Context: an optimization exercise on an open-source flow, tuned for small area, a short achievable clock period and few clock cycles per item. The choices shown serve that exercise and are no tape-out recipe.
The RTL was checked by simulation tests, not by an equivalence proof against the original design.
Some runs may be left out. An edit can pass the tests and still lose a function that they never use.

Fig. 1: run 1, placed cells, one colour a class
Scale: 1 px per um.
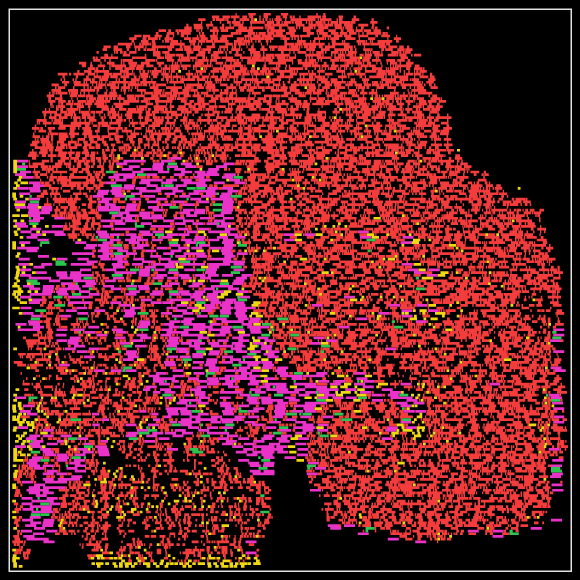
Fig. 2: run 1, signal wires by layer
Scale: 1 px per um.
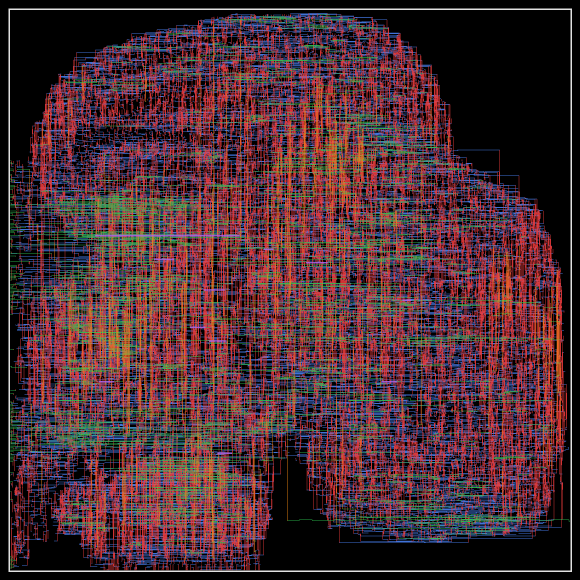
Fig. 3: run 1, layout detail
Window x 400 to 440, y 120 to 160 um. Cells in grey, sequential cells in the stronger grey; small squares are vias.
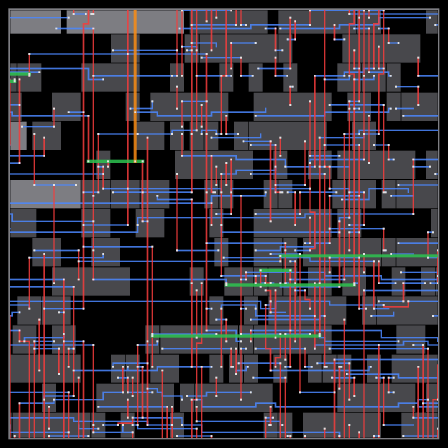
Fig. 4: run 1, M4 wires
Scale: 1 px per um. Cells faint in the background.
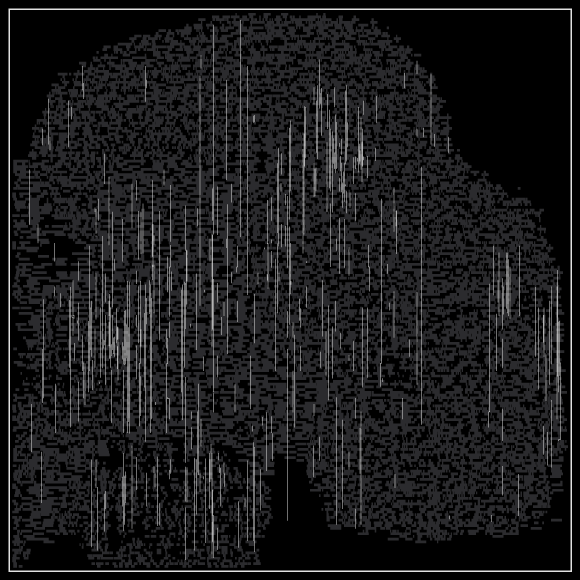
===== config.mk =====
export PLATFORM = sky130hd
export DESIGN_NAME = divSqrtRecodedFloat64
export DESIGN_NICKNAME = divSqrtRecodedFloat64
export VERILOG_FILES = /design/flow/design.v
export SDC_FILE = /design/flow/constraint.sdc
export NUM_CORES = 4
export LEC_CHECK = 0
export CAP_MARGIN = 20
export CORE_MARGIN = 2
export CORE_UTILIZATION = 45
export PLACE_DENSITY = 0.6
export SLEW_MARGIN = 20

===== constraint.sdc =====
create_clock -name core_clock -period 10.5 [get_ports {clk}]
set_input_delay 2.1000 -clock core_clock [delete_from_list [all_inputs] [get_ports {clk}]]
set_output_delay 2.1000 -clock core_clock [all_outputs]
set_load 0.01 [all_outputs]

===== design.v =====
module divSqrtRecodedFloat64_mulAddZ31(input clk, input reset,
    output io_inReady_div,
    output io_inReady_sqrt,
    input  io_inValid,
    input  io_sqrtOp,
    input [64:0] io_a,
    input [64:0] io_b,
    input [1:0] io_roundingMode,
    output io_outValid_div,
    output io_outValid_sqrt,
    output[64:0] io_out,
    output[4:0] io_exceptionFlags,
    output[3:0] io_usingMulAdd,
    output io_latchMulAddA_0,
    output[53:0] io_mulAddA_0,
    output io_latchMulAddB_0,
    output[53:0] io_mulAddB_0,
    output[104:0] io_mulAddC_2,
    input [104:0] io_mulAddResult_3
);
  wire[104:0] T0;
  wire[104:0] T1049;
  wire[55:0] T1;
  wire[55:0] T2;
  wire[1:0] T3;
  wire[1:0] T4;
  wire T5;
  reg  extraT_E;
  wire T6;
  wire T7;
  wire[53:0] sigT_C1;
  wire[53:0] zComplSigT_C1;
  wire[53:0] T8;
  wire[53:0] T9;
  wire[53:0] T10;
  wire[52:0] T11;
  wire[52:0] T12;
  wire T13;
  wire E_C1_div;
  wire T14;
  wire cyc_C1_div;
  wire T15;
  reg  sqrtOp_PC;
  wire T16;
  wire T17;
  reg  sqrtOp_PB;
  wire T18;
  wire T19;
  reg  sqrtOp_PA;
  wire T20;
  wire entering_PA;
  wire T21;
  wire T22;
  wire T23;
  wire ready_PB;
  wire T24;
  wire valid_leaving_PB;
  wire ready_PC;
  wire T25;
  wire valid_leaving_PC;
  wire cyc_E1;
  wire T26;
  reg [2:0] cycleNum_E;
  wire[2:0] T1050;
  wire[2:0] T27;
  wire[2:0] T28;
  wire[2:0] T29;
  wire T30;
  wire T31;
  wire T32;
  wire normalCase_PC;
  wire T33;
  wire T34;
  wire isZeroB_PC;
  reg [2:0] specialCodeB_PC;
  wire[2:0] T35;
  wire[2:0] T36;
  wire[2:0] specialCodeB_S;
  wire[11:0] expB_S;
  reg [2:0] specialCodeB_PB;
  wire[2:0] T37;
  wire[2:0] T38;
  reg [2:0] specialCodeB_PA;
  wire[2:0] T39;
  wire T40;
  wire T41;
  wire isZeroA_PC;
  reg [2:0] specialCodeA_PC;
  wire[2:0] T42;
  wire[2:0] T43;
  wire[2:0] specialCodeA_S;
  wire[11:0] expA_S;
  reg [2:0] specialCodeA_PB;
  wire[2:0] T44;
  wire[2:0] T45;
  reg [2:0] specialCodeA_PA;
  wire[2:0] T46;
  wire T47;
  wire T48;
  wire T49;
  wire T50;
  wire isSpecialB_PC;
  wire[1:0] T51;
  wire T52;
  wire isSpecialA_PC;
  wire[1:0] T53;
  wire T54;
  wire T55;
  reg  sign_PC;
  wire T56;
  wire T57;
  wire sign_S;
  wire T58;
  wire signA_S;
  wire signB_S;
  reg  sign_PB;
  wire T59;
  wire T60;
  reg  sign_PA;
  wire T61;
  wire T62;
  wire T63;
  wire T64;
  wire T65;
  reg  valid_PC;
  wire T1051;
  wire T66;
  wire T67;
  wire leaving_PC;
  wire T68;
  wire cyc_C3;
  wire T69;
  reg [2:0] cycleNum_C;
  wire[2:0] T1052;
  wire[2:0] T70;
  wire[2:0] T71;
  wire[2:0] T72;
  wire[2:0] T73;
  wire cyc_B1;
  wire T74;
  reg [3:0] cycleNum_B;
  wire[3:0] T1053;
  wire[3:0] T75;
  wire[3:0] T76;
  wire[3:0] T77;
  wire[3:0] T78;
  wire cyc_A1;
  reg [2:0] cycleNum_A;
  wire[2:0] T1054;
  wire[2:0] T79;
  wire[2:0] T80;
  wire[2:0] T81;
  wire[2:0] T82;
  wire T83;
  wire[2:0] T84;
  wire[2:0] T85;
  wire cyc_A7_sqrt;
  wire normalCase_S_sqrt;
  wire T86;
  wire T87;
  wire T88;
  wire isZeroB_S;
  wire T89;
  wire isSpecialB_S;
  wire[1:0] T90;
  wire cyc_S_sqrt;
  wire T91;
  wire[2:0] T1055;
  wire[1:0] T92;
  wire cyc_A4_div;
  wire normalCase_S_div;
  wire T93;
  wire T94;
  wire T95;
  wire isZeroA_S;
  wire T96;
  wire T97;
  wire T98;
  wire isSpecialA_S;
  wire[1:0] T99;
  wire cyc_S_div;
  wire T100;
  wire T101;
  wire T102;
  wire T103;
  wire T104;
  wire T105;
  wire T106;
  wire T107;
  wire normalCase_PB;
  wire T108;
  wire T109;
  wire isZeroB_PB;
  wire T110;
  wire T111;
  wire isZeroA_PB;
  wire T112;
  wire T113;
  wire isSpecialB_PB;
  wire[1:0] T114;
  wire T115;
  wire isSpecialA_PB;
  wire[1:0] T116;
  wire T117;
  wire T118;
  wire T119;
  wire T120;
  wire T121;
  wire T122;
  wire cyc_S;
  wire entering_PA_normalCase;
  reg  valid_PA;
  wire T1056;
  wire T123;
  wire T124;
  wire leaving_PA;
  wire T125;
  wire valid_leaving_PA;
  wire valid_normalCase_leaving_PA;
  wire cyc_B7_sqrt;
  wire T126;
  wire cyc_B4_div;
  wire T127;
  wire T128;
  wire T129;
  wire cyc_B4;
  wire T130;
  wire normalCase_PA;
  wire T131;
  wire T132;
  wire isZeroB_PA;
  wire T133;
  wire T134;
  wire isZeroA_PA;
  wire T135;
  wire T136;
  wire isSpecialB_PA;
  wire[1:0] T137;
  wire T138;
  wire isSpecialA_PA;
  wire[1:0] T139;
  wire T140;
  wire T141;
  wire T142;
  wire T143;
  wire T144;
  wire entering_PB;
  wire entering_PB_S;
  wire T145;
  wire T146;
  wire T147;
  wire T148;
  wire leaving_PB;
  wire T149;
  wire T150;
  wire T151;
  wire T152;
  wire T153;
  wire normalCase_S;
  reg  valid_PB;
  wire T1057;
  wire T154;
  wire T155;
  wire entering_PC;
  wire entering_PC_S;
  wire T156;
  wire T157;
  wire T158;
  wire T159;
  wire T160;
  wire T161;
  wire[53:0] T162;
  wire[53:0] T163;
  wire[53:0] T164;
  wire T165;
  wire cyc_C1_sqrt;
  wire T166;
  wire T167;
  wire cyc_C1;
  wire T168;
  wire[1:0] T169;
  wire[1:0] T170;
  wire T171;
  wire[52:0] sigB_PC;
  wire[51:0] T172;
  reg [50:0] fractB_other_PC;
  wire[50:0] T173;
  reg [50:0] fractB_other_PB;
  wire[50:0] T174;
  reg [50:0] fractB_other_PA;
  wire[50:0] T175;
  wire[50:0] T176;
  wire[51:0] fractB_S;
  wire entering_PB_normalCase;
  wire T177;
  wire entering_PC_normalCase;
  wire T178;
  reg  fractB_51_PC;
  wire T179;
  wire T180;
  wire T181;
  reg  fractB_51_PB;
  wire T182;
  wire T183;
  wire T184;
  reg  fractB_51_PA;
  wire T185;
  wire T186;
  wire T187;
  wire T188;
  wire T189;
  wire[1:0] T190;
  wire T191;
  wire T192;
  reg [13:0] exp_PC;
  wire[13:0] T193;
  reg [13:0] exp_PB;
  wire[13:0] T194;
  reg [13:0] exp_PA;
  wire[13:0] T195;
  wire[13:0] T196;
  wire[13:0] T197;
  wire[13:0] T198;
  wire[10:0] T199;
  wire[10:0] T200;
  wire[2:0] T201;
  wire[2:0] T1058;
  wire T202;
  wire[13:0] T1059;
  wire[13:0] T1060;
  wire cyc_E3_sqrt;
  wire cyc_E3;
  wire T203;
  wire[104:0] T204;
  wire[104:0] T1061;
  wire[53:0] T205;
  wire[53:0] T206;
  reg  fractA_0_PC;
  wire T207;
  reg  fractA_0_PB;
  wire T208;
  wire T209;
  reg [50:0] fractA_other_PA;
  wire[50:0] T210;
  wire[50:0] T211;
  wire[51:0] fractA_S;
  wire T212;
  wire T213;
  reg  E_E_div;
  wire T214;
  wire cyc_E3_div;
  wire T215;
  wire[104:0] T216;
  wire[104:0] T217;
  wire[104:0] T218;
  reg [57:0] sigXN_C;
  wire[57:0] T219;
  wire[57:0] sigXNU_B3_CX;
  wire[57:0] T220;
  wire T221;
  wire cyc_C3_sqrt;
  wire T222;
  wire cyc_C5_div;
  wire T223;
  wire cyc_C5;
  wire T224;
  wire cyc_C6_sqrt;
  wire T225;
  wire cyc_C2;
  wire T226;
  wire cyc_C4_sqrt;
  wire cyc_C4;
  wire T227;
  wire[104:0] T228;
  wire[104:0] T1062;
  wire[103:0] T229;
  wire[103:0] T230;
  reg [57:0] sigX1_B;
  wire[57:0] T231;
  wire cyc_B3;
  wire T232;
  wire[104:0] T233;
  wire[104:0] T234;
  wire[53:0] T235;
  wire[53:0] T1063;
  wire[52:0] T236;
  wire[52:0] T1064;
  wire[32:0] T237;
  reg [32:0] sqrSigma1_C;
  wire[32:0] T238;
  wire[32:0] sqrSigma1_B1;
  wire[52:0] T239;
  wire[52:0] T1065;
  wire[29:0] T240;
  wire[29:0] T241;
  wire[52:0] T242;
  wire[52:0] T1066;
  wire[45:0] zSigma1_B4;
  wire[45:0] T243;
  wire[45:0] T244;
  wire[45:0] T245;
  wire[52:0] T246;
  wire[52:0] T247;
  wire[52:0] T248;
  reg [16:0] ER1_B_sqrt;
  wire[16:0] T249;
  wire[16:0] ER1_A1_sqrt;
  wire[16:0] T1067;
  wire[15:0] r1_A1;
  wire[14:0] fractR1_A1;
  wire[15:0] T250;
  wire[15:0] T251;
  wire[24:0] mulAdd9Out_A;
  wire[17:0] T252;
  wire[18:0] loMulAdd9Out_A;
  wire[18:0] T253;
  wire[17:0] T254;
  wire[24:0] mulAdd9C_A;
  wire[24:0] T1068;
  wire[23:0] T255;
  wire[23:0] T256;
  reg [8:0] fractR0_A;
  wire[8:0] T257;
  wire[8:0] T258;
  wire[8:0] zFractR0_A4_div;
  wire[13:0] T259;
  wire[13:0] T260;
  wire[24:0] T261;
  wire T262;
  wire T263;
  wire[8:0] zFractR0_A6_sqrt;
  wire[14:0] T264;
  wire[14:0] T265;
  wire[24:0] T266;
  wire T267;
  wire T268;
  wire cyc_A6_sqrt;
  wire T269;
  wire cyc_A1_div;
  wire T270;
  wire[24:0] T271;
  wire[24:0] T272;
  wire[24:0] T273;
  wire[24:0] T1069;
  wire[20:0] T274;
  wire[20:0] T275;
  reg [20:0] partNegSigma0_A;
  wire[20:0] T276;
  wire[20:0] T277;
  wire[24:0] T278;
  wire[24:0] T1070;
  wire[15:0] T279;
  wire cyc_A4_sqrt;
  wire T280;
  wire cyc_A3;
  wire T281;
  wire cyc_A2;
  wire cyc_A3_sqrt;
  wire[20:0] T282;
  wire[20:0] T283;
  wire[20:0] T284;
  wire[20:0] T285;
  wire[52:0] sigB_PA;
  wire[51:0] T286;
  wire T287;
  wire cyc_A3_div;
  wire T288;
  wire T289;
  wire T290;
  reg [9:0] hiSqrR0_A_sqrt;
  wire[9:0] T1071;
  wire[15:0] T291;
  wire[15:0] T1072;
  wire[15:0] T292;
  wire[25:0] sqrR0_A5_sqrt;
  wire[25:0] T1073;
  wire[25:0] T293;
  wire T294;
  wire cyc_A5_sqrt;
  wire[20:0] T295;
  wire[20:0] T1074;
  wire[10:0] T296;
  wire T297;
  wire T298;
  wire T299;
  wire[20:0] T300;
  wire[20:0] T1075;
  wire[19:0] T301;
  wire[19:0] T302;
  wire[19:0] T1076;
  wire[18:0] T303;
  wire[20:0] T304;
  wire[20:0] T305;
  wire[19:0] T306;
  wire[7:0] T307;
  wire[7:0] T1077;
  wire[11:0] zComplFractK0_A4_div;
  wire[11:0] T308;
  wire zLinPiece_7_A4_div;
  wire T309;
  wire[2:0] T310;
  wire[11:0] T311;
  wire[11:0] T312;
  wire zLinPiece_6_A4_div;
  wire T313;
  wire[2:0] T314;
  wire[11:0] T315;
  wire[11:0] T316;
  wire zLinPiece_5_A4_div;
  wire T317;
  wire[2:0] T318;
  wire[11:0] T319;
  wire[11:0] T320;
  wire zLinPiece_4_A4_div;
  wire T321;
  wire[2:0] T322;
  wire[11:0] T323;
  wire[11:0] T324;
  wire zLinPiece_3_A4_div;
  wire T325;
  wire[2:0] T326;
  wire[11:0] T327;
  wire[11:0] T328;
  wire zLinPiece_2_A4_div;
  wire T329;
  wire[2:0] T330;
  wire[11:0] T331;
  wire[11:0] T332;
  wire zLinPiece_1_A4_div;
  wire T333;
  wire[2:0] T334;
  wire[11:0] T335;
  wire zLinPiece_0_A4_div;
  wire T336;
  wire[2:0] T337;
  wire[20:0] T1078;
  wire[19:0] T338;
  wire[19:0] T339;
  wire[18:0] T340;
  wire[5:0] T341;
  wire[5:0] T1079;
  wire[12:0] zComplFractK0_A6_sqrt;
  wire[12:0] T342;
  wire zQuadPiece_3_A6_sqrt;
  wire T343;
  wire T344;
  wire T345;
  wire[12:0] T346;
  wire[12:0] T347;
  wire zQuadPiece_2_A6_sqrt;
  wire T348;
  wire T349;
  wire T350;
  wire T351;
  wire[12:0] T352;
  wire[12:0] T353;
  wire zQuadPiece_1_A6_sqrt;
  wire T354;
  wire T355;
  wire T356;
  wire T357;
  wire[12:0] T358;
  wire zQuadPiece_0_A6_sqrt;
  wire T359;
  wire T360;
  wire T361;
  wire T362;
  wire T363;
  wire[19:0] T364;
  wire[9:0] zComplK1_A7_sqrt;
  wire[9:0] T365;
  wire zQuadPiece_3_A7_sqrt;
  wire T366;
  wire T367;
  wire T368;
  wire[9:0] T369;
  wire[9:0] T370;
  wire zQuadPiece_2_A7_sqrt;
  wire T371;
  wire T372;
  wire T373;
  wire T374;
  wire[9:0] T375;
  wire[9:0] T376;
  wire zQuadPiece_1_A7_sqrt;
  wire T377;
  wire T378;
  wire T379;
  wire T380;
  wire[9:0] T381;
  wire zQuadPiece_0_A7_sqrt;
  wire T382;
  wire T383;
  wire T384;
  wire T385;
  wire T386;
  wire[18:0] T1080;
  wire[17:0] T387;
  wire[8:0] mulAdd9B_A;
  wire[8:0] T388;
  reg [8:0] nextMulAdd9B_A;
  wire[8:0] T389;
  wire[8:0] T390;
  wire[8:0] T391;
  wire[8:0] T392;
  wire[7:0] T393;
  wire[8:0] T394;
  wire[8:0] T395;
  wire[8:0] T396;
  wire[8:0] T397;
  wire[8:0] T398;
  wire[8:0] T399;
  wire[8:0] T400;
  wire[8:0] T401;
  wire[8:0] T402;
  wire[51:0] zFractB_A7_sqrt;
  wire T403;
  wire T404;
  wire cyc_A4;
  wire T405;
  wire T406;
  wire T407;
  wire[8:0] T408;
  wire[8:0] T409;
  wire[8:0] zK1_A4_div;
  wire[8:0] T410;
  wire[8:0] T411;
  wire[8:0] T412;
  wire[8:0] T413;
  wire[8:0] T414;
  wire[8:0] T415;
  wire[8:0] T416;
  wire[8:0] T417;
  wire[8:0] T418;
  wire[8:0] T419;
  wire[8:0] T420;
  wire[8:0] T421;
  wire[8:0] T422;
  wire[8:0] T423;
  wire[8:0] mulAdd9A_A;
  wire[8:0] T424;
  reg [8:0] nextMulAdd9A_A;
  wire[8:0] T1081;
  wire[13:0] T425;
  wire[13:0] T1082;
  wire[13:0] T426;
  wire[13:0] T1083;
  wire[8:0] zSigma0_A2;
  wire[22:0] T427;
  wire[22:0] T428;
  wire[24:0] T429;
  wire T430;
  wire T431;
  wire[13:0] T432;
  wire[13:0] T1084;
  wire[8:0] T433;
  wire[8:0] T434;
  wire T435;
  wire[13:0] T436;
  wire[13:0] T1085;
  wire[8:0] T437;
  wire[51:0] zFractB_A4_div;
  wire[13:0] T438;
  wire[13:0] T1086;
  wire[8:0] T439;
  wire[8:0] T440;
  wire[13:0] T441;
  wire[13:0] T1087;
  wire[13:0] T442;
  wire[13:0] T443;
  wire[24:0] T444;
  wire T445;
  wire T446;
  wire T447;
  wire T448;
  wire T449;
  wire T450;
  wire[8:0] T451;
  wire[8:0] zK2_A7_sqrt;
  wire[8:0] T452;
  wire[8:0] T453;
  wire[8:0] T454;
  wire[8:0] T455;
  wire[8:0] T456;
  wire[8:0] T457;
  wire[8:0] T458;
  wire[6:0] T459;
  wire[6:0] T460;
  wire[6:0] T461;
  wire[6:0] T462;
  wire T463;
  wire[15:0] T1088;
  wire[14:0] T464;
  wire[16:0] T465;
  wire T466;
  wire cyc_A1_sqrt;
  wire cyc_B6_sqrt;
  wire T467;
  wire T468;
  wire cyc_B6;
  wire T469;
  wire[52:0] T1089;
  wire[51:0] T470;
  wire[51:0] T1090;
  wire[50:0] T471;
  wire[50:0] T472;
  reg [31:0] ESqrR1_B_sqrt;
  wire[31:0] T473;
  wire[31:0] ESqrR1_B8_sqrt;
  wire cyc_B8_sqrt;
  wire T474;
  wire[51:0] T475;
  wire[51:0] T476;
  wire T477;
  wire T478;
  wire T479;
  wire T480;
  wire T481;
  wire T482;
  wire[53:0] T483;
  wire[53:0] zComplSigT_C1_sqrt;
  wire[53:0] T484;
  wire[53:0] T485;
  wire[53:0] T486;
  wire[53:0] T1091;
  wire[52:0] T487;
  wire[52:0] T488;
  wire[52:0] T489;
  wire[52:0] T1092;
  wire[45:0] T490;
  wire[45:0] T491;
  reg [30:0] u_C_sqrt;
  wire[30:0] T492;
  wire[30:0] T493;
  wire cyc_C5_sqrt;
  wire[52:0] T494;
  wire[52:0] T1093;
  wire[45:0] T495;
  wire[45:0] T496;
  wire[32:0] T497;
  wire cyc_C4_div;
  wire T498;
  wire[52:0] T499;
  wire[52:0] T1094;
  wire[45:0] T500;
  wire[45:0] T501;
  wire T502;
  wire[52:0] T503;
  wire[52:0] T1095;
  wire[33:0] T504;
  wire[52:0] T505;
  wire[52:0] T506;
  wire[52:0] sigA_PA;
  wire[51:0] T507;
  reg  fractA_51_PA;
  wire T508;
  wire T509;
  wire cyc_B6_div;
  wire T510;
  wire T511;
  wire T512;
  wire[52:0] T513;
  wire[52:0] T514;
  wire T515;
  wire[52:0] T516;
  wire[52:0] T517;
  wire T518;
  wire T519;
  wire T520;
  wire T521;
  wire T522;
  wire T523;
  wire T524;
  wire[3:0] T525;
  wire[1:0] T526;
  wire T527;
  wire cyc_B2_sqrt;
  wire T528;
  wire cyc_B2;
  wire T529;
  wire T530;
  wire T531;
  wire T532;
  wire T533;
  wire cyc_B1_sqrt;
  wire T534;
  wire T535;
  wire cyc_B3_sqrt;
  wire T536;
  wire T537;
  wire T538;
  wire cyc_B5;
  wire T539;
  wire T540;
  wire T541;
  wire T542;
  wire[1:0] T543;
  wire T544;
  wire T545;
  wire T546;
  wire cyc_B1_div;
  wire T547;
  wire T548;
  wire T549;
  wire T550;
  wire cyc_B4_sqrt;
  wire T551;
  wire T552;
  wire T553;
  wire T554;
  wire T555;
  wire T556;
  wire cyc_B9_sqrt;
  wire T557;
  wire T558;
  wire cyc_A2_div;
  wire T559;
  wire T560;
  wire T561;
  wire T562;
  wire cyc_B2_div;
  wire T563;
  wire T564;
  wire T565;
  wire T566;
  wire cyc_B5_sqrt;
  wire T567;
  wire T568;
  wire T569;
  wire T570;
  wire T571;
  wire T572;
  wire cyc_B10_sqrt;
  wire T573;
  wire T574;
  wire T575;
  wire[4:0] T576;
  wire[2:0] T577;
  wire[1:0] T578;
  wire inexact_E1;
  wire T579;
  wire inexactY_E1;
  wire anyRoundExtra_E1;
  wire T580;
  wire all1sHiRoundExtraT_E;
  wire[52:0] T581;
  wire[52:0] T1096;
  wire[51:0] T582;
  wire[52:0] roundMask_E;
  wire[26:0] T583;
  wire[13:0] T584;
  wire[6:0] T585;
  wire[3:0] T586;
  wire[1:0] T587;
  wire T588;
  wire[12:0] posExpX_E;
  wire[13:0] sExpX_E;
  wire[13:0] T1097;
  wire[12:0] T589;
  wire[12:0] T590;
  wire[12:0] T591;
  wire[13:0] T592;
  wire[13:0] T593;
  wire[13:0] expP1_PC;
  wire[13:0] T594;
  wire[12:0] T595;
  wire[13:0] T596;
  wire[12:0] T597;
  wire[13:0] expP2_PC;
  wire T598;
  wire T599;
  wire T600;
  wire T601;
  wire[13:0] T602;
  wire T603;
  wire T604;
  wire T605;
  wire[1:0] T606;
  wire posExpX_0001111_E;
  wire[6:0] T607;
  wire T608;
  wire T609;
  wire exp5X_lt_11111_E;
  wire exp3X_lt_111_E;
  wire[2:0] T610;
  wire exp5X_lt_11000_E;
  wire[1:0] T611;
  wire T612;
  wire T613;
  wire[2:0] T614;
  wire[1:0] T615;
  wire T616;
  wire T617;
  wire exp5X_lt_11110_E;
  wire exp3X_lt_110_E;
  wire[2:0] T618;
  wire T619;
  wire T620;
  wire T621;
  wire T622;
  wire exp5X_lt_11101_E;
  wire exp3X_lt_101_E;
  wire[2:0] T623;
  wire T624;
  wire T625;
  wire T626;
  wire T627;
  wire exp5X_lt_11100_E;
  wire exp3X_lt_100_E;
  wire[2:0] T628;
  wire T629;
  wire T630;
  wire[6:0] T631;
  wire[3:0] T632;
  wire[1:0] T633;
  wire T634;
  wire T635;
  wire exp5X_lt_11011_E;
  wire exp3X_lt_011_E;
  wire[2:0] T636;
  wire T637;
  wire T638;
  wire T639;
  wire T640;
  wire exp5X_lt_11010_E;
  wire exp3X_lt_010_E;
  wire[2:0] T641;
  wire T642;
  wire T643;
  wire[1:0] T644;
  wire T645;
  wire T646;
  wire exp5X_lt_11001_E;
  wire exp3X_lt_001_E;
  wire[2:0] T647;
  wire T648;
  wire T649;
  wire T650;
  wire T651;
  wire T652;
  wire T653;
  wire[2:0] T654;
  wire[1:0] T655;
  wire T656;
  wire T657;
  wire exp5X_lt_10111_E;
  wire T658;
  wire exp5X_10_E;
  wire[1:0] T659;
  wire T660;
  wire T661;
  wire T662;
  wire T663;
  wire T664;
  wire T665;
  wire exp5X_lt_10110_E;
  wire T666;
  wire T667;
  wire T668;
  wire T669;
  wire T670;
  wire T671;
  wire T672;
  wire exp5X_lt_10101_E;
  wire T673;
  wire T674;
  wire T675;
  wire T676;
  wire T677;
  wire[12:0] T678;
  wire[6:0] T679;
  wire[3:0] T680;
  wire[1:0] T681;
  wire T682;
  wire T683;
  wire exp5X_lt_10100_E;
  wire T684;
  wire T685;
  wire T686;
  wire T687;
  wire T688;
  wire T689;
  wire T690;
  wire exp5X_lt_10011_E;
  wire T691;
  wire T692;
  wire T693;
  wire T694;
  wire T695;
  wire[1:0] T696;
  wire T697;
  wire T698;
  wire exp5X_lt_10010_E;
  wire T699;
  wire T700;
  wire T701;
  wire T702;
  wire T703;
  wire T704;
  wire T705;
  wire exp5X_lt_10001_E;
  wire T706;
  wire T707;
  wire T708;
  wire T709;
  wire T710;
  wire[2:0] T711;
  wire[1:0] T712;
  wire T713;
  wire T714;
  wire exp5X_lt_10000_E;
  wire T715;
  wire T716;
  wire T717;
  wire T718;
  wire T719;
  wire exp5X_lt_01111_E;
  wire T720;
  wire exp5X_01_E;
  wire[1:0] T721;
  wire exp5X_00_E;
  wire[1:0] T722;
  wire T723;
  wire T724;
  wire T725;
  wire T726;
  wire exp5X_lt_01110_E;
  wire T727;
  wire T728;
  wire T729;
  wire[5:0] T730;
  wire[2:0] T731;
  wire[1:0] T732;
  wire T733;
  wire T734;
  wire exp5X_lt_01101_E;
  wire T735;
  wire T736;
  wire T737;
  wire T738;
  wire T739;
  wire exp5X_lt_01100_E;
  wire T740;
  wire T741;
  wire T742;
  wire T743;
  wire T744;
  wire exp5X_lt_01011_E;
  wire T745;
  wire T746;
  wire T747;
  wire[2:0] T748;
  wire[1:0] T749;
  wire T750;
  wire T751;
  wire exp5X_lt_01010_E;
  wire T752;
  wire T753;
  wire T754;
  wire T755;
  wire T756;
  wire exp5X_lt_01001_E;
  wire T757;
  wire T758;
  wire T759;
  wire T760;
  wire T761;
  wire T762;
  wire T763;
  wire[25:0] T764;
  wire[12:0] T765;
  wire[6:0] T766;
  wire[3:0] T767;
  wire[1:0] T768;
  wire T769;
  wire T770;
  wire exp5X_lt_00111_E;
  wire T771;
  wire T772;
  wire T773;
  wire T774;
  wire exp5X_lt_00110_E;
  wire T775;
  wire T776;
  wire[1:0] T777;
  wire T778;
  wire T779;
  wire exp5X_lt_00101_E;
  wire T780;
  wire T781;
  wire T782;
  wire T783;
  wire exp5X_lt_00100_E;
  wire T784;
  wire T785;
  wire[2:0] T786;
  wire[1:0] T787;
  wire T788;
  wire T789;
  wire exp5X_lt_00011_E;
  wire T790;
  wire T791;
  wire T792;
  wire T793;
  wire exp5X_lt_00010_E;
  wire T794;
  wire T795;
  wire T796;
  wire T797;
  wire exp5X_lt_00001_E;
  wire T798;
  wire T799;
  wire[5:0] T800;
  wire[2:0] T801;
  wire[1:0] T802;
  wire posExpX_00011110_E;
  wire T803;
  wire T804;
  wire T805;
  wire T806;
  wire[2:0] T807;
  wire[1:0] T808;
  wire T809;
  wire T810;
  wire T811;
  wire[12:0] T812;
  wire[6:0] T813;
  wire[3:0] T814;
  wire[1:0] T815;
  wire T816;
  wire T817;
  wire[1:0] T818;
  wire T819;
  wire T820;
  wire[2:0] T821;
  wire[1:0] T822;
  wire T823;
  wire T824;
  wire T825;
  wire[5:0] T826;
  wire[2:0] T827;
  wire[1:0] T828;
  wire T829;
  wire T830;
  wire T831;
  wire[2:0] T832;
  wire[1:0] T833;
  wire posExpX_000111100_E;
  wire T834;
  wire T835;
  wire T836;
  wire T837;
  wire[3:0] T838;
  wire T839;
  wire T840;
  wire[3:0] T841;
  wire[52:0] T842;
  reg [52:0] sigT_E;
  wire[52:0] T843;
  wire[52:0] T844;
  wire T845;
  wire T846;
  wire T847;
  reg  isZeroRemT_E;
  wire T848;
  wire T849;
  wire T850;
  wire T851;
  wire[1:0] T852;
  wire[55:0] remT_E2;
  wire T853;
  wire T854;
  wire[53:0] T855;
  wire cyc_E2;
  wire T856;
  wire hiRoundPosBit_E1;
  wire T857;
  wire T858;
  wire T859;
  wire T860;
  wire trueLtX_E1;
  reg  isNegRemT_E;
  wire T861;
  wire T862;
  wire T863;
  wire T864;
  wire T865;
  wire T866;
  wire T867;
  wire T868;
  wire hiRoundPosBitT_E;
  wire[52:0] T869;
  wire[52:0] T870;
  wire[53:0] incrPosMask_E;
  wire[53:0] T871;
  wire[53:0] T872;
  wire[53:0] T873;
  wire T874;
  wire underflow_E1;
  wire underflowY_E1;
  wire T875;
  wire T876;
  wire totalUnderflowY_E1;
  wire T877;
  wire[12:0] T878;
  wire[13:0] sExpY_E1;
  wire[13:0] T1098;
  wire[12:0] T879;
  wire[12:0] T880;
  wire[12:0] T881;
  wire T882;
  wire T883;
  wire[53:0] sigY_E1;
  wire[53:0] T884;
  wire[53:0] roundEvenMask_E1;
  wire T885;
  wire T886;
  wire T887;
  wire roundingMode_near_even_PC;
  reg [1:0] roundingMode_PC;
  wire[1:0] T888;
  wire[1:0] T889;
  reg [1:0] roundingMode_PB;
  wire[1:0] T890;
  wire[1:0] T891;
  reg [1:0] roundingMode_PA;
  wire[1:0] T892;
  wire[53:0] T893;
  wire[53:0] sigY0_E;
  wire[53:0] T894;
  wire[52:0] T895;
  wire[53:0] sigAdjT_E;
  wire[53:0] T1099;
  wire roundMagUp_PC;
  wire roundingMode_max_PC;
  wire roundingMode_min_PC;
  wire[53:0] T896;
  wire[53:0] T1100;
  wire[53:0] sigY1_E;
  wire[53:0] T897;
  wire[53:0] T898;
  wire T899;
  wire T900;
  wire T901;
  wire T902;
  wire T903;
  wire T904;
  wire T905;
  wire T906;
  wire T907;
  wire T908;
  wire T909;
  wire T910;
  wire T911;
  wire T912;
  wire T913;
  wire T914;
  wire all1sHiRoundT_E;
  wire T915;
  wire T916;
  wire T917;
  wire T918;
  wire T919;
  wire T920;
  wire T921;
  wire T922;
  wire T923;
  wire T924;
  wire T925;
  wire roundMagDown_PC;
  wire T926;
  wire T927;
  wire[13:0] T928;
  wire[13:0] T929;
  wire T930;
  wire T931;
  wire T932;
  wire T933;
  wire T934;
  wire[13:0] T935;
  wire[13:0] T936;
  wire T937;
  wire T938;
  wire T939;
  wire T940;
  wire[13:0] T941;
  wire T942;
  wire T943;
  wire T944;
  wire overflow_E1;
  wire overflowY_E1;
  wire T945;
  wire[2:0] T946;
  wire T947;
  wire T948;
  wire[1:0] T949;
  wire infinity_PC;
  wire T950;
  wire T951;
  wire T952;
  wire T953;
  wire T954;
  wire invalid_PC;
  wire notSigNaN_invalid_PC;
  wire T955;
  wire T956;
  wire isInfB_PC;
  wire T957;
  wire T958;
  wire isInfA_PC;
  wire T959;
  wire T960;
  wire T961;
  wire T962;
  wire T963;
  wire T964;
  wire T965;
  wire isNaNB_PC;
  wire T966;
  wire T967;
  wire isSigNaNB_PC;
  wire T968;
  wire T969;
  wire isSigNaNA_PC;
  wire T970;
  reg  fractA_51_PC;
  wire T971;
  wire T972;
  wire T973;
  reg  fractA_51_PB;
  wire T974;
  wire T975;
  wire T976;
  wire isNaNA_PC;
  wire T977;
  wire T978;
  wire[64:0] T979;
  wire[63:0] T980;
  wire[51:0] fractOut_E1;
  wire[51:0] T981;
  wire T982;
  wire pegMaxFiniteMagOut_E1;
  wire T983;
  wire overflowY_roundMagUp_PC;
  wire isNaNOut_PC;
  wire T984;
  wire T985;
  wire T986;
  wire[51:0] T987;
  wire[51:0] fractY_E1;
  wire T988;
  wire[11:0] expOut_E1;
  wire[11:0] T989;
  wire[11:0] T990;
  wire[11:0] T991;
  wire notNaN_isInfOut_E1;
  wire T992;
  wire T993;
  wire T994;
  wire[11:0] T995;
  wire[11:0] T996;
  wire[11:0] T997;
  wire[11:0] T998;
  wire pegMinFiniteMagOut_E1;
  wire T999;
  wire[11:0] T1000;
  wire[11:0] T1001;
  wire[11:0] T1002;
  wire[11:0] T1003;
  wire[11:0] T1004;
  wire[11:0] T1005;
  wire[11:0] T1006;
  wire[11:0] T1007;
  wire[11:0] T1008;
  wire[11:0] T1009;
  wire[11:0] T1010;
  wire[11:0] T1011;
  wire notSpecial_isZeroOut_E1;
  wire T1012;
  wire T1013;
  wire T1014;
  wire T1015;
  wire[11:0] expY_E1;
  wire signOut_PC;
  wire T1016;
  wire T1017;
  wire T1018;
  wire T1019;
  wire T1020;
  wire T1021;
  wire T1022;
  wire T1023;
  wire T1024;
  wire T1025;
  wire T1026;
  wire T1027;
  wire T1028;
  wire T1029;
  wire T1030;
  wire ready_PA;
  wire T1031;
  wire T1032;
  wire T1033;
  wire T1034;
  wire T1035;
  wire T1036;
  wire T1037;
  wire T1038;
  wire T1039;
  wire T1040;
  wire T1041;
  wire T1042;
  wire T1043;
  wire T1044;
  wire T1045;
  wire T1046;
  wire T1047;
  wire T1048;
  assign io_mulAddC_2 = T0;
  assign T0 = T204 | T1049;
  assign T1049 = {49'h0, T1};
  assign T1 = cyc_E3_sqrt ? T2 : 56'h0;
  assign T2 = T3 << 6'h36;
  assign T3 = T169 ^ T4;
  assign T4 = {T5, 1'h0};
  assign T5 = ~ extraT_E;
  assign T6 = cyc_C1 ? T7 : extraT_E;
  assign T7 = sigT_C1[1'h0:1'h0];
  assign sigT_C1 = ~ zComplSigT_C1;
  assign zComplSigT_C1 = T8;
  assign T8 = T162 | T9;
  assign T9 = T13 ? T10 : 54'h0;
  assign T10 = {1'h0, T11};
  assign T11 = ~ T12;
  assign T12 = io_mulAddResult_3[7'h66:6'h32];
  assign T13 = cyc_C1_div & E_C1_div;
  assign E_C1_div = ~ T14;
  assign T14 = io_mulAddResult_3[7'h68:7'h68];
  assign cyc_C1_div = cyc_C1 & T15;
  assign T15 = ~ sqrtOp_PC;
  assign T16 = entering_PC ? T17 : sqrtOp_PC;
  assign T17 = valid_PB ? sqrtOp_PB : io_sqrtOp;
  assign T18 = entering_PB ? T19 : sqrtOp_PB;
  assign T19 = valid_PA ? sqrtOp_PA : io_sqrtOp;
  assign T20 = entering_PA ? io_sqrtOp : sqrtOp_PA;
  assign entering_PA = entering_PA_normalCase | T21;
  assign T21 = cyc_S & T22;
  assign T22 = valid_PA | T23;
  assign T23 = ~ ready_PB;
  assign ready_PB = T24;
  assign T24 = T122 | valid_leaving_PB;
  assign valid_leaving_PB = normalCase_PB ? cyc_C3 : ready_PC;
  assign ready_PC = T25;
  assign T25 = T65 | valid_leaving_PC;
  assign valid_leaving_PC = T32 | cyc_E1;
  assign cyc_E1 = T26;
  assign T26 = cycleNum_E == 3'h1;
  assign T1050 = reset ? 3'h0 : T27;
  assign T27 = T30 ? T28 : cycleNum_E;
  assign T28 = cyc_C1 ? 3'h4 : T29;
  assign T29 = cycleNum_E - 3'h1;
  assign T30 = cyc_C1 | T31;
  assign T31 = cycleNum_E != 3'h0;
  assign T32 = ~ normalCase_PC;
  assign normalCase_PC = sqrtOp_PC ? T54 : T33;
  assign T33 = T40 & T34;
  assign T34 = ~ isZeroB_PC;
  assign isZeroB_PC = specialCodeB_PC == 3'h0;
  assign T35 = entering_PC ? T36 : specialCodeB_PC;
  assign T36 = valid_PB ? specialCodeB_PB : specialCodeB_S;
  assign specialCodeB_S = expB_S[4'hb:4'h9];
  assign expB_S = io_b[6'h3f:6'h34];
  assign T37 = entering_PB ? T38 : specialCodeB_PB;
  assign T38 = valid_PA ? specialCodeB_PA : specialCodeB_S;
  assign T39 = entering_PA ? specialCodeB_S : specialCodeB_PA;
  assign T40 = T49 & T41;
  assign T41 = ~ isZeroA_PC;
  assign isZeroA_PC = specialCodeA_PC == 3'h0;
  assign T42 = entering_PC ? T43 : specialCodeA_PC;
  assign T43 = valid_PB ? specialCodeA_PB : specialCodeA_S;
  assign specialCodeA_S = expA_S[4'hb:4'h9];
  assign expA_S = io_a[6'h3f:6'h34];
  assign T44 = entering_PB ? T45 : specialCodeA_PB;
  assign T45 = valid_PA ? specialCodeA_PA : specialCodeA_S;
  assign T46 = T47 ? specialCodeA_S : specialCodeA_PA;
  assign T47 = entering_PA & T48;
  assign T48 = ~ io_sqrtOp;
  assign T49 = T52 & T50;
  assign T50 = ~ isSpecialB_PC;
  assign isSpecialB_PC = T51 == 2'h3;
  assign T51 = specialCodeB_PC[2'h2:1'h1];
  assign T52 = ~ isSpecialA_PC;
  assign isSpecialA_PC = T53 == 2'h3;
  assign T53 = specialCodeA_PC[2'h2:1'h1];
  assign T54 = T62 & T55;
  assign T55 = ~ sign_PC;
  assign T56 = entering_PC ? T57 : sign_PC;
  assign T57 = valid_PB ? sign_PB : sign_S;
  assign sign_S = io_sqrtOp ? signB_S : T58;
  assign T58 = signA_S ^ signB_S;
  assign signA_S = io_a[7'h40:7'h40];
  assign signB_S = io_b[7'h40:7'h40];
  assign T59 = entering_PB ? T60 : sign_PB;
  assign T60 = valid_PA ? sign_PA : sign_S;
  assign T61 = entering_PA ? sign_S : sign_PA;
  assign T62 = T64 & T63;
  assign T63 = ~ isZeroB_PC;
  assign T64 = ~ isSpecialB_PC;
  assign T65 = ~ valid_PC;
  assign T1051 = reset ? 1'h0 : T66;
  assign T66 = T67 ? entering_PC : valid_PC;
  assign T67 = entering_PC | leaving_PC;
  assign leaving_PC = T68;
  assign T68 = valid_PC & valid_leaving_PC;
  assign cyc_C3 = T69;
  assign T69 = cycleNum_C == 3'h3;
  assign T1052 = reset ? 3'h0 : T70;
  assign T70 = T106 ? T71 : cycleNum_C;
  assign T71 = cyc_B1 ? T73 : T72;
  assign T72 = cycleNum_C - 3'h1;
  assign T73 = sqrtOp_PB ? 3'h6 : 3'h5;
  assign cyc_B1 = T74;
  assign T74 = cycleNum_B == 4'h1;
  assign T1053 = reset ? 4'h0 : T75;
  assign T75 = T104 ? T76 : cycleNum_B;
  assign T76 = cyc_A1 ? T78 : T77;
  assign T77 = cycleNum_B - 4'h1;
  assign T78 = sqrtOp_PA ? 4'ha : 4'h6;
  assign cyc_A1 = cycleNum_A == 3'h1;
  assign T1054 = reset ? 3'h0 : T79;
  assign T79 = T102 ? T80 : cycleNum_A;
  assign T80 = T84 | T81;
  assign T81 = T83 ? T82 : 3'h0;
  assign T82 = cycleNum_A - 3'h1;
  assign T83 = ~ entering_PA_normalCase;
  assign T84 = T1055 | T85;
  assign T85 = cyc_A7_sqrt ? 3'h6 : 3'h0;
  assign cyc_A7_sqrt = cyc_S_sqrt & normalCase_S_sqrt;
  assign normalCase_S_sqrt = T87 & T86;
  assign T86 = ~ signB_S;
  assign T87 = T89 & T88;
  assign T88 = ~ isZeroB_S;
  assign isZeroB_S = specialCodeB_S == 3'h0;
  assign T89 = ~ isSpecialB_S;
  assign isSpecialB_S = T90 == 2'h3;
  assign T90 = specialCodeB_S[2'h2:1'h1];
  assign cyc_S_sqrt = T91 & io_sqrtOp;
  assign T91 = io_inReady_sqrt & io_inValid;
  assign T1055 = {1'h0, T92};
  assign T92 = cyc_A4_div ? 2'h3 : 2'h0;
  assign cyc_A4_div = cyc_S_div & normalCase_S_div;
  assign normalCase_S_div = T94 & T93;
  assign T93 = ~ isZeroB_S;
  assign T94 = T96 & T95;
  assign T95 = ~ isZeroA_S;
  assign isZeroA_S = specialCodeA_S == 3'h0;
  assign T96 = T98 & T97;
  assign T97 = ~ isSpecialB_S;
  assign T98 = ~ isSpecialA_S;
  assign isSpecialA_S = T99 == 2'h3;
  assign T99 = specialCodeA_S[2'h2:1'h1];
  assign cyc_S_div = T101 & T100;
  assign T100 = ~ io_sqrtOp;
  assign T101 = io_inReady_div & io_inValid;
  assign T102 = entering_PA_normalCase | T103;
  assign T103 = cycleNum_A != 3'h0;
  assign T104 = cyc_A1 | T105;
  assign T105 = cycleNum_B != 4'h0;
  assign T106 = cyc_B1 | T107;
  assign T107 = cycleNum_C != 3'h0;
  assign normalCase_PB = sqrtOp_PB ? T117 : T108;
  assign T108 = T110 & T109;
  assign T109 = ~ isZeroB_PB;
  assign isZeroB_PB = specialCodeB_PB == 3'h0;
  assign T110 = T112 & T111;
  assign T111 = ~ isZeroA_PB;
  assign isZeroA_PB = specialCodeA_PB == 3'h0;
  assign T112 = T115 & T113;
  assign T113 = ~ isSpecialB_PB;
  assign isSpecialB_PB = T114 == 2'h3;
  assign T114 = specialCodeB_PB[2'h2:1'h1];
  assign T115 = ~ isSpecialA_PB;
  assign isSpecialA_PB = T116 == 2'h3;
  assign T116 = specialCodeA_PB[2'h2:1'h1];
  assign T117 = T119 & T118;
  assign T118 = ~ sign_PB;
  assign T119 = T121 & T120;
  assign T120 = ~ isZeroB_PB;
  assign T121 = ~ isSpecialB_PB;
  assign T122 = ~ valid_PB;
  assign cyc_S = cyc_S_div | cyc_S_sqrt;
  assign entering_PA_normalCase = cyc_A4_div | cyc_A7_sqrt;
  assign T1056 = reset ? 1'h0 : T123;
  assign T123 = T124 ? entering_PA : valid_PA;
  assign T124 = entering_PA | leaving_PA;
  assign leaving_PA = T125;
  assign T125 = valid_PA & valid_leaving_PA;
  assign valid_leaving_PA = normalCase_PA ? valid_normalCase_leaving_PA : ready_PB;
  assign valid_normalCase_leaving_PA = cyc_B4_div | cyc_B7_sqrt;
  assign cyc_B7_sqrt = T126;
  assign T126 = cycleNum_B == 4'h7;
  assign cyc_B4_div = T127;
  assign T127 = T129 & T128;
  assign T128 = ~ sqrtOp_PA;
  assign T129 = cyc_B4 & valid_PA;
  assign cyc_B4 = T130;
  assign T130 = cycleNum_B == 4'h4;
  assign normalCase_PA = sqrtOp_PA ? T140 : T131;
  assign T131 = T133 & T132;
  assign T132 = ~ isZeroB_PA;
  assign isZeroB_PA = specialCodeB_PA == 3'h0;
  assign T133 = T135 & T134;
  assign T134 = ~ isZeroA_PA;
  assign isZeroA_PA = specialCodeA_PA == 3'h0;
  assign T135 = T138 & T136;
  assign T136 = ~ isSpecialB_PA;
  assign isSpecialB_PA = T137 == 2'h3;
  assign T137 = specialCodeB_PA[2'h2:1'h1];
  assign T138 = ~ isSpecialA_PA;
  assign isSpecialA_PA = T139 == 2'h3;
  assign T139 = specialCodeA_PA[2'h2:1'h1];
  assign T140 = T142 & T141;
  assign T141 = ~ sign_PA;
  assign T142 = T144 & T143;
  assign T143 = ~ isZeroB_PA;
  assign T144 = ~ isSpecialB_PA;
  assign entering_PB = entering_PB_S | leaving_PA;
  assign entering_PB_S = T150 & T145;
  assign T145 = leaving_PB | T146;
  assign T146 = T148 & T147;
  assign T147 = ~ ready_PC;
  assign T148 = ~ valid_PB;
  assign leaving_PB = T149;
  assign T149 = valid_PB & valid_leaving_PB;
  assign T150 = T152 & T151;
  assign T151 = ~ valid_PA;
  assign T152 = cyc_S & T153;
  assign T153 = ~ normalCase_S;
  assign normalCase_S = io_sqrtOp ? normalCase_S_sqrt : normalCase_S_div;
  assign T1057 = reset ? 1'h0 : T154;
  assign T154 = T155 ? entering_PB : valid_PB;
  assign T155 = entering_PB | leaving_PB;
  assign entering_PC = entering_PC_S | leaving_PB;
  assign entering_PC_S = T156 & ready_PC;
  assign T156 = T158 & T157;
  assign T157 = ~ valid_PB;
  assign T158 = T160 & T159;
  assign T159 = ~ valid_PA;
  assign T160 = cyc_S & T161;
  assign T161 = ~ normalCase_S;
  assign T162 = T165 ? T163 : 54'h0;
  assign T163 = ~ T164;
  assign T164 = io_mulAddResult_3[7'h68:6'h33];
  assign T165 = T166 | cyc_C1_sqrt;
  assign cyc_C1_sqrt = cyc_C1 & sqrtOp_PC;
  assign T166 = cyc_C1_div & T167;
  assign T167 = ~ E_C1_div;
  assign cyc_C1 = T168;
  assign T168 = cycleNum_C == 3'h1;
  assign T169 = T192 ? T190 : T170;
  assign T170 = {T187, T171};
  assign T171 = sigB_PC[1'h0:1'h0];
  assign sigB_PC = {1'h1, T172};
  assign T172 = {fractB_51_PC, fractB_other_PC};
  assign T173 = entering_PC_normalCase ? fractB_other_PB : fractB_other_PC;
  assign T174 = entering_PB_normalCase ? fractB_other_PA : fractB_other_PB;
  assign T175 = entering_PA_normalCase ? T176 : fractB_other_PA;
  assign T176 = fractB_S[6'h32:1'h0];
  assign fractB_S = io_b[6'h33:1'h0];
  assign entering_PB_normalCase = T177 & valid_normalCase_leaving_PA;
  assign T177 = valid_PA & normalCase_PA;
  assign entering_PC_normalCase = T178 & cyc_C3;
  assign T178 = valid_PB & normalCase_PB;
  assign T179 = entering_PC ? T180 : fractB_51_PC;
  assign T180 = valid_PB ? fractB_51_PB : T181;
  assign T181 = fractB_S[6'h33:6'h33];
  assign T182 = entering_PB ? T183 : fractB_51_PB;
  assign T183 = valid_PA ? fractB_51_PA : T184;
  assign T184 = fractB_S[6'h33:6'h33];
  assign T185 = entering_PA ? T186 : fractB_51_PA;
  assign T186 = fractB_S[6'h33:6'h33];
  assign T187 = T189 ^ T188;
  assign T188 = sigB_PC[1'h0:1'h0];
  assign T189 = sigB_PC[1'h1:1'h1];
  assign T190 = {T191, 1'h0};
  assign T191 = sigB_PC[1'h0:1'h0];
  assign T192 = exp_PC[1'h0:1'h0];
  assign T193 = entering_PC_normalCase ? exp_PB : exp_PC;
  assign T194 = entering_PB_normalCase ? exp_PA : exp_PB;
  assign T195 = entering_PA_normalCase ? T196 : exp_PA;
  assign T196 = io_sqrtOp ? T1060 : T197;
  assign T197 = T1059 + T198;
  assign T198 = {T201, T199};
  assign T199 = ~ T200;
  assign T200 = expB_S[4'ha:1'h0];
  assign T201 = 3'h0 - T1058;
  assign T1058 = {2'h0, T202};
  assign T202 = expB_S[4'hb:4'hb];
  assign T1059 = {2'h0, expA_S};
  assign T1060 = {2'h0, expB_S};
  assign cyc_E3_sqrt = cyc_E3 & sqrtOp_PC;
  assign cyc_E3 = T203;
  assign T203 = cycleNum_E == 3'h3;
  assign T204 = T216 | T1061;
  assign T1061 = {51'h0, T205};
  assign T205 = T212 ? T206 : 54'h0;
  assign T206 = fractA_0_PC << 6'h35;
  assign T207 = entering_PC_normalCase ? fractA_0_PB : fractA_0_PC;
  assign T208 = entering_PB_normalCase ? T209 : fractA_0_PB;
  assign T209 = fractA_other_PA[1'h0:1'h0];
  assign T210 = cyc_A4_div ? T211 : fractA_other_PA;
  assign T211 = fractA_S[6'h32:1'h0];
  assign fractA_S = io_a[6'h33:1'h0];
  assign T212 = cyc_E3_div & T213;
  assign T213 = ~ E_E_div;
  assign T214 = cyc_C1 ? E_C1_div : E_E_div;
  assign cyc_E3_div = cyc_E3 & T215;
  assign T215 = ~ sqrtOp_PC;
  assign T216 = T228 | T217;
  assign T217 = T225 ? T218 : 105'h0;
  assign T218 = sigXN_C << 6'h2f;
  assign T219 = T221 ? sigXNU_B3_CX : sigXN_C;
  assign sigXNU_B3_CX = T220;
  assign T220 = io_mulAddResult_3[7'h68:6'h2f];
  assign T221 = T222 | cyc_C3_sqrt;
  assign cyc_C3_sqrt = cyc_C3 & sqrtOp_PB;
  assign T222 = cyc_C6_sqrt | cyc_C5_div;
  assign cyc_C5_div = cyc_C5 & T223;
  assign T223 = ~ sqrtOp_PB;
  assign cyc_C5 = T224;
  assign T224 = cycleNum_C == 3'h5;
  assign cyc_C6_sqrt = cycleNum_C == 3'h6;
  assign T225 = cyc_C4_sqrt | cyc_C2;
  assign cyc_C2 = T226;
  assign T226 = cycleNum_C == 3'h2;
  assign cyc_C4_sqrt = cyc_C4 & sqrtOp_PB;
  assign cyc_C4 = T227;
  assign T227 = cycleNum_C == 3'h4;
  assign T228 = T233 | T1062;
  assign T1062 = {1'h0, T229};
  assign T229 = cyc_C6_sqrt ? T230 : 104'h0;
  assign T230 = sigX1_B << 6'h2e;
  assign T231 = cyc_B3 ? sigXNU_B3_CX : sigX1_B;
  assign cyc_B3 = T232;
  assign T232 = cycleNum_B == 4'h3;
  assign T233 = cyc_B1 ? T234 : 105'h0;
  assign T234 = sigX1_B << 6'h2f;
  assign io_mulAddB_0 = T235;
  assign T235 = T1063 | zComplSigT_C1;
  assign T1063 = {1'h0, T236};
  assign T236 = T239 | T1064;
  assign T1064 = {20'h0, T237};
  assign T237 = cyc_C4 ? sqrSigma1_C : 33'h0;
  assign T238 = cyc_B1 ? sqrSigma1_B1 : sqrSigma1_C;
  assign sqrSigma1_B1 = io_mulAddResult_3[7'h4f:6'h2f];
  assign T239 = T242 | T1065;
  assign T1065 = {23'h0, T240};
  assign T240 = cyc_C6_sqrt ? T241 : 30'h0;
  assign T241 = sqrSigma1_C[5'h1e:1'h1];
  assign T242 = T246 | T1066;
  assign T1066 = {7'h0, zSigma1_B4};
  assign zSigma1_B4 = T243;
  assign T243 = cyc_B4 ? T244 : 46'h0;
  assign T244 = ~ T245;
  assign T245 = io_mulAddResult_3[7'h5a:6'h2d];
  assign T246 = T1089 | T247;
  assign T247 = cyc_B6_sqrt ? T248 : 53'h0;
  assign T248 = ER1_B_sqrt << 6'h24;
  assign T249 = cyc_A1_sqrt ? ER1_A1_sqrt : ER1_B_sqrt;
  assign ER1_A1_sqrt = T466 ? T465 : T1067;
  assign T1067 = {1'h0, r1_A1};
  assign r1_A1 = {1'h1, fractR1_A1};
  assign fractR1_A1 = T250[4'he:1'h0];
  assign T250 = sqrtOp_PA ? T1088 : T251;
  assign T251 = mulAdd9Out_A >> 4'h9;
  assign mulAdd9Out_A = {T459, T252};
  assign T252 = loMulAdd9Out_A[5'h11:1'h0];
  assign loMulAdd9Out_A = T1080 + T253;
  assign T253 = {1'h0, T254};
  assign T254 = mulAdd9C_A[5'h11:1'h0];
  assign mulAdd9C_A = T271 | T1068;
  assign T1068 = {1'h0, T255};
  assign T255 = cyc_A1_div ? T256 : 24'h0;
  assign T256 = fractR0_A << 4'hf;
  assign T257 = T269 ? T258 : fractR0_A;
  assign T258 = zFractR0_A6_sqrt | zFractR0_A4_div;
  assign zFractR0_A4_div = T259[4'h8:1'h0];
  assign T259 = T262 ? T260 : 14'h0;
  assign T260 = T261 >> 4'hb;
  assign T261 = ~ mulAdd9Out_A;
  assign T262 = cyc_A4_div & T263;
  assign T263 = mulAdd9Out_A[5'h14:5'h14];
  assign zFractR0_A6_sqrt = T264[4'h8:1'h0];
  assign T264 = T267 ? T265 : 15'h0;
  assign T265 = T266 >> 4'ha;
  assign T266 = ~ mulAdd9Out_A;
  assign T267 = cyc_A6_sqrt & T268;
  assign T268 = mulAdd9Out_A[5'h13:5'h13];
  assign cyc_A6_sqrt = cycleNum_A == 3'h6;
  assign T269 = cyc_A6_sqrt | cyc_A4_div;
  assign cyc_A1_div = cyc_A1 & T270;
  assign T270 = ~ sqrtOp_PA;
  assign T271 = T1069 | T272;
  assign T272 = cyc_A1_sqrt ? T273 : 25'h0;
  assign T273 = fractR0_A << 5'h10;
  assign T1069 = {4'h0, T274};
  assign T274 = T282 | T275;
  assign T275 = T281 ? partNegSigma0_A : 21'h0;
  assign T276 = T280 ? T277 : partNegSigma0_A;
  assign T277 = T278[5'h14:1'h0];
  assign T278 = cyc_A4_sqrt ? mulAdd9Out_A : T1070;
  assign T1070 = {9'h0, T279};
  assign T279 = mulAdd9Out_A >> 4'h9;
  assign cyc_A4_sqrt = cycleNum_A == 3'h4;
  assign T280 = cyc_A4_sqrt | cyc_A3;
  assign cyc_A3 = cycleNum_A == 3'h3;
  assign T281 = cyc_A3_sqrt | cyc_A2;
  assign cyc_A2 = cycleNum_A == 3'h2;
  assign cyc_A3_sqrt = cyc_A3 & sqrtOp_PA;
  assign T282 = T295 | T283;
  assign T283 = T287 ? T284 : 21'h0;
  assign T284 = T285 + 21'h400;
  assign T285 = sigB_PA[6'h2e:5'h1a];
  assign sigB_PA = {1'h1, T286};
  assign T286 = {fractB_51_PA, fractB_other_PA};
  assign T287 = T289 | cyc_A3_div;
  assign cyc_A3_div = cyc_A3 & T288;
  assign T288 = ~ sqrtOp_PA;
  assign T289 = cyc_A4_sqrt & T290;
  assign T290 = hiSqrR0_A_sqrt[4'h9:4'h9];
  assign T1071 = T291[4'h9:1'h0];
  assign T291 = cyc_A5_sqrt ? T292 : T1072;
  assign T1072 = {6'h0, hiSqrR0_A_sqrt};
  assign T292 = sqrR0_A5_sqrt >> 4'ha;
  assign sqrR0_A5_sqrt = T294 ? T293 : T1073;
  assign T1073 = {1'h0, mulAdd9Out_A};
  assign T293 = mulAdd9Out_A << 1'h1;
  assign T294 = exp_PA[1'h0:1'h0];
  assign cyc_A5_sqrt = cycleNum_A == 3'h5;
  assign T295 = T300 | T1074;
  assign T1074 = {10'h0, T296};
  assign T296 = T297 ? 11'h400 : 11'h0;
  assign T297 = cyc_A4_sqrt & T298;
  assign T298 = ~ T299;
  assign T299 = hiSqrR0_A_sqrt[4'h9:4'h9];
  assign T300 = T304 | T1075;
  assign T1075 = {1'h0, T301};
  assign T301 = cyc_A5_sqrt ? T302 : 20'h0;
  assign T302 = 20'h40000 + T1076;
  assign T1076 = {1'h0, T303};
  assign T303 = fractR0_A << 4'ha;
  assign T304 = T1078 | T305;
  assign T305 = {cyc_A4_div, T306};
  assign T306 = {zComplFractK0_A4_div, T307};
  assign T307 = 8'h0 - T1077;
  assign T1077 = {7'h0, cyc_A4_div};
  assign zComplFractK0_A4_div = T311 | T308;
  assign T308 = zLinPiece_7_A4_div ? 12'hef4 : 12'h0;
  assign zLinPiece_7_A4_div = cyc_A4_div & T309;
  assign T309 = T310 == 3'h7;
  assign T310 = fractB_S[6'h33:6'h31];
  assign T311 = T315 | T312;
  assign T312 = zLinPiece_6_A4_div ? 12'hdbd : 12'h0;
  assign zLinPiece_6_A4_div = cyc_A4_div & T313;
  assign T313 = T314 == 3'h6;
  assign T314 = fractB_S[6'h33:6'h31];
  assign T315 = T319 | T316;
  assign T316 = zLinPiece_5_A4_div ? 12'hc56 : 12'h0;
  assign zLinPiece_5_A4_div = cyc_A4_div & T317;
  assign T317 = T318 == 3'h5;
  assign T318 = fractB_S[6'h33:6'h31];
  assign T319 = T323 | T320;
  assign T320 = zLinPiece_4_A4_div ? 12'hab4 : 12'h0;
  assign zLinPiece_4_A4_div = cyc_A4_div & T321;
  assign T321 = T322 == 3'h4;
  assign T322 = fractB_S[6'h33:6'h31];
  assign T323 = T327 | T324;
  assign T324 = zLinPiece_3_A4_div ? 12'h8c6 : 12'h0;
  assign zLinPiece_3_A4_div = cyc_A4_div & T325;
  assign T325 = T326 == 3'h3;
  assign T326 = fractB_S[6'h33:6'h31];
  assign T327 = T331 | T328;
  assign T328 = zLinPiece_2_A4_div ? 12'h675 : 12'h0;
  assign zLinPiece_2_A4_div = cyc_A4_div & T329;
  assign T329 = T330 == 3'h2;
  assign T330 = fractB_S[6'h33:6'h31];
  assign T331 = T335 | T332;
  assign T332 = zLinPiece_1_A4_div ? 12'h3a2 : 12'h0;
  assign zLinPiece_1_A4_div = cyc_A4_div & T333;
  assign T333 = T334 == 3'h1;
  assign T334 = fractB_S[6'h33:6'h31];
  assign T335 = zLinPiece_0_A4_div ? 12'h1c : 12'h0;
  assign zLinPiece_0_A4_div = cyc_A4_div & T336;
  assign T336 = T337 == 3'h0;
  assign T337 = fractB_S[6'h33:6'h31];
  assign T1078 = {1'h0, T338};
  assign T338 = T364 | T339;
  assign T339 = {cyc_A6_sqrt, T340};
  assign T340 = {zComplFractK0_A6_sqrt, T341};
  assign T341 = 6'h0 - T1079;
  assign T1079 = {5'h0, cyc_A6_sqrt};
  assign zComplFractK0_A6_sqrt = T346 | T342;
  assign T342 = zQuadPiece_3_A6_sqrt ? 13'h1b17 : 13'h0;
  assign zQuadPiece_3_A6_sqrt = T344 & T343;
  assign T343 = sigB_PA[6'h33:6'h33];
  assign T344 = cyc_A6_sqrt & T345;
  assign T345 = exp_PA[1'h0:1'h0];
  assign T346 = T352 | T347;
  assign T347 = zQuadPiece_2_A6_sqrt ? 13'h12d3 : 13'h0;
  assign zQuadPiece_2_A6_sqrt = T350 & T348;
  assign T348 = ~ T349;
  assign T349 = sigB_PA[6'h33:6'h33];
  assign T350 = cyc_A6_sqrt & T351;
  assign T351 = exp_PA[1'h0:1'h0];
  assign T352 = T358 | T353;
  assign T353 = zQuadPiece_1_A6_sqrt ? 13'hbca : 13'h0;
  assign zQuadPiece_1_A6_sqrt = T355 & T354;
  assign T354 = sigB_PA[6'h33:6'h33];
  assign T355 = cyc_A6_sqrt & T356;
  assign T356 = ~ T357;
  assign T357 = exp_PA[1'h0:1'h0];
  assign T358 = zQuadPiece_0_A6_sqrt ? 13'h1a : 13'h0;
  assign zQuadPiece_0_A6_sqrt = T361 & T359;
  assign T359 = ~ T360;
  assign T360 = sigB_PA[6'h33:6'h33];
  assign T361 = cyc_A6_sqrt & T362;
  assign T362 = ~ T363;
  assign T363 = exp_PA[1'h0:1'h0];
  assign T364 = zComplK1_A7_sqrt << 4'ha;
  assign zComplK1_A7_sqrt = T369 | T365;
  assign T365 = zQuadPiece_3_A7_sqrt ? 10'h27e : 10'h0;
  assign zQuadPiece_3_A7_sqrt = T367 & T366;
  assign T366 = fractB_S[6'h33:6'h33];
  assign T367 = cyc_A7_sqrt & T368;
  assign T368 = expB_S[1'h0:1'h0];
  assign T369 = T375 | T370;
  assign T370 = zQuadPiece_2_A7_sqrt ? 10'h14d : 10'h0;
  assign zQuadPiece_2_A7_sqrt = T373 & T371;
  assign T371 = ~ T372;
  assign T372 = fractB_S[6'h33:6'h33];
  assign T373 = cyc_A7_sqrt & T374;
  assign T374 = expB_S[1'h0:1'h0];
  assign T375 = T381 | T376;
  assign T376 = zQuadPiece_1_A7_sqrt ? 10'h1df : 10'h0;
  assign zQuadPiece_1_A7_sqrt = T378 & T377;
  assign T377 = fractB_S[6'h33:6'h33];
  assign T378 = cyc_A7_sqrt & T379;
  assign T379 = ~ T380;
  assign T380 = expB_S[1'h0:1'h0];
  assign T381 = zQuadPiece_0_A7_sqrt ? 10'h2f : 10'h0;
  assign zQuadPiece_0_A7_sqrt = T384 & T382;
  assign T382 = ~ T383;
  assign T383 = fractB_S[6'h33:6'h33];
  assign T384 = cyc_A7_sqrt & T385;
  assign T385 = ~ T386;
  assign T386 = expB_S[1'h0:1'h0];
  assign T1080 = {1'h0, T387};
  assign T387 = mulAdd9A_A * mulAdd9B_A;
  assign mulAdd9B_A = T408 | T388;
  assign T388 = T407 ? nextMulAdd9B_A : 9'h0;
  assign T389 = T403 ? T390 : nextMulAdd9B_A;
  assign T390 = T394 | T391;
  assign T391 = cyc_A2 ? T392 : 9'h0;
  assign T392 = {1'h1, T393};
  assign T393 = fractR0_A[4'h8:1'h1];
  assign T394 = T397 | T395;
  assign T395 = cyc_A4_sqrt ? T396 : 9'h0;
  assign T396 = hiSqrR0_A_sqrt[4'h8:1'h0];
  assign T397 = T398 | zFractR0_A4_div;
  assign T398 = T401 | T399;
  assign T399 = cyc_A5_sqrt ? T400 : 9'h0;
  assign T400 = sqrR0_A5_sqrt[4'h9:1'h1];
  assign T401 = T402 | zFractR0_A6_sqrt;
  assign T402 = zFractB_A7_sqrt[6'h32:6'h2a];
  assign zFractB_A7_sqrt = cyc_A7_sqrt ? fractB_S : 52'h0;
  assign T403 = T404 | cyc_A2;
  assign T404 = T405 | cyc_A4;
  assign cyc_A4 = cyc_A4_sqrt | cyc_A4_div;
  assign T405 = T406 | cyc_A5_sqrt;
  assign T406 = cyc_A7_sqrt | cyc_A6_sqrt;
  assign T407 = ~ cyc_S;
  assign T408 = zK1_A4_div | T409;
  assign T409 = zFractB_A7_sqrt[6'h32:6'h2a];
  assign zK1_A4_div = T411 | T410;
  assign T410 = zLinPiece_7_A4_div ? 9'h89 : 9'h0;
  assign T411 = T413 | T412;
  assign T412 = zLinPiece_6_A4_div ? 9'h9c : 9'h0;
  assign T413 = T415 | T414;
  assign T414 = zLinPiece_5_A4_div ? 9'hb4 : 9'h0;
  assign T415 = T417 | T416;
  assign T416 = zLinPiece_4_A4_div ? 9'hd2 : 9'h0;
  assign T417 = T419 | T418;
  assign T418 = zLinPiece_3_A4_div ? 9'hf8 : 9'h0;
  assign T419 = T421 | T420;
  assign T420 = zLinPiece_2_A4_div ? 9'h12a : 9'h0;
  assign T421 = T423 | T422;
  assign T422 = zLinPiece_1_A4_div ? 9'h16c : 9'h0;
  assign T423 = zLinPiece_0_A4_div ? 9'h1c7 : 9'h0;
  assign mulAdd9A_A = T451 | T424;
  assign T424 = T450 ? nextMulAdd9A_A : 9'h0;
  assign T1081 = T425[4'h8:1'h0];
  assign T425 = T445 ? T426 : T1082;
  assign T1082 = {5'h0, nextMulAdd9A_A};
  assign T426 = T432 | T1083;
  assign T1083 = {5'h0, zSigma0_A2};
  assign zSigma0_A2 = T427[4'h8:1'h0];
  assign T427 = T430 ? T428 : 23'h0;
  assign T428 = T429 >> 2'h2;
  assign T429 = ~ mulAdd9Out_A;
  assign T430 = cyc_A2 & T431;
  assign T431 = mulAdd9Out_A[4'hb:4'hb];
  assign T432 = T436 | T1084;
  assign T1084 = {5'h0, T433};
  assign T433 = T435 ? T434 : 9'h0;
  assign T434 = sigB_PA[6'h34:6'h2c];
  assign T435 = cyc_A5_sqrt | cyc_A3;
  assign T436 = T438 | T1085;
  assign T1085 = {5'h0, T437};
  assign T437 = zFractB_A4_div[6'h2b:6'h23];
  assign zFractB_A4_div = cyc_A4_div ? fractB_S : 52'h0;
  assign T438 = T441 | T1086;
  assign T1086 = {5'h0, T439};
  assign T439 = cyc_A4_sqrt ? T440 : 9'h0;
  assign T440 = sigB_PA[6'h2b:6'h23];
  assign T441 = T442 | T1087;
  assign T1087 = {5'h0, zFractR0_A6_sqrt};
  assign T442 = cyc_A7_sqrt ? T443 : 14'h0;
  assign T443 = T444 >> 4'hb;
  assign T444 = ~ mulAdd9Out_A;
  assign T445 = T446 | cyc_A2;
  assign T446 = T447 | cyc_A3;
  assign T447 = T448 | cyc_A4;
  assign T448 = T449 | cyc_A5_sqrt;
  assign T449 = cyc_A7_sqrt | cyc_A6_sqrt;
  assign T450 = ~ cyc_S;
  assign T451 = T458 | zK2_A7_sqrt;
  assign zK2_A7_sqrt = T453 | T452;
  assign T452 = zQuadPiece_3_A7_sqrt ? 9'h89 : 9'h0;
  assign T453 = T455 | T454;
  assign T454 = zQuadPiece_2_A7_sqrt ? 9'h143 : 9'h0;
  assign T455 = T457 | T456;
  assign T456 = zQuadPiece_1_A7_sqrt ? 9'hc1 : 9'h0;
  assign T457 = zQuadPiece_0_A7_sqrt ? 9'h1c8 : 9'h0;
  assign T458 = zFractB_A4_div[6'h30:6'h28];
  assign T459 = T463 ? T461 : T460;
  assign T460 = mulAdd9C_A[5'h18:5'h12];
  assign T461 = T462 + 7'h1;
  assign T462 = mulAdd9C_A[5'h18:5'h12];
  assign T463 = loMulAdd9Out_A[5'h12:5'h12];
  assign T1088 = {1'h0, T464};
  assign T464 = mulAdd9Out_A >> 4'ha;
  assign T465 = r1_A1 << 1'h1;
  assign T466 = exp_PA[1'h0:1'h0];
  assign cyc_A1_sqrt = cyc_A1 & sqrtOp_PA;
  assign cyc_B6_sqrt = T467;
  assign T467 = T468 & sqrtOp_PB;
  assign T468 = cyc_B6 & valid_PB;
  assign cyc_B6 = T469;
  assign T469 = cycleNum_B == 4'h6;
  assign T1089 = {1'h0, T470};
  assign T470 = T475 | T1090;
  assign T1090 = {1'h0, T471};
  assign T471 = cyc_B7_sqrt ? T472 : 51'h0;
  assign T472 = ESqrR1_B_sqrt << 5'h13;
  assign T473 = cyc_B8_sqrt ? ESqrR1_B8_sqrt : ESqrR1_B_sqrt;
  assign ESqrR1_B8_sqrt = io_mulAddResult_3[7'h67:7'h48];
  assign cyc_B8_sqrt = T474;
  assign T474 = cycleNum_B == 4'h8;
  assign T475 = cyc_A1 ? T476 : 52'h0;
  assign T476 = r1_A1 << 6'h24;
  assign io_latchMulAddB_0 = T477;
  assign T477 = T478 | cyc_C1;
  assign T478 = T479 | cyc_C4;
  assign T479 = T480 | cyc_C6_sqrt;
  assign T480 = T481 | cyc_B4;
  assign T481 = T482 | cyc_B6_sqrt;
  assign T482 = cyc_A1 | cyc_B7_sqrt;
  assign io_mulAddA_0 = T483;
  assign T483 = T1091 | zComplSigT_C1_sqrt;
  assign zComplSigT_C1_sqrt = T484;
  assign T484 = cyc_C1_sqrt ? T485 : 54'h0;
  assign T485 = ~ T486;
  assign T486 = io_mulAddResult_3[7'h68:6'h33];
  assign T1091 = {1'h0, T487};
  assign T487 = T489 | T488;
  assign T488 = cyc_C1_div ? sigB_PC : 53'h0;
  assign T489 = T494 | T1092;
  assign T1092 = {7'h0, T490};
  assign T490 = cyc_C4_sqrt ? T491 : 46'h0;
  assign T491 = u_C_sqrt << 4'hf;
  assign T492 = cyc_C5_sqrt ? T493 : u_C_sqrt;
  assign T493 = sigXNU_B3_CX[6'h38:5'h1a];
  assign cyc_C5_sqrt = cyc_C5 & sqrtOp_PB;
  assign T494 = T499 | T1093;
  assign T1093 = {7'h0, T495};
  assign T495 = cyc_C4_div ? T496 : 46'h0;
  assign T496 = T497 << 4'hd;
  assign T497 = sigXN_C[6'h39:5'h19];
  assign cyc_C4_div = cyc_C4 & T498;
  assign T498 = ~ sqrtOp_PB;
  assign T499 = T503 | T1094;
  assign T1094 = {7'h0, T500};
  assign T500 = T502 ? T501 : 46'h0;
  assign T501 = sigXNU_B3_CX[6'h39:4'hc];
  assign T502 = cyc_B3 | cyc_C6_sqrt;
  assign T503 = T505 | T1095;
  assign T1095 = {19'h0, T504};
  assign T504 = zSigma1_B4[6'h2d:4'hc];
  assign T505 = T513 | T506;
  assign T506 = cyc_B6_div ? sigA_PA : 53'h0;
  assign sigA_PA = {1'h1, T507};
  assign T507 = {fractA_51_PA, fractA_other_PA};
  assign T508 = T47 ? T509 : fractA_51_PA;
  assign T509 = fractA_S[6'h33:6'h33];
  assign cyc_B6_div = T510;
  assign T510 = T512 & T511;
  assign T511 = ~ sqrtOp_PA;
  assign T512 = cyc_B6 & valid_PA;
  assign T513 = T516 | T514;
  assign T514 = T515 ? sigB_PA : 53'h0;
  assign T515 = cyc_B7_sqrt | cyc_A1_div;
  assign T516 = cyc_A1_sqrt ? T517 : 53'h0;
  assign T517 = ER1_A1_sqrt << 6'h24;
  assign io_latchMulAddA_0 = T518;
  assign T518 = T519 | cyc_C1;
  assign T519 = T520 | cyc_C4;
  assign T520 = T521 | cyc_C6_sqrt;
  assign T521 = T522 | cyc_B3;
  assign T522 = T523 | cyc_B4;
  assign T523 = T524 | cyc_B6_div;
  assign T524 = cyc_A1 | cyc_B7_sqrt;
  assign io_usingMulAdd = T525;
  assign T525 = {T543, T526};
  assign T526 = {T531, T527};
  assign T527 = T530 | cyc_B2_sqrt;
  assign cyc_B2_sqrt = T528;
  assign T528 = cyc_B2 & sqrtOp_PB;
  assign cyc_B2 = T529;
  assign T529 = cycleNum_B == 4'h2;
  assign T530 = io_latchMulAddA_0 | cyc_B6;
  assign T531 = T532 | cyc_C2;
  assign T532 = T533 | cyc_C5;
  assign T533 = T535 | cyc_B1_sqrt;
  assign cyc_B1_sqrt = T534;
  assign T534 = cyc_B1 & sqrtOp_PB;
  assign T535 = T537 | cyc_B3_sqrt;
  assign cyc_B3_sqrt = T536;
  assign T536 = cyc_B3 & sqrtOp_PB;
  assign T537 = T538 | cyc_B4;
  assign T538 = T540 | cyc_B5;
  assign cyc_B5 = T539;
  assign T539 = cycleNum_B == 4'h5;
  assign T540 = T541 | cyc_B7_sqrt;
  assign T541 = T542 | cyc_B8_sqrt;
  assign T542 = cyc_A2 | cyc_A1_div;
  assign T543 = {T560, T544};
  assign T544 = T545 | cyc_C3;
  assign T545 = T546 | cyc_C6_sqrt;
  assign T546 = T549 | cyc_B1_div;
  assign cyc_B1_div = T547;
  assign T547 = cyc_B1 & T548;
  assign T548 = ~ sqrtOp_PB;
  assign T549 = T550 | cyc_B2_sqrt;
  assign T550 = T553 | cyc_B4_sqrt;
  assign cyc_B4_sqrt = T551;
  assign T551 = T552 & sqrtOp_PB;
  assign T552 = cyc_B4 & valid_PB;
  assign T553 = T554 | cyc_B5;
  assign T554 = T555 | cyc_B6;
  assign T555 = T556 | cyc_B8_sqrt;
  assign T556 = T558 | cyc_B9_sqrt;
  assign cyc_B9_sqrt = T557;
  assign T557 = cycleNum_B == 4'h9;
  assign T558 = cyc_A3 | cyc_A2_div;
  assign cyc_A2_div = cyc_A2 & T559;
  assign T559 = ~ sqrtOp_PA;
  assign T560 = T561 | cyc_C4;
  assign T561 = T562 | cyc_B1_sqrt;
  assign T562 = T565 | cyc_B2_div;
  assign cyc_B2_div = T563;
  assign T563 = cyc_B2 & T564;
  assign T564 = ~ sqrtOp_PB;
  assign T565 = T566 | cyc_B3_sqrt;
  assign T566 = T569 | cyc_B5_sqrt;
  assign cyc_B5_sqrt = T567;
  assign T567 = T568 & sqrtOp_PB;
  assign T568 = cyc_B5 & valid_PB;
  assign T569 = T570 | cyc_B6;
  assign T570 = T571 | cyc_B7_sqrt;
  assign T571 = T572 | cyc_B9_sqrt;
  assign T572 = T574 | cyc_B10_sqrt;
  assign cyc_B10_sqrt = T573;
  assign T573 = cycleNum_B == 4'ha;
  assign T574 = T575 | cyc_A1_div;
  assign T575 = cyc_A4 | cyc_A3_div;
  assign io_exceptionFlags = T576;
  assign T576 = {T949, T577};
  assign T577 = {overflow_E1, T578};
  assign T578 = {underflow_E1, inexact_E1};
  assign inexact_E1 = T874 | T579;
  assign T579 = normalCase_PC & inexactY_E1;
  assign inexactY_E1 = hiRoundPosBit_E1 | anyRoundExtra_E1;
  assign anyRoundExtra_E1 = T845 | T580;
  assign T580 = ~ all1sHiRoundExtraT_E;
  assign all1sHiRoundExtraT_E = T581 == 53'h0;
  assign T581 = T842 & T1096;
  assign T1096 = {1'h0, T582};
  assign T582 = roundMask_E >> 1'h1;
  assign roundMask_E = {T764, T583};
  assign T583 = {T678, T584};
  assign T584 = {T631, T585};
  assign T585 = {T614, T586};
  assign T586 = {T606, T587};
  assign T587 = {T605, T588};
  assign T588 = posExpX_E < 13'h402;
  assign posExpX_E = sExpX_E[4'hc:1'h0];
  assign sExpX_E = T592 | T1097;
  assign T1097 = {1'h0, T589};
  assign T589 = sqrtOp_PC ? T590 : 13'h0;
  assign T590 = T591 + 13'h400;
  assign T591 = exp_PC >> 1'h1;
  assign T592 = T602 | T593;
  assign T593 = T599 ? expP1_PC : 14'h0;
  assign expP1_PC = T598 ? T596 : T594;
  assign T594 = {T595, 1'h1};
  assign T595 = exp_PC[4'hd:1'h1];
  assign T596 = {T597, 1'h0};
  assign T597 = expP2_PC[4'hd:1'h1];
  assign expP2_PC = exp_PC + 14'h2;
  assign T598 = exp_PC[1'h0:1'h0];
  assign T599 = T601 & T600;
  assign T600 = ~ E_E_div;
  assign T601 = ~ sqrtOp_PC;
  assign T602 = T603 ? exp_PC : 14'h0;
  assign T603 = T604 & E_E_div;
  assign T604 = ~ sqrtOp_PC;
  assign T605 = posExpX_E < 13'h401;
  assign T606 = {T608, posExpX_0001111_E};
  assign posExpX_0001111_E = T607 == 7'hf;
  assign T607 = posExpX_E[4'hc:3'h6];
  assign T608 = posExpX_0001111_E & T609;
  assign T609 = T612 | exp5X_lt_11111_E;
  assign exp5X_lt_11111_E = exp5X_lt_11000_E | exp3X_lt_111_E;
  assign exp3X_lt_111_E = T610 < 3'h7;
  assign T610 = sExpX_E[2'h2:1'h0];
  assign exp5X_lt_11000_E = T611 != 2'h3;
  assign T611 = sExpX_E[3'h4:2'h3];
  assign T612 = ~ T613;
  assign T613 = sExpX_E[3'h5:3'h5];
  assign T614 = {T626, T615};
  assign T615 = {T621, T616};
  assign T616 = posExpX_0001111_E & T617;
  assign T617 = T619 | exp5X_lt_11110_E;
  assign exp5X_lt_11110_E = exp5X_lt_11000_E | exp3X_lt_110_E;
  assign exp3X_lt_110_E = T618 < 3'h6;
  assign T618 = sExpX_E[2'h2:1'h0];
  assign T619 = ~ T620;
  assign T620 = sExpX_E[3'h5:3'h5];
  assign T621 = posExpX_0001111_E & T622;
  assign T622 = T624 | exp5X_lt_11101_E;
  assign exp5X_lt_11101_E = exp5X_lt_11000_E | exp3X_lt_101_E;
  assign exp3X_lt_101_E = T623 < 3'h5;
  assign T623 = sExpX_E[2'h2:1'h0];
  assign T624 = ~ T625;
  assign T625 = sExpX_E[3'h5:3'h5];
  assign T626 = posExpX_0001111_E & T627;
  assign T627 = T629 | exp5X_lt_11100_E;
  assign exp5X_lt_11100_E = exp5X_lt_11000_E | exp3X_lt_100_E;
  assign exp3X_lt_100_E = T628 < 3'h4;
  assign T628 = sExpX_E[2'h2:1'h0];
  assign T629 = ~ T630;
  assign T630 = sExpX_E[3'h5:3'h5];
  assign T631 = {T654, T632};
  assign T632 = {T644, T633};
  assign T633 = {T639, T634};
  assign T634 = posExpX_0001111_E & T635;
  assign T635 = T637 | exp5X_lt_11011_E;
  assign exp5X_lt_11011_E = exp5X_lt_11000_E | exp3X_lt_011_E;
  assign exp3X_lt_011_E = T636 < 3'h3;
  assign T636 = sExpX_E[2'h2:1'h0];
  assign T637 = ~ T638;
  assign T638 = sExpX_E[3'h5:3'h5];
  assign T639 = posExpX_0001111_E & T640;
  assign T640 = T642 | exp5X_lt_11010_E;
  assign exp5X_lt_11010_E = exp5X_lt_11000_E | exp3X_lt_010_E;
  assign exp3X_lt_010_E = T641 < 3'h2;
  assign T641 = sExpX_E[2'h2:1'h0];
  assign T642 = ~ T643;
  assign T643 = sExpX_E[3'h5:3'h5];
  assign T644 = {T650, T645};
  assign T645 = posExpX_0001111_E & T646;
  assign T646 = T648 | exp5X_lt_11001_E;
  assign exp5X_lt_11001_E = exp5X_lt_11000_E | exp3X_lt_001_E;
  assign exp3X_lt_001_E = T647 < 3'h1;
  assign T647 = sExpX_E[2'h2:1'h0];
  assign T648 = ~ T649;
  assign T649 = sExpX_E[3'h5:3'h5];
  assign T650 = posExpX_0001111_E & T651;
  assign T651 = T652 | exp5X_lt_11000_E;
  assign T652 = ~ T653;
  assign T653 = sExpX_E[3'h5:3'h5];
  assign T654 = {T671, T655};
  assign T655 = {T664, T656};
  assign T656 = posExpX_0001111_E & T657;
  assign T657 = T662 | exp5X_lt_10111_E;
  assign exp5X_lt_10111_E = T660 | T658;
  assign T658 = exp5X_10_E & exp3X_lt_111_E;
  assign exp5X_10_E = T659 == 2'h2;
  assign T659 = sExpX_E[3'h4:2'h3];
  assign T660 = ~ T661;
  assign T661 = sExpX_E[3'h4:3'h4];
  assign T662 = ~ T663;
  assign T663 = sExpX_E[3'h5:3'h5];
  assign T664 = posExpX_0001111_E & T665;
  assign T665 = T669 | exp5X_lt_10110_E;
  assign exp5X_lt_10110_E = T667 | T666;
  assign T666 = exp5X_10_E & exp3X_lt_110_E;
  assign T667 = ~ T668;
  assign T668 = sExpX_E[3'h4:3'h4];
  assign T669 = ~ T670;
  assign T670 = sExpX_E[3'h5:3'h5];
  assign T671 = posExpX_0001111_E & T672;
  assign T672 = T676 | exp5X_lt_10101_E;
  assign exp5X_lt_10101_E = T674 | T673;
  assign T673 = exp5X_10_E & exp3X_lt_101_E;
  assign T674 = ~ T675;
  assign T675 = sExpX_E[3'h4:3'h4];
  assign T676 = ~ T677;
  assign T677 = sExpX_E[3'h5:3'h5];
  assign T678 = {T730, T679};
  assign T679 = {T711, T680};
  assign T680 = {T696, T681};
  assign T681 = {T689, T682};
  assign T682 = posExpX_0001111_E & T683;
  assign T683 = T687 | exp5X_lt_10100_E;
  assign exp5X_lt_10100_E = T685 | T684;
  assign T684 = exp5X_10_E & exp3X_lt_100_E;
  assign T685 = ~ T686;
  assign T686 = sExpX_E[3'h4:3'h4];
  assign T687 = ~ T688;
  assign T688 = sExpX_E[3'h5:3'h5];
  assign T689 = posExpX_0001111_E & T690;
  assign T690 = T694 | exp5X_lt_10011_E;
  assign exp5X_lt_10011_E = T692 | T691;
  assign T691 = exp5X_10_E & exp3X_lt_011_E;
  assign T692 = ~ T693;
  assign T693 = sExpX_E[3'h4:3'h4];
  assign T694 = ~ T695;
  assign T695 = sExpX_E[3'h5:3'h5];
  assign T696 = {T704, T697};
  assign T697 = posExpX_0001111_E & T698;
  assign T698 = T702 | exp5X_lt_10010_E;
  assign exp5X_lt_10010_E = T700 | T699;
  assign T699 = exp5X_10_E & exp3X_lt_010_E;
  assign T700 = ~ T701;
  assign T701 = sExpX_E[3'h4:3'h4];
  assign T702 = ~ T703;
  assign T703 = sExpX_E[3'h5:3'h5];
  assign T704 = posExpX_0001111_E & T705;
  assign T705 = T709 | exp5X_lt_10001_E;
  assign exp5X_lt_10001_E = T707 | T706;
  assign T706 = exp5X_10_E & exp3X_lt_001_E;
  assign T707 = ~ T708;
  assign T708 = sExpX_E[3'h4:3'h4];
  assign T709 = ~ T710;
  assign T710 = sExpX_E[3'h5:3'h5];
  assign T711 = {T725, T712};
  assign T712 = {T718, T713};
  assign T713 = posExpX_0001111_E & T714;
  assign T714 = T716 | exp5X_lt_10000_E;
  assign exp5X_lt_10000_E = ~ T715;
  assign T715 = sExpX_E[3'h4:3'h4];
  assign T716 = ~ T717;
  assign T717 = sExpX_E[3'h5:3'h5];
  assign T718 = posExpX_0001111_E & T719;
  assign T719 = T723 | exp5X_lt_01111_E;
  assign exp5X_lt_01111_E = exp5X_00_E | T720;
  assign T720 = exp5X_01_E & exp3X_lt_111_E;
  assign exp5X_01_E = T721 == 2'h1;
  assign T721 = sExpX_E[3'h4:2'h3];
  assign exp5X_00_E = T722 == 2'h0;
  assign T722 = sExpX_E[3'h4:2'h3];
  assign T723 = ~ T724;
  assign T724 = sExpX_E[3'h5:3'h5];
  assign T725 = posExpX_0001111_E & T726;
  assign T726 = T728 | exp5X_lt_01110_E;
  assign exp5X_lt_01110_E = exp5X_00_E | T727;
  assign T727 = exp5X_01_E & exp3X_lt_110_E;
  assign T728 = ~ T729;
  assign T729 = sExpX_E[3'h5:3'h5];
  assign T730 = {T748, T731};
  assign T731 = {T743, T732};
  assign T732 = {T738, T733};
  assign T733 = posExpX_0001111_E & T734;
  assign T734 = T736 | exp5X_lt_01101_E;
  assign exp5X_lt_01101_E = exp5X_00_E | T735;
  assign T735 = exp5X_01_E & exp3X_lt_101_E;
  assign T736 = ~ T737;
  assign T737 = sExpX_E[3'h5:3'h5];
  assign T738 = posExpX_0001111_E & T739;
  assign T739 = T741 | exp5X_lt_01100_E;
  assign exp5X_lt_01100_E = exp5X_00_E | T740;
  assign T740 = exp5X_01_E & exp3X_lt_100_E;
  assign T741 = ~ T742;
  assign T742 = sExpX_E[3'h5:3'h5];
  assign T743 = posExpX_0001111_E & T744;
  assign T744 = T746 | exp5X_lt_01011_E;
  assign exp5X_lt_01011_E = exp5X_00_E | T745;
  assign T745 = exp5X_01_E & exp3X_lt_011_E;
  assign T746 = ~ T747;
  assign T747 = sExpX_E[3'h5:3'h5];
  assign T748 = {T760, T749};
  assign T749 = {T755, T750};
  assign T750 = posExpX_0001111_E & T751;
  assign T751 = T753 | exp5X_lt_01010_E;
  assign exp5X_lt_01010_E = exp5X_00_E | T752;
  assign T752 = exp5X_01_E & exp3X_lt_010_E;
  assign T753 = ~ T754;
  assign T754 = sExpX_E[3'h5:3'h5];
  assign T755 = posExpX_0001111_E & T756;
  assign T756 = T758 | exp5X_lt_01001_E;
  assign exp5X_lt_01001_E = exp5X_00_E | T757;
  assign T757 = exp5X_01_E & exp3X_lt_001_E;
  assign T758 = ~ T759;
  assign T759 = sExpX_E[3'h5:3'h5];
  assign T760 = posExpX_0001111_E & T761;
  assign T761 = T762 | exp5X_00_E;
  assign T762 = ~ T763;
  assign T763 = sExpX_E[3'h5:3'h5];
  assign T764 = {T812, T765};
  assign T765 = {T800, T766};
  assign T766 = {T786, T767};
  assign T767 = {T777, T768};
  assign T768 = {T773, T769};
  assign T769 = posExpX_0001111_E & T770;
  assign T770 = T771 | exp5X_lt_00111_E;
  assign exp5X_lt_00111_E = exp5X_00_E & exp3X_lt_111_E;
  assign T771 = ~ T772;
  assign T772 = sExpX_E[3'h5:3'h5];
  assign T773 = posExpX_0001111_E & T774;
  assign T774 = T775 | exp5X_lt_00110_E;
  assign exp5X_lt_00110_E = exp5X_00_E & exp3X_lt_110_E;
  assign T775 = ~ T776;
  assign T776 = sExpX_E[3'h5:3'h5];
  assign T777 = {T782, T778};
  assign T778 = posExpX_0001111_E & T779;
  assign T779 = T780 | exp5X_lt_00101_E;
  assign exp5X_lt_00101_E = exp5X_00_E & exp3X_lt_101_E;
  assign T780 = ~ T781;
  assign T781 = sExpX_E[3'h5:3'h5];
  assign T782 = posExpX_0001111_E & T783;
  assign T783 = T784 | exp5X_lt_00100_E;
  assign exp5X_lt_00100_E = exp5X_00_E & exp3X_lt_100_E;
  assign T784 = ~ T785;
  assign T785 = sExpX_E[3'h5:3'h5];
  assign T786 = {T796, T787};
  assign T787 = {T792, T788};
  assign T788 = posExpX_0001111_E & T789;
  assign T789 = T790 | exp5X_lt_00011_E;
  assign exp5X_lt_00011_E = exp5X_00_E & exp3X_lt_011_E;
  assign T790 = ~ T791;
  assign T791 = sExpX_E[3'h5:3'h5];
  assign T792 = posExpX_0001111_E & T793;
  assign T793 = T794 | exp5X_lt_00010_E;
  assign exp5X_lt_00010_E = exp5X_00_E & exp3X_lt_010_E;
  assign T794 = ~ T795;
  assign T795 = sExpX_E[3'h5:3'h5];
  assign T796 = posExpX_0001111_E & T797;
  assign T797 = T798 | exp5X_lt_00001_E;
  assign exp5X_lt_00001_E = exp5X_00_E & exp3X_lt_001_E;
  assign T798 = ~ T799;
  assign T799 = sExpX_E[3'h5:3'h5];
  assign T800 = {T807, T801};
  assign T801 = {T806, T802};
  assign T802 = {T805, posExpX_00011110_E};
  assign posExpX_00011110_E = posExpX_0001111_E & T803;
  assign T803 = ~ T804;
  assign T804 = posExpX_E[3'h5:3'h5];
  assign T805 = posExpX_00011110_E & exp5X_lt_11111_E;
  assign T806 = posExpX_00011110_E & exp5X_lt_11110_E;
  assign T807 = {T811, T808};
  assign T808 = {T810, T809};
  assign T809 = posExpX_00011110_E & exp5X_lt_11101_E;
  assign T810 = posExpX_00011110_E & exp5X_lt_11100_E;
  assign T811 = posExpX_00011110_E & exp5X_lt_11011_E;
  assign T812 = {T826, T813};
  assign T813 = {T821, T814};
  assign T814 = {T818, T815};
  assign T815 = {T817, T816};
  assign T816 = posExpX_00011110_E & exp5X_lt_11010_E;
  assign T817 = posExpX_00011110_E & exp5X_lt_11001_E;
  assign T818 = {T820, T819};
  assign T819 = posExpX_00011110_E & exp5X_lt_11000_E;
  assign T820 = posExpX_00011110_E & exp5X_lt_10111_E;
  assign T821 = {T825, T822};
  assign T822 = {T824, T823};
  assign T823 = posExpX_00011110_E & exp5X_lt_10110_E;
  assign T824 = posExpX_00011110_E & exp5X_lt_10101_E;
  assign T825 = posExpX_00011110_E & exp5X_lt_10100_E;
  assign T826 = {T832, T827};
  assign T827 = {T831, T828};
  assign T828 = {T830, T829};
  assign T829 = posExpX_00011110_E & exp5X_lt_10011_E;
  assign T830 = posExpX_00011110_E & exp5X_lt_10010_E;
  assign T831 = posExpX_00011110_E & exp5X_lt_10001_E;
  assign T832 = {T839, T833};
  assign T833 = {T836, posExpX_000111100_E};
  assign posExpX_000111100_E = posExpX_00011110_E & T834;
  assign T834 = ~ T835;
  assign T835 = posExpX_E[3'h4:3'h4];
  assign T836 = posExpX_000111100_E & T837;
  assign T837 = T838 < 4'hf;
  assign T838 = sExpX_E[2'h3:1'h0];
  assign T839 = posExpX_000111100_E & T840;
  assign T840 = T841 < 4'he;
  assign T841 = sExpX_E[2'h3:1'h0];
  assign T842 = ~ sigT_E;
  assign T843 = cyc_C1 ? T844 : sigT_E;
  assign T844 = sigT_C1[6'h35:1'h1];
  assign T845 = T847 | T846;
  assign T846 = ~ extraT_E;
  assign T847 = ~ isZeroRemT_E;
  assign T848 = cyc_E2 ? T849 : isZeroRemT_E;
  assign T849 = T854 & T850;
  assign T850 = T853 | T851;
  assign T851 = T852 == 2'h0;
  assign T852 = remT_E2[6'h37:6'h36];
  assign remT_E2 = io_mulAddResult_3[6'h37:1'h0];
  assign T853 = ~ sqrtOp_PC;
  assign T854 = T855 == 54'h0;
  assign T855 = remT_E2[6'h35:1'h0];
  assign cyc_E2 = T856;
  assign T856 = cycleNum_E == 3'h2;
  assign hiRoundPosBit_E1 = hiRoundPosBitT_E ^ T857;
  assign T857 = T858 & extraT_E;
  assign T858 = T859 & all1sHiRoundExtraT_E;
  assign T859 = T868 & T860;
  assign T860 = ~ trueLtX_E1;
  assign trueLtX_E1 = sqrtOp_PC ? T865 : isNegRemT_E;
  assign T861 = cyc_E2 ? T862 : isNegRemT_E;
  assign T862 = sqrtOp_PC ? T864 : T863;
  assign T863 = remT_E2[6'h35:6'h35];
  assign T864 = remT_E2[6'h37:6'h37];
  assign T865 = T867 & T866;
  assign T866 = ~ isZeroRemT_E;
  assign T867 = ~ isNegRemT_E;
  assign T868 = roundMask_E[1'h0:1'h0];
  assign hiRoundPosBitT_E = T869 != 53'h0;
  assign T869 = sigT_E & T870;
  assign T870 = incrPosMask_E >> 1'h1;
  assign incrPosMask_E = T872 & T871;
  assign T871 = {roundMask_E, 1'h1};
  assign T872 = ~ T873;
  assign T873 = {1'h0, roundMask_E};
  assign T874 = overflow_E1 | underflow_E1;
  assign underflow_E1 = normalCase_PC & underflowY_E1;
  assign underflowY_E1 = totalUnderflowY_E1 | T875;
  assign T875 = T876 & inexactY_E1;
  assign T876 = posExpX_E <= 13'h401;
  assign totalUnderflowY_E1 = T944 | T877;
  assign T877 = T878 < 13'h3ce;
  assign T878 = sExpY_E1[4'hc:1'h0];
  assign sExpY_E1 = T928 | T1098;
  assign T1098 = {1'h0, T879};
  assign T879 = T882 ? T880 : 13'h0;
  assign T880 = T881 + 13'h400;
  assign T881 = expP2_PC >> 1'h1;
  assign T882 = T883 & sqrtOp_PC;
  assign T883 = sigY_E1[6'h35:6'h35];
  assign sigY_E1 = T893 & T884;
  assign T884 = ~ roundEvenMask_E1;
  assign roundEvenMask_E1 = T885 ? incrPosMask_E : 54'h0;
  assign T885 = T887 & T886;
  assign T886 = ~ anyRoundExtra_E1;
  assign T887 = roundingMode_near_even_PC & hiRoundPosBit_E1;
  assign roundingMode_near_even_PC = roundingMode_PC == 2'h0;
  assign T888 = entering_PC ? T889 : roundingMode_PC;
  assign T889 = valid_PB ? roundingMode_PB : io_roundingMode;
  assign T890 = entering_PB ? T891 : roundingMode_PB;
  assign T891 = valid_PA ? roundingMode_PA : io_roundingMode;
  assign T892 = entering_PA ? io_roundingMode : roundingMode_PA;
  assign T893 = T899 ? sigY1_E : sigY0_E;
  assign sigY0_E = sigAdjT_E & T894;
  assign T894 = {1'h1, T895};
  assign T895 = ~ roundMask_E;
  assign sigAdjT_E = T896 + T1099;
  assign T1099 = {53'h0, roundMagUp_PC};
  assign roundMagUp_PC = sign_PC ? roundingMode_min_PC : roundingMode_max_PC;
  assign roundingMode_max_PC = roundingMode_PC == 2'h3;
  assign roundingMode_min_PC = roundingMode_PC == 2'h2;
  assign T896 = 54'h0 + T1100;
  assign T1100 = {1'h0, sigT_E};
  assign sigY1_E = T897 + 54'h1;
  assign T897 = sigAdjT_E | T898;
  assign T898 = {1'h0, roundMask_E};
  assign T899 = T911 | T900;
  assign T900 = roundingMode_near_even_PC & T901;
  assign T901 = T905 | T902;
  assign T902 = T903 & all1sHiRoundExtraT_E;
  assign T903 = extraT_E & T904;
  assign T904 = ~ trueLtX_E1;
  assign T905 = hiRoundPosBitT_E | T906;
  assign T906 = T909 & T907;
  assign T907 = ~ T908;
  assign T908 = roundMask_E[1'h0:1'h0];
  assign T909 = extraT_E | T910;
  assign T910 = ~ trueLtX_E1;
  assign T911 = T922 | T912;
  assign T912 = roundMagUp_PC & T913;
  assign T913 = T918 | T914;
  assign T914 = ~ all1sHiRoundT_E;
  assign all1sHiRoundT_E = T915 & all1sHiRoundExtraT_E;
  assign T915 = T916 | hiRoundPosBitT_E;
  assign T916 = ~ T917;
  assign T917 = roundMask_E[1'h0:1'h0];
  assign T918 = T920 & T919;
  assign T919 = ~ isZeroRemT_E;
  assign T920 = extraT_E & T921;
  assign T921 = ~ trueLtX_E1;
  assign T922 = T923 & all1sHiRoundT_E;
  assign T923 = T925 & T924;
  assign T924 = ~ trueLtX_E1;
  assign T925 = roundMagDown_PC & extraT_E;
  assign roundMagDown_PC = T927 & T926;
  assign T926 = ~ roundingMode_near_even_PC;
  assign T927 = ~ roundMagUp_PC;
  assign T928 = T935 | T929;
  assign T929 = T930 ? expP2_PC : 14'h0;
  assign T930 = T932 & T931;
  assign T931 = ~ E_E_div;
  assign T932 = T934 & T933;
  assign T933 = ~ sqrtOp_PC;
  assign T934 = sigY_E1[6'h35:6'h35];
  assign T935 = T941 | T936;
  assign T936 = T937 ? expP1_PC : 14'h0;
  assign T937 = T938 & E_E_div;
  assign T938 = T940 & T939;
  assign T939 = ~ sqrtOp_PC;
  assign T940 = sigY_E1[6'h35:6'h35];
  assign T941 = T942 ? sExpX_E : 14'h0;
  assign T942 = ~ T943;
  assign T943 = sigY_E1[6'h35:6'h35];
  assign T944 = sExpY_E1[4'hd:4'hd];
  assign overflow_E1 = normalCase_PC & overflowY_E1;
  assign overflowY_E1 = T947 & T945;
  assign T945 = 3'h3 <= T946;
  assign T946 = sExpY_E1[4'hc:4'ha];
  assign T947 = ~ T948;
  assign T948 = sExpY_E1[4'hd:4'hd];
  assign T949 = {invalid_PC, infinity_PC};
  assign infinity_PC = T950 & isZeroB_PC;
  assign T950 = T952 & T951;
  assign T951 = ~ isZeroA_PC;
  assign T952 = T954 & T953;
  assign T953 = ~ isSpecialA_PC;
  assign T954 = ~ sqrtOp_PC;
  assign invalid_PC = T967 | notSigNaN_invalid_PC;
  assign notSigNaN_invalid_PC = sqrtOp_PC ? T962 : T955;
  assign T955 = T961 | T956;
  assign T956 = isInfA_PC & isInfB_PC;
  assign isInfB_PC = isSpecialB_PC & T957;
  assign T957 = ~ T958;
  assign T958 = specialCodeB_PC[1'h0:1'h0];
  assign isInfA_PC = isSpecialA_PC & T959;
  assign T959 = ~ T960;
  assign T960 = specialCodeA_PC[1'h0:1'h0];
  assign T961 = isZeroA_PC & isZeroB_PC;
  assign T962 = T963 & sign_PC;
  assign T963 = T965 & T964;
  assign T964 = ~ isZeroB_PC;
  assign T965 = ~ isNaNB_PC;
  assign isNaNB_PC = isSpecialB_PC & T966;
  assign T966 = specialCodeB_PC[1'h0:1'h0];
  assign T967 = T969 | isSigNaNB_PC;
  assign isSigNaNB_PC = isNaNB_PC & T968;
  assign T968 = ~ fractB_51_PC;
  assign T969 = T978 & isSigNaNA_PC;
  assign isSigNaNA_PC = isNaNA_PC & T970;
  assign T970 = ~ fractA_51_PC;
  assign T971 = entering_PC ? T972 : fractA_51_PC;
  assign T972 = valid_PB ? fractA_51_PB : T973;
  assign T973 = fractA_S[6'h33:6'h33];
  assign T974 = entering_PB ? T975 : fractA_51_PB;
  assign T975 = valid_PA ? fractA_51_PA : T976;
  assign T976 = fractA_S[6'h33:6'h33];
  assign isNaNA_PC = isSpecialA_PC & T977;
  assign T977 = specialCodeA_PC[1'h0:1'h0];
  assign T978 = ~ sqrtOp_PC;
  assign io_out = T979;
  assign T979 = {signOut_PC, T980};
  assign T980 = {expOut_E1, fractOut_E1};
  assign fractOut_E1 = T987 | T981;
  assign T981 = T982 ? 52'hfffffffffffff : 52'h0;
  assign T982 = isNaNOut_PC | pegMaxFiniteMagOut_E1;
  assign pegMaxFiniteMagOut_E1 = overflow_E1 & T983;
  assign T983 = ~ overflowY_roundMagUp_PC;
  assign overflowY_roundMagUp_PC = roundingMode_near_even_PC | roundMagUp_PC;
  assign isNaNOut_PC = T984 | notSigNaN_invalid_PC;
  assign T984 = T985 | isNaNB_PC;
  assign T985 = T986 & isNaNA_PC;
  assign T986 = ~ sqrtOp_PC;
  assign T987 = T988 ? 52'h0 : fractY_E1;
  assign fractY_E1 = sigY_E1[6'h33:1'h0];
  assign T988 = totalUnderflowY_E1 & roundMagUp_PC;
  assign expOut_E1 = T990 | T989;
  assign T989 = isNaNOut_PC ? 12'he00 : 12'h0;
  assign T990 = T995 | T991;
  assign T991 = notNaN_isInfOut_E1 ? 12'hc00 : 12'h0;
  assign notNaN_isInfOut_E1 = sqrtOp_PC ? isInfB_PC : T992;
  assign T992 = T994 | T993;
  assign T993 = overflow_E1 & overflowY_roundMagUp_PC;
  assign T994 = isInfA_PC | isZeroB_PC;
  assign T995 = T997 | T996;
  assign T996 = pegMaxFiniteMagOut_E1 ? 12'hbff : 12'h0;
  assign T997 = T1000 | T998;
  assign T998 = pegMinFiniteMagOut_E1 ? 12'h3ce : 12'h0;
  assign pegMinFiniteMagOut_E1 = T999 & roundMagUp_PC;
  assign T999 = normalCase_PC & totalUnderflowY_E1;
  assign T1000 = T1003 & T1001;
  assign T1001 = ~ T1002;
  assign T1002 = notNaN_isInfOut_E1 ? 12'h200 : 12'h0;
  assign T1003 = T1006 & T1004;
  assign T1004 = ~ T1005;
  assign T1005 = pegMaxFiniteMagOut_E1 ? 12'h400 : 12'h0;
  assign T1006 = T1009 & T1007;
  assign T1007 = ~ T1008;
  assign T1008 = pegMinFiniteMagOut_E1 ? 12'hc31 : 12'h0;
  assign T1009 = expY_E1 & T1010;
  assign T1010 = ~ T1011;
  assign T1011 = notSpecial_isZeroOut_E1 ? 12'he00 : 12'h0;
  assign notSpecial_isZeroOut_E1 = sqrtOp_PC ? isZeroB_PC : T1012;
  assign T1012 = T1015 | T1013;
  assign T1013 = totalUnderflowY_E1 & T1014;
  assign T1014 = ~ roundMagUp_PC;
  assign T1015 = isZeroA_PC | isInfB_PC;
  assign expY_E1 = sExpY_E1[4'hb:1'h0];
  assign signOut_PC = isNaNOut_PC | T1016;
  assign T1016 = sqrtOp_PC ? T1017 : sign_PC;
  assign T1017 = isZeroB_PC & sign_PC;
  assign io_outValid_sqrt = T1018;
  assign T1018 = leaving_PC & sqrtOp_PC;
  assign io_outValid_div = T1019;
  assign T1019 = leaving_PC & T1020;
  assign T1020 = ~ sqrtOp_PC;
  assign io_inReady_sqrt = T1021;
  assign T1021 = T1023 & T1022;
  assign T1022 = ~ cyc_B1_sqrt;
  assign T1023 = T1025 & T1024;
  assign T1024 = ~ cyc_B2_div;
  assign T1025 = T1027 & T1026;
  assign T1026 = ~ cyc_B4_sqrt;
  assign T1027 = T1029 & T1028;
  assign T1028 = ~ cyc_B5_sqrt;
  assign T1029 = ready_PA & T1030;
  assign T1030 = ~ cyc_B6_sqrt;
  assign ready_PA = T1031;
  assign T1031 = T1032 | valid_leaving_PA;
  assign T1032 = ~ valid_PA;
  assign io_inReady_div = T1033;
  assign T1033 = T1035 & T1034;
  assign T1034 = ~ cyc_C4;
  assign T1035 = T1037 & T1036;
  assign T1036 = ~ cyc_C5;
  assign T1037 = T1039 & T1038;
  assign T1038 = ~ cyc_B1_sqrt;
  assign T1039 = T1041 & T1040;
  assign T1040 = ~ cyc_B2;
  assign T1041 = T1043 & T1042;
  assign T1042 = ~ cyc_B3;
  assign T1043 = T1045 & T1044;
  assign T1044 = ~ cyc_B4_sqrt;
  assign T1045 = T1047 & T1046;
  assign T1046 = ~ cyc_B5_sqrt;
  assign T1047 = ready_PA & T1048;
  assign T1048 = ~ cyc_B6_sqrt;
  always @(posedge clk) begin
    if(cyc_C1) begin
      extraT_E <= T7;
    end
    if(entering_PC) begin
      sqrtOp_PC <= T17;
    end
    if(entering_PB) begin
      sqrtOp_PB <= T19;
    end
    if(entering_PA) begin
      sqrtOp_PA <= io_sqrtOp;
    end
    if(reset) begin
      cycleNum_E <= 3'h0;
    end else if(T30) begin
      cycleNum_E <= T28;
    end
    if(entering_PC) begin
      specialCodeB_PC <= T36;
    end
    if(entering_PB) begin
      specialCodeB_PB <= T38;
    end
    if(entering_PA) begin
      specialCodeB_PA <= specialCodeB_S;
    end
    if(entering_PC) begin
      specialCodeA_PC <= T43;
    end
    if(entering_PB) begin
      specialCodeA_PB <= T45;
    end
    if(T47) begin
      specialCodeA_PA <= specialCodeA_S;
    end
    if(entering_PC) begin
      sign_PC <= T57;
    end
    if(entering_PB) begin
      sign_PB <= T60;
    end
    if(entering_PA) begin
      sign_PA <= sign_S;
    end
    if(reset) begin
      valid_PC <= 1'h0;
    end else if(T67) begin
      valid_PC <= entering_PC;
    end
    if(reset) begin
      cycleNum_C <= 3'h0;
    end else if(T106) begin
      cycleNum_C <= T71;
    end
    if(reset) begin
      cycleNum_B <= 4'h0;
    end else if(T104) begin
      cycleNum_B <= T76;
    end
    if(reset) begin
      cycleNum_A <= 3'h0;
    end else if(T102) begin
      cycleNum_A <= T80;
    end
    if(reset) begin
      valid_PA <= 1'h0;
    end else if(T124) begin
      valid_PA <= entering_PA;
    end
    if(reset) begin
      valid_PB <= 1'h0;
    end else if(T155) begin
      valid_PB <= entering_PB;
    end
    if(entering_PC_normalCase) begin
      fractB_other_PC <= fractB_other_PB;
    end
    if(entering_PB_normalCase) begin
      fractB_other_PB <= fractB_other_PA;
    end
    if(entering_PA_normalCase) begin
      fractB_other_PA <= T176;
    end
    if(entering_PC) begin
      fractB_51_PC <= T180;
    end
    if(entering_PB) begin
      fractB_51_PB <= T183;
    end
    if(entering_PA) begin
      fractB_51_PA <= T186;
    end
    if(entering_PC_normalCase) begin
      exp_PC <= exp_PB;
    end
    if(entering_PB_normalCase) begin
      exp_PB <= exp_PA;
    end
    if(entering_PA_normalCase) begin
      exp_PA <= T196;
    end
    if(entering_PC_normalCase) begin
      fractA_0_PC <= fractA_0_PB;
    end
    if(entering_PB_normalCase) begin
      fractA_0_PB <= T209;
    end
    if(cyc_A4_div) begin
      fractA_other_PA <= T211;
    end
    if(cyc_C1) begin
      E_E_div <= E_C1_div;
    end
    if(T221) begin
      sigXN_C <= sigXNU_B3_CX;
    end
    if(cyc_B3) begin
      sigX1_B <= sigXNU_B3_CX;
    end
    if(cyc_B1) begin
      sqrSigma1_C <= sqrSigma1_B1;
    end
    if(cyc_A1_sqrt) begin
      ER1_B_sqrt <= ER1_A1_sqrt;
    end
    if(T269) begin
      fractR0_A <= T258;
    end
    if(T280) begin
      partNegSigma0_A <= T277;
    end
    hiSqrR0_A_sqrt <= T1071;
    if(T403) begin
      nextMulAdd9B_A <= T390;
    end
    nextMulAdd9A_A <= T1081;
    if(cyc_B8_sqrt) begin
      ESqrR1_B_sqrt <= ESqrR1_B8_sqrt;
    end
    if(cyc_C5_sqrt) begin
      u_C_sqrt <= T493;
    end
    if(T47) begin
      fractA_51_PA <= T509;
    end
    if(cyc_C1) begin
      sigT_E <= T844;
    end
    if(cyc_E2) begin
      isZeroRemT_E <= T849;
    end
    if(cyc_E2) begin
      isNegRemT_E <= T862;
    end
    if(entering_PC) begin
      roundingMode_PC <= T889;
    end
    if(entering_PB) begin
      roundingMode_PB <= T891;
    end
    if(entering_PA) begin
      roundingMode_PA <= io_roundingMode;
    end
    if(entering_PC) begin
      fractA_51_PC <= T972;
    end
    if(entering_PB) begin
      fractA_51_PB <= T975;
    end
  end
endmodule
module mul54(input clk,
    input  io_val_s0,
    input  io_latch_a_s0,
    input [53:0] io_a_s0,
    input  io_latch_b_s0,
    input [53:0] io_b_s0,
    input [104:0] io_c_s2,
    output[104:0] io_result_s3
);
  reg [104:0] reg_result_s3;
  wire[104:0] T0;
  wire[104:0] T1;
  wire[104:0] T2;
  wire[107:0] T3;
  reg [53:0] reg_b_s2;
  wire[53:0] T4;
  reg [53:0] reg_b_s1;
  wire[53:0] T5;
  wire T6;
  reg  val_s1;
  reg [53:0] reg_a_s2;
  wire[53:0] T7;
  reg [53:0] reg_a_s1;
  wire[53:0] T8;
  wire T9;
  reg  val_s2;
  assign io_result_s3 = reg_result_s3;
  assign T0 = val_s2 ? T1 : reg_result_s3;
  assign T1 = T2 + io_c_s2;
  assign T2 = T3[7'h68:1'h0];
  assign T3 = reg_a_s2 * reg_b_s2;
  assign T4 = val_s1 ? reg_b_s1 : reg_b_s2;
  assign T5 = T6 ? io_b_s0 : reg_b_s1;
  assign T6 = io_val_s0 & io_latch_b_s0;
  assign T7 = val_s1 ? reg_a_s1 : reg_a_s2;
  assign T8 = T9 ? io_a_s0 : reg_a_s1;
  assign T9 = io_val_s0 & io_latch_a_s0;
  always @(posedge clk) begin
    if(val_s2) begin
      reg_result_s3 <= T1;
    end
    if(val_s1) begin
      reg_b_s2 <= reg_b_s1;
    end
    if(T6) begin
      reg_b_s1 <= io_b_s0;
    end
    val_s1 <= io_val_s0;
    if(val_s1) begin
      reg_a_s2 <= reg_a_s1;
    end
    if(T9) begin
      reg_a_s1 <= io_a_s0;
    end
    val_s2 <= val_s1;
  end
endmodule
module divSqrtRecodedFloat64(input clk, input reset,
    output io_inReady_div,
    output io_inReady_sqrt,
    input  io_inValid,
    input  io_sqrtOp,
    input [64:0] io_a,
    input [64:0] io_b,
    input [1:0] io_roundingMode,
    output io_outValid_div,
    output io_outValid_sqrt,
    output[64:0] io_out,
    output[4:0] io_exceptionFlags
);
  wire T0;
  wire ds_io_inReady_div;
  wire ds_io_inReady_sqrt;
  wire ds_io_outValid_div;
  wire ds_io_outValid_sqrt;
  wire[64:0] ds_io_out;
  wire[4:0] ds_io_exceptionFlags;
  wire[3:0] ds_io_usingMulAdd;
  wire ds_io_latchMulAddA_0;
  wire[53:0] ds_io_mulAddA_0;
  wire ds_io_latchMulAddB_0;
  wire[53:0] ds_io_mulAddB_0;
  wire[104:0] ds_io_mulAddC_2;
  wire[104:0] mul_io_result_s3;
  assign T0 = ds_io_usingMulAdd[1'h0:1'h0];
  assign io_exceptionFlags = ds_io_exceptionFlags;
  assign io_out = ds_io_out;
  assign io_outValid_sqrt = ds_io_outValid_sqrt;
  assign io_outValid_div = ds_io_outValid_div;
  assign io_inReady_sqrt = ds_io_inReady_sqrt;
  assign io_inReady_div = ds_io_inReady_div;
  divSqrtRecodedFloat64_mulAddZ31 ds(.clk(clk), .reset(reset),
       .io_inReady_div( ds_io_inReady_div ),
       .io_inReady_sqrt( ds_io_inReady_sqrt ),
       .io_inValid( io_inValid ),
       .io_sqrtOp( io_sqrtOp ),
       .io_a( io_a ),
       .io_b( io_b ),
       .io_roundingMode( io_roundingMode ),
       .io_outValid_div( ds_io_outValid_div ),
       .io_outValid_sqrt( ds_io_outValid_sqrt ),
       .io_out( ds_io_out ),
       .io_exceptionFlags( ds_io_exceptionFlags ),
       .io_usingMulAdd( ds_io_usingMulAdd ),
       .io_latchMulAddA_0( ds_io_latchMulAddA_0 ),
       .io_mulAddA_0( ds_io_mulAddA_0 ),
       .io_latchMulAddB_0( ds_io_latchMulAddB_0 ),
       .io_mulAddB_0( ds_io_mulAddB_0 ),
       .io_mulAddC_2( ds_io_mulAddC_2 ),
       .io_mulAddResult_3( mul_io_result_s3 )
  );
  mul54 mul(.clk(clk),
       .io_val_s0( T0 ),
       .io_latch_a_s0( ds_io_latchMulAddA_0 ),
       .io_a_s0( ds_io_mulAddA_0 ),
       .io_latch_b_s0( ds_io_latchMulAddB_0 ),
       .io_b_s0( ds_io_mulAddB_0 ),
       .io_c_s2( ds_io_mulAddC_2 ),
       .io_result_s3( mul_io_result_s3 )
  );
endmodule

===== run.sh =====
#!/bin/bash
# synth_recipe.tcl (not shown) runs the flow's synth.tcl, then flattens the netlist and writes it again
# the make line also repeats each setting of config.mk as NAME=value (left out here)
make -C /OpenROAD-flow-scripts/flow DESIGN_CONFIG=/design/flow/config.mk WORK_HOME=/design/flow/orfs CLKGATE_MAP_FILE= SYNTH_SCRIPT=/design/flow/synth_recipe.tcl finish

==> flow_results.xml, run 1 <==
<?xml version="1.0" encoding="UTF-8"?>
<metrics>
  <group name="drt">
    <metric name="first_pass_iters" unit="">19</metric>
    <metric name="wirelength" unit="um">453000</metric>
    <metric name="route.detailed.drc" unit="">0</metric>
    <metric name="detailroute.via_count" unit="">103000</metric>
    <metric name="avgViaCountPerCell" unit="">5.58</metric>
    <metric name="postRouteAntennaNets" unit="">0</metric>
    <metric name="wire_per_inst" unit="um">24.5</metric>
    <metric name="first_iter_violations" unit="">10800</metric>
  </group>
  <group name="timing">
    <metric name="finalHoldViolCount" unit="">0</metric>
    <metric name="worst_pin_slew" unit="ns">1.11</metric>
    <metric name="drv_slew" unit="">0</metric>
    <metric name="finClkSkew" unit="ns">0.155</metric>
    <metric name="fmax" unit="GHz">0.0980</metric>
    <metric name="final_setup_violation_count" unit="">0</metric>
    <metric name="period_minus_slack" unit="ns">10.20</metric>
    <metric name="max_slew_margin" unit="%">25.5</metric>
    <metric name="final_min_period_over_clock_period" unit="%">97.2</metric>
  </group>
  <group name="finish">
    <metric name="drive_above_1_share" unit="%">6.11</metric>
    <metric name="fillerInstances" unit="">28700</metric>
    <metric name="finalCoreUtilization" unit="%">49.4</metric>
    <metric name="area_growth_syn_to_layout" unit="%">9.30</metric>
    <metric name="layout.nets" unit="">17800</metric>
    <metric name="instances_no_fill" unit="">18500</metric>
    <metric name="finalInstanceArea" unit="sq mm">0.152</metric>
  </group>
  <group name="placed_design">
    <metric name="final_estimated_routing_congestion_in_global_placement" unit="">0.976</metric>
    <metric name="postPlaceCellArea" unit="sq mm">0.148</metric>
    <metric name="buffer_ports.inserted" unit="">209</metric>
    <metric name="number_of_instances_in_the_placed_design" unit="">18300</metric>
    <metric name="dp.final_hpwl" unit="um">364000</metric>
  </group>
  <group name="global_route">
    <metric name="gr-usage-all-layers" unit="%">29.2</metric>
    <metric name="grt_antenna_before_repair" unit="">34</metric>
    <metric name="pin_count_of_the_biggest_net_entering_global_routing" unit="">87</metric>
    <metric name="first_global_vias" unit="">106000</metric>
    <metric name="grt_pass1_wl" unit="um">690000</metric>
    <metric name="globalRouteOverflowTotal" unit="">0</metric>
  </group>
  <group name="clock_network">
    <metric name="cts-buffers-inserted" unit="">101</metric>
    <metric name="worst_skew_pair.late_latency" unit="ns">0.78</metric>
    <metric name="sink_count_of_the_clock_tree" unit="">967</metric>
    <metric name="clock_tree.htree_level_count" unit="">3</metric>
    <metric name="cts-root-buf" unit="">clkbuf_16</metric>
    <metric name="clock_path_buffers" unit="">3</metric>
    <metric name="cts_tree" unit="">yes</metric>
    <metric name="clk_pin_slew_worst_paths" unit="ns">0.06</metric>
  </group>
  <group name="floorplan">
    <metric name="die-area" unit="sq mm">0.314</metric>
    <metric name="die_w" unit="um">560</metric>
    <metric name="ioPinCount" unit="">210</metric>
    <metric name="fp-row-count" unit="">204</metric>
    <metric name="initial_core_util" unit="%">45.2</metric>
    <metric name="die_outline_height" unit="um">560</metric>
    <metric name="core_region_area" unit="sq mm">0.309</metric>
  </group>
  <group name="outcome">
    <metric name="status" unit="">complete, no violations</metric>
  </group>
  <group name="critical_path">
    <metric name="critical-path-max-stage-delay" unit="ns">0.71</metric>
    <metric name="cpMaxStageDelayCell" unit="">edfxtp_1</metric>
    <metric name="worst-path-buf-inv" unit="">6</metric>
    <metric name="worstSetupStartpointType" unit="">flop</metric>
    <metric name="req_time_crit_path" unit="ns">8.40</metric>
    <metric name="cpLargestDelayFamily" unit="">compound AO/OA/AOI/OAI gates</metric>
    <metric name="endpoint_kind" unit="">output pin</metric>
    <metric name="worst-endpoint-arrival" unit="ns">8.10</metric>
    <metric name="path_cells" unit="">buf_6 -&gt; nor2_1 -&gt; a221oi_4 -&gt; buf_4 -&gt; nand2_1 -&gt; o21ai_0 -&gt; a31oi_1 -&gt; a2111oi_0 -&gt; and4_1 -&gt; o21ai_0 -&gt; or3_1 -&gt; o31ai_2 -&gt; mux2i_4 -&gt; buf_12 -&gt; o31ai_1 -&gt; nor4b_1 -&gt; o31a_2 -&gt; buf_12 -&gt; o41ai_1 -&gt; buf_4 -&gt; clkdlybuf4s50_1</metric>
    <metric name="worstSetupPathType" unit="">flop to output pin</metric>
    <metric name="crit_fanout" unit="">55</metric>
  </group>
  <group name="logic_synthesis">
    <metric name="ys.flop_type" unit="">edfxtp_1</metric>
    <metric name="synthesis.nets" unit="">17800</metric>
    <metric name="synth_enable_flop_cells" unit="">949</metric>
    <metric name="mappedNetlistArea" unit="sq mm">0.139</metric>
    <metric name="seq_area_frac_synth" unit="%">20.7</metric>
    <metric name="avgSynthCellArea" unit="sq um">9.75</metric>
    <metric name="synthCells" unit="">14300</metric>
    <metric name="asyncSetResetFlopFracSynth" unit="%">0</metric>
    <metric name="synth_cell_type_count" unit="">114</metric>
    <metric name="yosys_warnings" unit="">2</metric>
    <metric name="flip_flop_and_latch_count_after_synthesis" unit="">967</metric>
  </group>
  <group name="run">
    <metric name="cap_violations" unit="">0</metric>
  </group>
  <group name="worst_hold_path">
    <metric name="timing.hold.worst.class" unit="">flop to flop</metric>
  </group>
</metrics>
Testbench counts for the RTL of run 1, summed over its fixed seeds: cycles 68,371, items 3,200.
-- Fig. 1 (at the start) --
[yellow] remaining buffers and delay cells | cells: 766
[red] remaining logic cells | cells: 12416
[green] clock drivers and dummy loads | cells: 189
[magenta] sequential cells | cells: 967

-- Fig. 2 (at the start) --
[purple] M5 | wire length: 286 um
[orange] M4 | wire length: 17000 um
[green] M3 | wire length: 40.7 mm
[blue] M1 | wire length: 184 mm
[red] M2 | wire length: 210 mm

-- Fig. 3 (at the start) --
[blue] M1
[orange] M4
[red] M2
[green] M3
cells with their middle in the window: 114
netlist names of flops here include: mul.reg_a_s2 (1), mul.reg_b_s2 (1)
sequential cells in the window: 2
most frequent: nand2_1 (30), inv_1 (25), fa_1 (24)

-- Fig. 4 (at the start) --
wire length on this layer: 17000 um
longest straight run: 258 um
nets with wire on the layer: 283
main direction: vertical
share of all routed wire: 3.8%

==> run 1: sequential cells by signal, indices dropped and copies added, names as in the netlist, 17 cells and up <==
register            cells
mul.reg_a_s1           54
ds.partNegSigma0_A     21
mul.reg_a_s2           54
ds.fractB_other_PB     51
ds.sigXN_C             58
ds.sigT_E              53
mul.reg_b_s1           54
ds.fractB_other_PA     51
ds.fractB_other_PC     51
mul.reg_b_s2           54
ds.sigX1_B             58
ds.sqrSigma1_C         33
ds.ER1_B_sqrt          17
ds.ESqrR1_B_sqrt       32
ds.u_C_sqrt            31
mul.reg_result_s3     105
ds.fractA_other_PA     51
==> run 1: per-stage QoR <==
stage | hold slack, ns | setup slack (ns) | TNS, ns
2_1_floorplan | 0.400 | 0.0250 | 0
3_3_place_gp | 0.400 | -0.446 | -1.37
3_5_place_dp | 0.405 | -0.562 | -1.93
4_1_cts | 0.316 | 0.0189 | 0
5_1_grt | 0.335 | -0.0131 | -0.0131
6_report | 0.326 | 0.297 | 0
==> run 1: repair_timing <==
action,in CTS,in global routing
gates cloned,0,1
pin swaps,0,7
setup buffers,0,16
hold buffers,0,0
gates resized for setup,5,43
endpoints found under the setup margin,9,90
hold endpoints to repair,0,0
==> run 1: cell type report <==
type                    instances  area [sq um]  area share (%)
well taps                    4120          5150            3.38
clock inverters                75           872           0.573
inverters                    2969         11100            7.32
diodes                          8          20.0          0.0131
clock buffers                 114          2580            1.69
flip-flops and latches        967         28900            19.0
multi-input cells            9447         96100            63.1
repair buffers                766          7560            4.96
==> run 1: cells by family (layout without fill, tap and decap cells) <==
| logic type | Yosys count | count (layout) | share of synthesized area [%] |
|---|---|---|---|
| buffers and inverters | 3883 | 3924 | 10.5 |
| multiplexers | 85 | 85 | 0.655 |
| adder cells (fa/ha/maj) | 3396 | 3396 | 45.7 |
| AND/OR/NAND/NOR | 4256 | 4257 | 13.6 |
| other | 0 | 8 | 0 |
| AO/OA/AOI/OAI | 1433 | 1433 | 7.08 |
| XOR/XNOR | 276 | 276 | 1.73 |
| flip-flops | 967 | 967 | 20.7 |
==> run 1: cell usage in the layout (no fill, tap or decap), types with 39 or more instances in the layout <==
cell	netlist	final
mux2i_1	47	47
nor3_1	84	82
ha_1	568	567
fa_1	2827	2827
inv_1	2967	2963
xnor2_1	197	196
a221oi_1	53	51
nor2_1	357	356
clkdlybuf4s50_1	0	209
edfxtp_1	949	949
nand2_1	2723	2717
buf_12	0	101
a31oi_1	51	50
o22a_1	56	56
clkbuf_16	0	101
a21o_1	82	81
o211ai_1	68	68
nand4_1	68	68
nand2b_1	39	39
o22ai_1	45	45
xor2_1	79	79
a222oi_1	128	128
buf_4	11	450
and2_1	642	640
o21ai_1	38	41
nand3_1	116	113
a21oi_1	304	299
a22oi_1	58	58
o21ai_0	286	277
==> run 1: path summary, 6_finish.rpt <==
kind,from,endpoint,slack (ns),depth (start not counted)
min,ds.fractB_other_PB[49],ds.fractB_other_PC[49],0.33,0
max reg2reg,mul.reg_a_s2[22],mul.reg_result_s3[104],0.36,35
min reg2reg,ds.fractB_other_PB[49],ds.fractB_other_PC[49],0.33,0
max,ds.sqrtOp_PC,io_out[13],0.30,21
==> run 1: cell usage after synthesis (79+ instances only) <==
cell | count | area, sq um
a21o_1 | 82 | 616
a222oi_1 | 128 | 1280
nand3_1 | 116 | 581
edfxtp_1 | 949 | 28500
xnor2_1 | 197 | 1730
clkbuf_1 | 833 | 3130
xor2_1 | 79 | 692
nor3_1 | 84 | 420
nor2_1 | 357 | 1340
o21ai_0 | 286 | 1430
a21oi_1 | 304 | 1520
nand2_1 | 2723 | 10200
fa_1 | 2827 | 56600
ha_1 | 568 | 7110
inv_1 | 2967 | 11100
and2_1 | 642 | 4020
==> run 1: worst register-to-register path: cells and delay by family, from the launching register on <==
kind                       cells  cell delay [ns]
adders and majority gates     10             4.82
AOI/OAI and AO/OA              7             1.74
and+or+nand+nor                8             1.63
buffers and inverters          9             1.16
DFF                            1             0.38
xor gates and xnor gates       1             0.17
==> run 1: layer usage <==
metal,global-route usage (%),routed length [um],part of all wire [%],vias up
met5,0,286,0.063,-
met4,9.04,17000,3.8,22
met3,5.21,40700,9.0,831
met2,46.8,210000,46,4699
met1,40.4,184000,41,53600
li1,-,-,-,43900
--- run 2: outline of the changes from run 1 ---
design.v: 3068 -> 2153 lines; modules unchanged: 0
  divSqrtRecodedFloat64: edited, 64 -> 408 lines
  csa8: new, 1745 lines
  removed: divSqrtRecodedFloat64_mulAddZ31, mul54
==> module divSqrtRecodedFloat64 as of run 2 <==
module divSqrtRecodedFloat64(input clk, input reset,
    output io_inReady_div,
    output io_inReady_sqrt,
    input  io_inValid,
    input  io_sqrtOp,
    input [64:0] io_a,
    input [64:0] io_b,
    input [1:0] io_roundingMode,
    output io_outValid_div,
    output io_outValid_sqrt,
    output[64:0] io_out,
    output[4:0] io_exceptionFlags
);
  localparam [3:0] S_IDLE  = 4'd0,
                   S_FIRST = 4'd1,
                   S_ITER  = 4'd2,
                   S_ROUND = 4'd3,
                   S_NORM  = 4'd4,
                   S_DONE  = 4'd5,
                   S_SQA   = 4'd6,    
                   S_SQM   = 4'd7,    
                   S_SQR   = 4'd10,   
                   S_SQT   = 4'd8,    
                   S_SQF   = 4'd9;    
  reg  [3:0]  state;
  reg         rdy, vdiv, vsqrt;
  reg         sqrtOp, sign;
  reg  [1:0]  rm;
  reg         normal, nanOut, infOut;
  reg  [4:0]  flags;
  reg  [57:0] R;       
  reg  [53:0] S;       
  reg  [55:0] Q;       
  reg  [13:0] X;       
  reg  [11:0] EB;      
  reg  [5:0]  cnt;     
  reg  [54:0] Cc;      
  reg         cy;      
  reg  [3:0]  sop;     
  reg  [57:0] XR;      
  reg  [45:0] Z;       
  reg  [32:0] S1;      
  reg  [16:0] ER1;     
  reg  [1:0]  sb10;    
  reg  [8:0]  nA, nB, r0;
  reg  [9:0]  hiSq;
  reg  [20:0] pns;
  reg         aph;     
  reg  [18:0] plo;
  reg  [6:0]  phi;
  assign io_inReady_div   = rdy;
  assign io_inReady_sqrt  = rdy;
  assign io_outValid_div  = vdiv;
  assign io_outValid_sqrt = vsqrt;
  assign io_out = {sign, X[11:0], Q[51:0]};
  assign io_exceptionFlags = flags;
  wire        accept = io_inValid & rdy;
  wire        sA = io_a[64], sB = io_b[64];
  wire [11:0] eA = io_a[63:52], eB = io_b[63:52];
  wire [51:0] fA = io_a[51:0], fB = io_b[51:0];
  wire zA = (eA[11:9] == 3'b000), zB = (eB[11:9] == 3'b000);
  wire spA = (eA[11:10] == 2'b11), spB = (eB[11:10] == 2'b11);
  wire nanA = spA & eA[9], nanB = spB & eB[9];
  wire infA = spA & ~eA[9], infB = spB & ~eB[9];
  wire snanA = nanA & ~fA[51], snanB = nanB & ~fB[51];
  wire inv_d = snanA | snanB | (zA & zB) | (infA & infB);
  wire inv_s = snanB | (sB & ~nanB & ~zB);
  wire in_inv    = io_sqrtOp ? inv_s : inv_d;
  wire in_nan    = io_sqrtOp ? (nanB | inv_s) : (nanA | nanB | inv_d);
  wire in_inf    = io_sqrtOp ? infB : (infA | zB);
  wire in_dz     = ~io_sqrtOp & ~spA & ~zA & zB;
  wire in_normal = io_sqrtOp ? (~spB & ~zB & ~sB) : (~spA & ~spB & ~zA & ~zB);
  wire [10:0] hB = eB[11:1];
  wire [62:0] ms, mcar;
  csa8 u_csa (.as_(R[54:0]), .ac(Cc), .mc(S), .mq(Q[7:0]), .s(ms), .c(mcar));
  wire [8:0]  mlo = {1'b0, ms[7:0]} + {1'b0, mcar[7:0]} + {8'd0, cy};
  reg  [58:0] adA, adB;
  reg         adC;
  always @(*) begin
    adA = {3'b000, R[54:0], 1'b0};
    adB = ~{5'b00000, S};
    adC = 1'b1;
    if (state == S_SQR) begin
      adA = {4'd0, R[54:0]};
      adB = {4'd0, Cc};
      adC = cy;
    end else if (state == S_SQT) begin
      adB = {1'b0, XR};
      adC = 1'b0;
      case (sop)
        4'd5:    adA = {R[56:0], Q[55:54]};
        4'd6:    adA = {1'b0, R[56:0], Q[55]};
        4'd7:    adA = {16'd0, R[57:15]};
        default: adA = {1'b0, R};
      endcase
    end
  end
  wire [58:0] sum = adA + adB + {58'd0, adC};
  wire        q = ~sum[58];
  wire [57:0] R_step = q ? {3'b000, sum[54:0]} : {3'b000, R[53:0], 1'b0};
  wire [55:0] Q_step = {Q[54:0], q};
  wire [13:0] Epre  = X - {2'b00, EB} + 14'd2047;
  wire [13:0] EpreP = X - {2'b00, EB} + 14'd2048;
  wire [13:0] d     = X - {2'b00, EB} + 14'd1075;    
  wire        d_neg = d[13];
  wire        d_big = ~d[13] & (d[12:0] >= 13'd54);
  wire [5:0]  rem_d = d_big ? (q ? 6'd53 : 6'd54) : d[5:0];
  wire        rbit   = Q[0];
  wire        lsb    = Q[1];
  wire        sticky = |R[54:0];
  wire        inexact = rbit | sticky;
  wire        magUp  = (rm == 2'd3 & ~sign) | (rm == 2'd2 & sign);
  wire        inc    = (rm == 2'd0) ? (rbit & (sticky | lsb)) : (magUp & inexact);
  wire [53:0] Qr     = {1'b0, Q[53:1]} + {53'd0, inc};
  wire        sub    = X[13] | (X[12:0] < 13'd1026);
  wire [13:0] Ef     = X + {13'd0, Qr[53]};
  wire        ovf    = ~sub & ~Ef[13] & (Ef[12:0] >= 13'd3072);
  wire        e0 = EB[0];
  wire [1:0]  pc = {EB[0], XR[51]};
  reg  [8:0]  k2;
  reg  [9:0]  ck1;
  reg  [12:0] ck0;
  always @(*) begin
    case (pc)
      2'd0: begin k2 = 9'h1c8; ck1 = 10'h2f;  ck0 = 13'h1a;   end
      2'd1: begin k2 = 9'h0c1; ck1 = 10'h1df; ck0 = 13'hbca;  end
      2'd2: begin k2 = 9'h143; ck1 = 10'h14d; ck0 = 13'h12d3; end
      default: begin k2 = 9'h089; ck1 = 10'h27e; ck0 = 13'h1b17; end
    endcase
  end
  reg  [24:0] c9;
  always @(*) begin
    case (cnt[2:0])
      3'd7: c9 = {5'd0, ck1, 10'd0};
      3'd6: c9 = {5'd0, 1'b1, ck0, 6'h3f};
      3'd5: c9 = 25'h40000 + {6'd0, r0, 10'd0};
      3'd4: c9 = hiSq[9] ? {4'd0, XR[46:26] + 21'h400} : 25'h400;
      3'd1: c9 = {r0, 16'd0};
      default: c9 = {4'd0, pns};
    endcase
  end
  wire [8:0]  a9 = (cnt[2:0] == 3'd7) ? k2 : nA;
  wire [8:0]  b9 = (cnt[2:0] == 3'd7) ? XR[50:42] : nB;
  wire [18:0] lo9 = a9 * b9 + {1'b0, c9[17:0]};
  wire [6:0]  hi9 = phi + {6'd0, plo[18]};
  wire [24:0] o9 = {hi9, plo[17:0]};
  wire [24:0] no9 = ~o9;
  wire [25:0] sq9 = e0 ? {o9, 1'b0} : {1'b0, o9};
  wire [8:0]  r0v = o9[19] ? no9[18:10] : 9'd0;
  wire [8:0]  zs0 = o9[11] ? no9[10:2] : 9'd0;
  wire [15:0] r1v = {1'b1, o9[24:10]};
  wire [15:0] r1  = e0 ? ER1[16:1] : ER1[15:0];
  wire [1:0]  cc0   = e0 ? {sb10[0], 1'b0} : {sb10[1] ^ sb10[0], sb10[0]};
  wire        extraT = XR[0];
  wire [1:0]  cc    = cc0 ^ {~extraT, 1'b0};
  wire [1:0]  rtop  = Q[55:54] + cc;
  wire        isNeg = rtop[1];
  wire        isZero = (rtop == 2'b00) & ~|Q[53:0];
  wire        sq_trueLtX = ~isNeg & ~isZero;
  wire        sq_inexact = ~isZero | ~extraT;
  wire        sq_magUp = (rm == 2'd3);
  wire        sq_rne = (rm == 2'd0);
  wire        sq_sel = (~sq_magUp & ~sq_rne & extraT & ~sq_trueLtX)
                     | (sq_magUp & extraT & ~sq_trueLtX & ~isZero)
                     | (sq_rne & (extraT | ~sq_trueLtX));
  wire [53:0] sigY = {1'b0, XR[53:1]} + {52'd0, sq_magUp & sq_sel, sq_magUp ^ sq_sel};
  always @(posedge clk) begin
    if (reset) begin
      state <= S_IDLE;
      rdy   <= 1'b1;
      vdiv  <= 1'b0;
      vsqrt <= 1'b0;
    end else begin
      vdiv  <= 1'b0;
      vsqrt <= 1'b0;
      case (state)
        S_IDLE, S_DONE: begin
          if (accept) begin
            state <= S_FIRST;
            rdy   <= 1'b0;
          end else begin
            state <= S_IDLE;
          end
        end
        S_FIRST: begin
          if (~normal) begin
            state <= S_DONE;
            rdy   <= 1'b1;
            vdiv  <= ~sqrtOp;
            vsqrt <= sqrtOp;
          end else if (sqrtOp) begin
            state <= S_SQA;
          end else if (d_neg || (~d_big && d[5:0] == 6'd0)) begin
            state <= S_ROUND;
          end else begin
            state <= S_ITER;
          end
        end
        S_ITER: begin
          if (cnt == 6'd1) state <= S_ROUND;
        end
        S_ROUND: begin
          if (~ovf & sub & ~Qr[52]) begin
            state <= S_NORM;
          end else begin
            state <= S_DONE;
            rdy   <= 1'b1;
            vdiv  <= 1'b1;
          end
        end
        S_NORM: begin
          if (Q[52] | ~|Q[53:0]) begin
            state <= S_DONE;
            rdy   <= 1'b1;
            vdiv  <= 1'b1;
          end
        end
        S_SQA: begin
          if (aph && cnt[2:0] == 3'd1) state <= S_SQT;
        end
        S_SQM: begin
          if (cnt == 6'd1) state <= (sop == 4'd9) ? S_SQF : S_SQR;
        end
        S_SQR: begin
          state <= S_SQT;
        end
        S_SQT: begin
          if (sop != 4'd5) state <= S_SQM;
        end
        S_SQF: begin
          state <= S_DONE;
          rdy   <= 1'b1;
          vsqrt <= 1'b1;
        end
        default: begin
          state <= S_IDLE;
          rdy   <= 1'b1;
        end
      endcase
    end
  end
  always @(posedge clk) begin
    case (state)
      S_IDLE, S_DONE: begin
        if (accept) begin
          sqrtOp <= io_sqrtOp;
          sign   <= io_sqrtOp ? sB : (sA ^ sB);
          rm     <= io_roundingMode;
          normal <= in_normal;
          nanOut <= in_nan;
          infOut <= in_inf;
          flags  <= {in_inv, in_dz, 3'b000};
          R      <= {5'd0, 1'b1, fA};
          S      <= {1'b1, fB, 1'b0};
          Q      <= 56'd0;
          X      <= io_sqrtOp ? {2'b00, hB[10], ~hB[10], hB[9:0]} : {2'b00, eA};
          EB     <= eB;
          XR     <= {5'd0, 1'b1, fB};
          sb10   <= fB[1:0];
        end
      end
      S_FIRST: begin
        if (~normal) begin
          X <= nanOut ? 14'h0e00 : infOut ? 14'h0c00 : 14'h0000;
        end else if (sqrtOp) begin
          cnt <= 6'd7;
          aph <= 1'b0;
        end else if (d_neg) begin
          X   <= Epre;
        end else begin
          R   <= R_step;
          Q   <= Q_step;
          X   <= q ? EpreP : Epre;
          cnt <= rem_d;
        end
      end
      S_ITER: begin
        R   <= R_step;
        Q   <= Q_step;
        cnt <= cnt - 6'd1;
      end
      S_ROUND: begin
        flags[2] <= ovf;
        flags[1] <= sub & inexact;
        flags[0] <= inexact | ovf;
        if (ovf) begin
          if (rm == 2'd0 | magUp) begin
            X <= 14'h0c00;
          end else begin
            X <= 14'h0bff;
            Q <= {56{1'b1}};
          end
        end else if (sub) begin
          X <= 14'd1026;
          Q <= {2'b00, Qr};
        end else begin
          X <= Ef;
          Q <= {2'b00, Qr};
        end
      end
      S_NORM: begin
        if (~Q[52]) begin
          if (~|Q[53:0]) begin
            X <= 14'h0000;
          end else begin
            Q <= {Q[54:0], 1'b0};
            X <= X - 14'd1;
          end
        end
      end
      S_SQA: begin
        aph <= ~aph;
        if (~aph) begin
          plo <= lo9;
          phi <= c9[24:18];
        end else begin
        cnt <= cnt - 6'd1;
        case (cnt[2:0])
          3'd7: begin nA <= no9[19:11]; nB <= XR[50:42]; end
          3'd6: begin r0 <= r0v; nA <= r0v; nB <= r0v; end
          3'd5: begin hiSq <= sq9[19:10]; nA <= XR[52:44]; nB <= sq9[9:1]; end
          3'd4: begin pns <= o9[20:0]; nA <= XR[43:35]; nB <= hiSq[8:0]; end
          3'd3: begin pns <= o9[24:9] ; nA <= XR[52:44]; end
          3'd2: begin nA <= zs0; nB <= {1'b1, r0[8:1]}; end
          default: begin
            ER1 <= e0 ? {r1v, 1'b0} : {1'b0, r1v};
            sop <= 4'd0;
          end
        endcase
        end
      end
      S_SQM: begin
        R     <= {3'b000, ms[62:8]};
        Cc    <= mcar[62:8];
        Q     <= {mlo[7:0], Q[55:8]};
        cy    <= mlo[8];
        cnt   <= cnt - 6'd1;
      end
      S_SQR: begin
        R     <= {3'b000, sum[54:0]};
      end
      S_SQT: begin
        Cc    <= 55'd0;
        cy    <= 1'b0;
        R     <= 58'd0;
        sop   <= sop + 4'd1;
        case (sop)
          4'd0: begin    
            S <= {37'd0, ER1};
            Q <= {40'd0, r1};
            cnt <= 6'd2;
          end
          4'd1: begin    
            S <= XR[53:0];
            Q <= {24'd0, R[15:0], Q[55:40]};
            cnt <= 6'd4;
          end
          4'd2: begin    
            Z <= ~{R[39:0], Q[55:50]};
            S <= XR[53:0];
            Q <= {39'd0, ER1};
            cnt <= 6'd3;
          end
          4'd3: begin    
            XR <= {R[44:0], Q[55:43]};
            S <= {8'd0, Z};
            Q <= {22'd0, Z[45:12]};
            cnt <= 6'd5;
          end
          4'd4: begin    
            S1 <= R[39:7];
            S <= {8'd0, XR[57:12]};
            Q <= {10'd0, Z};
            cnt <= 6'd6;
          end
          4'd5: begin    
            Z <= {15'd0, sum[57:27]};
            R <= R;
          end
          4'd6: begin    
            XR <= sum[57:0];
            S <= {8'd0, sum[57:12]};
            Q <= {26'd0, S1[30:1]};
            cnt <= 6'd4;
          end
          4'd7: begin    
            XR <= sum[57:0];
            S <= {21'd0, S1};
            Q <= {25'd0, Z[30:0]};
            cnt <= 6'd4;
          end
          default: begin    
            XR <= {4'd0, sum[57:4]};
            S <= ~sum[57:4];
            Q <= {2'b00, ~sum[57:4]};
            cnt <= 6'd7;
          end
        endcase
      end
      S_SQF: begin
        flags[0] <= sq_inexact;
        X <= X + {13'd0, sigY[53]};
        Q <= {4'd0, sigY[51:0]};
      end
      default: ;
    endcase
  end
endmodule
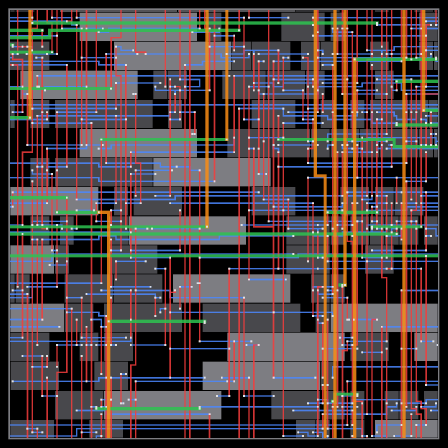
Fig. 5. Layout detail (run 2).
Window x 247 to 287, y 69 to 109 um. Cells in grey, sequential cells in the stronger grey; small squares are vias.
[blue] M1
[orange] M4
[green] M3
[red] M2
sequential cells in the window: 13
netlist names of flops here include: plo (7), pns (4), nB (2)
cells with their middle in the window: 95
most frequent: nor2_1 (19), a21oi_1 (15), edfxtp_1 (13)

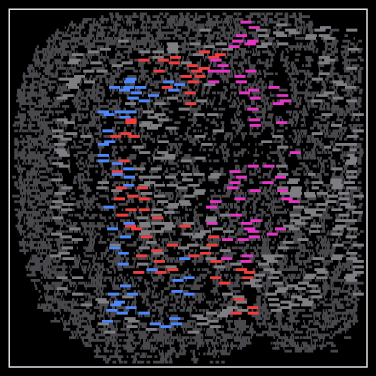
Fig. 6. Register map, names as in the netlist (run 2).
Scale: 1 px per um. Other sequential cells in the stronger grey, the rest of the logic in the fainter grey.
[blue] R | flops: 55
[magenta] Q | flops: 56
[red] XR | flops: 58
not coloured: 346

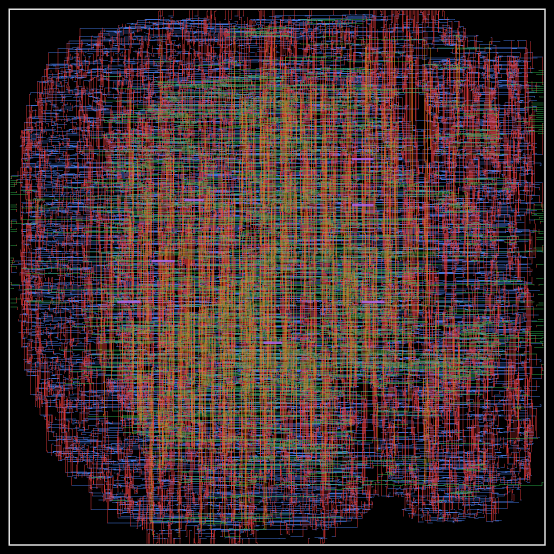
Fig. 7. Signal wires by layer (run 2).
Scale: 1.5 px per um.
final WL: 257000 um
Total GRT Usage: 39.9%
via count of the routed design: 52600
routed wire length per instance: 32.3 um

==> run 2 against run 1 <==
Net effect:
- non-clock buffer count shrank 389
- cell count shrank 57%
- clock skew shrank 0.13 ns
- highest routed layer unchanged
==> flow_results.xml, run 2 <==
<?xml version="1.0" encoding="UTF-8"?>
<metrics>
  <group name="finish">
    <metric name="layout.area.seq" unit="sq mm">0.0154</metric>
    <metric name="leading_registers_by_flop_count" unit="">XR: 58 flops, Q: 56 flops, R: 55 flops</metric>
    <metric name="layout_commonest_cell" unit="">inv_1</metric>
    <metric name="combined_area_of_the_multi_input_logic_cells" unit="sq mm">0.0352</metric>
    <metric name="finalCoreUtilization" unit="%">50.0</metric>
    <metric name="largest_register_ffs" unit="">58</metric>
    <metric name="most-common-layout-cells" unit="">inv_1, edfxtp_1, fa_1, and2_1, a21oi_1</metric>
    <metric name="area_growth_syn_to_layout" unit="%">10.4</metric>
    <metric name="fillerInstances" unit="">11800</metric>
    <metric name="registers.top_by_ff_count" unit="">XR</metric>
    <metric name="layout.nets" unit="">7055</metric>
    <metric name="drive_above_1_share" unit="%">6.37</metric>
  </group>
  <group name="placed_design">
    <metric name="dp.final_hpwl" unit="um">191000</metric>
    <metric name="buffer_ports.inserted" unit="">209</metric>
    <metric name="final_estimated_routing_congestion_in_global_placement" unit="">1.04</metric>
  </group>
  <group name="clock_network">
    <metric name="postCtsResizedCells" unit="">0</metric>
    <metric name="setup_fix_buffers_added_after_clock_tree_synthesis" unit="">0</metric>
    <metric name="cts-root-buf" unit="">clkbuf_16</metric>
    <metric name="cts_tree" unit="">yes</metric>
    <metric name="worst_skew_pair.late_latency" unit="ns">0.67</metric>
    <metric name="clk_pin_slew_worst_paths" unit="ns">0.06</metric>
    <metric name="clock_path_buffers" unit="">3</metric>
    <metric name="clock_tree.htree_level_count" unit="">3</metric>
    <metric name="sink_count_of_the_clock_tree" unit="">515</metric>
    <metric name="cts-buffers-inserted" unit="">68</metric>
    <metric name="holdBufCountCts" unit="">0</metric>
  </group>
  <group name="outcome">
    <metric name="status" unit="">complete, no violations</metric>
  </group>
  <group name="timing">
    <metric name="final_min_period_over_clock_period" unit="%">84.3</metric>
    <metric name="finalHoldViolCount" unit="">0</metric>
    <metric name="final_setup_violation_count" unit="">0</metric>
    <metric name="max_slew_margin" unit="%">15.0</metric>
    <metric name="fmax" unit="GHz">0.113</metric>
    <metric name="tns" unit="ns">0</metric>
    <metric name="period_minus_slack" unit="ns">8.85</metric>
    <metric name="worst_pin_slew" unit="ns">1.26</metric>
    <metric name="finClkSkew" unit="ns">0.0290</metric>
    <metric name="drv_slew" unit="">0</metric>
    <metric name="rsz_0062_raised_after_global_routing" unit="">no</metric>
  </group>
  <group name="logic_synthesis">
    <metric name="mappedNetlistArea" unit="sq mm">0.0558</metric>
    <metric name="synth_most_common_cell" unit="">inv_1</metric>
    <metric name="synth_enable_flop_cells" unit="">508</metric>
    <metric name="synth_top_area_cell" unit="">edfxtp_1</metric>
    <metric name="yosys_warnings" unit="">1</metric>
    <metric name="netlist_top_cells_area" unit="">edfxtp_1, fa_1, inv_1</metric>
    <metric name="ys.flop_type" unit="">edfxtp_1</metric>
    <metric name="avgSynthCellArea" unit="sq um">8.88</metric>
    <metric name="synthCells" unit="">6286</metric>
    <metric name="synth_top_area_share" unit="%">27.3</metric>
    <metric name="flip_flop_and_latch_count_after_synthesis" unit="">515</metric>
    <metric name="seq_area_frac_synth" unit="%">27.6</metric>
    <metric name="synth_cell_type_count" unit="">104</metric>
    <metric name="asyncSetResetFlopFracSynth" unit="%">0</metric>
    <metric name="synthesis.nets" unit="">7084</metric>
    <metric name="synth_common_cells" unit="">inv_1, edfxtp_1, fa_1, and2_1, a21oi_1</metric>
  </group>
  <group name="worst_hold_path">
    <metric name="timing.hold.worst.class" unit="">flop to flop</metric>
    <metric name="holdCritStartpoint" unit="">pns[19]</metric>
  </group>
  <group name="global_route">
    <metric name="pin_count_of_the_biggest_net_entering_global_routing" unit="">97</metric>
    <metric name="grt_pass1_wl" unit="um">369000</metric>
    <metric name="grt_antenna_before_repair" unit="">18</metric>
    <metric name="first_global_vias" unit="">51500</metric>
    <metric name="globalRouteOverflowTotal" unit="">0</metric>
  </group>
  <group name="floorplan">
    <metric name="core_region_area" unit="sq mm">0.123</metric>
    <metric name="die_outline_height" unit="um">356</metric>
    <metric name="initial_core_util" unit="%">45.3</metric>
    <metric name="fp-row-count" unit="">129</metric>
    <metric name="die-area" unit="sq mm">0.127</metric>
    <metric name="die_w" unit="um">356</metric>
    <metric name="ioPinCount" unit="">210</metric>
  </group>
  <group name="critical_path">
    <metric name="critical_path.reg2reg.startpoint" unit="">R[36]</metric>
    <metric name="req_time_crit_path" unit="ns">10.82</metric>
    <metric name="worstSetupStartpoint" unit="">R[36]</metric>
    <metric name="endpoint_kind" unit="">flop</metric>
    <metric name="worstSetupStartpointType" unit="">flop</metric>
    <metric name="worstSetupPathType" unit="">flop to flop</metric>
    <metric name="worst-endpoint-arrival" unit="ns">9.17</metric>
    <metric name="crit_fanout" unit="">21</metric>
  </group>
  <group name="drt">
    <metric name="first_iter_violations" unit="">9231</metric>
    <metric name="avgViaCountPerCell" unit="">6.62</metric>
    <metric name="postRouteAntennaNets" unit="">0</metric>
    <metric name="first_pass_iters" unit="">15</metric>
    <metric name="route.detailed.drc" unit="">0</metric>
  </group>
  <group name="run">
    <metric name="cap_violations" unit="">0</metric>
  </group>
</metrics>
Testbench counts for the RTL of run 2, summed over its fixed seeds: cycles 193,994, items 3,200.
## run 2: cell types whose count changed in the layout (fill, tap and decap cells not counted), moves of 55 or more
| cell | before | now |
|---|---|---|
| inv_1 | 2963 | 882 |
| buf_12 | 101 | 1 |
| fa_1 | 2827 | 487 |
| o22ai_1 | 45 | 143 |
| a22oi_1 | 58 | 126 |
| nand2_1 | 2717 | 445 |
| edfxtp_1 | 949 | 508 |
| and2_1 | 640 | 476 |
| o22a_1 | 56 | 1 |
| xnor2_1 | 196 | 112 |
| ha_1 | 567 | 175 |
| buf_4 | 450 | 165 |
| a21oi_1 | 299 | 469 |
## run 2: layer usage
layer | vias to the layer above | part of all wire (%) | track usage [%] | wire length (um)
met5 | - | 0.035 | 0.0741 | 89
met4 | 14 | 7.3 | 23.4 | 18800
met3 | 979 | 13 | 12.3 | 34700
met2 | 4063 | 42 | 57.5 | 107000
met1 | 25800 | 37 | 52.7 | 96500
li1 | 21800 | - | - | -
## run 2: worst max-delay path: stages, from the launching register on
cell and delay, ns:
edfxtp_1 0.78, nor4_1 0.12, nand4_1 0.36, nor4_2 0.24, nor2_1 0.13, nor2_1 0.05
a311oi_1 0.30, ha_1 0.26, nand2_1 0.13, nor3_1 0.23, buf_4 0.19, nand4_1 0.31
or3_1 0.42, nor4_1 0.79, ha_1 0.35, ha_1 0.19, and3_1 0.30, nand3_1 0.20
a311oi_1 0.27, a31oi_1 0.09, o211a_1 0.41, nand2_1 0.12, buf_4 0.36, inv_1 0.52
a221oi_1 0.48, o21ai_0 0.14, a21oi_1 0.36, o21ai_0 0.34
## run 2: cells by family after synthesis
group	synth area share, %
mux	1.79
buf+inv	9.74
xor+xnor	3.42
compound gates	19.8
fa+ha+maj	21.4
simple gates	16.2
flops	27.6
## run 2: metrics by stage
step           area, sq um  cells  hold WS [ns]  setup slack [ns]
2_1_floorplan        55800   6286         0.424              1.67
3_3_place_gp         59300   7822         0.565              1.86
3_5_place_dp         59300   7823         0.570              2.00
4_1_cts              61600   7947         0.585              1.94
5_1_grt              61600   7948         0.622              1.41
6_report             61600   7955         0.590              1.65
## run 2: path summary, 6_finish.rpt
check             endpoint  slack [ns]  depth (start not counted)
setup / recovery     Q[47]        1.65                         27
hold / removal      phi[1]        0.59                          2
setup reg to reg     Q[47]        1.65                         27
hold reg to reg     phi[1]        0.59                          2
## run 2: cell type report
type	count	area share [%]
multi-input cells	4411	57.1
flip-flops and latches	515	25.0
repair buffers	377	5.50
inverters	884	5.39
well taps	1637	3.33
clock buffers	84	2.96
clock inverters	40	0.664
diodes	7	0.0284
==> run 2 -> run 3 <==
--- a/config.mk
+++ b/config.mk
@@ -9,4 +9,5 @@
 export CORE_MARGIN = 2
 export CORE_UTILIZATION = 45
 export PLACE_DENSITY = 0.6
+export SETUP_SLACK_MARGIN = 5
 export SLEW_MARGIN = 20
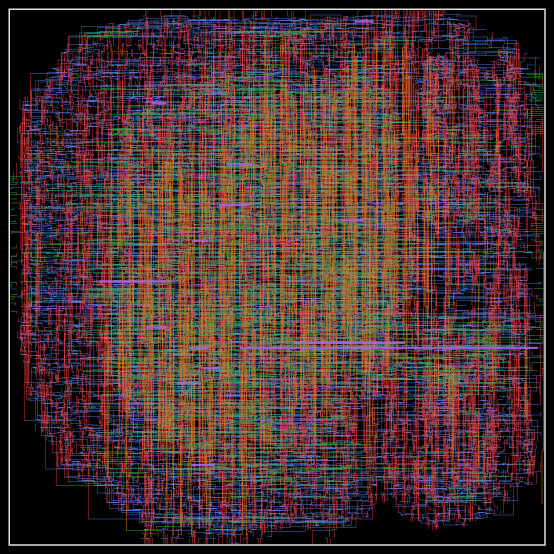
Fig. 8. Signal wires by layer (run 3).
Scale: 1.5 px per um.
[red] M2 | wire length: 114 mm
[purple] M5 | wire length: 451 um
[green] M3 | wire length: 40.5 mm
[orange] M4 | wire length: 24.3 mm
[blue] M1 | wire length: 101 mm

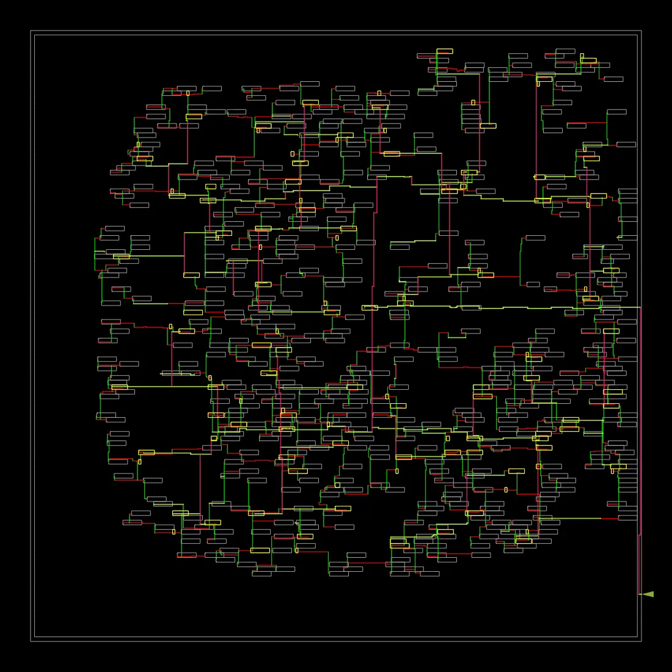
Fig. 9. Clock routing (run 3).
seq_cells: 515
maximum clock skew at final layout: 0.0425 ns

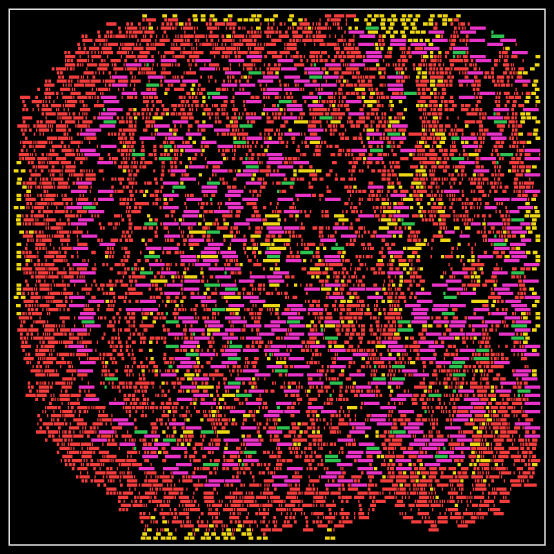
Fig. 10. Placed cells, one colour a class (run 3).
Scale: 1.5 px per um.
[magenta] sequential cells | cells: 515
[yellow] remaining buffers and delay cells | cells: 630
[green] clock drivers and dummy loads | cells: 123
[red] remaining logic cells | cells: 5310

==> run 3 against run 2 <==
Net effect:
- core utilization up 4.5 points
- critical endpoint unchanged
- global-route usage is 3.0 points higher
- still clean
- area after synthesis unchanged
==> flow_results.xml, run 3 <==
<?xml version="1.0" encoding="UTF-8"?>
<metrics>
  <group name="critical_path">
    <metric name="endpoint_kind" unit="">flop</metric>
    <metric name="timing.reg2reg.worst_path_depth" unit="">29</metric>
    <metric name="crit_fanout" unit="">6</metric>
    <metric name="req_time_crit_path" unit="ns">10.88</metric>
    <metric name="worstSetupStartpointType" unit="">flop</metric>
    <metric name="critical-path-max-stage-delay" unit="ns">0.51</metric>
    <metric name="worst-endpoint-arrival" unit="ns">6.86</metric>
    <metric name="r2r_setup_slack" unit="ns">4.01</metric>
    <metric name="worstSetupStartpoint" unit="">R[12]</metric>
    <metric name="critical_path.reg2reg.endpoint" unit="">Q[47]</metric>
    <metric name="critical_path.reg2reg.startpoint" unit="">R[12]</metric>
  </group>
  <group name="logic_synthesis">
    <metric name="yosys.area_share.xor_xnor" unit="%">3.42</metric>
    <metric name="synth_common_cells" unit="">inv_1, edfxtp_1, fa_1, and2_1, a21oi_1</metric>
    <metric name="avgSynthCellArea" unit="sq um">8.88</metric>
    <metric name="ys.flop_type" unit="">edfxtp_1</metric>
    <metric name="seq_area_frac_synth" unit="%">27.6</metric>
    <metric name="synth_most_common_cell" unit="">inv_1</metric>
    <metric name="asyncSetResetFlopFracSynth" unit="%">0</metric>
    <metric name="synth_enable_flop_cells" unit="">508</metric>
    <metric name="synth_top_area_share" unit="%">27.3</metric>
    <metric name="synth_cell_type_count" unit="">104</metric>
    <metric name="dominant_combinational_cell_family_by_area_after_synthesis" unit="">adder cells</metric>
    <metric name="synthCells" unit="">6286</metric>
    <metric name="netlist_top_cells_area" unit="">edfxtp_1, fa_1, inv_1</metric>
    <metric name="mappedNetlistArea" unit="sq mm">0.0558</metric>
    <metric name="post_synth_fa_ha_maj_area_fraction" unit="%">21.4</metric>
  </group>
  <group name="floorplan">
    <metric name="die_w" unit="um">356</metric>
    <metric name="core_region_area" unit="sq mm">0.123</metric>
    <metric name="initial_core_util" unit="%">45.3</metric>
  </group>
  <group name="finish">
    <metric name="layout_commonest_cell" unit="">inv_1</metric>
    <metric name="finalCoreUtilization" unit="%">54.4</metric>
    <metric name="largest_register_ffs" unit="">58</metric>
    <metric name="area_growth_syn_to_layout" unit="%">20.3</metric>
    <metric name="registers.top_by_ff_count" unit="">XR</metric>
    <metric name="instances_no_fill" unit="">8228</metric>
    <metric name="layout.nets" unit="">7324</metric>
    <metric name="drive_above_1_share" unit="%">14.7</metric>
  </group>
  <group name="timing">
    <metric name="worst_pin_slew" unit="ns">1.33</metric>
    <metric name="finalHoldWorstSlack" unit="ns">0.587</metric>
    <metric name="period_minus_slack" unit="ns">6.49</metric>
    <metric name="finalHoldViolCount" unit="">0</metric>
    <metric name="final_setup_violation_count" unit="">0</metric>
    <metric name="drv_slew" unit="">0</metric>
  </group>
  <group name="worst_hold_path">
    <metric name="timing.hold.worst.class" unit="">flop to flop</metric>
    <metric name="hold_path_end" unit="">phi[2]</metric>
    <metric name="holdCritStartpoint" unit="">pns[20]</metric>
    <metric name="hold_path_depth" unit="">2</metric>
  </group>
  <group name="drt">
    <metric name="wire_per_inst" unit="um">34.0</metric>
    <metric name="wirelength" unit="um">280000</metric>
    <metric name="postRouteAntennaNets" unit="">0</metric>
    <metric name="route.detailed.drc" unit="">0</metric>
    <metric name="first_pass_iters" unit="">13</metric>
  </group>
  <group name="global_route">
    <metric name="grt_antenna_before_repair" unit="">25</metric>
    <metric name="globalRouteOverflowTotal" unit="">0</metric>
    <metric name="met1_usage" unit="%">54.7</metric>
    <metric name="grt_pass1_wl" unit="um">392000</metric>
    <metric name="grt.met3_usage" unit="%">15.2</metric>
  </group>
  <group name="placed_design">
    <metric name="dp.final_hpwl" unit="um">192000</metric>
    <metric name="buffer_ports.inserted" unit="">209</metric>
    <metric name="final_estimated_routing_congestion_in_global_placement" unit="">1.05</metric>
    <metric name="number_of_instances_in_the_placed_design" unit="">7819</metric>
  </group>
  <group name="clock_network">
    <metric name="clk_pin_slew_worst_paths" unit="ns">0.06</metric>
    <metric name="sink_count_of_the_clock_tree" unit="">515</metric>
    <metric name="cts-root-buf" unit="">clkbuf_16</metric>
    <metric name="clock_tree.htree_level_count" unit="">3</metric>
  </group>
  <group name="run">
    <metric name="cap_violations" unit="">0</metric>
  </group>
  <group name="outcome">
    <metric name="status" unit="">complete, no violations</metric>
  </group>
</metrics>
[run 3: changes by cell type in the layout (fill, tap and decap cells not counted), moves of 16 or more]
cell,delta
buf_4,+144
o21ai_0,-59
a21oi_1,-53
buf_6,+47
o21ai_1,+41
a21oi_2,+37
buf_12,+34
ha_1,-33
nor2_1,-20
ha_4,+18
inv_1,-17
a21oi_4,+16
[run 3: per-stage QoR]
step / area, sq um / setup WS (ns)
3_3_place_gp: 59400 / 2.19
4_1_cts: 65600 / 4.39
3_5_place_dp: 59400 / 2.18
6_report: 67100 / 4.01
5_1_grt: 67100 / 4.02
2_1_floorplan: 55900 / 4.90
[run 3: logic make-up after synthesis]
kind of cell	after synthesis
and+or+nand+nor	1799
AOI/OAI and AO/OA	1638
buffers and inverters	1360
DFF	515
xor gates and xnor gates	217
adders and majority gates	662
muxes	95
[run 3: worst max-delay path by stage]
stage,end,depth (start not counted)
after CTS,Q[6],27
after global placement,Q[39],22
final,Q[47],29
after global routing,X[0],29
after detailed placement,Q[39],22
after floorplan,plo[18],22
[run 3: critical path: cells and delay by family, from the launching register on]
family                     cells  cell delay, ns
AOI/OAI and AO/OA              8            1.50
adders and majority gates      3            0.68
and+or+nand+nor               13            2.60
DFF                            1            0.51
buffers and inverters          5            0.88
[run 3: metal layers]
layer | wire (um) | vias up
met5 | 451 | -
met4 | 24300 | 28
met3 | 40500 | 1365
met2 | 114000 | 4741
met1 | 101000 | 27300
li1 | - | 22400
[run 3: timing repair]
| action | CTS | global route |
|---|---|---|
| gates resized for setup | 438 | 202 |
| pin swaps | 129 | 179 |
| hold buffers | 0 | 0 |
| cloned | 27 | 10 |
| setup buffers | 187 | 48 |
| setup endpoints to repair | 385 | 313 |
[run 3: area by class of cell]
class	instances	area share, %
Antenna cell	13	0.0485
Clock buffer	87	2.74
Clock inverter	36	0.591
Inverter	884	4.98
Multi-Input combinational cell	4426	56.1
Sequential cell	515	22.9
Tap cell	1637	3.05
Timing Repair Buffer	630	9.57
==> run 3 -> run 4 <==
--- a/design.v
+++ b/design.v
@@ -21,7 +21,9 @@
                    S_SQM   = 4'd7,    
                    S_SQR   = 4'd10,   
                    S_SQT   = 4'd8,    
-                   S_SQF   = 4'd9;    
+                   S_SQF   = 4'd9,    
+                   S_PRE   = 4'd11,   
+                   S_SQP   = 4'd12;   
   reg  [3:0]  state;
   reg         rdy, vdiv, vsqrt;
   reg         sqrtOp, sign;
@@ -44,7 +46,8 @@
   reg  [1:0]  sb10;    
   reg  [8:0]  nA, nB, r0;
   reg  [9:0]  hiSq;
-  reg  [20:0] pns;
+  reg  [24:0] c9;      
+  reg         rinc, rinx, rsub, pq52, pq53;    
   reg         aph;     
   reg  [18:0] plo;
   reg  [6:0]  phi;
@@ -111,9 +114,9 @@
   wire        inexact = rbit | sticky;
   wire        magUp  = (rm == 2'd3 & ~sign) | (rm == 2'd2 & sign);
   wire        inc    = (rm == 2'd0) ? (rbit & (sticky | lsb)) : (magUp & inexact);
-  wire [53:0] Qr     = {1'b0, Q[53:1]} + {53'd0, inc};
-  wire        sub    = X[13] | (X[12:0] < 13'd1026);
-  wire [13:0] Ef     = X + {13'd0, Qr[53]};
+  wire [53:0] Qr     = {1'b0, Q[53:1]} + {53'd0, rinc};
+  wire        sub    = rsub;
+  wire [13:0] Ef     = X + {13'd0, pq53};
   wire        ovf    = ~sub & ~Ef[13] & (Ef[12:0] >= 13'd3072);
   wire        e0 = EB[0];
   wire [1:0]  pc = {EB[0], XR[51]};
@@ -128,20 +131,7 @@
       default: begin k2 = 9'h089; ck1 = 10'h27e; ck0 = 13'h1b17; end
     endcase
   end
-  reg  [24:0] c9;
-  always @(*) begin
-    case (cnt[2:0])
-      3'd7: c9 = {5'd0, ck1, 10'd0};
-      3'd6: c9 = {5'd0, 1'b1, ck0, 6'h3f};
-      3'd5: c9 = 25'h40000 + {6'd0, r0, 10'd0};
-      3'd4: c9 = hiSq[9] ? {4'd0, XR[46:26] + 21'h400} : 25'h400;
-      3'd1: c9 = {r0, 16'd0};
-      default: c9 = {4'd0, pns};
-    endcase
-  end
-  wire [8:0]  a9 = (cnt[2:0] == 3'd7) ? k2 : nA;
-  wire [8:0]  b9 = (cnt[2:0] == 3'd7) ? XR[50:42] : nB;
-  wire [18:0] lo9 = a9 * b9 + {1'b0, c9[17:0]};
+  wire [18:0] lo9 = nA * nB + {1'b0, c9[17:0]};
   wire [6:0]  hi9 = phi + {6'd0, plo[18]};
   wire [24:0] o9 = {hi9, plo[17:0]};
   wire [24:0] no9 = ~o9;
@@ -163,7 +153,7 @@
   wire        sq_sel = (~sq_magUp & ~sq_rne & extraT & ~sq_trueLtX)
                      | (sq_magUp & extraT & ~sq_trueLtX & ~isZero)
                      | (sq_rne & (extraT | ~sq_trueLtX));
-  wire [53:0] sigY = {1'b0, XR[53:1]} + {52'd0, sq_magUp & sq_sel, sq_magUp ^ sq_sel};
+  wire [53:0] sigY = {1'b0, XR[53:1]} + {52'd0, sq_magUp & rinc, sq_magUp ^ rinc};
   always @(posedge clk) begin
     if (reset) begin
       state <= S_IDLE;
@@ -191,16 +181,19 @@
           end else if (sqrtOp) begin
             state <= S_SQA;
           end else if (d_neg || (~d_big && d[5:0] == 6'd0)) begin
-            state <= S_ROUND;
+            state <= S_PRE;
           end else begin
             state <= S_ITER;
           end
         end
         S_ITER: begin
-          if (cnt == 6'd1) state <= S_ROUND;
+          if (cnt == 6'd1) state <= S_PRE;
+        end
+        S_PRE: begin
+          state <= S_ROUND;
         end
         S_ROUND: begin
-          if (~ovf & sub & ~Qr[52]) begin
+          if (~ovf & sub & ~pq52) begin
             state <= S_NORM;
           end else begin
             state <= S_DONE;
@@ -219,7 +212,7 @@
           if (aph && cnt[2:0] == 3'd1) state <= S_SQT;
         end
         S_SQM: begin
-          if (cnt == 6'd1) state <= (sop == 4'd9) ? S_SQF : S_SQR;
+          if (cnt == 6'd1) state <= (sop == 4'd9) ? S_SQP : S_SQR;
         end
         S_SQR: begin
           state <= S_SQT;
@@ -227,6 +220,9 @@
         S_SQT: begin
           if (sop != 4'd5) state <= S_SQM;
         end
+        S_SQP: begin
+          state <= S_SQF;
+        end
         S_SQF: begin
           state <= S_DONE;
           rdy   <= 1'b1;
@@ -265,6 +261,9 @@
         end else if (sqrtOp) begin
           cnt <= 6'd7;
           aph <= 1'b0;
+          nA  <= k2;
+          nB  <= XR[50:42];
+          c9  <= {5'd0, ck1, 10'd0};
         end else if (d_neg) begin
           X   <= Epre;
         end else begin
@@ -281,8 +280,8 @@
       end
       S_ROUND: begin
         flags[2] <= ovf;
-        flags[1] <= sub & inexact;
-        flags[0] <= inexact | ovf;
+        flags[1] <= sub & rinx;
+        flags[0] <= rinx | ovf;
         if (ovf) begin
           if (rm == 2'd0 | magUp) begin
             X <= 14'h0c00;
@@ -316,12 +315,30 @@
         end else begin
         cnt <= cnt - 6'd1;
         case (cnt[2:0])
-          3'd7: begin nA <= no9[19:11]; nB <= XR[50:42]; end
-          3'd6: begin r0 <= r0v; nA <= r0v; nB <= r0v; end
-          3'd5: begin hiSq <= sq9[19:10]; nA <= XR[52:44]; nB <= sq9[9:1]; end
-          3'd4: begin pns <= o9[20:0]; nA <= XR[43:35]; nB <= hiSq[8:0]; end
-          3'd3: begin pns <= o9[24:9] ; nA <= XR[52:44]; end
-          3'd2: begin nA <= zs0; nB <= {1'b1, r0[8:1]}; end
+          3'd7: begin
+            nA <= no9[19:11];
+            c9 <= {5'd0, 1'b1, ck0, 6'h3f};
+          end
+          3'd6: begin
+            r0 <= r0v; nA <= r0v; nB <= r0v;
+            c9 <= 25'h40000 + {6'd0, r0v, 10'd0};
+          end
+          3'd5: begin
+            hiSq <= sq9[19:10]; nA <= XR[52:44]; nB <= sq9[9:1];
+            c9 <= sq9[19] ? {4'd0, XR[46:26] + 21'h400} : 25'h400;
+          end
+          3'd4: begin
+            nA <= XR[43:35]; nB <= hiSq[8:0];
+            c9 <= {4'd0, o9[20:0]};
+          end
+          3'd3: begin
+            nA <= XR[52:44];
+            c9 <= {9'd0, o9[24:9]};
+          end
+          3'd2: begin
+            nA <= zs0; nB <= {1'b1, r0[8:1]};
+            c9 <= {r0, 16'd0};
+          end
           default: begin
             ER1 <= e0 ? {r1v, 1'b0} : {1'b0, r1v};
             sop <= 4'd0;
@@ -397,8 +414,19 @@
           end
         endcase
       end
+      S_PRE: begin
+        rinc <= inc;
+        rinx <= inexact;
+        rsub <= X[13] | (X[12:0] < 13'd1026);
+        pq52 <= Q[53] ^ (inc & (&Q[52:1]));
+        pq53 <= inc & (&Q[53:1]);
+      end
+      S_SQP: begin
+        rinc <= sq_sel;
+        rinx <= sq_inexact;
+      end
       S_SQF: begin
-        flags[0] <= sq_inexact;
+        flags[0] <= rinx;
         X <= X + {13'd0, sigY[53]};
         Q <= {4'd0, sigY[51:0]};
       end
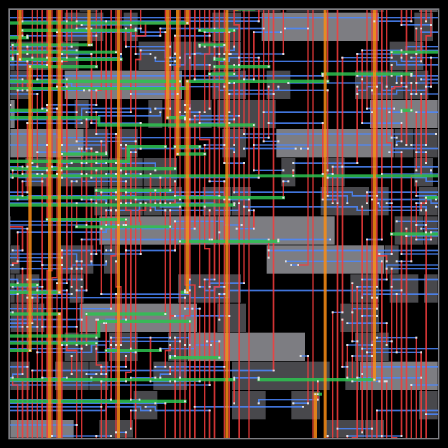
Fig. 11. Layout detail (run 4).
Window x 247 to 287, y 69 to 109 um. Cells in grey, sequential cells in the stronger grey; small squares are vias.
[red] M2
[blue] M1
[green] M3
[orange] M4
cells with their middle in the window: 84
most frequent: edfxtp_1 (12), o21ai_0 (8), nor2_1 (6)
netlist names of flops here include: Q (7)
sequential cells in the window: 12

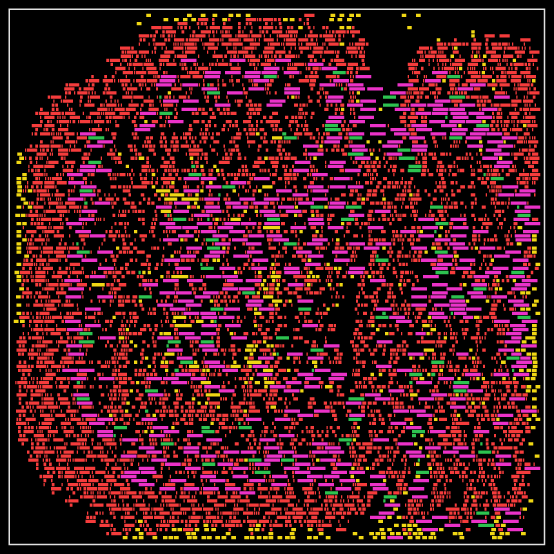
Fig. 12. Placed cells, one colour a class (run 4).
Scale: 1.5 px per um.
[green] clock drivers and dummy loads | cells: 119
[yellow] remaining buffers and delay cells | cells: 470
[red] remaining logic cells | cells: 5234
[magenta] sequential cells | cells: 523

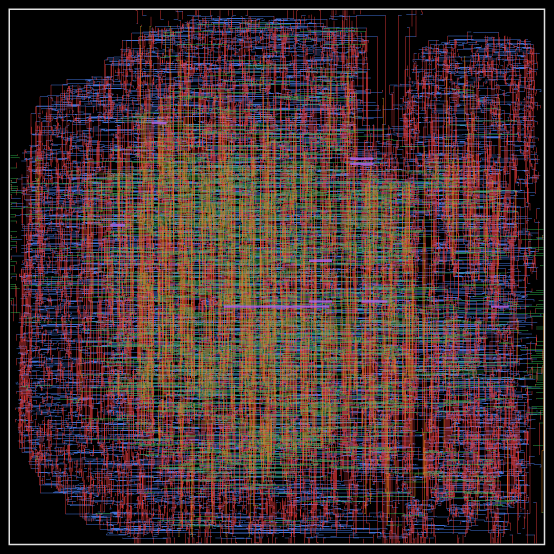
Fig. 13. Signal wires by layer (run 4).
Scale: 1.5 px per um.
Total GRT Usage: 40.3%
routed wire length per instance: 32.8 um
via count of the routed design: 53400

==> run 4 against run 3 <==
Net effect:
- core utilization is 2.8 points lower
- first-iteration DRC count down 7.8%
- critical path depth down 5
- synthesized cell count down 0.56%
- critical path type unchanged
==> flow_results.xml, run 4 <==
<?xml version="1.0" encoding="UTF-8"?>
<metrics>
  <group name="outcome">
    <metric name="status" unit="">complete, no violations</metric>
  </group>
  <group name="drt">
    <metric name="wirelength" unit="um">262000</metric>
    <metric name="first_iter_violations" unit="">9878</metric>
    <metric name="postRouteAntennaNets" unit="">0</metric>
    <metric name="first_pass_iters" unit="">15</metric>
    <metric name="route.detailed.drc" unit="">0</metric>
    <metric name="avgViaCountPerCell" unit="">6.68</metric>
  </group>
  <group name="critical_path">
    <metric name="worstSetupStartpointType" unit="">flop</metric>
    <metric name="endpoint_kind" unit="">flop</metric>
    <metric name="r2r_setup_slack" unit="ns">4.91</metric>
    <metric name="critical-path-max-stage-delay" unit="ns">0.42</metric>
    <metric name="cpMaxStageDelayCell" unit="">edfxtp_1</metric>
    <metric name="worst-endpoint-arrival" unit="ns">6.08</metric>
    <metric name="crit_fanout" unit="">34</metric>
    <metric name="path_cells" unit="">buf_4 -&gt; ha_4 -&gt; nand2_1 -&gt; buf_6 -&gt; nand2_1 -&gt; clkbuf_8 -&gt; a22oi_1 -&gt; o22ai_1 -&gt; ha_1 -&gt; and2_1 -&gt; o2111a_1 -&gt; o31ai_2 -&gt; buf_4 -&gt; a31o_4 -&gt; o21ai_4 -&gt; and3_4 -&gt; o211ai_4 -&gt; buf_12 -&gt; a21o_4 -&gt; a21oi_4 -&gt; buf_4 -&gt; buf_16 -&gt; a221oi_1 -&gt; a21oi_1</metric>
    <metric name="req_time_crit_path" unit="ns">10.99</metric>
    <metric name="worstSetupPathType" unit="">flop to flop</metric>
    <metric name="crit_path_frequent_cell" unit="">buf_4</metric>
  </group>
  <group name="placed_design">
    <metric name="buffer_ports.inserted" unit="">209</metric>
    <metric name="dp.final_hpwl" unit="um">187000</metric>
    <metric name="final_estimated_routing_congestion_in_global_placement" unit="">1.06</metric>
  </group>
  <group name="finish">
    <metric name="registers.top_by_ff_count" unit="">XR</metric>
    <metric name="most-common-layout-cells" unit="">inv_1, edfxtp_1, and2_1, fa_1, nand2_1</metric>
    <metric name="layout.nets" unit="">7096</metric>
    <metric name="drive_above_1_share" unit="%">9.27</metric>
    <metric name="layout_commonest_cell" unit="">inv_1</metric>
    <metric name="area_growth_syn_to_layout" unit="%">14.2</metric>
    <metric name="leading_registers_by_flop_count" unit="">XR: 58 flops, Q: 56 flops, R: 55 flops</metric>
    <metric name="largest_register_ffs" unit="">58</metric>
  </group>
  <group name="logic_synthesis">
    <metric name="yosys.area_share.xor_xnor" unit="%">3.81</metric>
    <metric name="dominant_combinational_cell_family_by_area_after_synthesis" unit="">adder cells</metric>
    <metric name="flip_flop_and_latch_count_after_synthesis" unit="">523</metric>
    <metric name="ys.flop_type" unit="">edfxtp_1</metric>
    <metric name="synthCells" unit="">6251</metric>
    <metric name="avgSynthCellArea" unit="sq um">8.91</metric>
    <metric name="mappedNetlistArea" unit="sq mm">0.0557</metric>
    <metric name="synthMuxAreaShare" unit="%">0.900</metric>
    <metric name="netlist_top_cells_area" unit="">edfxtp_1, fa_1, inv_1</metric>
    <metric name="synth_most_common_cell" unit="">inv_1</metric>
    <metric name="synth_compound_gate_area_share" unit="%">19.5</metric>
    <metric name="post_synth_and_or_nand_nor_area_fraction" unit="%">16.6</metric>
    <metric name="synth_cell_type_count" unit="">99</metric>
    <metric name="asyncSetResetFlopFracSynth" unit="%">0</metric>
    <metric name="post_synth_fa_ha_maj_area_fraction" unit="%">21.4</metric>
    <metric name="synth_top_area_share" unit="%">27.8</metric>
    <metric name="synth_enable_flop_cells" unit="">516</metric>
    <metric name="yosys_warnings" unit="">1</metric>
    <metric name="seq_area_frac_synth" unit="%">28.1</metric>
    <metric name="synth_common_cells" unit="">inv_1, edfxtp_1, and2_1, fa_1, nand2_1</metric>
    <metric name="synth_top_area_cell" unit="">edfxtp_1</metric>
  </group>
  <group name="timing">
    <metric name="final_setup_violation_count" unit="">0</metric>
    <metric name="fmax" unit="GHz">0.179</metric>
    <metric name="period_minus_slack" unit="ns">5.59</metric>
    <metric name="drv_slew" unit="">0</metric>
    <metric name="final_min_period_over_clock_period" unit="%">53.2</metric>
    <metric name="rsz_0062_raised_after_global_routing" unit="">yes</metric>
    <metric name="tns" unit="ns">0</metric>
    <metric name="worst_pin_slew" unit="ns">1.19</metric>
    <metric name="max_slew_margin" unit="%">20.4</metric>
    <metric name="finClkSkew" unit="ns">0.0570</metric>
    <metric name="finalHoldViolCount" unit="">0</metric>
  </group>
  <group name="floorplan">
    <metric name="die_outline_height" unit="um">356</metric>
    <metric name="fp-row-count" unit="">129</metric>
    <metric name="die_w" unit="um">356</metric>
    <metric name="initial_core_util" unit="%">45.2</metric>
    <metric name="die-area" unit="sq mm">0.127</metric>
    <metric name="ioPinCount" unit="">210</metric>
    <metric name="core_region_area" unit="sq mm">0.123</metric>
  </group>
  <group name="global_route">
    <metric name="first_global_vias" unit="">51500</metric>
    <metric name="grt_pass1_wl" unit="um">371000</metric>
    <metric name="pin_count_of_the_biggest_net_entering_global_routing" unit="">74</metric>
    <metric name="globalRouteOverflowTotal" unit="">0</metric>
    <metric name="grt_antenna_before_repair" unit="">14</metric>
  </group>
  <group name="clock_network">
    <metric name="sink_count_of_the_clock_tree" unit="">523</metric>
    <metric name="holdBufCountCts" unit="">0</metric>
    <metric name="worst_skew_pair.late_latency" unit="ns">0.67</metric>
    <metric name="clock_tree.htree_level_count" unit="">3</metric>
    <metric name="cts-buffers-inserted" unit="">68</metric>
    <metric name="clock_path_buffers" unit="">3</metric>
    <metric name="clk_pin_slew_worst_paths" unit="ns">0.06</metric>
    <metric name="cts_tree" unit="">yes</metric>
    <metric name="cts-root-buf" unit="">clkbuf_16</metric>
  </group>
  <group name="worst_hold_path">
    <metric name="timing.hold.worst.class" unit="">flop to flop</metric>
  </group>
  <group name="run">
    <metric name="cap_violations" unit="">0</metric>
  </group>
</metrics>
Testbench counts for the RTL of run 4, summed over its fixed seeds: cycles 197,117, items 3,200.
## run 4: cell count changes in the layout (fill, tap and decap cells not counted), moves of 21 or more
cell / previous run / this run
ha_1: 142 / 164
buf_4: 309 / 218
o21ai_0: 199 / 220
and2_1: 472 / 493
a221oi_1: 73 / 101
a21oi_1: 416 / 384
nand2_1: 430 / 466
buf_6: 47 / 8
a211oi_1: 25 / 88
o22ai_1: 143 / 88
o21ai_1: 50 / 14
a21oi_2: 42 / 9
nor3_1: 56 / 106
## run 4: per-stage QoR
stage | utilization [%] | worst slack, ns | instances | area (sq um) | hold slack (ns)
floorplan | - | 4.52 | 6251 | 55800 | 0.400
global placement | 48.0 | 2.71 | 7748 | 59200 | 0.401
detailed placement | 48.0 | 2.58 | 7749 | 59200 | 0.406
CTS | 51.0 | 4.95 | 7939 | 62800 | 0.419
global route | 51.6 | 4.94 | 7983 | 63600 | 0.422
finish | 51.6 | 4.91 | 7987 | 63600 | 0.418
## run 4: area by class of cell
| type | count | area [sq um] |
|---|---|---|
| Inverter | 858 | 3220 |
| Tap cell | 1637 | 2050 |
| Clock buffer | 76 | 1770 |
| Clock inverter | 43 | 546 |
| Antenna cell | 4 | 10.0 |
| Sequential cell | 523 | 15600 |
| Fill cell | 11700 | 59700 |
| Multi-Input combinational cell | 4376 | 35800 |
| Timing Repair Buffer | 470 | 4550 |
## run 4: worst max-delay path: cells and delay by family, from the launching register on
kind	cells	cell delay, ns
adders and majority gates	2	0.55
AOI/OAI and AO/OA	11	2.34
and+or+nand+nor	4	0.66
DFF	1	0.42
buffers and inverters	7	1.40
## run 4: metal layers
metal	part of all wire, %	up-vias	GRT usage [%]
li1	-	21800	-
met1	37	26200	52.6
met2	42	4245	58.9
met3	14	1058	12.5
met4	7.3	18	23.3
met5	0.063	-	0.377
## run 4: path summary, 6_finish.rpt
path / end / startpoint / cells after the start
setup / recovery: R[45] / sop[1] / 24
hold / removal: phi[4] / c9[22] / 0
setup reg to reg: R[45] / sop[1] / 24
hold reg to reg: phi[4] / c9[22] / 0
## run 4: repair_timing
action | in CTS | in global routing
buffers inserted | 58 | 41
pin swaps | 27 | 29
gates cloned | 13 | 3
resized for setup | 127 | 94
setup endpoints to repair | 367 | 252
## run 4: logic make-up after synthesis
family	after synthesis
simple gates	1850
compound gates	1568
buf+inv	1359
fa+ha+maj	663
flops	523
xor+xnor	240
mux	48
==> run 4 -> run 5 <==
--- a/design.v
+++ b/design.v
@@ -47,10 +47,21 @@
   reg  [8:0]  nA, nB, r0;
   reg  [9:0]  hiSq;
   reg  [24:0] c9;      
+  reg  [8:0]  ik2;     
+  reg  [9:0]  ick1;
+  always @(*) begin
+    case ({eB[0], fB[51]})
+      2'd0: begin ik2 = 9'h1c8; ick1 = 10'h2f;  end
+      2'd1: begin ik2 = 9'h0c1; ick1 = 10'h1df; end
+      2'd2: begin ik2 = 9'h143; ick1 = 10'h14d; end
+      default: begin ik2 = 9'h089; ick1 = 10'h27e; end
+    endcase
+  end
   reg         rinc, rinx, rsub, pq52, pq53;    
   reg         aph;     
-  reg  [18:0] plo;
+  reg  [18:0] ps9, pk9;    
   reg  [6:0]  phi;
+  reg         f_res, f_p5a, f_p5b, f_p7, f_p8;    
   assign io_inReady_div   = rdy;
   assign io_inReady_sqrt  = rdy;
   assign io_outValid_div  = vdiv;
@@ -83,19 +94,17 @@
     adA = {3'b000, R[54:0], 1'b0};
     adB = ~{5'b00000, S};
     adC = 1'b1;
-    if (state == S_SQR) begin
+    if (f_res) begin
       adA = {4'd0, R[54:0]};
       adB = {4'd0, Cc};
       adC = cy;
-    end else if (state == S_SQT) begin
+    end else if (f_p5a | f_p5b | f_p7 | f_p8) begin
       adB = {1'b0, XR};
       adC = 1'b0;
-      case (sop)
-        4'd5:    adA = {R[56:0], Q[55:54]};
-        4'd6:    adA = {1'b0, R[56:0], Q[55]};
-        4'd7:    adA = {16'd0, R[57:15]};
-        default: adA = {1'b0, R};
-      endcase
+      adA = ({59{f_p5a}} & {R[56:0], Q[55:54]})
+          | ({59{f_p5b}} & {1'b0, R[56:0], Q[55]})
+          | ({59{f_p7}}  & {16'd0, R[57:15]})
+          | ({59{f_p8}}  & {1'b0, R});
     end
   end
   wire [58:0] sum = adA + adB + {58'd0, adC};
@@ -120,18 +129,18 @@
   wire        ovf    = ~sub & ~Ef[13] & (Ef[12:0] >= 13'd3072);
   wire        e0 = EB[0];
   wire [1:0]  pc = {EB[0], XR[51]};
-  reg  [8:0]  k2;
-  reg  [9:0]  ck1;
   reg  [12:0] ck0;
   always @(*) begin
     case (pc)
-      2'd0: begin k2 = 9'h1c8; ck1 = 10'h2f;  ck0 = 13'h1a;   end
-      2'd1: begin k2 = 9'h0c1; ck1 = 10'h1df; ck0 = 13'hbca;  end
-      2'd2: begin k2 = 9'h143; ck1 = 10'h14d; ck0 = 13'h12d3; end
-      default: begin k2 = 9'h089; ck1 = 10'h27e; ck0 = 13'h1b17; end
+      2'd0: ck0 = 13'h1a;
+      2'd1: ck0 = 13'hbca;
+      2'd2: ck0 = 13'h12d3;
+      default: ck0 = 13'h1b17;
     endcase
   end
-  wire [18:0] lo9 = nA * nB + {1'b0, c9[17:0]};
+  wire [18:0] cs9s, cs9k;
+  csa9 u_csa9 (.a(nA), .b(nB), .c(c9[17:0]), .s(cs9s), .k(cs9k));
+  wire [18:0] plo = ps9 + pk9;
   wire [6:0]  hi9 = phi + {6'd0, plo[18]};
   wire [24:0] o9 = {hi9, plo[17:0]};
   wire [24:0] no9 = ~o9;
@@ -155,6 +164,14 @@
                      | (sq_rne & (extraT | ~sq_trueLtX));
   wire [53:0] sigY = {1'b0, XR[53:1]} + {52'd0, sq_magUp & rinc, sq_magUp ^ rinc};
   always @(posedge clk) begin
+    f_res <= (state == S_SQM && cnt == 6'd1 && sop != 4'd9)
+           | (state == S_SQA && aph && cnt[2:0] == 3'd1);
+    f_p5a <= (state == S_SQR && sop == 4'd5);
+    f_p5b <= (state == S_SQT && sop == 4'd5);
+    f_p7  <= (state == S_SQR && sop == 4'd7);
+    f_p8  <= (state == S_SQR && sop == 4'd8);
+  end
+  always @(posedge clk) begin
     if (reset) begin
       state <= S_IDLE;
       rdy   <= 1'b1;
@@ -166,7 +183,7 @@
       case (state)
         S_IDLE, S_DONE: begin
           if (accept) begin
-            state <= S_FIRST;
+            state <= (io_sqrtOp & in_normal) ? S_SQA : S_FIRST;
             rdy   <= 1'b0;
           end else begin
             state <= S_IDLE;
@@ -178,8 +195,6 @@
             rdy   <= 1'b1;
             vdiv  <= ~sqrtOp;
             vsqrt <= sqrtOp;
-          end else if (sqrtOp) begin
-            state <= S_SQA;
           end else if (d_neg || (~d_big && d[5:0] == 6'd0)) begin
             state <= S_PRE;
           end else begin
@@ -212,7 +227,7 @@
           if (aph && cnt[2:0] == 3'd1) state <= S_SQT;
         end
         S_SQM: begin
-          if (cnt == 6'd1) state <= (sop == 4'd9) ? S_SQP : S_SQR;
+          if (cnt == 6'd1) state <= (sop == 4'd9) ? S_SQP : (sop <= 4'd4) ? S_SQT : S_SQR;
         end
         S_SQR: begin
           state <= S_SQT;
@@ -253,17 +268,16 @@
           EB     <= eB;
           XR     <= {5'd0, 1'b1, fB};
           sb10   <= fB[1:0];
+          cnt    <= 6'd7;
+          aph    <= 1'b0;
+          nA     <= ik2;
+          nB     <= fB[50:42];
+          c9     <= {5'd0, ick1, 10'd0};
         end
       end
       S_FIRST: begin
         if (~normal) begin
           X <= nanOut ? 14'h0e00 : infOut ? 14'h0c00 : 14'h0000;
-        end else if (sqrtOp) begin
-          cnt <= 6'd7;
-          aph <= 1'b0;
-          nA  <= k2;
-          nB  <= XR[50:42];
-          c9  <= {5'd0, ck1, 10'd0};
         end else if (d_neg) begin
           X   <= Epre;
         end else begin
@@ -310,7 +324,8 @@
       S_SQA: begin
         aph <= ~aph;
         if (~aph) begin
-          plo <= lo9;
+          ps9 <= cs9s;
+          pk9 <= cs9k;
           phi <= c9[24:18];
         end else begin
         cnt <= cnt - 6'd1;
@@ -369,23 +384,23 @@
           end
           4'd1: begin    
             S <= XR[53:0];
-            Q <= {24'd0, R[15:0], Q[55:40]};
+            Q <= {24'd0, sum[15:0], Q[55:40]};
             cnt <= 6'd4;
           end
           4'd2: begin    
-            Z <= ~{R[39:0], Q[55:50]};
+            Z <= ~{sum[39:0], Q[55:50]};
             S <= XR[53:0];
             Q <= {39'd0, ER1};
             cnt <= 6'd3;
           end
           4'd3: begin    
-            XR <= {R[44:0], Q[55:43]};
+            XR <= {sum[44:0], Q[55:43]};
             S <= {8'd0, Z};
             Q <= {22'd0, Z[45:12]};
             cnt <= 6'd5;
           end
           4'd4: begin    
-            S1 <= R[39:7];
+            S1 <= sum[39:7];
             S <= {8'd0, XR[57:12]};
             Q <= {10'd0, Z};
             cnt <= 6'd6;
@@ -2179,3 +2194,295 @@
   assign s = {1'b0, t866, t864, t862, t860, t858, t856, t854, t852, t850, t848, t846, t844, t842, t840, t838, t836, t834, t832, t830, t828, t826, t824, t822, t820, t818, t816, t814, t812, t810, t808, t806, t804, t802, t800, t798, t796, t794, t792, t790, t788, t786, t784, t782, t780, t778, t776, t774, t772, t770, t768, t766, t764, t762, t760, t758, t756, t754, t752, t750, t748, t746, t745};
   assign c = {1'b0, 1'b0, t865, t863, t861, t859, t857, t855, t853, t851, t849, t847, t845, t843, t841, t839, t837, t835, t833, t831, t829, t827, t825, t823, t821, t819, t817, t815, t813, t811, t809, t807, t805, t803, t801, t799, t797, t795, t793, t791, t789, t787, t785, t783, t781, t779, t777, t775, t773, t771, t769, t767, t765, t763, t761, t759, t757, t755, t753, t751, t749, t747, pp0[0]};
 endmodule
+module csa9(input [8:0] a, input [8:0] b, input [17:0] c, output [18:0] s, output [18:0] k);
+  wire u1;
+  wire u2;
+  wire u3;
+  wire u4;
+  wire u5;
+  wire u6;
+  wire u7;
+  wire u8;
+  wire u9;
+  wire u10;
+  wire u11;
+  wire u12;
+  wire u13;
+  wire u14;
+  wire u15;
+  wire u16;
+  wire u17;
+  wire u18;
+  wire u19;
+  wire u20;
+  wire u21;
+  wire u22;
+  wire u23;
+  wire u24;
+  wire u25;
+  wire u26;
+  wire u27;
+  wire u28;
+  wire u29;
+  wire u30;
+  wire u31;
+  wire u32;
+  wire u33;
+  wire u34;
+  wire u35;
+  wire u36;
+  wire u37;
+  wire u38;
+  wire u39;
+  wire u40;
+  wire u41;
+  wire u42;
+  wire u43;
+  wire u44;
+  wire u45;
+  wire u46;
+  wire u47;
+  wire u48;
+  wire u49;
+  wire u50;
+  wire u51;
+  wire u52;
+  wire u53;
+  wire u54;
+  wire u55;
+  wire u56;
+  wire u57;
+  wire u58;
+  wire u59;
+  wire u60;
+  wire u61;
+  wire u62;
+  wire u63;
+  wire u64;
+  wire u65;
+  wire u66;
+  wire u67;
+  wire u68;
+  wire u69;
+  wire u70;
+  wire u71;
+  wire u72;
+  wire u73;
+  wire u74;
+  wire u75;
+  wire u76;
+  wire u77;
+  wire u78;
+  wire u79;
+  wire u80;
+  wire u81;
+  wire u82;
+  wire u83;
+  wire u84;
+  wire u85;
+  wire u86;
+  wire u87;
+  wire u88;
+  wire u89;
+  wire u90;
+  wire u91;
+  wire u92;
+  wire u93;
+  wire u94;
+  wire u95;
+  wire u96;
+  wire u97;
+  wire u98;
+  wire u99;
+  wire u100;
+  wire u101;
+  wire u102;
+  wire u103;
+  wire u104;
+  wire u105;
+  wire u106;
+  wire u107;
+  wire u108;
+  wire u109;
+  wire u110;
+  wire u111;
+  wire u112;
+  wire u113;
+  wire u114;
+  wire u115;
+  wire u116;
+  wire u117;
+  wire u118;
+  wire u119;
+  wire u120;
+  wire u121;
+  wire u122;
+  wire u123;
+  wire u124;
+  wire u125;
+  wire u126;
+  wire u127;
+  wire u128;
+  wire u129;
+  wire u130;
+  wire u131;
+  wire u132;
+  wire u133;
+  wire u134;
+  wire u135;
+  wire u136;
+  wire u137;
+  wire u138;
+  wire u139;
+  wire u140;
+  wire u141;
+  wire u142;
+  wire u143;
+  wire u144;
+  assign u1 = (a[8] & b[0]) ^ (a[7] & b[1]);
+  assign u2 = (a[8] & b[0]) & (a[7] & b[1]);
+  assign u3 = (a[8] & b[1]) ^ (a[7] & b[2]);
+  assign u4 = (a[8] & b[1]) & (a[7] & b[2]);
+  assign u5 = (a[5] & b[0]) ^ (a[4] & b[1]);
+  assign u6 = (a[5] & b[0]) & (a[4] & b[1]);
+  assign u7 = (a[6] & b[0]) ^ (a[5] & b[1]) ^ (a[4] & b[2]);
+  assign u8 = ((a[6] & b[0]) & (a[5] & b[1])) | ((a[6] & b[0]) & (a[4] & b[2])) | ((a[5] & b[1]) & (a[4] & b[2]));
+  assign u9 = (a[3] & b[3]) ^ (a[2] & b[4]);
+  assign u10 = (a[3] & b[3]) & (a[2] & b[4]);
+  assign u11 = (a[7] & b[0]) ^ (a[6] & b[1]) ^ (a[5] & b[2]);
+  assign u12 = ((a[7] & b[0]) & (a[6] & b[1])) | ((a[7] & b[0]) & (a[5] & b[2])) | ((a[6] & b[1]) & (a[5] & b[2]));
+  assign u13 = (a[4] & b[3]) ^ (a[3] & b[4]) ^ (a[2] & b[5]);
+  assign u14 = ((a[4] & b[3]) & (a[3] & b[4])) | ((a[4] & b[3]) & (a[2] & b[5])) | ((a[3] & b[4]) & (a[2] & b[5]));
+  assign u15 = (a[1] & b[6]) ^ (a[0] & b[7]);
+  assign u16 = (a[1] & b[6]) & (a[0] & b[7]);
+  assign u17 = u1 ^ (a[6] & b[2]) ^ (a[5] & b[3]);
+  assign u18 = (u1 & (a[6] & b[2])) | (u1 & (a[5] & b[3])) | ((a[6] & b[2]) & (a[5] & b[3]));
+  assign u19 = (a[4] & b[4]) ^ (a[3] & b[5]) ^ (a[2] & b[6]);
+  assign u20 = ((a[4] & b[4]) & (a[3] & b[5])) | ((a[4] & b[4]) & (a[2] & b[6])) | ((a[3] & b[5]) & (a[2] & b[6]));
+  assign u21 = (a[1] & b[7]) ^ (a[0] & b[8]) ^ c[8];
+  assign u22 = ((a[1] & b[7]) & (a[0] & b[8])) | ((a[1] & b[7]) & c[8]) | ((a[0] & b[8]) & c[8]);
+  assign u23 = u2 ^ u3 ^ (a[6] & b[3]);
+  assign u24 = (u2 & u3) | (u2 & (a[6] & b[3])) | (u3 & (a[6] & b[3]));
+  assign u25 = (a[5] & b[4]) ^ (a[4] & b[5]) ^ (a[3] & b[6]);
+  assign u26 = ((a[5] & b[4]) & (a[4] & b[5])) | ((a[5] & b[4]) & (a[3] & b[6])) | ((a[4] & b[5]) & (a[3] & b[6]));
+  assign u27 = (a[2] & b[7]) ^ (a[1] & b[8]) ^ c[9];
+  assign u28 = ((a[2] & b[7]) & (a[1] & b[8])) | ((a[2] & b[7]) & c[9]) | ((a[1] & b[8]) & c[9]);
+  assign u29 = u4 ^ (a[8] & b[2]) ^ (a[7] & b[3]);
+  assign u30 = (u4 & (a[8] & b[2])) | (u4 & (a[7] & b[3])) | ((a[8] & b[2]) & (a[7] & b[3]));
+  assign u31 = (a[6] & b[4]) ^ (a[5] & b[5]) ^ (a[4] & b[6]);
+  assign u32 = ((a[6] & b[4]) & (a[5] & b[5])) | ((a[6] & b[4]) & (a[4] & b[6])) | ((a[5] & b[5]) & (a[4] & b[6]));
+  assign u33 = (a[3] & b[7]) ^ (a[2] & b[8]) ^ c[10];
+  assign u34 = ((a[3] & b[7]) & (a[2] & b[8])) | ((a[3] & b[7]) & c[10]) | ((a[2] & b[8]) & c[10]);
+  assign u35 = (a[8] & b[3]) ^ (a[7] & b[4]) ^ (a[6] & b[5]);
+  assign u36 = ((a[8] & b[3]) & (a[7] & b[4])) | ((a[8] & b[3]) & (a[6] & b[5])) | ((a[7] & b[4]) & (a[6] & b[5]));
+  assign u37 = (a[5] & b[6]) ^ (a[4] & b[7]) ^ (a[3] & b[8]);
+  assign u38 = ((a[5] & b[6]) & (a[4] & b[7])) | ((a[5] & b[6]) & (a[3] & b[8])) | ((a[4] & b[7]) & (a[3] & b[8]));
+  assign u39 = (a[8] & b[4]) ^ (a[7] & b[5]) ^ (a[6] & b[6]);
+  assign u40 = ((a[8] & b[4]) & (a[7] & b[5])) | ((a[8] & b[4]) & (a[6] & b[6])) | ((a[7] & b[5]) & (a[6] & b[6]));
+  assign u41 = (a[3] & b[0]) ^ (a[2] & b[1]);
+  assign u42 = (a[3] & b[0]) & (a[2] & b[1]);
+  assign u43 = (a[4] & b[0]) ^ (a[3] & b[1]) ^ (a[2] & b[2]);
+  assign u44 = ((a[4] & b[0]) & (a[3] & b[1])) | ((a[4] & b[0]) & (a[2] & b[2])) | ((a[3] & b[1]) & (a[2] & b[2]));
+  assign u45 = (a[1] & b[3]) ^ (a[0] & b[4]);
+  assign u46 = (a[1] & b[3]) & (a[0] & b[4]);
+  assign u47 = u5 ^ (a[3] & b[2]) ^ (a[2] & b[3]);
+  assign u48 = (u5 & (a[3] & b[2])) | (u5 & (a[2] & b[3])) | ((a[3] & b[2]) & (a[2] & b[3]));
+  assign u49 = (a[1] & b[4]) ^ (a[0] & b[5]) ^ c[5];
+  assign u50 = ((a[1] & b[4]) & (a[0] & b[5])) | ((a[1] & b[4]) & c[5]) | ((a[0] & b[5]) & c[5]);
+  assign u51 = u6 ^ u7 ^ u9;
+  assign u52 = (u6 & u7) | (u6 & u9) | (u7 & u9);
+  assign u53 = (a[1] & b[5]) ^ (a[0] & b[6]) ^ c[6];
+  assign u54 = ((a[1] & b[5]) & (a[0] & b[6])) | ((a[1] & b[5]) & c[6]) | ((a[0] & b[6]) & c[6]);
+  assign u55 = u8 ^ u10 ^ u11;
+  assign u56 = (u8 & u10) | (u8 & u11) | (u10 & u11);
+  assign u57 = u13 ^ u15 ^ c[7];
+  assign u58 = (u13 & u15) | (u13 & c[7]) | (u15 & c[7]);
+  assign u59 = u12 ^ u14 ^ u16;
+  assign u60 = (u12 & u14) | (u12 & u16) | (u14 & u16);
+  assign u61 = u17 ^ u19 ^ u21;
+  assign u62 = (u17 & u19) | (u17 & u21) | (u19 & u21);
+  assign u63 = u18 ^ u20 ^ u22;
+  assign u64 = (u18 & u20) | (u18 & u22) | (u20 & u22);
+  assign u65 = u23 ^ u25 ^ u27;
+  assign u66 = (u23 & u25) | (u23 & u27) | (u25 & u27);
+  assign u67 = u24 ^ u26 ^ u28;
+  assign u68 = (u24 & u26) | (u24 & u28) | (u26 & u28);
+  assign u69 = u29 ^ u31 ^ u33;
+  assign u70 = (u29 & u31) | (u29 & u33) | (u31 & u33);
+  assign u71 = u30 ^ u32 ^ u34;
+  assign u72 = (u30 & u32) | (u30 & u34) | (u32 & u34);
+  assign u73 = u35 ^ u37 ^ c[11];
+  assign u74 = (u35 & u37) | (u35 & c[11]) | (u37 & c[11]);
+  assign u75 = u36 ^ u38 ^ u39;
+  assign u76 = (u36 & u38) | (u36 & u39) | (u38 & u39);
+  assign u77 = (a[5] & b[7]) ^ (a[4] & b[8]) ^ c[12];
+  assign u78 = ((a[5] & b[7]) & (a[4] & b[8])) | ((a[5] & b[7]) & c[12]) | ((a[4] & b[8]) & c[12]);
+  assign u79 = u40 ^ (a[8] & b[5]) ^ (a[7] & b[6]);
+  assign u80 = (u40 & (a[8] & b[5])) | (u40 & (a[7] & b[6])) | ((a[8] & b[5]) & (a[7] & b[6]));
+  assign u81 = (a[6] & b[7]) ^ (a[5] & b[8]) ^ c[13];
+  assign u82 = ((a[6] & b[7]) & (a[5] & b[8])) | ((a[6] & b[7]) & c[13]) | ((a[5] & b[8]) & c[13]);
+  assign u83 = (a[8] & b[6]) ^ (a[7] & b[7]) ^ (a[6] & b[8]);
+  assign u84 = ((a[8] & b[6]) & (a[7] & b[7])) | ((a[8] & b[6]) & (a[6] & b[8])) | ((a[7] & b[7]) & (a[6] & b[8]));
+  assign u85 = (a[2] & b[0]) ^ (a[1] & b[1]);
+  assign u86 = (a[2] & b[0]) & (a[1] & b[1]);
+  assign u87 = u41 ^ (a[1] & b[2]) ^ (a[0] & b[3]);
+  assign u88 = (u41 & (a[1] & b[2])) | (u41 & (a[0] & b[3])) | ((a[1] & b[2]) & (a[0] & b[3]));
+  assign u89 = u42 ^ u43 ^ u45;
+  assign u90 = (u42 & u43) | (u42 & u45) | (u43 & u45);
+  assign u91 = u44 ^ u46 ^ u47;
+  assign u92 = (u44 & u46) | (u44 & u47) | (u46 & u47);
+  assign u93 = u48 ^ u50 ^ u51;
+  assign u94 = (u48 & u50) | (u48 & u51) | (u50 & u51);
+  assign u95 = u52 ^ u54 ^ u55;
+  assign u96 = (u52 & u54) | (u52 & u55) | (u54 & u55);
+  assign u97 = u56 ^ u58 ^ u59;
+  assign u98 = (u56 & u58) | (u56 & u59) | (u58 & u59);
+  assign u99 = u60 ^ u62 ^ u63;
+  assign u100 = (u60 & u62) | (u60 & u63) | (u62 & u63);
+  assign u101 = u64 ^ u66 ^ u67;
+  assign u102 = (u64 & u66) | (u64 & u67) | (u66 & u67);
+  assign u103 = u68 ^ u70 ^ u71;
+  assign u104 = (u68 & u70) | (u68 & u71) | (u70 & u71);
+  assign u105 = u72 ^ u74 ^ u75;
+  assign u106 = (u72 & u74) | (u72 & u75) | (u74 & u75);
+  assign u107 = u76 ^ u78 ^ u79;
+  assign u108 = (u76 & u78) | (u76 & u79) | (u78 & u79);
+  assign u109 = u80 ^ u82 ^ u83;
+  assign u110 = (u80 & u82) | (u80 & u83) | (u82 & u83);
+  assign u111 = u84 ^ (a[8] & b[7]) ^ (a[7] & b[8]);
+  assign u112 = (u84 & (a[8] & b[7])) | (u84 & (a[7] & b[8])) | ((a[8] & b[7]) & (a[7] & b[8]));
+  assign u113 = (a[1] & b[0]) ^ (a[0] & b[1]);
+  assign u114 = (a[1] & b[0]) & (a[0] & b[1]);
+  assign u115 = u85 ^ (a[0] & b[2]) ^ c[2];
+  assign u116 = (u85 & (a[0] & b[2])) | (u85 & c[2]) | ((a[0] & b[2]) & c[2]);
+  assign u117 = u86 ^ u87 ^ c[3];
+  assign u118 = (u86 & u87) | (u86 & c[3]) | (u87 & c[3]);
+  assign u119 = u88 ^ u89 ^ c[4];
+  assign u120 = (u88 & u89) | (u88 & c[4]) | (u89 & c[4]);
+  assign u121 = u90 ^ u91 ^ u49;
+  assign u122 = (u90 & u91) | (u90 & u49) | (u91 & u49);
+  assign u123 = u92 ^ u93 ^ u53;
+  assign u124 = (u92 & u93) | (u92 & u53) | (u93 & u53);
+  assign u125 = u94 ^ u95 ^ u57;
+  assign u126 = (u94 & u95) | (u94 & u57) | (u95 & u57);
+  assign u127 = u96 ^ u97 ^ u61;
+  assign u128 = (u96 & u97) | (u96 & u61) | (u97 & u61);
+  assign u129 = u98 ^ u99 ^ u65;
+  assign u130 = (u98 & u99) | (u98 & u65) | (u99 & u65);
+  assign u131 = u100 ^ u101 ^ u69;
+  assign u132 = (u100 & u101) | (u100 & u69) | (u101 & u69);
+  assign u133 = u102 ^ u103 ^ u73;
+  assign u134 = (u102 & u103) | (u102 & u73) | (u103 & u73);
+  assign u135 = u104 ^ u105 ^ u77;
+  assign u136 = (u104 & u105) | (u104 & u77) | (u105 & u77);
+  assign u137 = u106 ^ u107 ^ u81;
+  assign u138 = (u106 & u107) | (u106 & u81) | (u107 & u81);
+  assign u139 = u108 ^ u109 ^ c[14];
+  assign u140 = (u108 & u109) | (u108 & c[14]) | (u109 & c[14]);
+  assign u141 = u110 ^ u111 ^ c[15];
+  assign u142 = (u110 & u111) | (u110 & c[15]) | (u111 & c[15]);
+  assign u143 = u112 ^ (a[8] & b[8]) ^ c[16];
+  assign u144 = (u112 & (a[8] & b[8])) | (u112 & c[16]) | ((a[8] & b[8]) & c[16]);
+  assign s = {1'b0, u144, u142, u140, u138, u136, u134, u132, u130, u128, u126, u124, u122, u120, u118, u116, u114, u113, (a[0] & b[0])};
+  assign k = {1'b0, c[17], u143, u141, u139, u137, u135, u133, u131, u129, u127, u125, u123, u121, u119, u117, u115, c[1], c[0]};
+endmodule
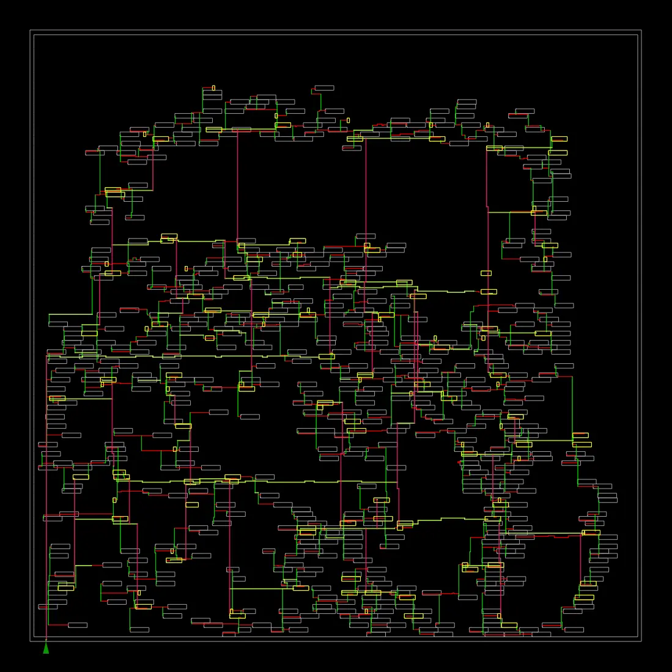
Fig. 14. Clock routing (run 5).
seq_cells: 545
maximum clock skew at final layout: 0.0333 ns
latest clock arrival within the worst-skew pair: 0.69 ns

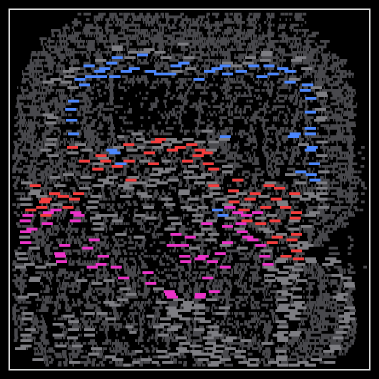
Fig. 15. Register map, names as in the netlist (run 5).
Scale: 1 px per um. Other sequential cells in the stronger grey, the rest of the logic in the fainter grey.
[red] XR | flops: 58 | where: a band across the middle
[magenta] Q | flops: 56
[blue] R | flops: 55
not coloured: 376

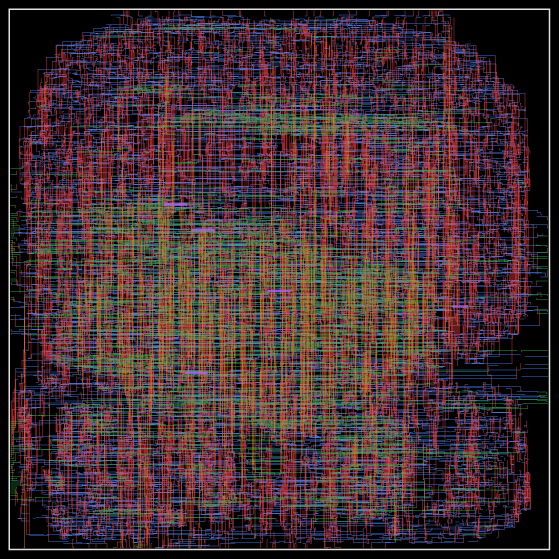
Fig. 16. Signal wires by layer (run 5).
Scale: 1.5 px per um.
[green] M3 | wire length: 32.4 mm
[red] M2 | wire length: 107 mm
[purple] M5 | wire length: 63.5 um
[orange] M4 | wire length: 15100 um
[blue] M1 | wire length: 99.3 mm

==> run 5 against run 4 <==
Net effect:
- critical path depth is 7 lower
- setup slack improved by 0.21 ns
- register-to-register slack gained 0.21 ns
- sequential share of layout area up 0.98 points
- area after synthesis is 1.9% higher
- design area hardly changed
- critical endpoint is now S[53]
- largest cell class unchanged
- via count down 1.1%
- clock skew is 0.024 ns lower
==> flow_results.xml, run 5 <==
<?xml version="1.0" encoding="UTF-8"?>
<metrics>
  <group name="outcome">
    <metric name="status" unit="">complete, no violations</metric>
  </group>
  <group name="timing">
    <metric name="final_setup_violation_count" unit="">0</metric>
    <metric name="worst_pin_slew" unit="ns">1.18</metric>
    <metric name="final_min_period_over_clock_period" unit="%">51.2</metric>
    <metric name="fmax" unit="GHz">0.186</metric>
    <metric name="finalHoldViolCount" unit="">0</metric>
    <metric name="drv_slew" unit="">0</metric>
    <metric name="max_slew_margin" unit="%">20.4</metric>
    <metric name="tns" unit="ns">0</metric>
    <metric name="rsz_0062_raised_after_global_routing" unit="">yes</metric>
    <metric name="period_minus_slack" unit="ns">5.38</metric>
  </group>
  <group name="floorplan">
    <metric name="fp-row-count" unit="">130</metric>
    <metric name="initial_core_util" unit="%">45.3</metric>
    <metric name="die-area" unit="sq mm">0.129</metric>
    <metric name="ioPinCount" unit="">210</metric>
    <metric name="die_w" unit="um">359</metric>
    <metric name="die_outline_height" unit="um">359</metric>
    <metric name="core_region_area" unit="sq mm">0.125</metric>
  </group>
  <group name="critical_path">
    <metric name="endpoint_kind" unit="">flop</metric>
    <metric name="worstSetupStartpointType" unit="">flop</metric>
    <metric name="worst-endpoint-arrival" unit="ns">5.79</metric>
    <metric name="req_time_crit_path" unit="ns">10.92</metric>
    <metric name="crit_fanout" unit="">60</metric>
    <metric name="worstSetupPathType" unit="">flop to flop</metric>
  </group>
  <group name="clock_network">
    <metric name="clock_tree.htree_level_count" unit="">3</metric>
    <metric name="cts_tree" unit="">yes</metric>
    <metric name="clock_path_buffers" unit="">3</metric>
    <metric name="clk_pin_slew_worst_paths" unit="ns">0.06</metric>
    <metric name="cts-root-buf" unit="">clkbuf_16</metric>
    <metric name="holdBufCountCts" unit="">0</metric>
    <metric name="sink_count_of_the_clock_tree" unit="">545</metric>
    <metric name="cts-buffers-inserted" unit="">69</metric>
  </group>
  <group name="drt">
    <metric name="avgViaCountPerCell" unit="">6.51</metric>
    <metric name="wire_per_inst" unit="um">31.3</metric>
    <metric name="first_iter_violations" unit="">8855</metric>
    <metric name="wirelength" unit="um">254000</metric>
    <metric name="route.detailed.drc" unit="">0</metric>
    <metric name="detailroute.via_count" unit="">52800</metric>
    <metric name="first_pass_iters" unit="">13</metric>
    <metric name="postRouteAntennaNets" unit="">0</metric>
  </group>
  <group name="logic_synthesis">
    <metric name="synth_top_area_share" unit="%">28.2</metric>
    <metric name="netlist_top_cells_area" unit="">edfxtp_1, fa_1, and2_1</metric>
    <metric name="synth_top_area_cell" unit="">edfxtp_1</metric>
    <metric name="seq_area_frac_synth" unit="%">28.6</metric>
    <metric name="mappedNetlistArea" unit="sq mm">0.0568</metric>
    <metric name="synth_common_cells" unit="">inv_1, nand2_1, edfxtp_1, and2_1, fa_1</metric>
    <metric name="synth_most_common_cell" unit="">inv_1</metric>
    <metric name="synthesis.nets" unit="">7194</metric>
    <metric name="synthCells" unit="">6413</metric>
    <metric name="synth_cell_type_count" unit="">94</metric>
    <metric name="avgSynthCellArea" unit="sq um">8.85</metric>
    <metric name="yosys_warnings" unit="">1</metric>
    <metric name="asyncSetResetFlopFracSynth" unit="%">0</metric>
    <metric name="synth_enable_flop_cells" unit="">533</metric>
    <metric name="flip_flop_and_latch_count_after_synthesis" unit="">545</metric>
    <metric name="ys.flop_type" unit="">edfxtp_1</metric>
  </group>
  <group name="finish">
    <metric name="instances_no_fill" unit="">8111</metric>
    <metric name="layout_commonest_cell" unit="">inv_1</metric>
    <metric name="antenna_cells_inserted" unit="">0</metric>
    <metric name="fillerInstances" unit="">11900</metric>
    <metric name="area_growth_syn_to_layout" unit="%">12.0</metric>
    <metric name="largest_register_ffs" unit="">58</metric>
    <metric name="layout.nets" unit="">7187</metric>
    <metric name="registers.top_by_ff_count" unit="">XR</metric>
    <metric name="most-common-layout-cells" unit="">inv_1, nand2_1, edfxtp_1, and2_1, fa_1</metric>
    <metric name="drive_above_1_share" unit="%">7.23</metric>
    <metric name="leading_registers_by_flop_count" unit="">XR: 58 flops, Q: 56 flops, R: 55 flops</metric>
  </group>
  <group name="placed_design">
    <metric name="final_estimated_routing_congestion_in_global_placement" unit="">1.02</metric>
    <metric name="dp.final_hpwl" unit="um">186000</metric>
    <metric name="number_of_instances_in_the_placed_design" unit="">7944</metric>
    <metric name="buffer_ports.inserted" unit="">209</metric>
  </group>
  <group name="worst_hold_path">
    <metric name="timing.hold.worst.class" unit="">flop to flop</metric>
  </group>
  <group name="global_route">
    <metric name="gr-usage-all-layers" unit="%">38.4</metric>
    <metric name="pin_count_of_the_biggest_net_entering_global_routing" unit="">84</metric>
    <metric name="first_global_vias" unit="">51400</metric>
    <metric name="grt_pass1_wl" unit="um">366000</metric>
    <metric name="grt_antenna_before_repair" unit="">12</metric>
    <metric name="globalRouteOverflowTotal" unit="">0</metric>
  </group>
  <group name="run">
    <metric name="cap_violations" unit="">0</metric>
  </group>
</metrics>
Testbench counts for the RTL of run 5, summed over its fixed seeds: cycles 189,567, items 3,200.
## run 5: cells by family after synthesis
kind of cell / count (synthesis) / share of synthesized area [%]
and+or+nand+nor: 2011 / 17.5
buffers and inverters: 1349 / 9.41
adders and majority gates: 645 / 20.7
muxes: 77 / 1.40
AOI/OAI and AO/OA: 1550 / 18.8
DFF: 545 / 28.6
xor gates and xnor gates: 236 / 3.66
## run 5: final cells by class
cell class	instances	area [sq um]	area share, %
Multi-Input combinational cell	4521	35800	56.4
Sequential cell	545	16300	25.6
Tap cell	1650	2060	3.25
Timing Repair Buffer	416	3900	6.13
Clock buffer	87	1850	2.90
Inverter	853	3200	5.04
Clock inverter	39	485	0.764
## run 5: repair_timing
action | 4_1_cts | 5_1_grt
pin swaps | 11 | 20
endpoints found under the setup margin | 406 | 306
cloned | 2 | 2
buffers inserted | 18 | 16
resized for setup | 57 | 48
## run 5: worst max-delay path: stages (launching register included)
cell	delay, ns
dfxtp_2	0.32
buf_12	0.17
or4_4	0.57
buf_4	0.23
a21oi_1	0.23
o21ai_0	0.14
ha_1	0.41
and3_1	0.23
nand3_1	0.18
a211oi_4	0.40
o21ai_2	0.14
or4_4	0.56
a211o_4	0.40
a211o_1	0.35
a21oi_2	0.18
nor3_2	0.06
buf_4	0.20
a221o_1	0.34
## run 5: stage by stage
step                util (%)  cell area, sq um  hold slack [ns]  setup slack (ns)
floorplan                  -             56800            0.400              5.07
global route            50.7             63600            0.423              4.99
global placement        48.0             60200            0.400              3.59
finish                  50.7             63600            0.418              5.12
CTS                     50.3             63100            0.419              5.00
detailed placement      48.1             60300            0.406              3.39
## run 5: per-layer routing
metal	vias to the layer above	global-route usage (%)	wire [um]
li1	22200	-	-
met3	734	11.1	32400
met4	10	18.8	15100
met1	26100	52.0	99300
met5	-	0	63
met2	3788	56.3	107000
## run 5: final timing paths
path | from | end | slack [ns] | cells past startpoint
min reg2reg | c9[17] | pk9[17] | 0.42 | 0
max reg2reg | f_p5a | S[53] | 5.12 | 17
min | c9[17] | pk9[17] | 0.42 | 0
max | f_p5a | S[53] | 5.12 | 17
==> run 5 -> run 6 <==
--- a/config.mk
+++ b/config.mk
@@ -11,3 +11,4 @@
 export PLACE_DENSITY = 0.6
 export SETUP_SLACK_MARGIN = 5
 export SLEW_MARGIN = 20
+export TNS_END_PERCENT = 0
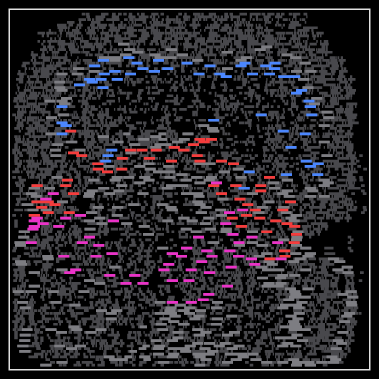
Fig. 17. Register map, names as in the netlist (run 6).
Scale: 1 px per um. Other sequential cells in the stronger grey, the rest of the logic in the fainter grey.
[blue] R | flops: 55
[red] XR | flops: 58 | where: a band across the middle
[magenta] Q | flops: 56
not coloured: 376

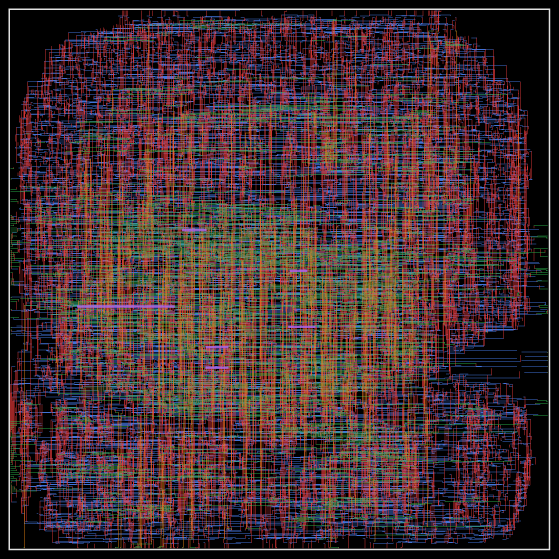
Fig. 18. Signal wires by layer (run 6).
Scale: 1.5 px per um.
[red] M2 | wire length: 107 mm
[green] M3 | wire length: 33.4 mm
[blue] M1 | wire length: 101 mm
[orange] M4 | wire length: 16700 um
[purple] M5 | wire length: 133 um

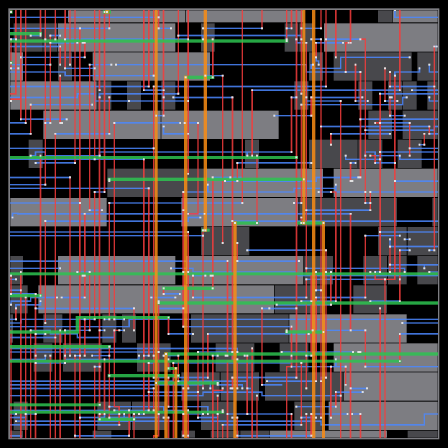
Fig. 19. Layout detail (run 6).
Window x 249 to 289, y 70 to 110 um. Cells in grey, sequential cells in the stronger grey; small squares are vias.

==> run 6 against run 5 <==
Net effect:
- area after synthesis stayed put
- global-route usage is 0.65 points higher
- count of clock-buffer cells in the layout is 2 higher
- largest cell class unchanged
- still clean on timing, DRC and antenna
- first-iteration DRC count is 4.4% higher
- setup slack worse by 0.24 ns
- core utilization hardly changed
- die area stayed put
- worst hold slack worse by 0.0026 ns
- critical path depth is 1 lower
==> flow_results.xml, run 6 <==
<?xml version="1.0" encoding="UTF-8"?>
<metrics>
  <group name="clock_network">
    <metric name="clock_tree.htree_level_count" unit="">3</metric>
    <metric name="cts-buffers-inserted" unit="">71</metric>
    <metric name="worst_skew_pair.late_latency" unit="ns">0.68</metric>
    <metric name="holdBufCountCts" unit="">0</metric>
    <metric name="sink_count_of_the_clock_tree" unit="">545</metric>
    <metric name="cts_tree" unit="">yes</metric>
    <metric name="clock_path_buffers" unit="">3</metric>
  </group>
  <group name="timing">
    <metric name="final_setup_violation_count" unit="">0</metric>
    <metric name="finalHoldViolCount" unit="">0</metric>
    <metric name="rsz_0062_raised_after_global_routing" unit="">yes</metric>
    <metric name="finClkSkew" unit="ns">0.0369</metric>
  </group>
  <group name="finish">
    <metric name="instances_no_fill" unit="">8120</metric>
    <metric name="finalCoreUtilization" unit="%">50.7</metric>
    <metric name="layout_commonest_cell" unit="">inv_1</metric>
    <metric name="area_growth_syn_to_layout" unit="%">12.0</metric>
    <metric name="finalInstanceArea" unit="sq mm">0.0635</metric>
  </group>
  <group name="critical_path">
    <metric name="path_cells" unit="">buf_12 -&gt; or4_2 -&gt; nor2_1 -&gt; a21oi_1 -&gt; o21ai_0 -&gt; ha_1 -&gt; o21a_1 -&gt; o31ai_2 -&gt; a211oi_4 -&gt; o21ai_1 -&gt; or4_4 -&gt; a211o_4 -&gt; a211o_1 -&gt; nand3_1 -&gt; a21oi_1 -&gt; a211o_1</metric>
    <metric name="worst-path-buf-inv" unit="">1</metric>
    <metric name="cpMaxStageDelayCell" unit="">or4_2</metric>
    <metric name="req_time_crit_path" unit="ns">10.93</metric>
    <metric name="crit_fanout" unit="">61</metric>
    <metric name="worstSetupStartpointType" unit="">flop</metric>
    <metric name="cpLargestDelayFamily" unit="">compound AO/OA/AOI/OAI gates</metric>
    <metric name="worst-endpoint-arrival" unit="ns">6.04</metric>
    <metric name="worstSetupPathType" unit="">flop to flop</metric>
  </group>
  <group name="global_route">
    <metric name="grt_pass1_wl" unit="um">371000</metric>
    <metric name="first_global_vias" unit="">51600</metric>
    <metric name="grt_antenna_before_repair" unit="">8</metric>
    <metric name="globalRouteOverflowTotal" unit="">0</metric>
    <metric name="pin_count_of_the_biggest_net_entering_global_routing" unit="">161</metric>
    <metric name="gr-usage-all-layers" unit="%">39.1</metric>
  </group>
  <group name="placed_design">
    <metric name="dp.final_hpwl" unit="um">188000</metric>
    <metric name="placement.setup.worst_slack" unit="ns">3.72</metric>
    <metric name="buffer_ports.inserted" unit="">209</metric>
    <metric name="postPlaceCellArea" unit="sq mm">0.0604</metric>
  </group>
  <group name="floorplan">
    <metric name="fp-row-count" unit="">130</metric>
    <metric name="die_w" unit="um">359</metric>
    <metric name="ioPinCount" unit="">210</metric>
  </group>
  <group name="outcome">
    <metric name="status" unit="">complete, no violations</metric>
  </group>
  <group name="drt">
    <metric name="detailroute.via_count" unit="">53100</metric>
    <metric name="first_iter_violations" unit="">9242</metric>
    <metric name="wirelength" unit="um">258000</metric>
  </group>
  <group name="logic_synthesis">
    <metric name="synth_top_area_cell" unit="">edfxtp_1</metric>
    <metric name="seq_area_frac_synth" unit="%">28.6</metric>
    <metric name="mappedNetlistArea" unit="sq mm">0.0568</metric>
    <metric name="netlist_top_cells_area" unit="">edfxtp_1, fa_1, and2_1</metric>
    <metric name="ys.flop_type" unit="">edfxtp_1</metric>
    <metric name="synth_cell_type_count" unit="">94</metric>
    <metric name="synth_enable_flop_cells" unit="">533</metric>
    <metric name="synthesis.nets" unit="">7194</metric>
    <metric name="synthCells" unit="">6413</metric>
    <metric name="avgSynthCellArea" unit="sq um">8.85</metric>
  </group>
</metrics>
## run 6: cell counts after synthesis
Identical to the previous run, type by type.
## run 6: timing repair
| action | CTS | global route |
|---|---|---|
| gates resized for setup | 58 | 41 |
| pin swaps | 8 | 12 |
| setup endpoints to repair | 399 | 294 |
| gates cloned | 3 | 3 |
| setup buffers | 12 | 19 |
## run 6: cell families (layout without fill, tap and decap cells)
family	after synthesis	after routing	synth area share, %
simple gates	2011	2014	17.5
compound gates	1550	1551	18.8
buf+inv	1349	1398	9.41
fa+ha+maj	645	645	20.7
flops	545	545	28.6
xor+xnor	236	236	3.66
mux	77	77	1.40
other cells	0	4	0
## run 6: path summary, 6_finish.rpt
check	start	slack [ns]	to	cells past startpoint
worst max-delay path	f_p5a	4.89	Q[49]	16
worst max register to register	f_p5a	4.89	Q[49]	16
worst min-delay path	c9[24]	0.42	phi[6]	0
worst min register to register	c9[24]	0.42	phi[6]	0
## run 6: layout make-up
class / instances / area (sq um)
Sequential cell: 545 / 16300
Clock inverter: 41 / 437
Tap cell: 1650 / 2060
Timing Repair Buffer: 415 / 3850
Antenna cell: 4 / 10.0
Multi-Input combinational cell: 4523 / 35800
Clock buffer: 89 / 1880
Inverter: 853 / 3200
Fill cell: 11900 / 61900
## run 6: worst register-to-register path: stages (launching register included)
cell	delay, ns
dfxtp_2	0.33
buf_12	0.16
or4_2	1.14
nor2_1	0.19
a21oi_1	0.07
o21ai_0	0.19
ha_1	0.30
o21a_1	0.18
o31ai_2	0.12
a211oi_4	0.39
o21ai_1	0.17
or4_4	0.57
a211o_4	0.40
a211o_1	0.34
nand3_1	0.41
a21oi_1	0.17
a211o_1	0.25
## run 6: layer usage
layer	track usage, %	wire length (um)	up-vias
met1	53.0	101000	26200
met5	0.370	132	-
li1	-	-	22200
met4	20.9	16700	12
met3	11.9	33400	804
met2	55.8	107000	3900
==> run 6 -> run 7 <==
--- a/config.mk
+++ b/config.mk
@@ -5,10 +5,10 @@
 export SDC_FILE = /design/flow/constraint.sdc
 export NUM_CORES = 4
 export LEC_CHECK = 0
+export ABC_AREA = 1
 export CAP_MARGIN = 20
 export CORE_MARGIN = 2
 export CORE_UTILIZATION = 45
 export PLACE_DENSITY = 0.6
 export SETUP_SLACK_MARGIN = 5
 export SLEW_MARGIN = 20
-export TNS_END_PERCENT = 0
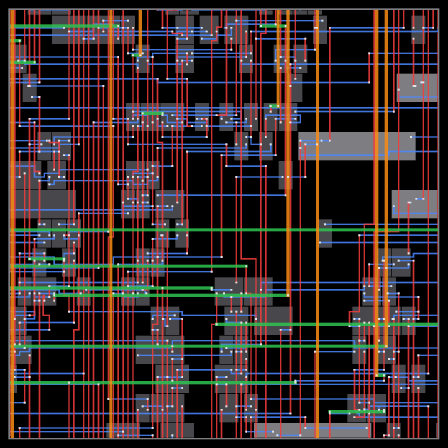
Fig. 20. Layout detail (run 7).
Window x 256 to 296, y 72 to 112 um. Cells in grey, sequential cells in the stronger grey; small squares are vias.
[green] M3
[orange] M4
[red] M2
[blue] M1
cells with their middle in the window: 87
sequential cells in the window: 2
most frequent: nand2_1 (20), nor2_1 (16), inv_1 (12)
netlist names of flops here include: rinc (1), rinx (1)

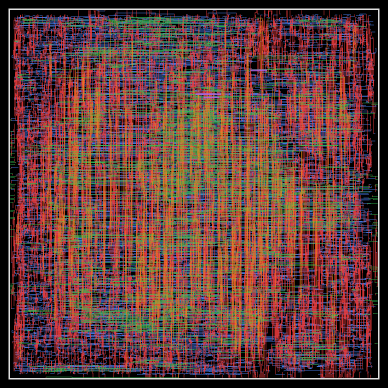
Fig. 21. Signal wires by layer (run 7).
Scale: 1 px per um.
[red] M2 | wire length: 130 mm
[purple] M5 | wire length: 52.4 um
[orange] M4 | wire length: 22.4 mm
[blue] M1 | wire length: 111 mm
[green] M3 | wire length: 34.7 mm

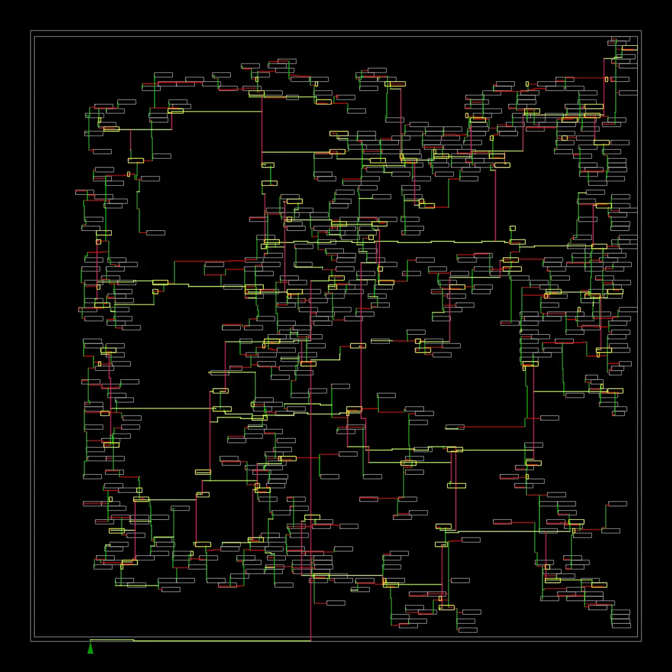
Fig. 22. Clock routing (run 7).
Layout clock buffers: 83
latest clock arrival within the worst-skew pair: 0.71 ns
sink count of the clock tree: 545
maximum clock skew at final layout: 0.0435 ns

==> run 7 against run 6 <==
Net effect:
- via count increased by 14%
- still clean on timing, DRC and antenna
- area after synthesis increased by 5.1%
- clock skew increased by 0.0066 ns
- cell count increased by 21%
- critical endpoint is now S[35]
- synthesized cell count increased by 25%
- worst hold slack got worse by 0.0059 ns
- highest routed layer unchanged
==> flow_results.xml, run 7 <==
<?xml version="1.0" encoding="UTF-8"?>
<metrics>
  <group name="logic_synthesis">
    <metric name="yosys_warnings" unit="">1</metric>
    <metric name="yosys.area_share.xor_xnor" unit="%">1.74</metric>
    <metric name="synthesis.nets" unit="">8803</metric>
    <metric name="mappedNetlistArea" unit="sq mm">0.0596</metric>
    <metric name="synth_cell_type_count" unit="">74</metric>
    <metric name="synth_enable_flop_cells" unit="">533</metric>
    <metric name="synth_compound_gate_area_share" unit="%">16.4</metric>
    <metric name="asyncSetResetFlopFracSynth" unit="%">0</metric>
    <metric name="synth_common_cells" unit="">inv_1, nand2_1, nor2_1, edfxtp_1, fa_1</metric>
    <metric name="synth_top_area_cell" unit="">edfxtp_1</metric>
    <metric name="synthCells" unit="">8022</metric>
    <metric name="avgSynthCellArea" unit="sq um">7.43</metric>
    <metric name="dominant_combinational_cell_family_by_area_after_synthesis" unit="">adder cells</metric>
    <metric name="flip_flop_and_latch_count_after_synthesis" unit="">545</metric>
    <metric name="synth_top_area_share" unit="%">26.8</metric>
    <metric name="ys.flop_type" unit="">edfxtp_1</metric>
    <metric name="synthMuxAreaShare" unit="%">0.0168</metric>
    <metric name="post_synth_and_or_nand_nor_area_fraction" unit="%">19.5</metric>
    <metric name="post_synth_fa_ha_maj_area_fraction" unit="%">19.7</metric>
    <metric name="netlist_top_cells_area" unit="">edfxtp_1, fa_1, inv_1</metric>
    <metric name="synth_most_common_cell" unit="">inv_1</metric>
    <metric name="seq_area_frac_synth" unit="%">27.2</metric>
  </group>
  <group name="drt">
    <metric name="detailroute.via_count" unit="">60400</metric>
    <metric name="route.detailed.drc" unit="">0</metric>
    <metric name="avgViaCountPerCell" unit="">6.15</metric>
    <metric name="wirelength" unit="um">297000</metric>
    <metric name="first_pass_iters" unit="">6</metric>
    <metric name="postRouteAntennaNets" unit="">0</metric>
    <metric name="first_iter_violations" unit="">9143</metric>
    <metric name="wire_per_inst" unit="um">30.2</metric>
  </group>
  <group name="timing">
    <metric name="fmax" unit="GHz">0.179</metric>
    <metric name="rsz_0062_raised_after_global_routing" unit="">yes</metric>
    <metric name="final_min_period_over_clock_period" unit="%">53.2</metric>
    <metric name="drv_slew" unit="">0</metric>
    <metric name="worst_pin_slew" unit="ns">1.29</metric>
    <metric name="finalHoldViolCount" unit="">0</metric>
    <metric name="tns" unit="ns">0</metric>
    <metric name="period_minus_slack" unit="ns">5.59</metric>
    <metric name="finalHoldWorstSlack" unit="ns">0.410</metric>
    <metric name="final_setup_violation_count" unit="">0</metric>
    <metric name="max_slew_margin" unit="%">13.7</metric>
  </group>
  <group name="floorplan">
    <metric name="die-area" unit="sq mm">0.135</metric>
    <metric name="die_w" unit="um">368</metric>
    <metric name="core_region_area" unit="sq mm">0.131</metric>
    <metric name="die_outline_height" unit="um">368</metric>
    <metric name="ioPinCount" unit="">210</metric>
    <metric name="initial_core_util" unit="%">45.4</metric>
    <metric name="fp-row-count" unit="">133</metric>
  </group>
  <group name="finish">
    <metric name="most-common-layout-cells" unit="">inv_1, nand2_1, edfxtp_1, nor2_1, fa_1</metric>
    <metric name="finalCoreUtilization" unit="%">50.2</metric>
    <metric name="layout.nets" unit="">8795</metric>
    <metric name="layout_commonest_cell" unit="">inv_1</metric>
    <metric name="leading_registers_by_flop_count" unit="">XR: 58 flops, Q: 56 flops, R: 55 flops</metric>
    <metric name="fillerInstances" unit="">13200</metric>
    <metric name="area_growth_syn_to_layout" unit="%">10.7</metric>
    <metric name="largest_register_ffs" unit="">58</metric>
    <metric name="drive_above_1_share" unit="%">5.90</metric>
    <metric name="registers.top_by_ff_count" unit="">XR</metric>
  </group>
  <group name="placed_design">
    <metric name="final_estimated_routing_congestion_in_global_placement" unit="">1.06</metric>
    <metric name="buffer_ports.inserted" unit="">209</metric>
    <metric name="dp.final_hpwl" unit="um">230000</metric>
  </group>
  <group name="outcome">
    <metric name="status" unit="">complete, no violations</metric>
  </group>
  <group name="clock_network">
    <metric name="cts-buffers-inserted" unit="">70</metric>
    <metric name="clock_path_buffers" unit="">3</metric>
    <metric name="cts_tree" unit="">yes</metric>
    <metric name="clock_tree.htree_level_count" unit="">3</metric>
    <metric name="holdBufCountCts" unit="">0</metric>
    <metric name="clk_pin_slew_worst_paths" unit="ns">0.06</metric>
    <metric name="cts-root-buf" unit="">clkbuf_16</metric>
  </group>
  <group name="global_route">
    <metric name="gr-usage-all-layers" unit="%">43.2</metric>
    <metric name="globalRouteOverflowTotal" unit="">0</metric>
    <metric name="pin_count_of_the_biggest_net_entering_global_routing" unit="">79</metric>
    <metric name="first_global_vias" unit="">58800</metric>
    <metric name="grt_pass1_wl" unit="um">422000</metric>
    <metric name="grt_antenna_before_repair" unit="">8</metric>
  </group>
  <group name="critical_path">
    <metric name="endpoint_kind" unit="">flop</metric>
    <metric name="worstSetupPathType" unit="">flop to flop</metric>
    <metric name="worstSetupStartpointType" unit="">flop</metric>
    <metric name="crit_fanout" unit="">41</metric>
    <metric name="req_time_crit_path" unit="ns">10.90</metric>
    <metric name="worst-endpoint-arrival" unit="ns">5.99</metric>
  </group>
  <group name="run">
    <metric name="cap_violations" unit="">0</metric>
  </group>
  <group name="worst_hold_path">
    <metric name="timing.hold.worst.class" unit="">flop to flop</metric>
  </group>
</metrics>
-- run 7: cell types whose count changed after synthesis, moves of 78 or more --
cell | before | now
xnor2_1 | 118 | 16
o22ai_1 | 25 | 223
o21ai_0 | 317 | 413
a222oi_1 | 154 | 0
clkbuf_1 | 379 | 265
nor2_1 | 407 | 534
inv_1 | 852 | 1883
nand2_1 | 599 | 1671
nand3_1 | 129 | 207
and2_1 | 515 | 3
-- run 7: path summary, 6_finish.rpt --
| kind | from | to | slack [ns] | cells past startpoint |
|---|---|---|---|---|
| worst min-delay path | c9[17] | pk9[17] | 0.41 | 0 |
| worst max register to register | f_p5a | S[35] | 4.91 | 20 |
| worst min register to register | c9[17] | pk9[17] | 0.41 | 0 |
| worst max-delay path | f_p5a | S[35] | 4.91 | 20 |
-- run 7: repair_timing --
action / in CTS / in global routing
cloned: 4 / 0
pin swaps: 21 / 11
resized for setup: 69 / 44
setup buffers: 16 / 7
endpoints found under the setup margin: 322 / 257
-- run 7: critical path: stages (launching register included) --
cell,delay (ns)
dfxtp_1,0.30
buf_6,0.18
inv_12,0.18
nand3_4,0.19
nor2_4,0.20
clkinvlp_4,0.27
buf_4,0.35
o22ai_1,0.17
a21oi_1,0.06
ha_1,0.45
nand2_1,0.16
nor2_1,0.28
nand2_1,0.15
nor2_1,0.29
nand3_1,0.21
nand3_1,0.32
xnor2_1,0.18
buf_4,0.29
o21ai_0,0.27
a21oi_1,0.48
o21ai_0,0.21
-- run 7: logic make-up (layout without fill, tap and decap cells) --
kind of cell	after synthesis	in the layout
compound gates	1579	1579
mux	1	1
flops	545	545
other cells	0	5
fa+ha+maj	645	645
xor+xnor	111	111
buf+inv	2355	2397
simple gates	2786	2788
-- run 7: cell type report --
class                      count  area, sq um  share of cell area, %
clock inverter                41          430                  0.652
tap                         1755         2200                   3.33
timing repair inverter         1         5.00                0.00758
clock buffer                  83         1820                   2.76
multi-input combinational   5124        34800                   52.7
antenna                        5         12.5                 0.0190
inverter                    1923         7270                   11.0
sequential                   545        16200                   24.6
timing repair buffer         349         3260                   4.94
-- run 7: through the flow --
stage / area, sq um / setup slack, ns / std cells
after detailed placement: 63100 / 3.41 / 9669
after global placement: 63000 / 3.53 / 9669
after global routing: 66000 / 4.92 / 9821
final: 66000 / 4.91 / 9826
after floorplan: 59700 / 5.16 / 8022
after CTS: 65800 / 4.96 / 9813
-- run 7: per-layer routing --
metal,share of wire (%),global-route usage (%),vias up
met3,12,10.2,965
met5,0.017,0,-
met2,44,66.2,4262
met4,7.5,26.2,6
li1,-,-,25700
met1,37,55.3,29400
==> run 7 -> run 8 <==
==> flow/run.sh (new file) <==
#!/bin/bash
bash standard.sh SETUP_SLACK_MARGIN=6.5 finish > standard.log 2>&1
==> standard.sh (new file) <==
#!/bin/bash
# synth_recipe.tcl (not shown) runs the flow's synth.tcl, then flattens the netlist and writes it again
# the make line also repeats each setting of config.mk as NAME=value (left out here)
make -C /OpenROAD-flow-scripts/flow DESIGN_CONFIG=/design/flow/config.mk WORK_HOME=/design/flow/orfs CLKGATE_MAP_FILE= SYNTH_SCRIPT=/design/flow/synth_recipe.tcl "${@:-finish}"
--- a/config.mk
+++ b/config.mk
@@ -5,7 +5,6 @@
 export SDC_FILE = /design/flow/constraint.sdc
 export NUM_CORES = 4
 export LEC_CHECK = 0
-export ABC_AREA = 1
 export CAP_MARGIN = 20
 export CORE_MARGIN = 2
 export CORE_UTILIZATION = 45
removed: run.sh
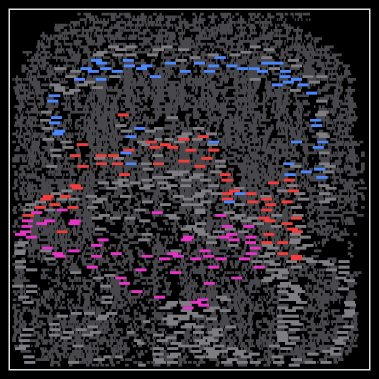
Fig. 23. Register map, names as in the netlist (run 8).
Scale: 1 px per um. Other sequential cells in the stronger grey, the rest of the logic in the fainter grey.
[blue] R | flops: 55
[red] XR | flops: 58 | where: a band across the middle
[magenta] Q | flops: 56
not coloured: 376

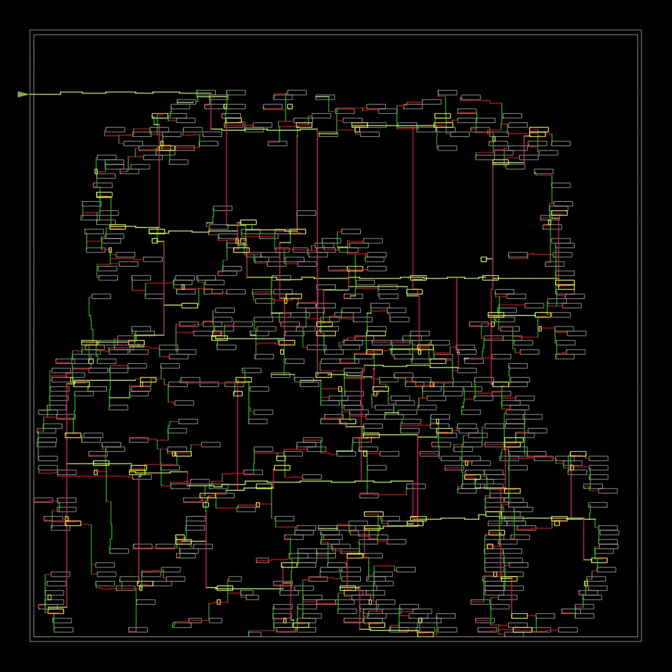
Fig. 24. Clock routing (run 8).
maximum clock skew at final layout: 0.0435 ns

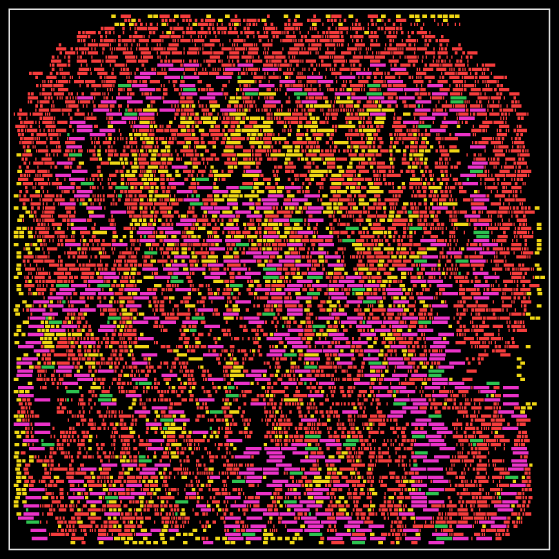
Fig. 25. Placed cells, one colour a class (run 8).
Scale: 1.5 px per um.
[yellow] remaining buffers and delay cells | cells: 1072
[red] remaining logic cells | cells: 5386
[green] clock drivers and dummy loads | cells: 128
[magenta] sequential cells | cells: 545

==> run 8 against run 7 <==
Net effect:
- critical path depth unchanged
- design area increased by 16%
- cell count decreased by 10%
- area after synthesis decreased by 4.9%
- non-clock buffer count increased by 723
- flip-flop and latch count unchanged
- setup slack improved by 0.43 ns
- worst hold slack improved by 0.0068 ns
- clock skew about the same
==> flow_results.xml, run 8 <==
<?xml version="1.0" encoding="UTF-8"?>
<metrics>
  <group name="logic_synthesis">
    <metric name="synth_cell_type_count" unit="">94</metric>
    <metric name="flip_flop_and_latch_count_after_synthesis" unit="">545</metric>
    <metric name="synthCells" unit="">6413</metric>
    <metric name="synth_top_area_share" unit="%">28.2</metric>
    <metric name="synth_common_cells" unit="">inv_1, nand2_1, edfxtp_1, and2_1, fa_1</metric>
    <metric name="synth_top_area_cell" unit="">edfxtp_1</metric>
    <metric name="synthesis.nets" unit="">7194</metric>
    <metric name="yosys_warnings" unit="">1</metric>
    <metric name="ys.flop_type" unit="">edfxtp_1</metric>
    <metric name="avgSynthCellArea" unit="sq um">8.85</metric>
    <metric name="netlist_top_cells_area" unit="">edfxtp_1, fa_1, and2_1</metric>
    <metric name="seq_area_frac_synth" unit="%">28.6</metric>
    <metric name="asyncSetResetFlopFracSynth" unit="%">0</metric>
    <metric name="mappedNetlistArea" unit="sq mm">0.0568</metric>
    <metric name="synth_most_common_cell" unit="">inv_1</metric>
    <metric name="synth_enable_flop_cells" unit="">533</metric>
  </group>
  <group name="floorplan">
    <metric name="die_outline_height" unit="um">359</metric>
    <metric name="initial_core_util" unit="%">45.3</metric>
    <metric name="fp-row-count" unit="">130</metric>
    <metric name="die_w" unit="um">359</metric>
    <metric name="ioPinCount" unit="">210</metric>
    <metric name="die-area" unit="sq mm">0.129</metric>
  </group>
  <group name="finish">
    <metric name="layout.area.seq" unit="sq mm">0.0163</metric>
    <metric name="registers.top_by_ff_count" unit="">XR</metric>
    <metric name="drive_above_1_share" unit="%">25.2</metric>
    <metric name="area_growth_syn_to_layout" unit="%">34.9</metric>
    <metric name="combined_area_of_the_multi_input_logic_cells" unit="sq mm">0.0409</metric>
    <metric name="leading_registers_by_flop_count" unit="">XR: 58 flops, Q: 56 flops, R: 55 flops</metric>
    <metric name="most-common-layout-cells" unit="">inv_1, nand2_1, edfxtp_1, and2_1, fa_1</metric>
    <metric name="fillerInstances" unit="">10500</metric>
    <metric name="largest_register_ffs" unit="">58</metric>
    <metric name="layout.nets" unit="">7856</metric>
    <metric name="layout_commonest_cell" unit="">inv_1</metric>
  </group>
  <group name="worst_hold_path">
    <metric name="timing.hold.worst.class" unit="">flop to flop</metric>
  </group>
  <group name="clock_network">
    <metric name="holdBufCountCts" unit="">0</metric>
    <metric name="worst_skew_pair.late_latency" unit="ns">0.71</metric>
    <metric name="cts-root-buf" unit="">clkbuf_16</metric>
    <metric name="cts_tree" unit="">yes</metric>
    <metric name="clock_tree.htree_level_count" unit="">3</metric>
    <metric name="clk_pin_slew_worst_paths" unit="ns">0.06</metric>
    <metric name="clock_path_buffers" unit="">3</metric>
    <metric name="cts-buffers-inserted" unit="">70</metric>
    <metric name="sink_count_of_the_clock_tree" unit="">545</metric>
  </group>
  <group name="timing">
    <metric name="tns" unit="ns">0</metric>
    <metric name="rsz_0062_raised_after_global_routing" unit="">yes</metric>
    <metric name="max_slew_margin" unit="%">6.40</metric>
    <metric name="fmax" unit="GHz">0.194</metric>
    <metric name="finalHoldWorstSlack" unit="ns">0.417</metric>
    <metric name="final_setup_violation_count" unit="">0</metric>
    <metric name="worst_pin_slew" unit="ns">1.40</metric>
    <metric name="finalHoldViolCount" unit="">0</metric>
    <metric name="drv_slew" unit="">0</metric>
    <metric name="period_minus_slack" unit="ns">5.16</metric>
  </group>
  <group name="drt">
    <metric name="first_pass_iters" unit="">12</metric>
    <metric name="postRouteAntennaNets" unit="">0</metric>
    <metric name="detailroute.via_count" unit="">58800</metric>
    <metric name="wire_per_inst" unit="um">33.3</metric>
    <metric name="first_iter_violations" unit="">10600</metric>
    <metric name="route.detailed.drc" unit="">0</metric>
    <metric name="wirelength" unit="um">293000</metric>
    <metric name="avgViaCountPerCell" unit="">6.67</metric>
  </group>
  <group name="critical_path">
    <metric name="endpoint_kind" unit="">flop</metric>
    <metric name="critical_path.reg2reg.startpoint" unit="">f_p5a</metric>
    <metric name="cpMaxStageDelayCell" unit="">or4_4</metric>
    <metric name="worst-path-buf-inv" unit="">4</metric>
    <metric name="timing.critical_path.depth" unit="">20</metric>
    <metric name="crit_fanout" unit="">5</metric>
    <metric name="path_cells" unit="">buf_12 -&gt; or4_4 -&gt; buf_6 -&gt; nand2b_4 -&gt; buf_6 -&gt; buf_16 -&gt; nand2_1 -&gt; nand2_1 -&gt; mux2_2 -&gt; ha_1 -&gt; o21a_1 -&gt; o31ai_4 -&gt; a211oi_4 -&gt; o21ai_4 -&gt; or4_4 -&gt; a211o_4 -&gt; a211oi_4 -&gt; nor4_4 -&gt; nor3_4 -&gt; o221ai_2</metric>
    <metric name="setup.worst_path.end" unit="">S[45]</metric>
    <metric name="req_time_crit_path" unit="ns">10.90</metric>
    <metric name="timing.reg2reg.worst_path_depth" unit="">20</metric>
    <metric name="cpLargestDelayFamily" unit="">simple AND/OR/NAND/NOR gates</metric>
    <metric name="worst-endpoint-arrival" unit="ns">5.55</metric>
    <metric name="worstSetupStartpoint" unit="">f_p5a</metric>
    <metric name="worstSetupStartpointType" unit="">flop</metric>
    <metric name="critical_path.reg2reg.endpoint" unit="">S[45]</metric>
    <metric name="critical-path-max-stage-delay" unit="ns">0.60</metric>
    <metric name="worstSetupPathType" unit="">flop to flop</metric>
  </group>
  <group name="global_route">
    <metric name="gr-usage-met2" unit="%">60.4</metric>
    <metric name="met1_usage" unit="%">56.6</metric>
    <metric name="first_global_vias" unit="">56200</metric>
    <metric name="grt_antenna_before_repair" unit="">25</metric>
    <metric name="gr-usage-all-layers" unit="%">44.0</metric>
    <metric name="grt_pass1_wl" unit="um">410000</metric>
    <metric name="pin_count_of_the_biggest_net_entering_global_routing" unit="">70</metric>
    <metric name="globalRouteOverflowTotal" unit="">0</metric>
    <metric name="grt.met3_usage" unit="%">18.1</metric>
    <metric name="grt.busiest_layer" unit="">met2</metric>
  </group>
  <group name="outcome">
    <metric name="status" unit="">complete, no violations</metric>
  </group>
  <group name="placed_design">
    <metric name="dp.final_hpwl" unit="um">187000</metric>
    <metric name="buffer_ports.inserted" unit="">209</metric>
    <metric name="final_estimated_routing_congestion_in_global_placement" unit="">1.05</metric>
  </group>
  <group name="run">
    <metric name="cap_violations" unit="">0</metric>
  </group>
</metrics>
-- run 8: changes by cell type after synthesis, sizes merged, moves of 153 or more --
cell / before / now
and2: 3 / 516
inv: 1906 / 852
a222oi: 0 / 154
o22ai: 223 / 25
nand2: 1694 / 599
nor2: 560 / 407
-- run 8: cell type report --
cell class | instances | share of cell area [%]
clock buffer | 89 | 2.52
clock inverter | 39 | 0.543
inverter | 853 | 4.19
timing repair buffer | 1072 | 15.3
sequential | 545 | 21.2
antenna | 22 | 0.0719
multi-input combinational | 4533 | 53.4
tap | 1650 | 2.70
-- run 8: per-layer routing --
layer	part of all wire (%)	up-vias
li1	-	23600
met1	36	28700
met2	40	5094
met3	15	1358
met4	8.4	28
met5	0.23	-
-- run 8: timing repair --
action,in CTS,in global routing
gates cloned,54,6
pin swaps,323,277
endpoints found under the hold margin,0,0
endpoints found under the setup margin,607,578
setup buffers,464,186
resized for setup,862,488
-- run 8: how the worst min path moves through the flow --
stage,start,to,slack (ns),cells after the start
after floorplan,c9[18],phi[0],0.40,0
after CTS,c9[1],pk9[1],0.42,0
after global routing,c9[22],phi[4],0.43,0
final,c9[1],pk9[1],0.42,0
after global placement,c9[24],phi[6],0.40,0
after detailed placement,c9[22],phi[4],0.41,0
-- run 8: cells by family after synthesis --
kind of cell | after synthesis | synth area share [%]
simple gates | 2011 | 17.5
compound gates | 1550 | 18.8
buf+inv | 1349 | 9.41
fa+ha+maj | 645 | 20.7
flops | 545 | 28.6
xor+xnor | 236 | 3.66
mux | 77 | 1.40
-- run 8: stage by stage --
step / setup WS, ns / area, sq um / cells / utilization, %
finish: 5.34 / 76600 / 8803 / 61.0
global route: 5.38 / 76500 / 8783 / 61.0
CTS: 5.57 / 72800 / 8589 / 58.1
detailed placement: 3.48 / 61300 / 7943 / 48.9
global placement: 3.60 / 61300 / 7942 / 48.9
floorplan: 5.53 / 58200 / 6413 / -
==> run 8 -> run 9 <==
==> run.sh (new file) <==
#!/bin/bash
# synth_recipe.tcl (not shown) runs the flow's synth.tcl, then flattens the netlist and writes it again
# the make line also repeats each setting of config.mk as NAME=value (left out here)
make -C /OpenROAD-flow-scripts/flow DESIGN_CONFIG=/design/flow/config.mk WORK_HOME=/design/flow/orfs CLKGATE_MAP_FILE= SYNTH_SCRIPT=/design/flow/synth_recipe.tcl finish
--- a/config.mk
+++ b/config.mk
@@ -7,7 +7,7 @@
 export LEC_CHECK = 0
 export CAP_MARGIN = 20
 export CORE_MARGIN = 2
-export CORE_UTILIZATION = 45
-export PLACE_DENSITY = 0.6
+export CORE_UTILIZATION = 60
+export PLACE_DENSITY = 0.75
 export SETUP_SLACK_MARGIN = 5
 export SLEW_MARGIN = 20
removed: flow/run.sh
removed: standard.sh
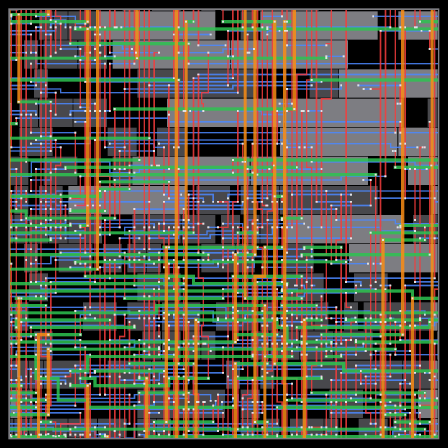
Fig. 26. Layout detail (run 9).
Window x 214 to 254, y 58 to 98 um. Cells in grey, sequential cells in the stronger grey; small squares are vias.
[green] M3
[red] M2
[blue] M1
[orange] M4
cells with their middle in the window: 108
netlist names of flops here include: c9 (4), Q (3), Z (3)
most frequent: nand2_1 (15), edfxtp_1 (13), nor2_1 (12)
sequential cells in the window: 13

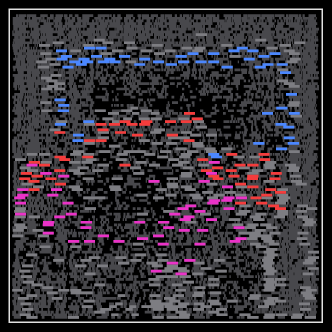
Fig. 27. Register map, names as in the netlist (run 9).
Scale: 1 px per um. Other sequential cells in the stronger grey, the rest of the logic in the fainter grey.
[red] XR | flops: 58 | where: a band across the middle
[magenta] Q | flops: 56
[blue] R | flops: 55
not coloured: 376

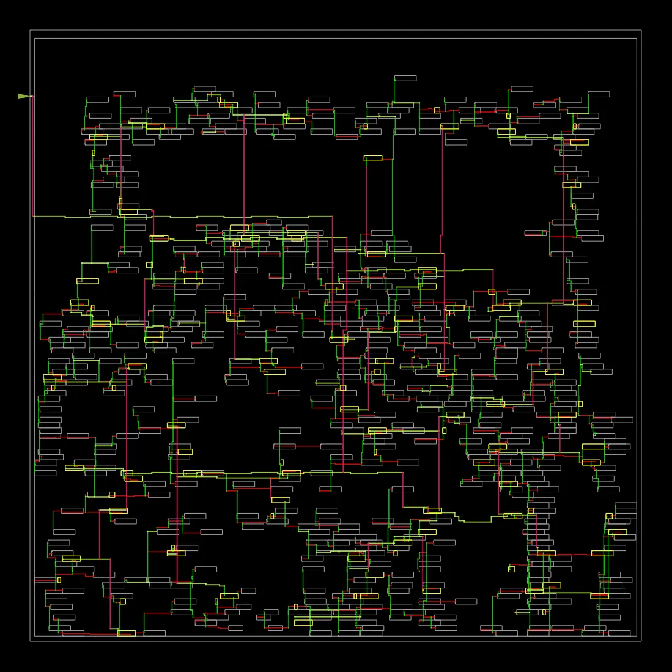
Fig. 28. Clock routing (run 9).
maximum clock skew at final layout: 0.0485 ns
number of buffers inserted during clock tree synthesis: 66
latest clock arrival within the worst-skew pair: 0.68 ns

==> run 9 against run 8 <==
Net effect:
- still clean
- flip-flop and latch count did not move
- register-to-register slack got worse by 0.29 ns
- sequential share of layout area up 4.5 points
- critical path depth down 1
- routed wire length shrank 16%
- die area fell by 25%
- synthesized cell count unchanged
- non-clock buffer count fell by 662
- area after synthesis is the same
==> flow_results.xml, run 9 <==
<?xml version="1.0" encoding="UTF-8"?>
<metrics>
  <group name="finish">
    <metric name="instances_no_fill" unit="">7716</metric>
    <metric name="layout.area.seq" unit="sq mm">0.0163</metric>
    <metric name="leading_registers_by_flop_count" unit="">XR: 58 flops, Q: 56 flops, R: 55 flops</metric>
    <metric name="finalInstanceArea" unit="sq mm">0.0630</metric>
    <metric name="layout_commonest_cell" unit="">inv_1</metric>
    <metric name="drive_above_1_share" unit="%">7.18</metric>
    <metric name="combined_area_of_the_multi_input_logic_cells" unit="sq mm">0.0359</metric>
    <metric name="layout.nets" unit="">7179</metric>
    <metric name="largest_register_ffs" unit="">58</metric>
    <metric name="registers.top_by_ff_count" unit="">XR</metric>
    <metric name="most-common-layout-cells" unit="">inv_1, nand2_1, edfxtp_1, and2_1, fa_1</metric>
    <metric name="area_growth_syn_to_layout" unit="%">11.1</metric>
    <metric name="fillerInstances" unit="">7552</metric>
  </group>
  <group name="global_route">
    <metric name="grt_pass1_wl" unit="um">353000</metric>
    <metric name="pin_count_of_the_biggest_net_entering_global_routing" unit="">159</metric>
    <metric name="first_global_vias" unit="">52400</metric>
    <metric name="grt_antenna_before_repair" unit="">17</metric>
    <metric name="globalRouteOverflowTotal" unit="">0</metric>
    <metric name="gr-usage-all-layers" unit="%">49.3</metric>
  </group>
  <group name="placed_design">
    <metric name="buffer_ports.inserted" unit="">209</metric>
    <metric name="number_of_instances_in_the_placed_design" unit="">7534</metric>
    <metric name="dp.final_hpwl" unit="um">176000</metric>
    <metric name="postPlaceCellArea" unit="sq mm">0.0597</metric>
    <metric name="final_estimated_routing_congestion_in_global_placement" unit="">1.05</metric>
  </group>
  <group name="timing">
    <metric name="rsz_0062_raised_after_global_routing" unit="">yes</metric>
    <metric name="worst_pin_slew" unit="ns">1.29</metric>
    <metric name="max_slew_margin" unit="%">13.1</metric>
    <metric name="drv_slew" unit="">0</metric>
    <metric name="finalHoldViolCount" unit="">0</metric>
    <metric name="final_min_period_over_clock_period" unit="%">51.9</metric>
    <metric name="fmax" unit="GHz">0.184</metric>
    <metric name="tns" unit="ns">0</metric>
    <metric name="period_minus_slack" unit="ns">5.45</metric>
    <metric name="final_setup_violation_count" unit="">0</metric>
  </group>
  <group name="floorplan">
    <metric name="initial_core_util" unit="%">60.7</metric>
    <metric name="die_outline_height" unit="um">312</metric>
    <metric name="ioPinCount" unit="">210</metric>
    <metric name="die-area" unit="sq mm">0.0971</metric>
    <metric name="die_w" unit="um">312</metric>
    <metric name="fp-row-count" unit="">112</metric>
    <metric name="core_region_area" unit="sq mm">0.0935</metric>
  </group>
  <group name="logic_synthesis">
    <metric name="synth_top_area_share" unit="%">28.2</metric>
    <metric name="flip_flop_and_latch_count_after_synthesis" unit="">545</metric>
    <metric name="netlist_top_cells_area" unit="">edfxtp_1, fa_1, and2_1</metric>
    <metric name="yosys_warnings" unit="">1</metric>
    <metric name="asyncSetResetFlopFracSynth" unit="%">0</metric>
    <metric name="synth_top_area_cell" unit="">edfxtp_1</metric>
    <metric name="synth_most_common_cell" unit="">inv_1</metric>
    <metric name="synth_common_cells" unit="">inv_1, nand2_1, edfxtp_1, and2_1, fa_1</metric>
    <metric name="seq_area_frac_synth" unit="%">28.6</metric>
    <metric name="synthCells" unit="">6413</metric>
    <metric name="synth_cell_type_count" unit="">94</metric>
    <metric name="mappedNetlistArea" unit="sq mm">0.0568</metric>
    <metric name="ys.flop_type" unit="">edfxtp_1</metric>
    <metric name="avgSynthCellArea" unit="sq um">8.85</metric>
    <metric name="synth_enable_flop_cells" unit="">533</metric>
    <metric name="synthesis.nets" unit="">7194</metric>
  </group>
  <group name="drt">
    <metric name="avgViaCountPerCell" unit="">7.12</metric>
    <metric name="detailroute.via_count" unit="">55000</metric>
    <metric name="postRouteAntennaNets" unit="">0</metric>
    <metric name="first_pass_iters" unit="">17</metric>
    <metric name="wirelength" unit="um">246000</metric>
    <metric name="wire_per_inst" unit="um">31.9</metric>
    <metric name="first_iter_violations" unit="">11200</metric>
    <metric name="route.detailed.drc" unit="">0</metric>
  </group>
  <group name="clock_network">
    <metric name="cts-root-buf" unit="">clkbuf_16</metric>
    <metric name="cts_tree" unit="">yes</metric>
    <metric name="clock_path_buffers" unit="">3</metric>
    <metric name="sink_count_of_the_clock_tree" unit="">545</metric>
    <metric name="clock_tree.htree_level_count" unit="">3</metric>
    <metric name="clk_pin_slew_worst_paths" unit="ns">0.06</metric>
    <metric name="holdBufCountCts" unit="">0</metric>
  </group>
  <group name="critical_path">
    <metric name="endpoint_kind" unit="">flop</metric>
    <metric name="req_time_crit_path" unit="ns">10.88</metric>
    <metric name="worstSetupPathType" unit="">flop to flop</metric>
    <metric name="worst-endpoint-arrival" unit="ns">5.82</metric>
    <metric name="worstSetupStartpointType" unit="">flop</metric>
    <metric name="r2r_setup_slack" unit="ns">5.05</metric>
    <metric name="crit_fanout" unit="">26</metric>
  </group>
  <group name="outcome">
    <metric name="status" unit="">complete, no violations</metric>
  </group>
  <group name="worst_hold_path">
    <metric name="timing.hold.worst.class" unit="">flop to flop</metric>
  </group>
  <group name="run">
    <metric name="cap_violations" unit="">0</metric>
  </group>
</metrics>
==> run 9: per-layer routing <==
metal,GRT usage [%],wire length [um],vias up,part of all wire (%)
met3,18.1,38400,1268,16
met2,69.8,101000,5144,41
met4,29.8,19900,14,8.1
met1,64.4,86500,26400,35
li1,-,-,22200,-
met5,0,295,-,0.12
==> run 9: cell type report <==
type                    instances  area share [%]
clock buffers                  83            2.81
well taps                    1254            2.49
multi-input cells            4522            57.0
inverters                     853            5.08
repair buffers                410            6.15
diodes                         14          0.0556
clock inverters                35           0.604
flip-flops and latches        545            25.8
==> run 9: cells by family (layout without fill, tap and decap cells) <==
family,count (synthesis),count (layout),synth area share [%]
compound gates,1550,1551,18.8
xor+xnor,236,236,3.66
fa+ha+maj,645,645,20.7
buf+inv,1349,1381,9.41
flops,545,545,28.6
mux,77,77,1.40
other cells,0,14,0
simple gates,2011,2013,17.5
==> run 9: stage by stage <==
stage / hold WS, ns / util, % / setup slack (ns)
floorplan: 0.400 / - / 5.07
global placement: 0.401 / 63.9 / 3.75
detailed placement: 0.405 / 63.9 / 3.45
CTS: 0.421 / 66.9 / 4.94
global route: 0.423 / 67.4 / 4.94
finish: 0.421 / 67.4 / 5.05
==> run 9: path summary, 6_finish.rpt <==
| kind | to | depth (start not counted) | start |
|---|---|---|---|
| worst max-delay path | XR[34] | 19 | f_p8 |
| worst min-delay path | phi[2] | 0 | c9[20] |
| worst max register to register | XR[34] | 19 | f_p8 |
| worst min register to register | phi[2] | 0 | c9[20] |
==> run 9: timing repair <==
item / in CTS / in global routing
resized for setup: 70 / 52
pin swaps: 12 / 15
cloned: 4 / 4
endpoints found under the setup margin: 411 / 289
buffers inserted: 20 / 22
==> run 9: worst max-delay path: stages, from the launching register on <==
cell and delay, ns:
dfxtp_4 0.45, or4_4 0.65, nand2b_4 0.19, buf_12 0.18, nand2_1 0.06, nand2_1 0.08
nor2_1 0.04, a21oi_1 0.17, ha_2 0.34, and3_1 0.21, a221o_1 0.36, a21o_4 0.26
a211oi_4 0.54, a21oi_4 0.17, a21bo_2 0.25, a21boi_1 0.24, xnor2_1 0.19, buf_4 0.26
a222oi_1 0.39, a21oi_1 0.11

## Gallery

Register map, names as in the netlist.
Scale: 1 px per um. Other sequential cells in the stronger grey, the rest of the logic in the fainter grey.
panel A
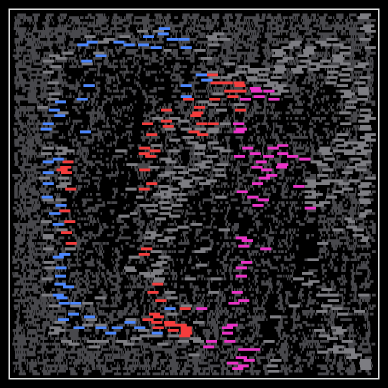
panel B
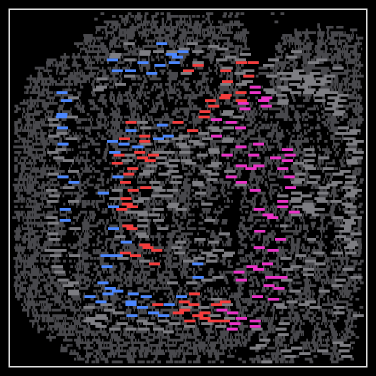
panel C
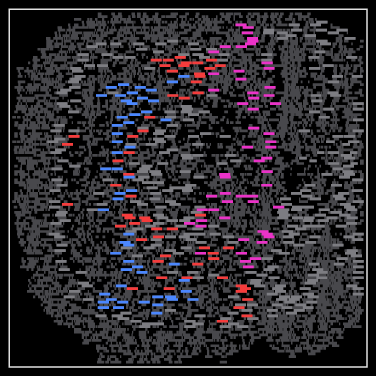
| picture | from |
|---|---|
| panel B | run 4 |
| panel A | run 7 |
| panel C | run 3 |
- most cells: panel A

-- separate check: timing with driven ports --
How much do the figures lean on ideal ports? The routed layouts below were timed once more, with nothing changed but the port constraints.
Step 1, drivers: a clkbuf_16 drives clk and a buf_2 each remaining input, both assumed.
Step 2, shift: input delay + t, output delay - t, t = (earliest + latest rising clock arrival at the registers) / 2. This alone moves slack from input paths to output paths.
a / b / c = ideal / step 1 / step 2; a / b = the first two.
run | shift t [ns] | setup slack, ns | worst hold slack (ns)
run 1 | 0.802 | 0.297 / 0.201 / -0.091 | 0.326 / 0.326 / 0.326
run 2 | 0.735 | 1.653 / 1.653 / 1.653 | 0.590 / 0.590 / 0.590
run 3 | 0.735 | 4.013 / 4.013 / 4.013 | 0.587 / 0.587 / 0.587
run 4 | 0.718 | 4.911 / 4.911 / 4.731 | 0.418 / 0.418 / 0.418
run 5 | 0.760 | 5.124 / 5.124 / 4.941 | 0.418 / 0.418 / 0.418
run 6 | 0.752 | 4.887 / 4.887 / 4.887 | 0.416 / 0.416 / 0.416
run 7 | 0.759 | 4.911 / 4.911 / 4.467 | 0.410 / 0.410 / 0.410
run 8 | 0.769 | 5.343 / 5.343 / 5.343 | 0.417 / 0.417 / 0.417
run 9 | 0.734 | 5.054 / 5.054 / 4.928 | 0.421 / 0.421 / 0.421
Met with ideal ports but missed after step 2: setup timing in run 1. The setup slack of run 7, which loses most, moves by 0.000 ns with the drivers and by -0.444 ns with both steps.
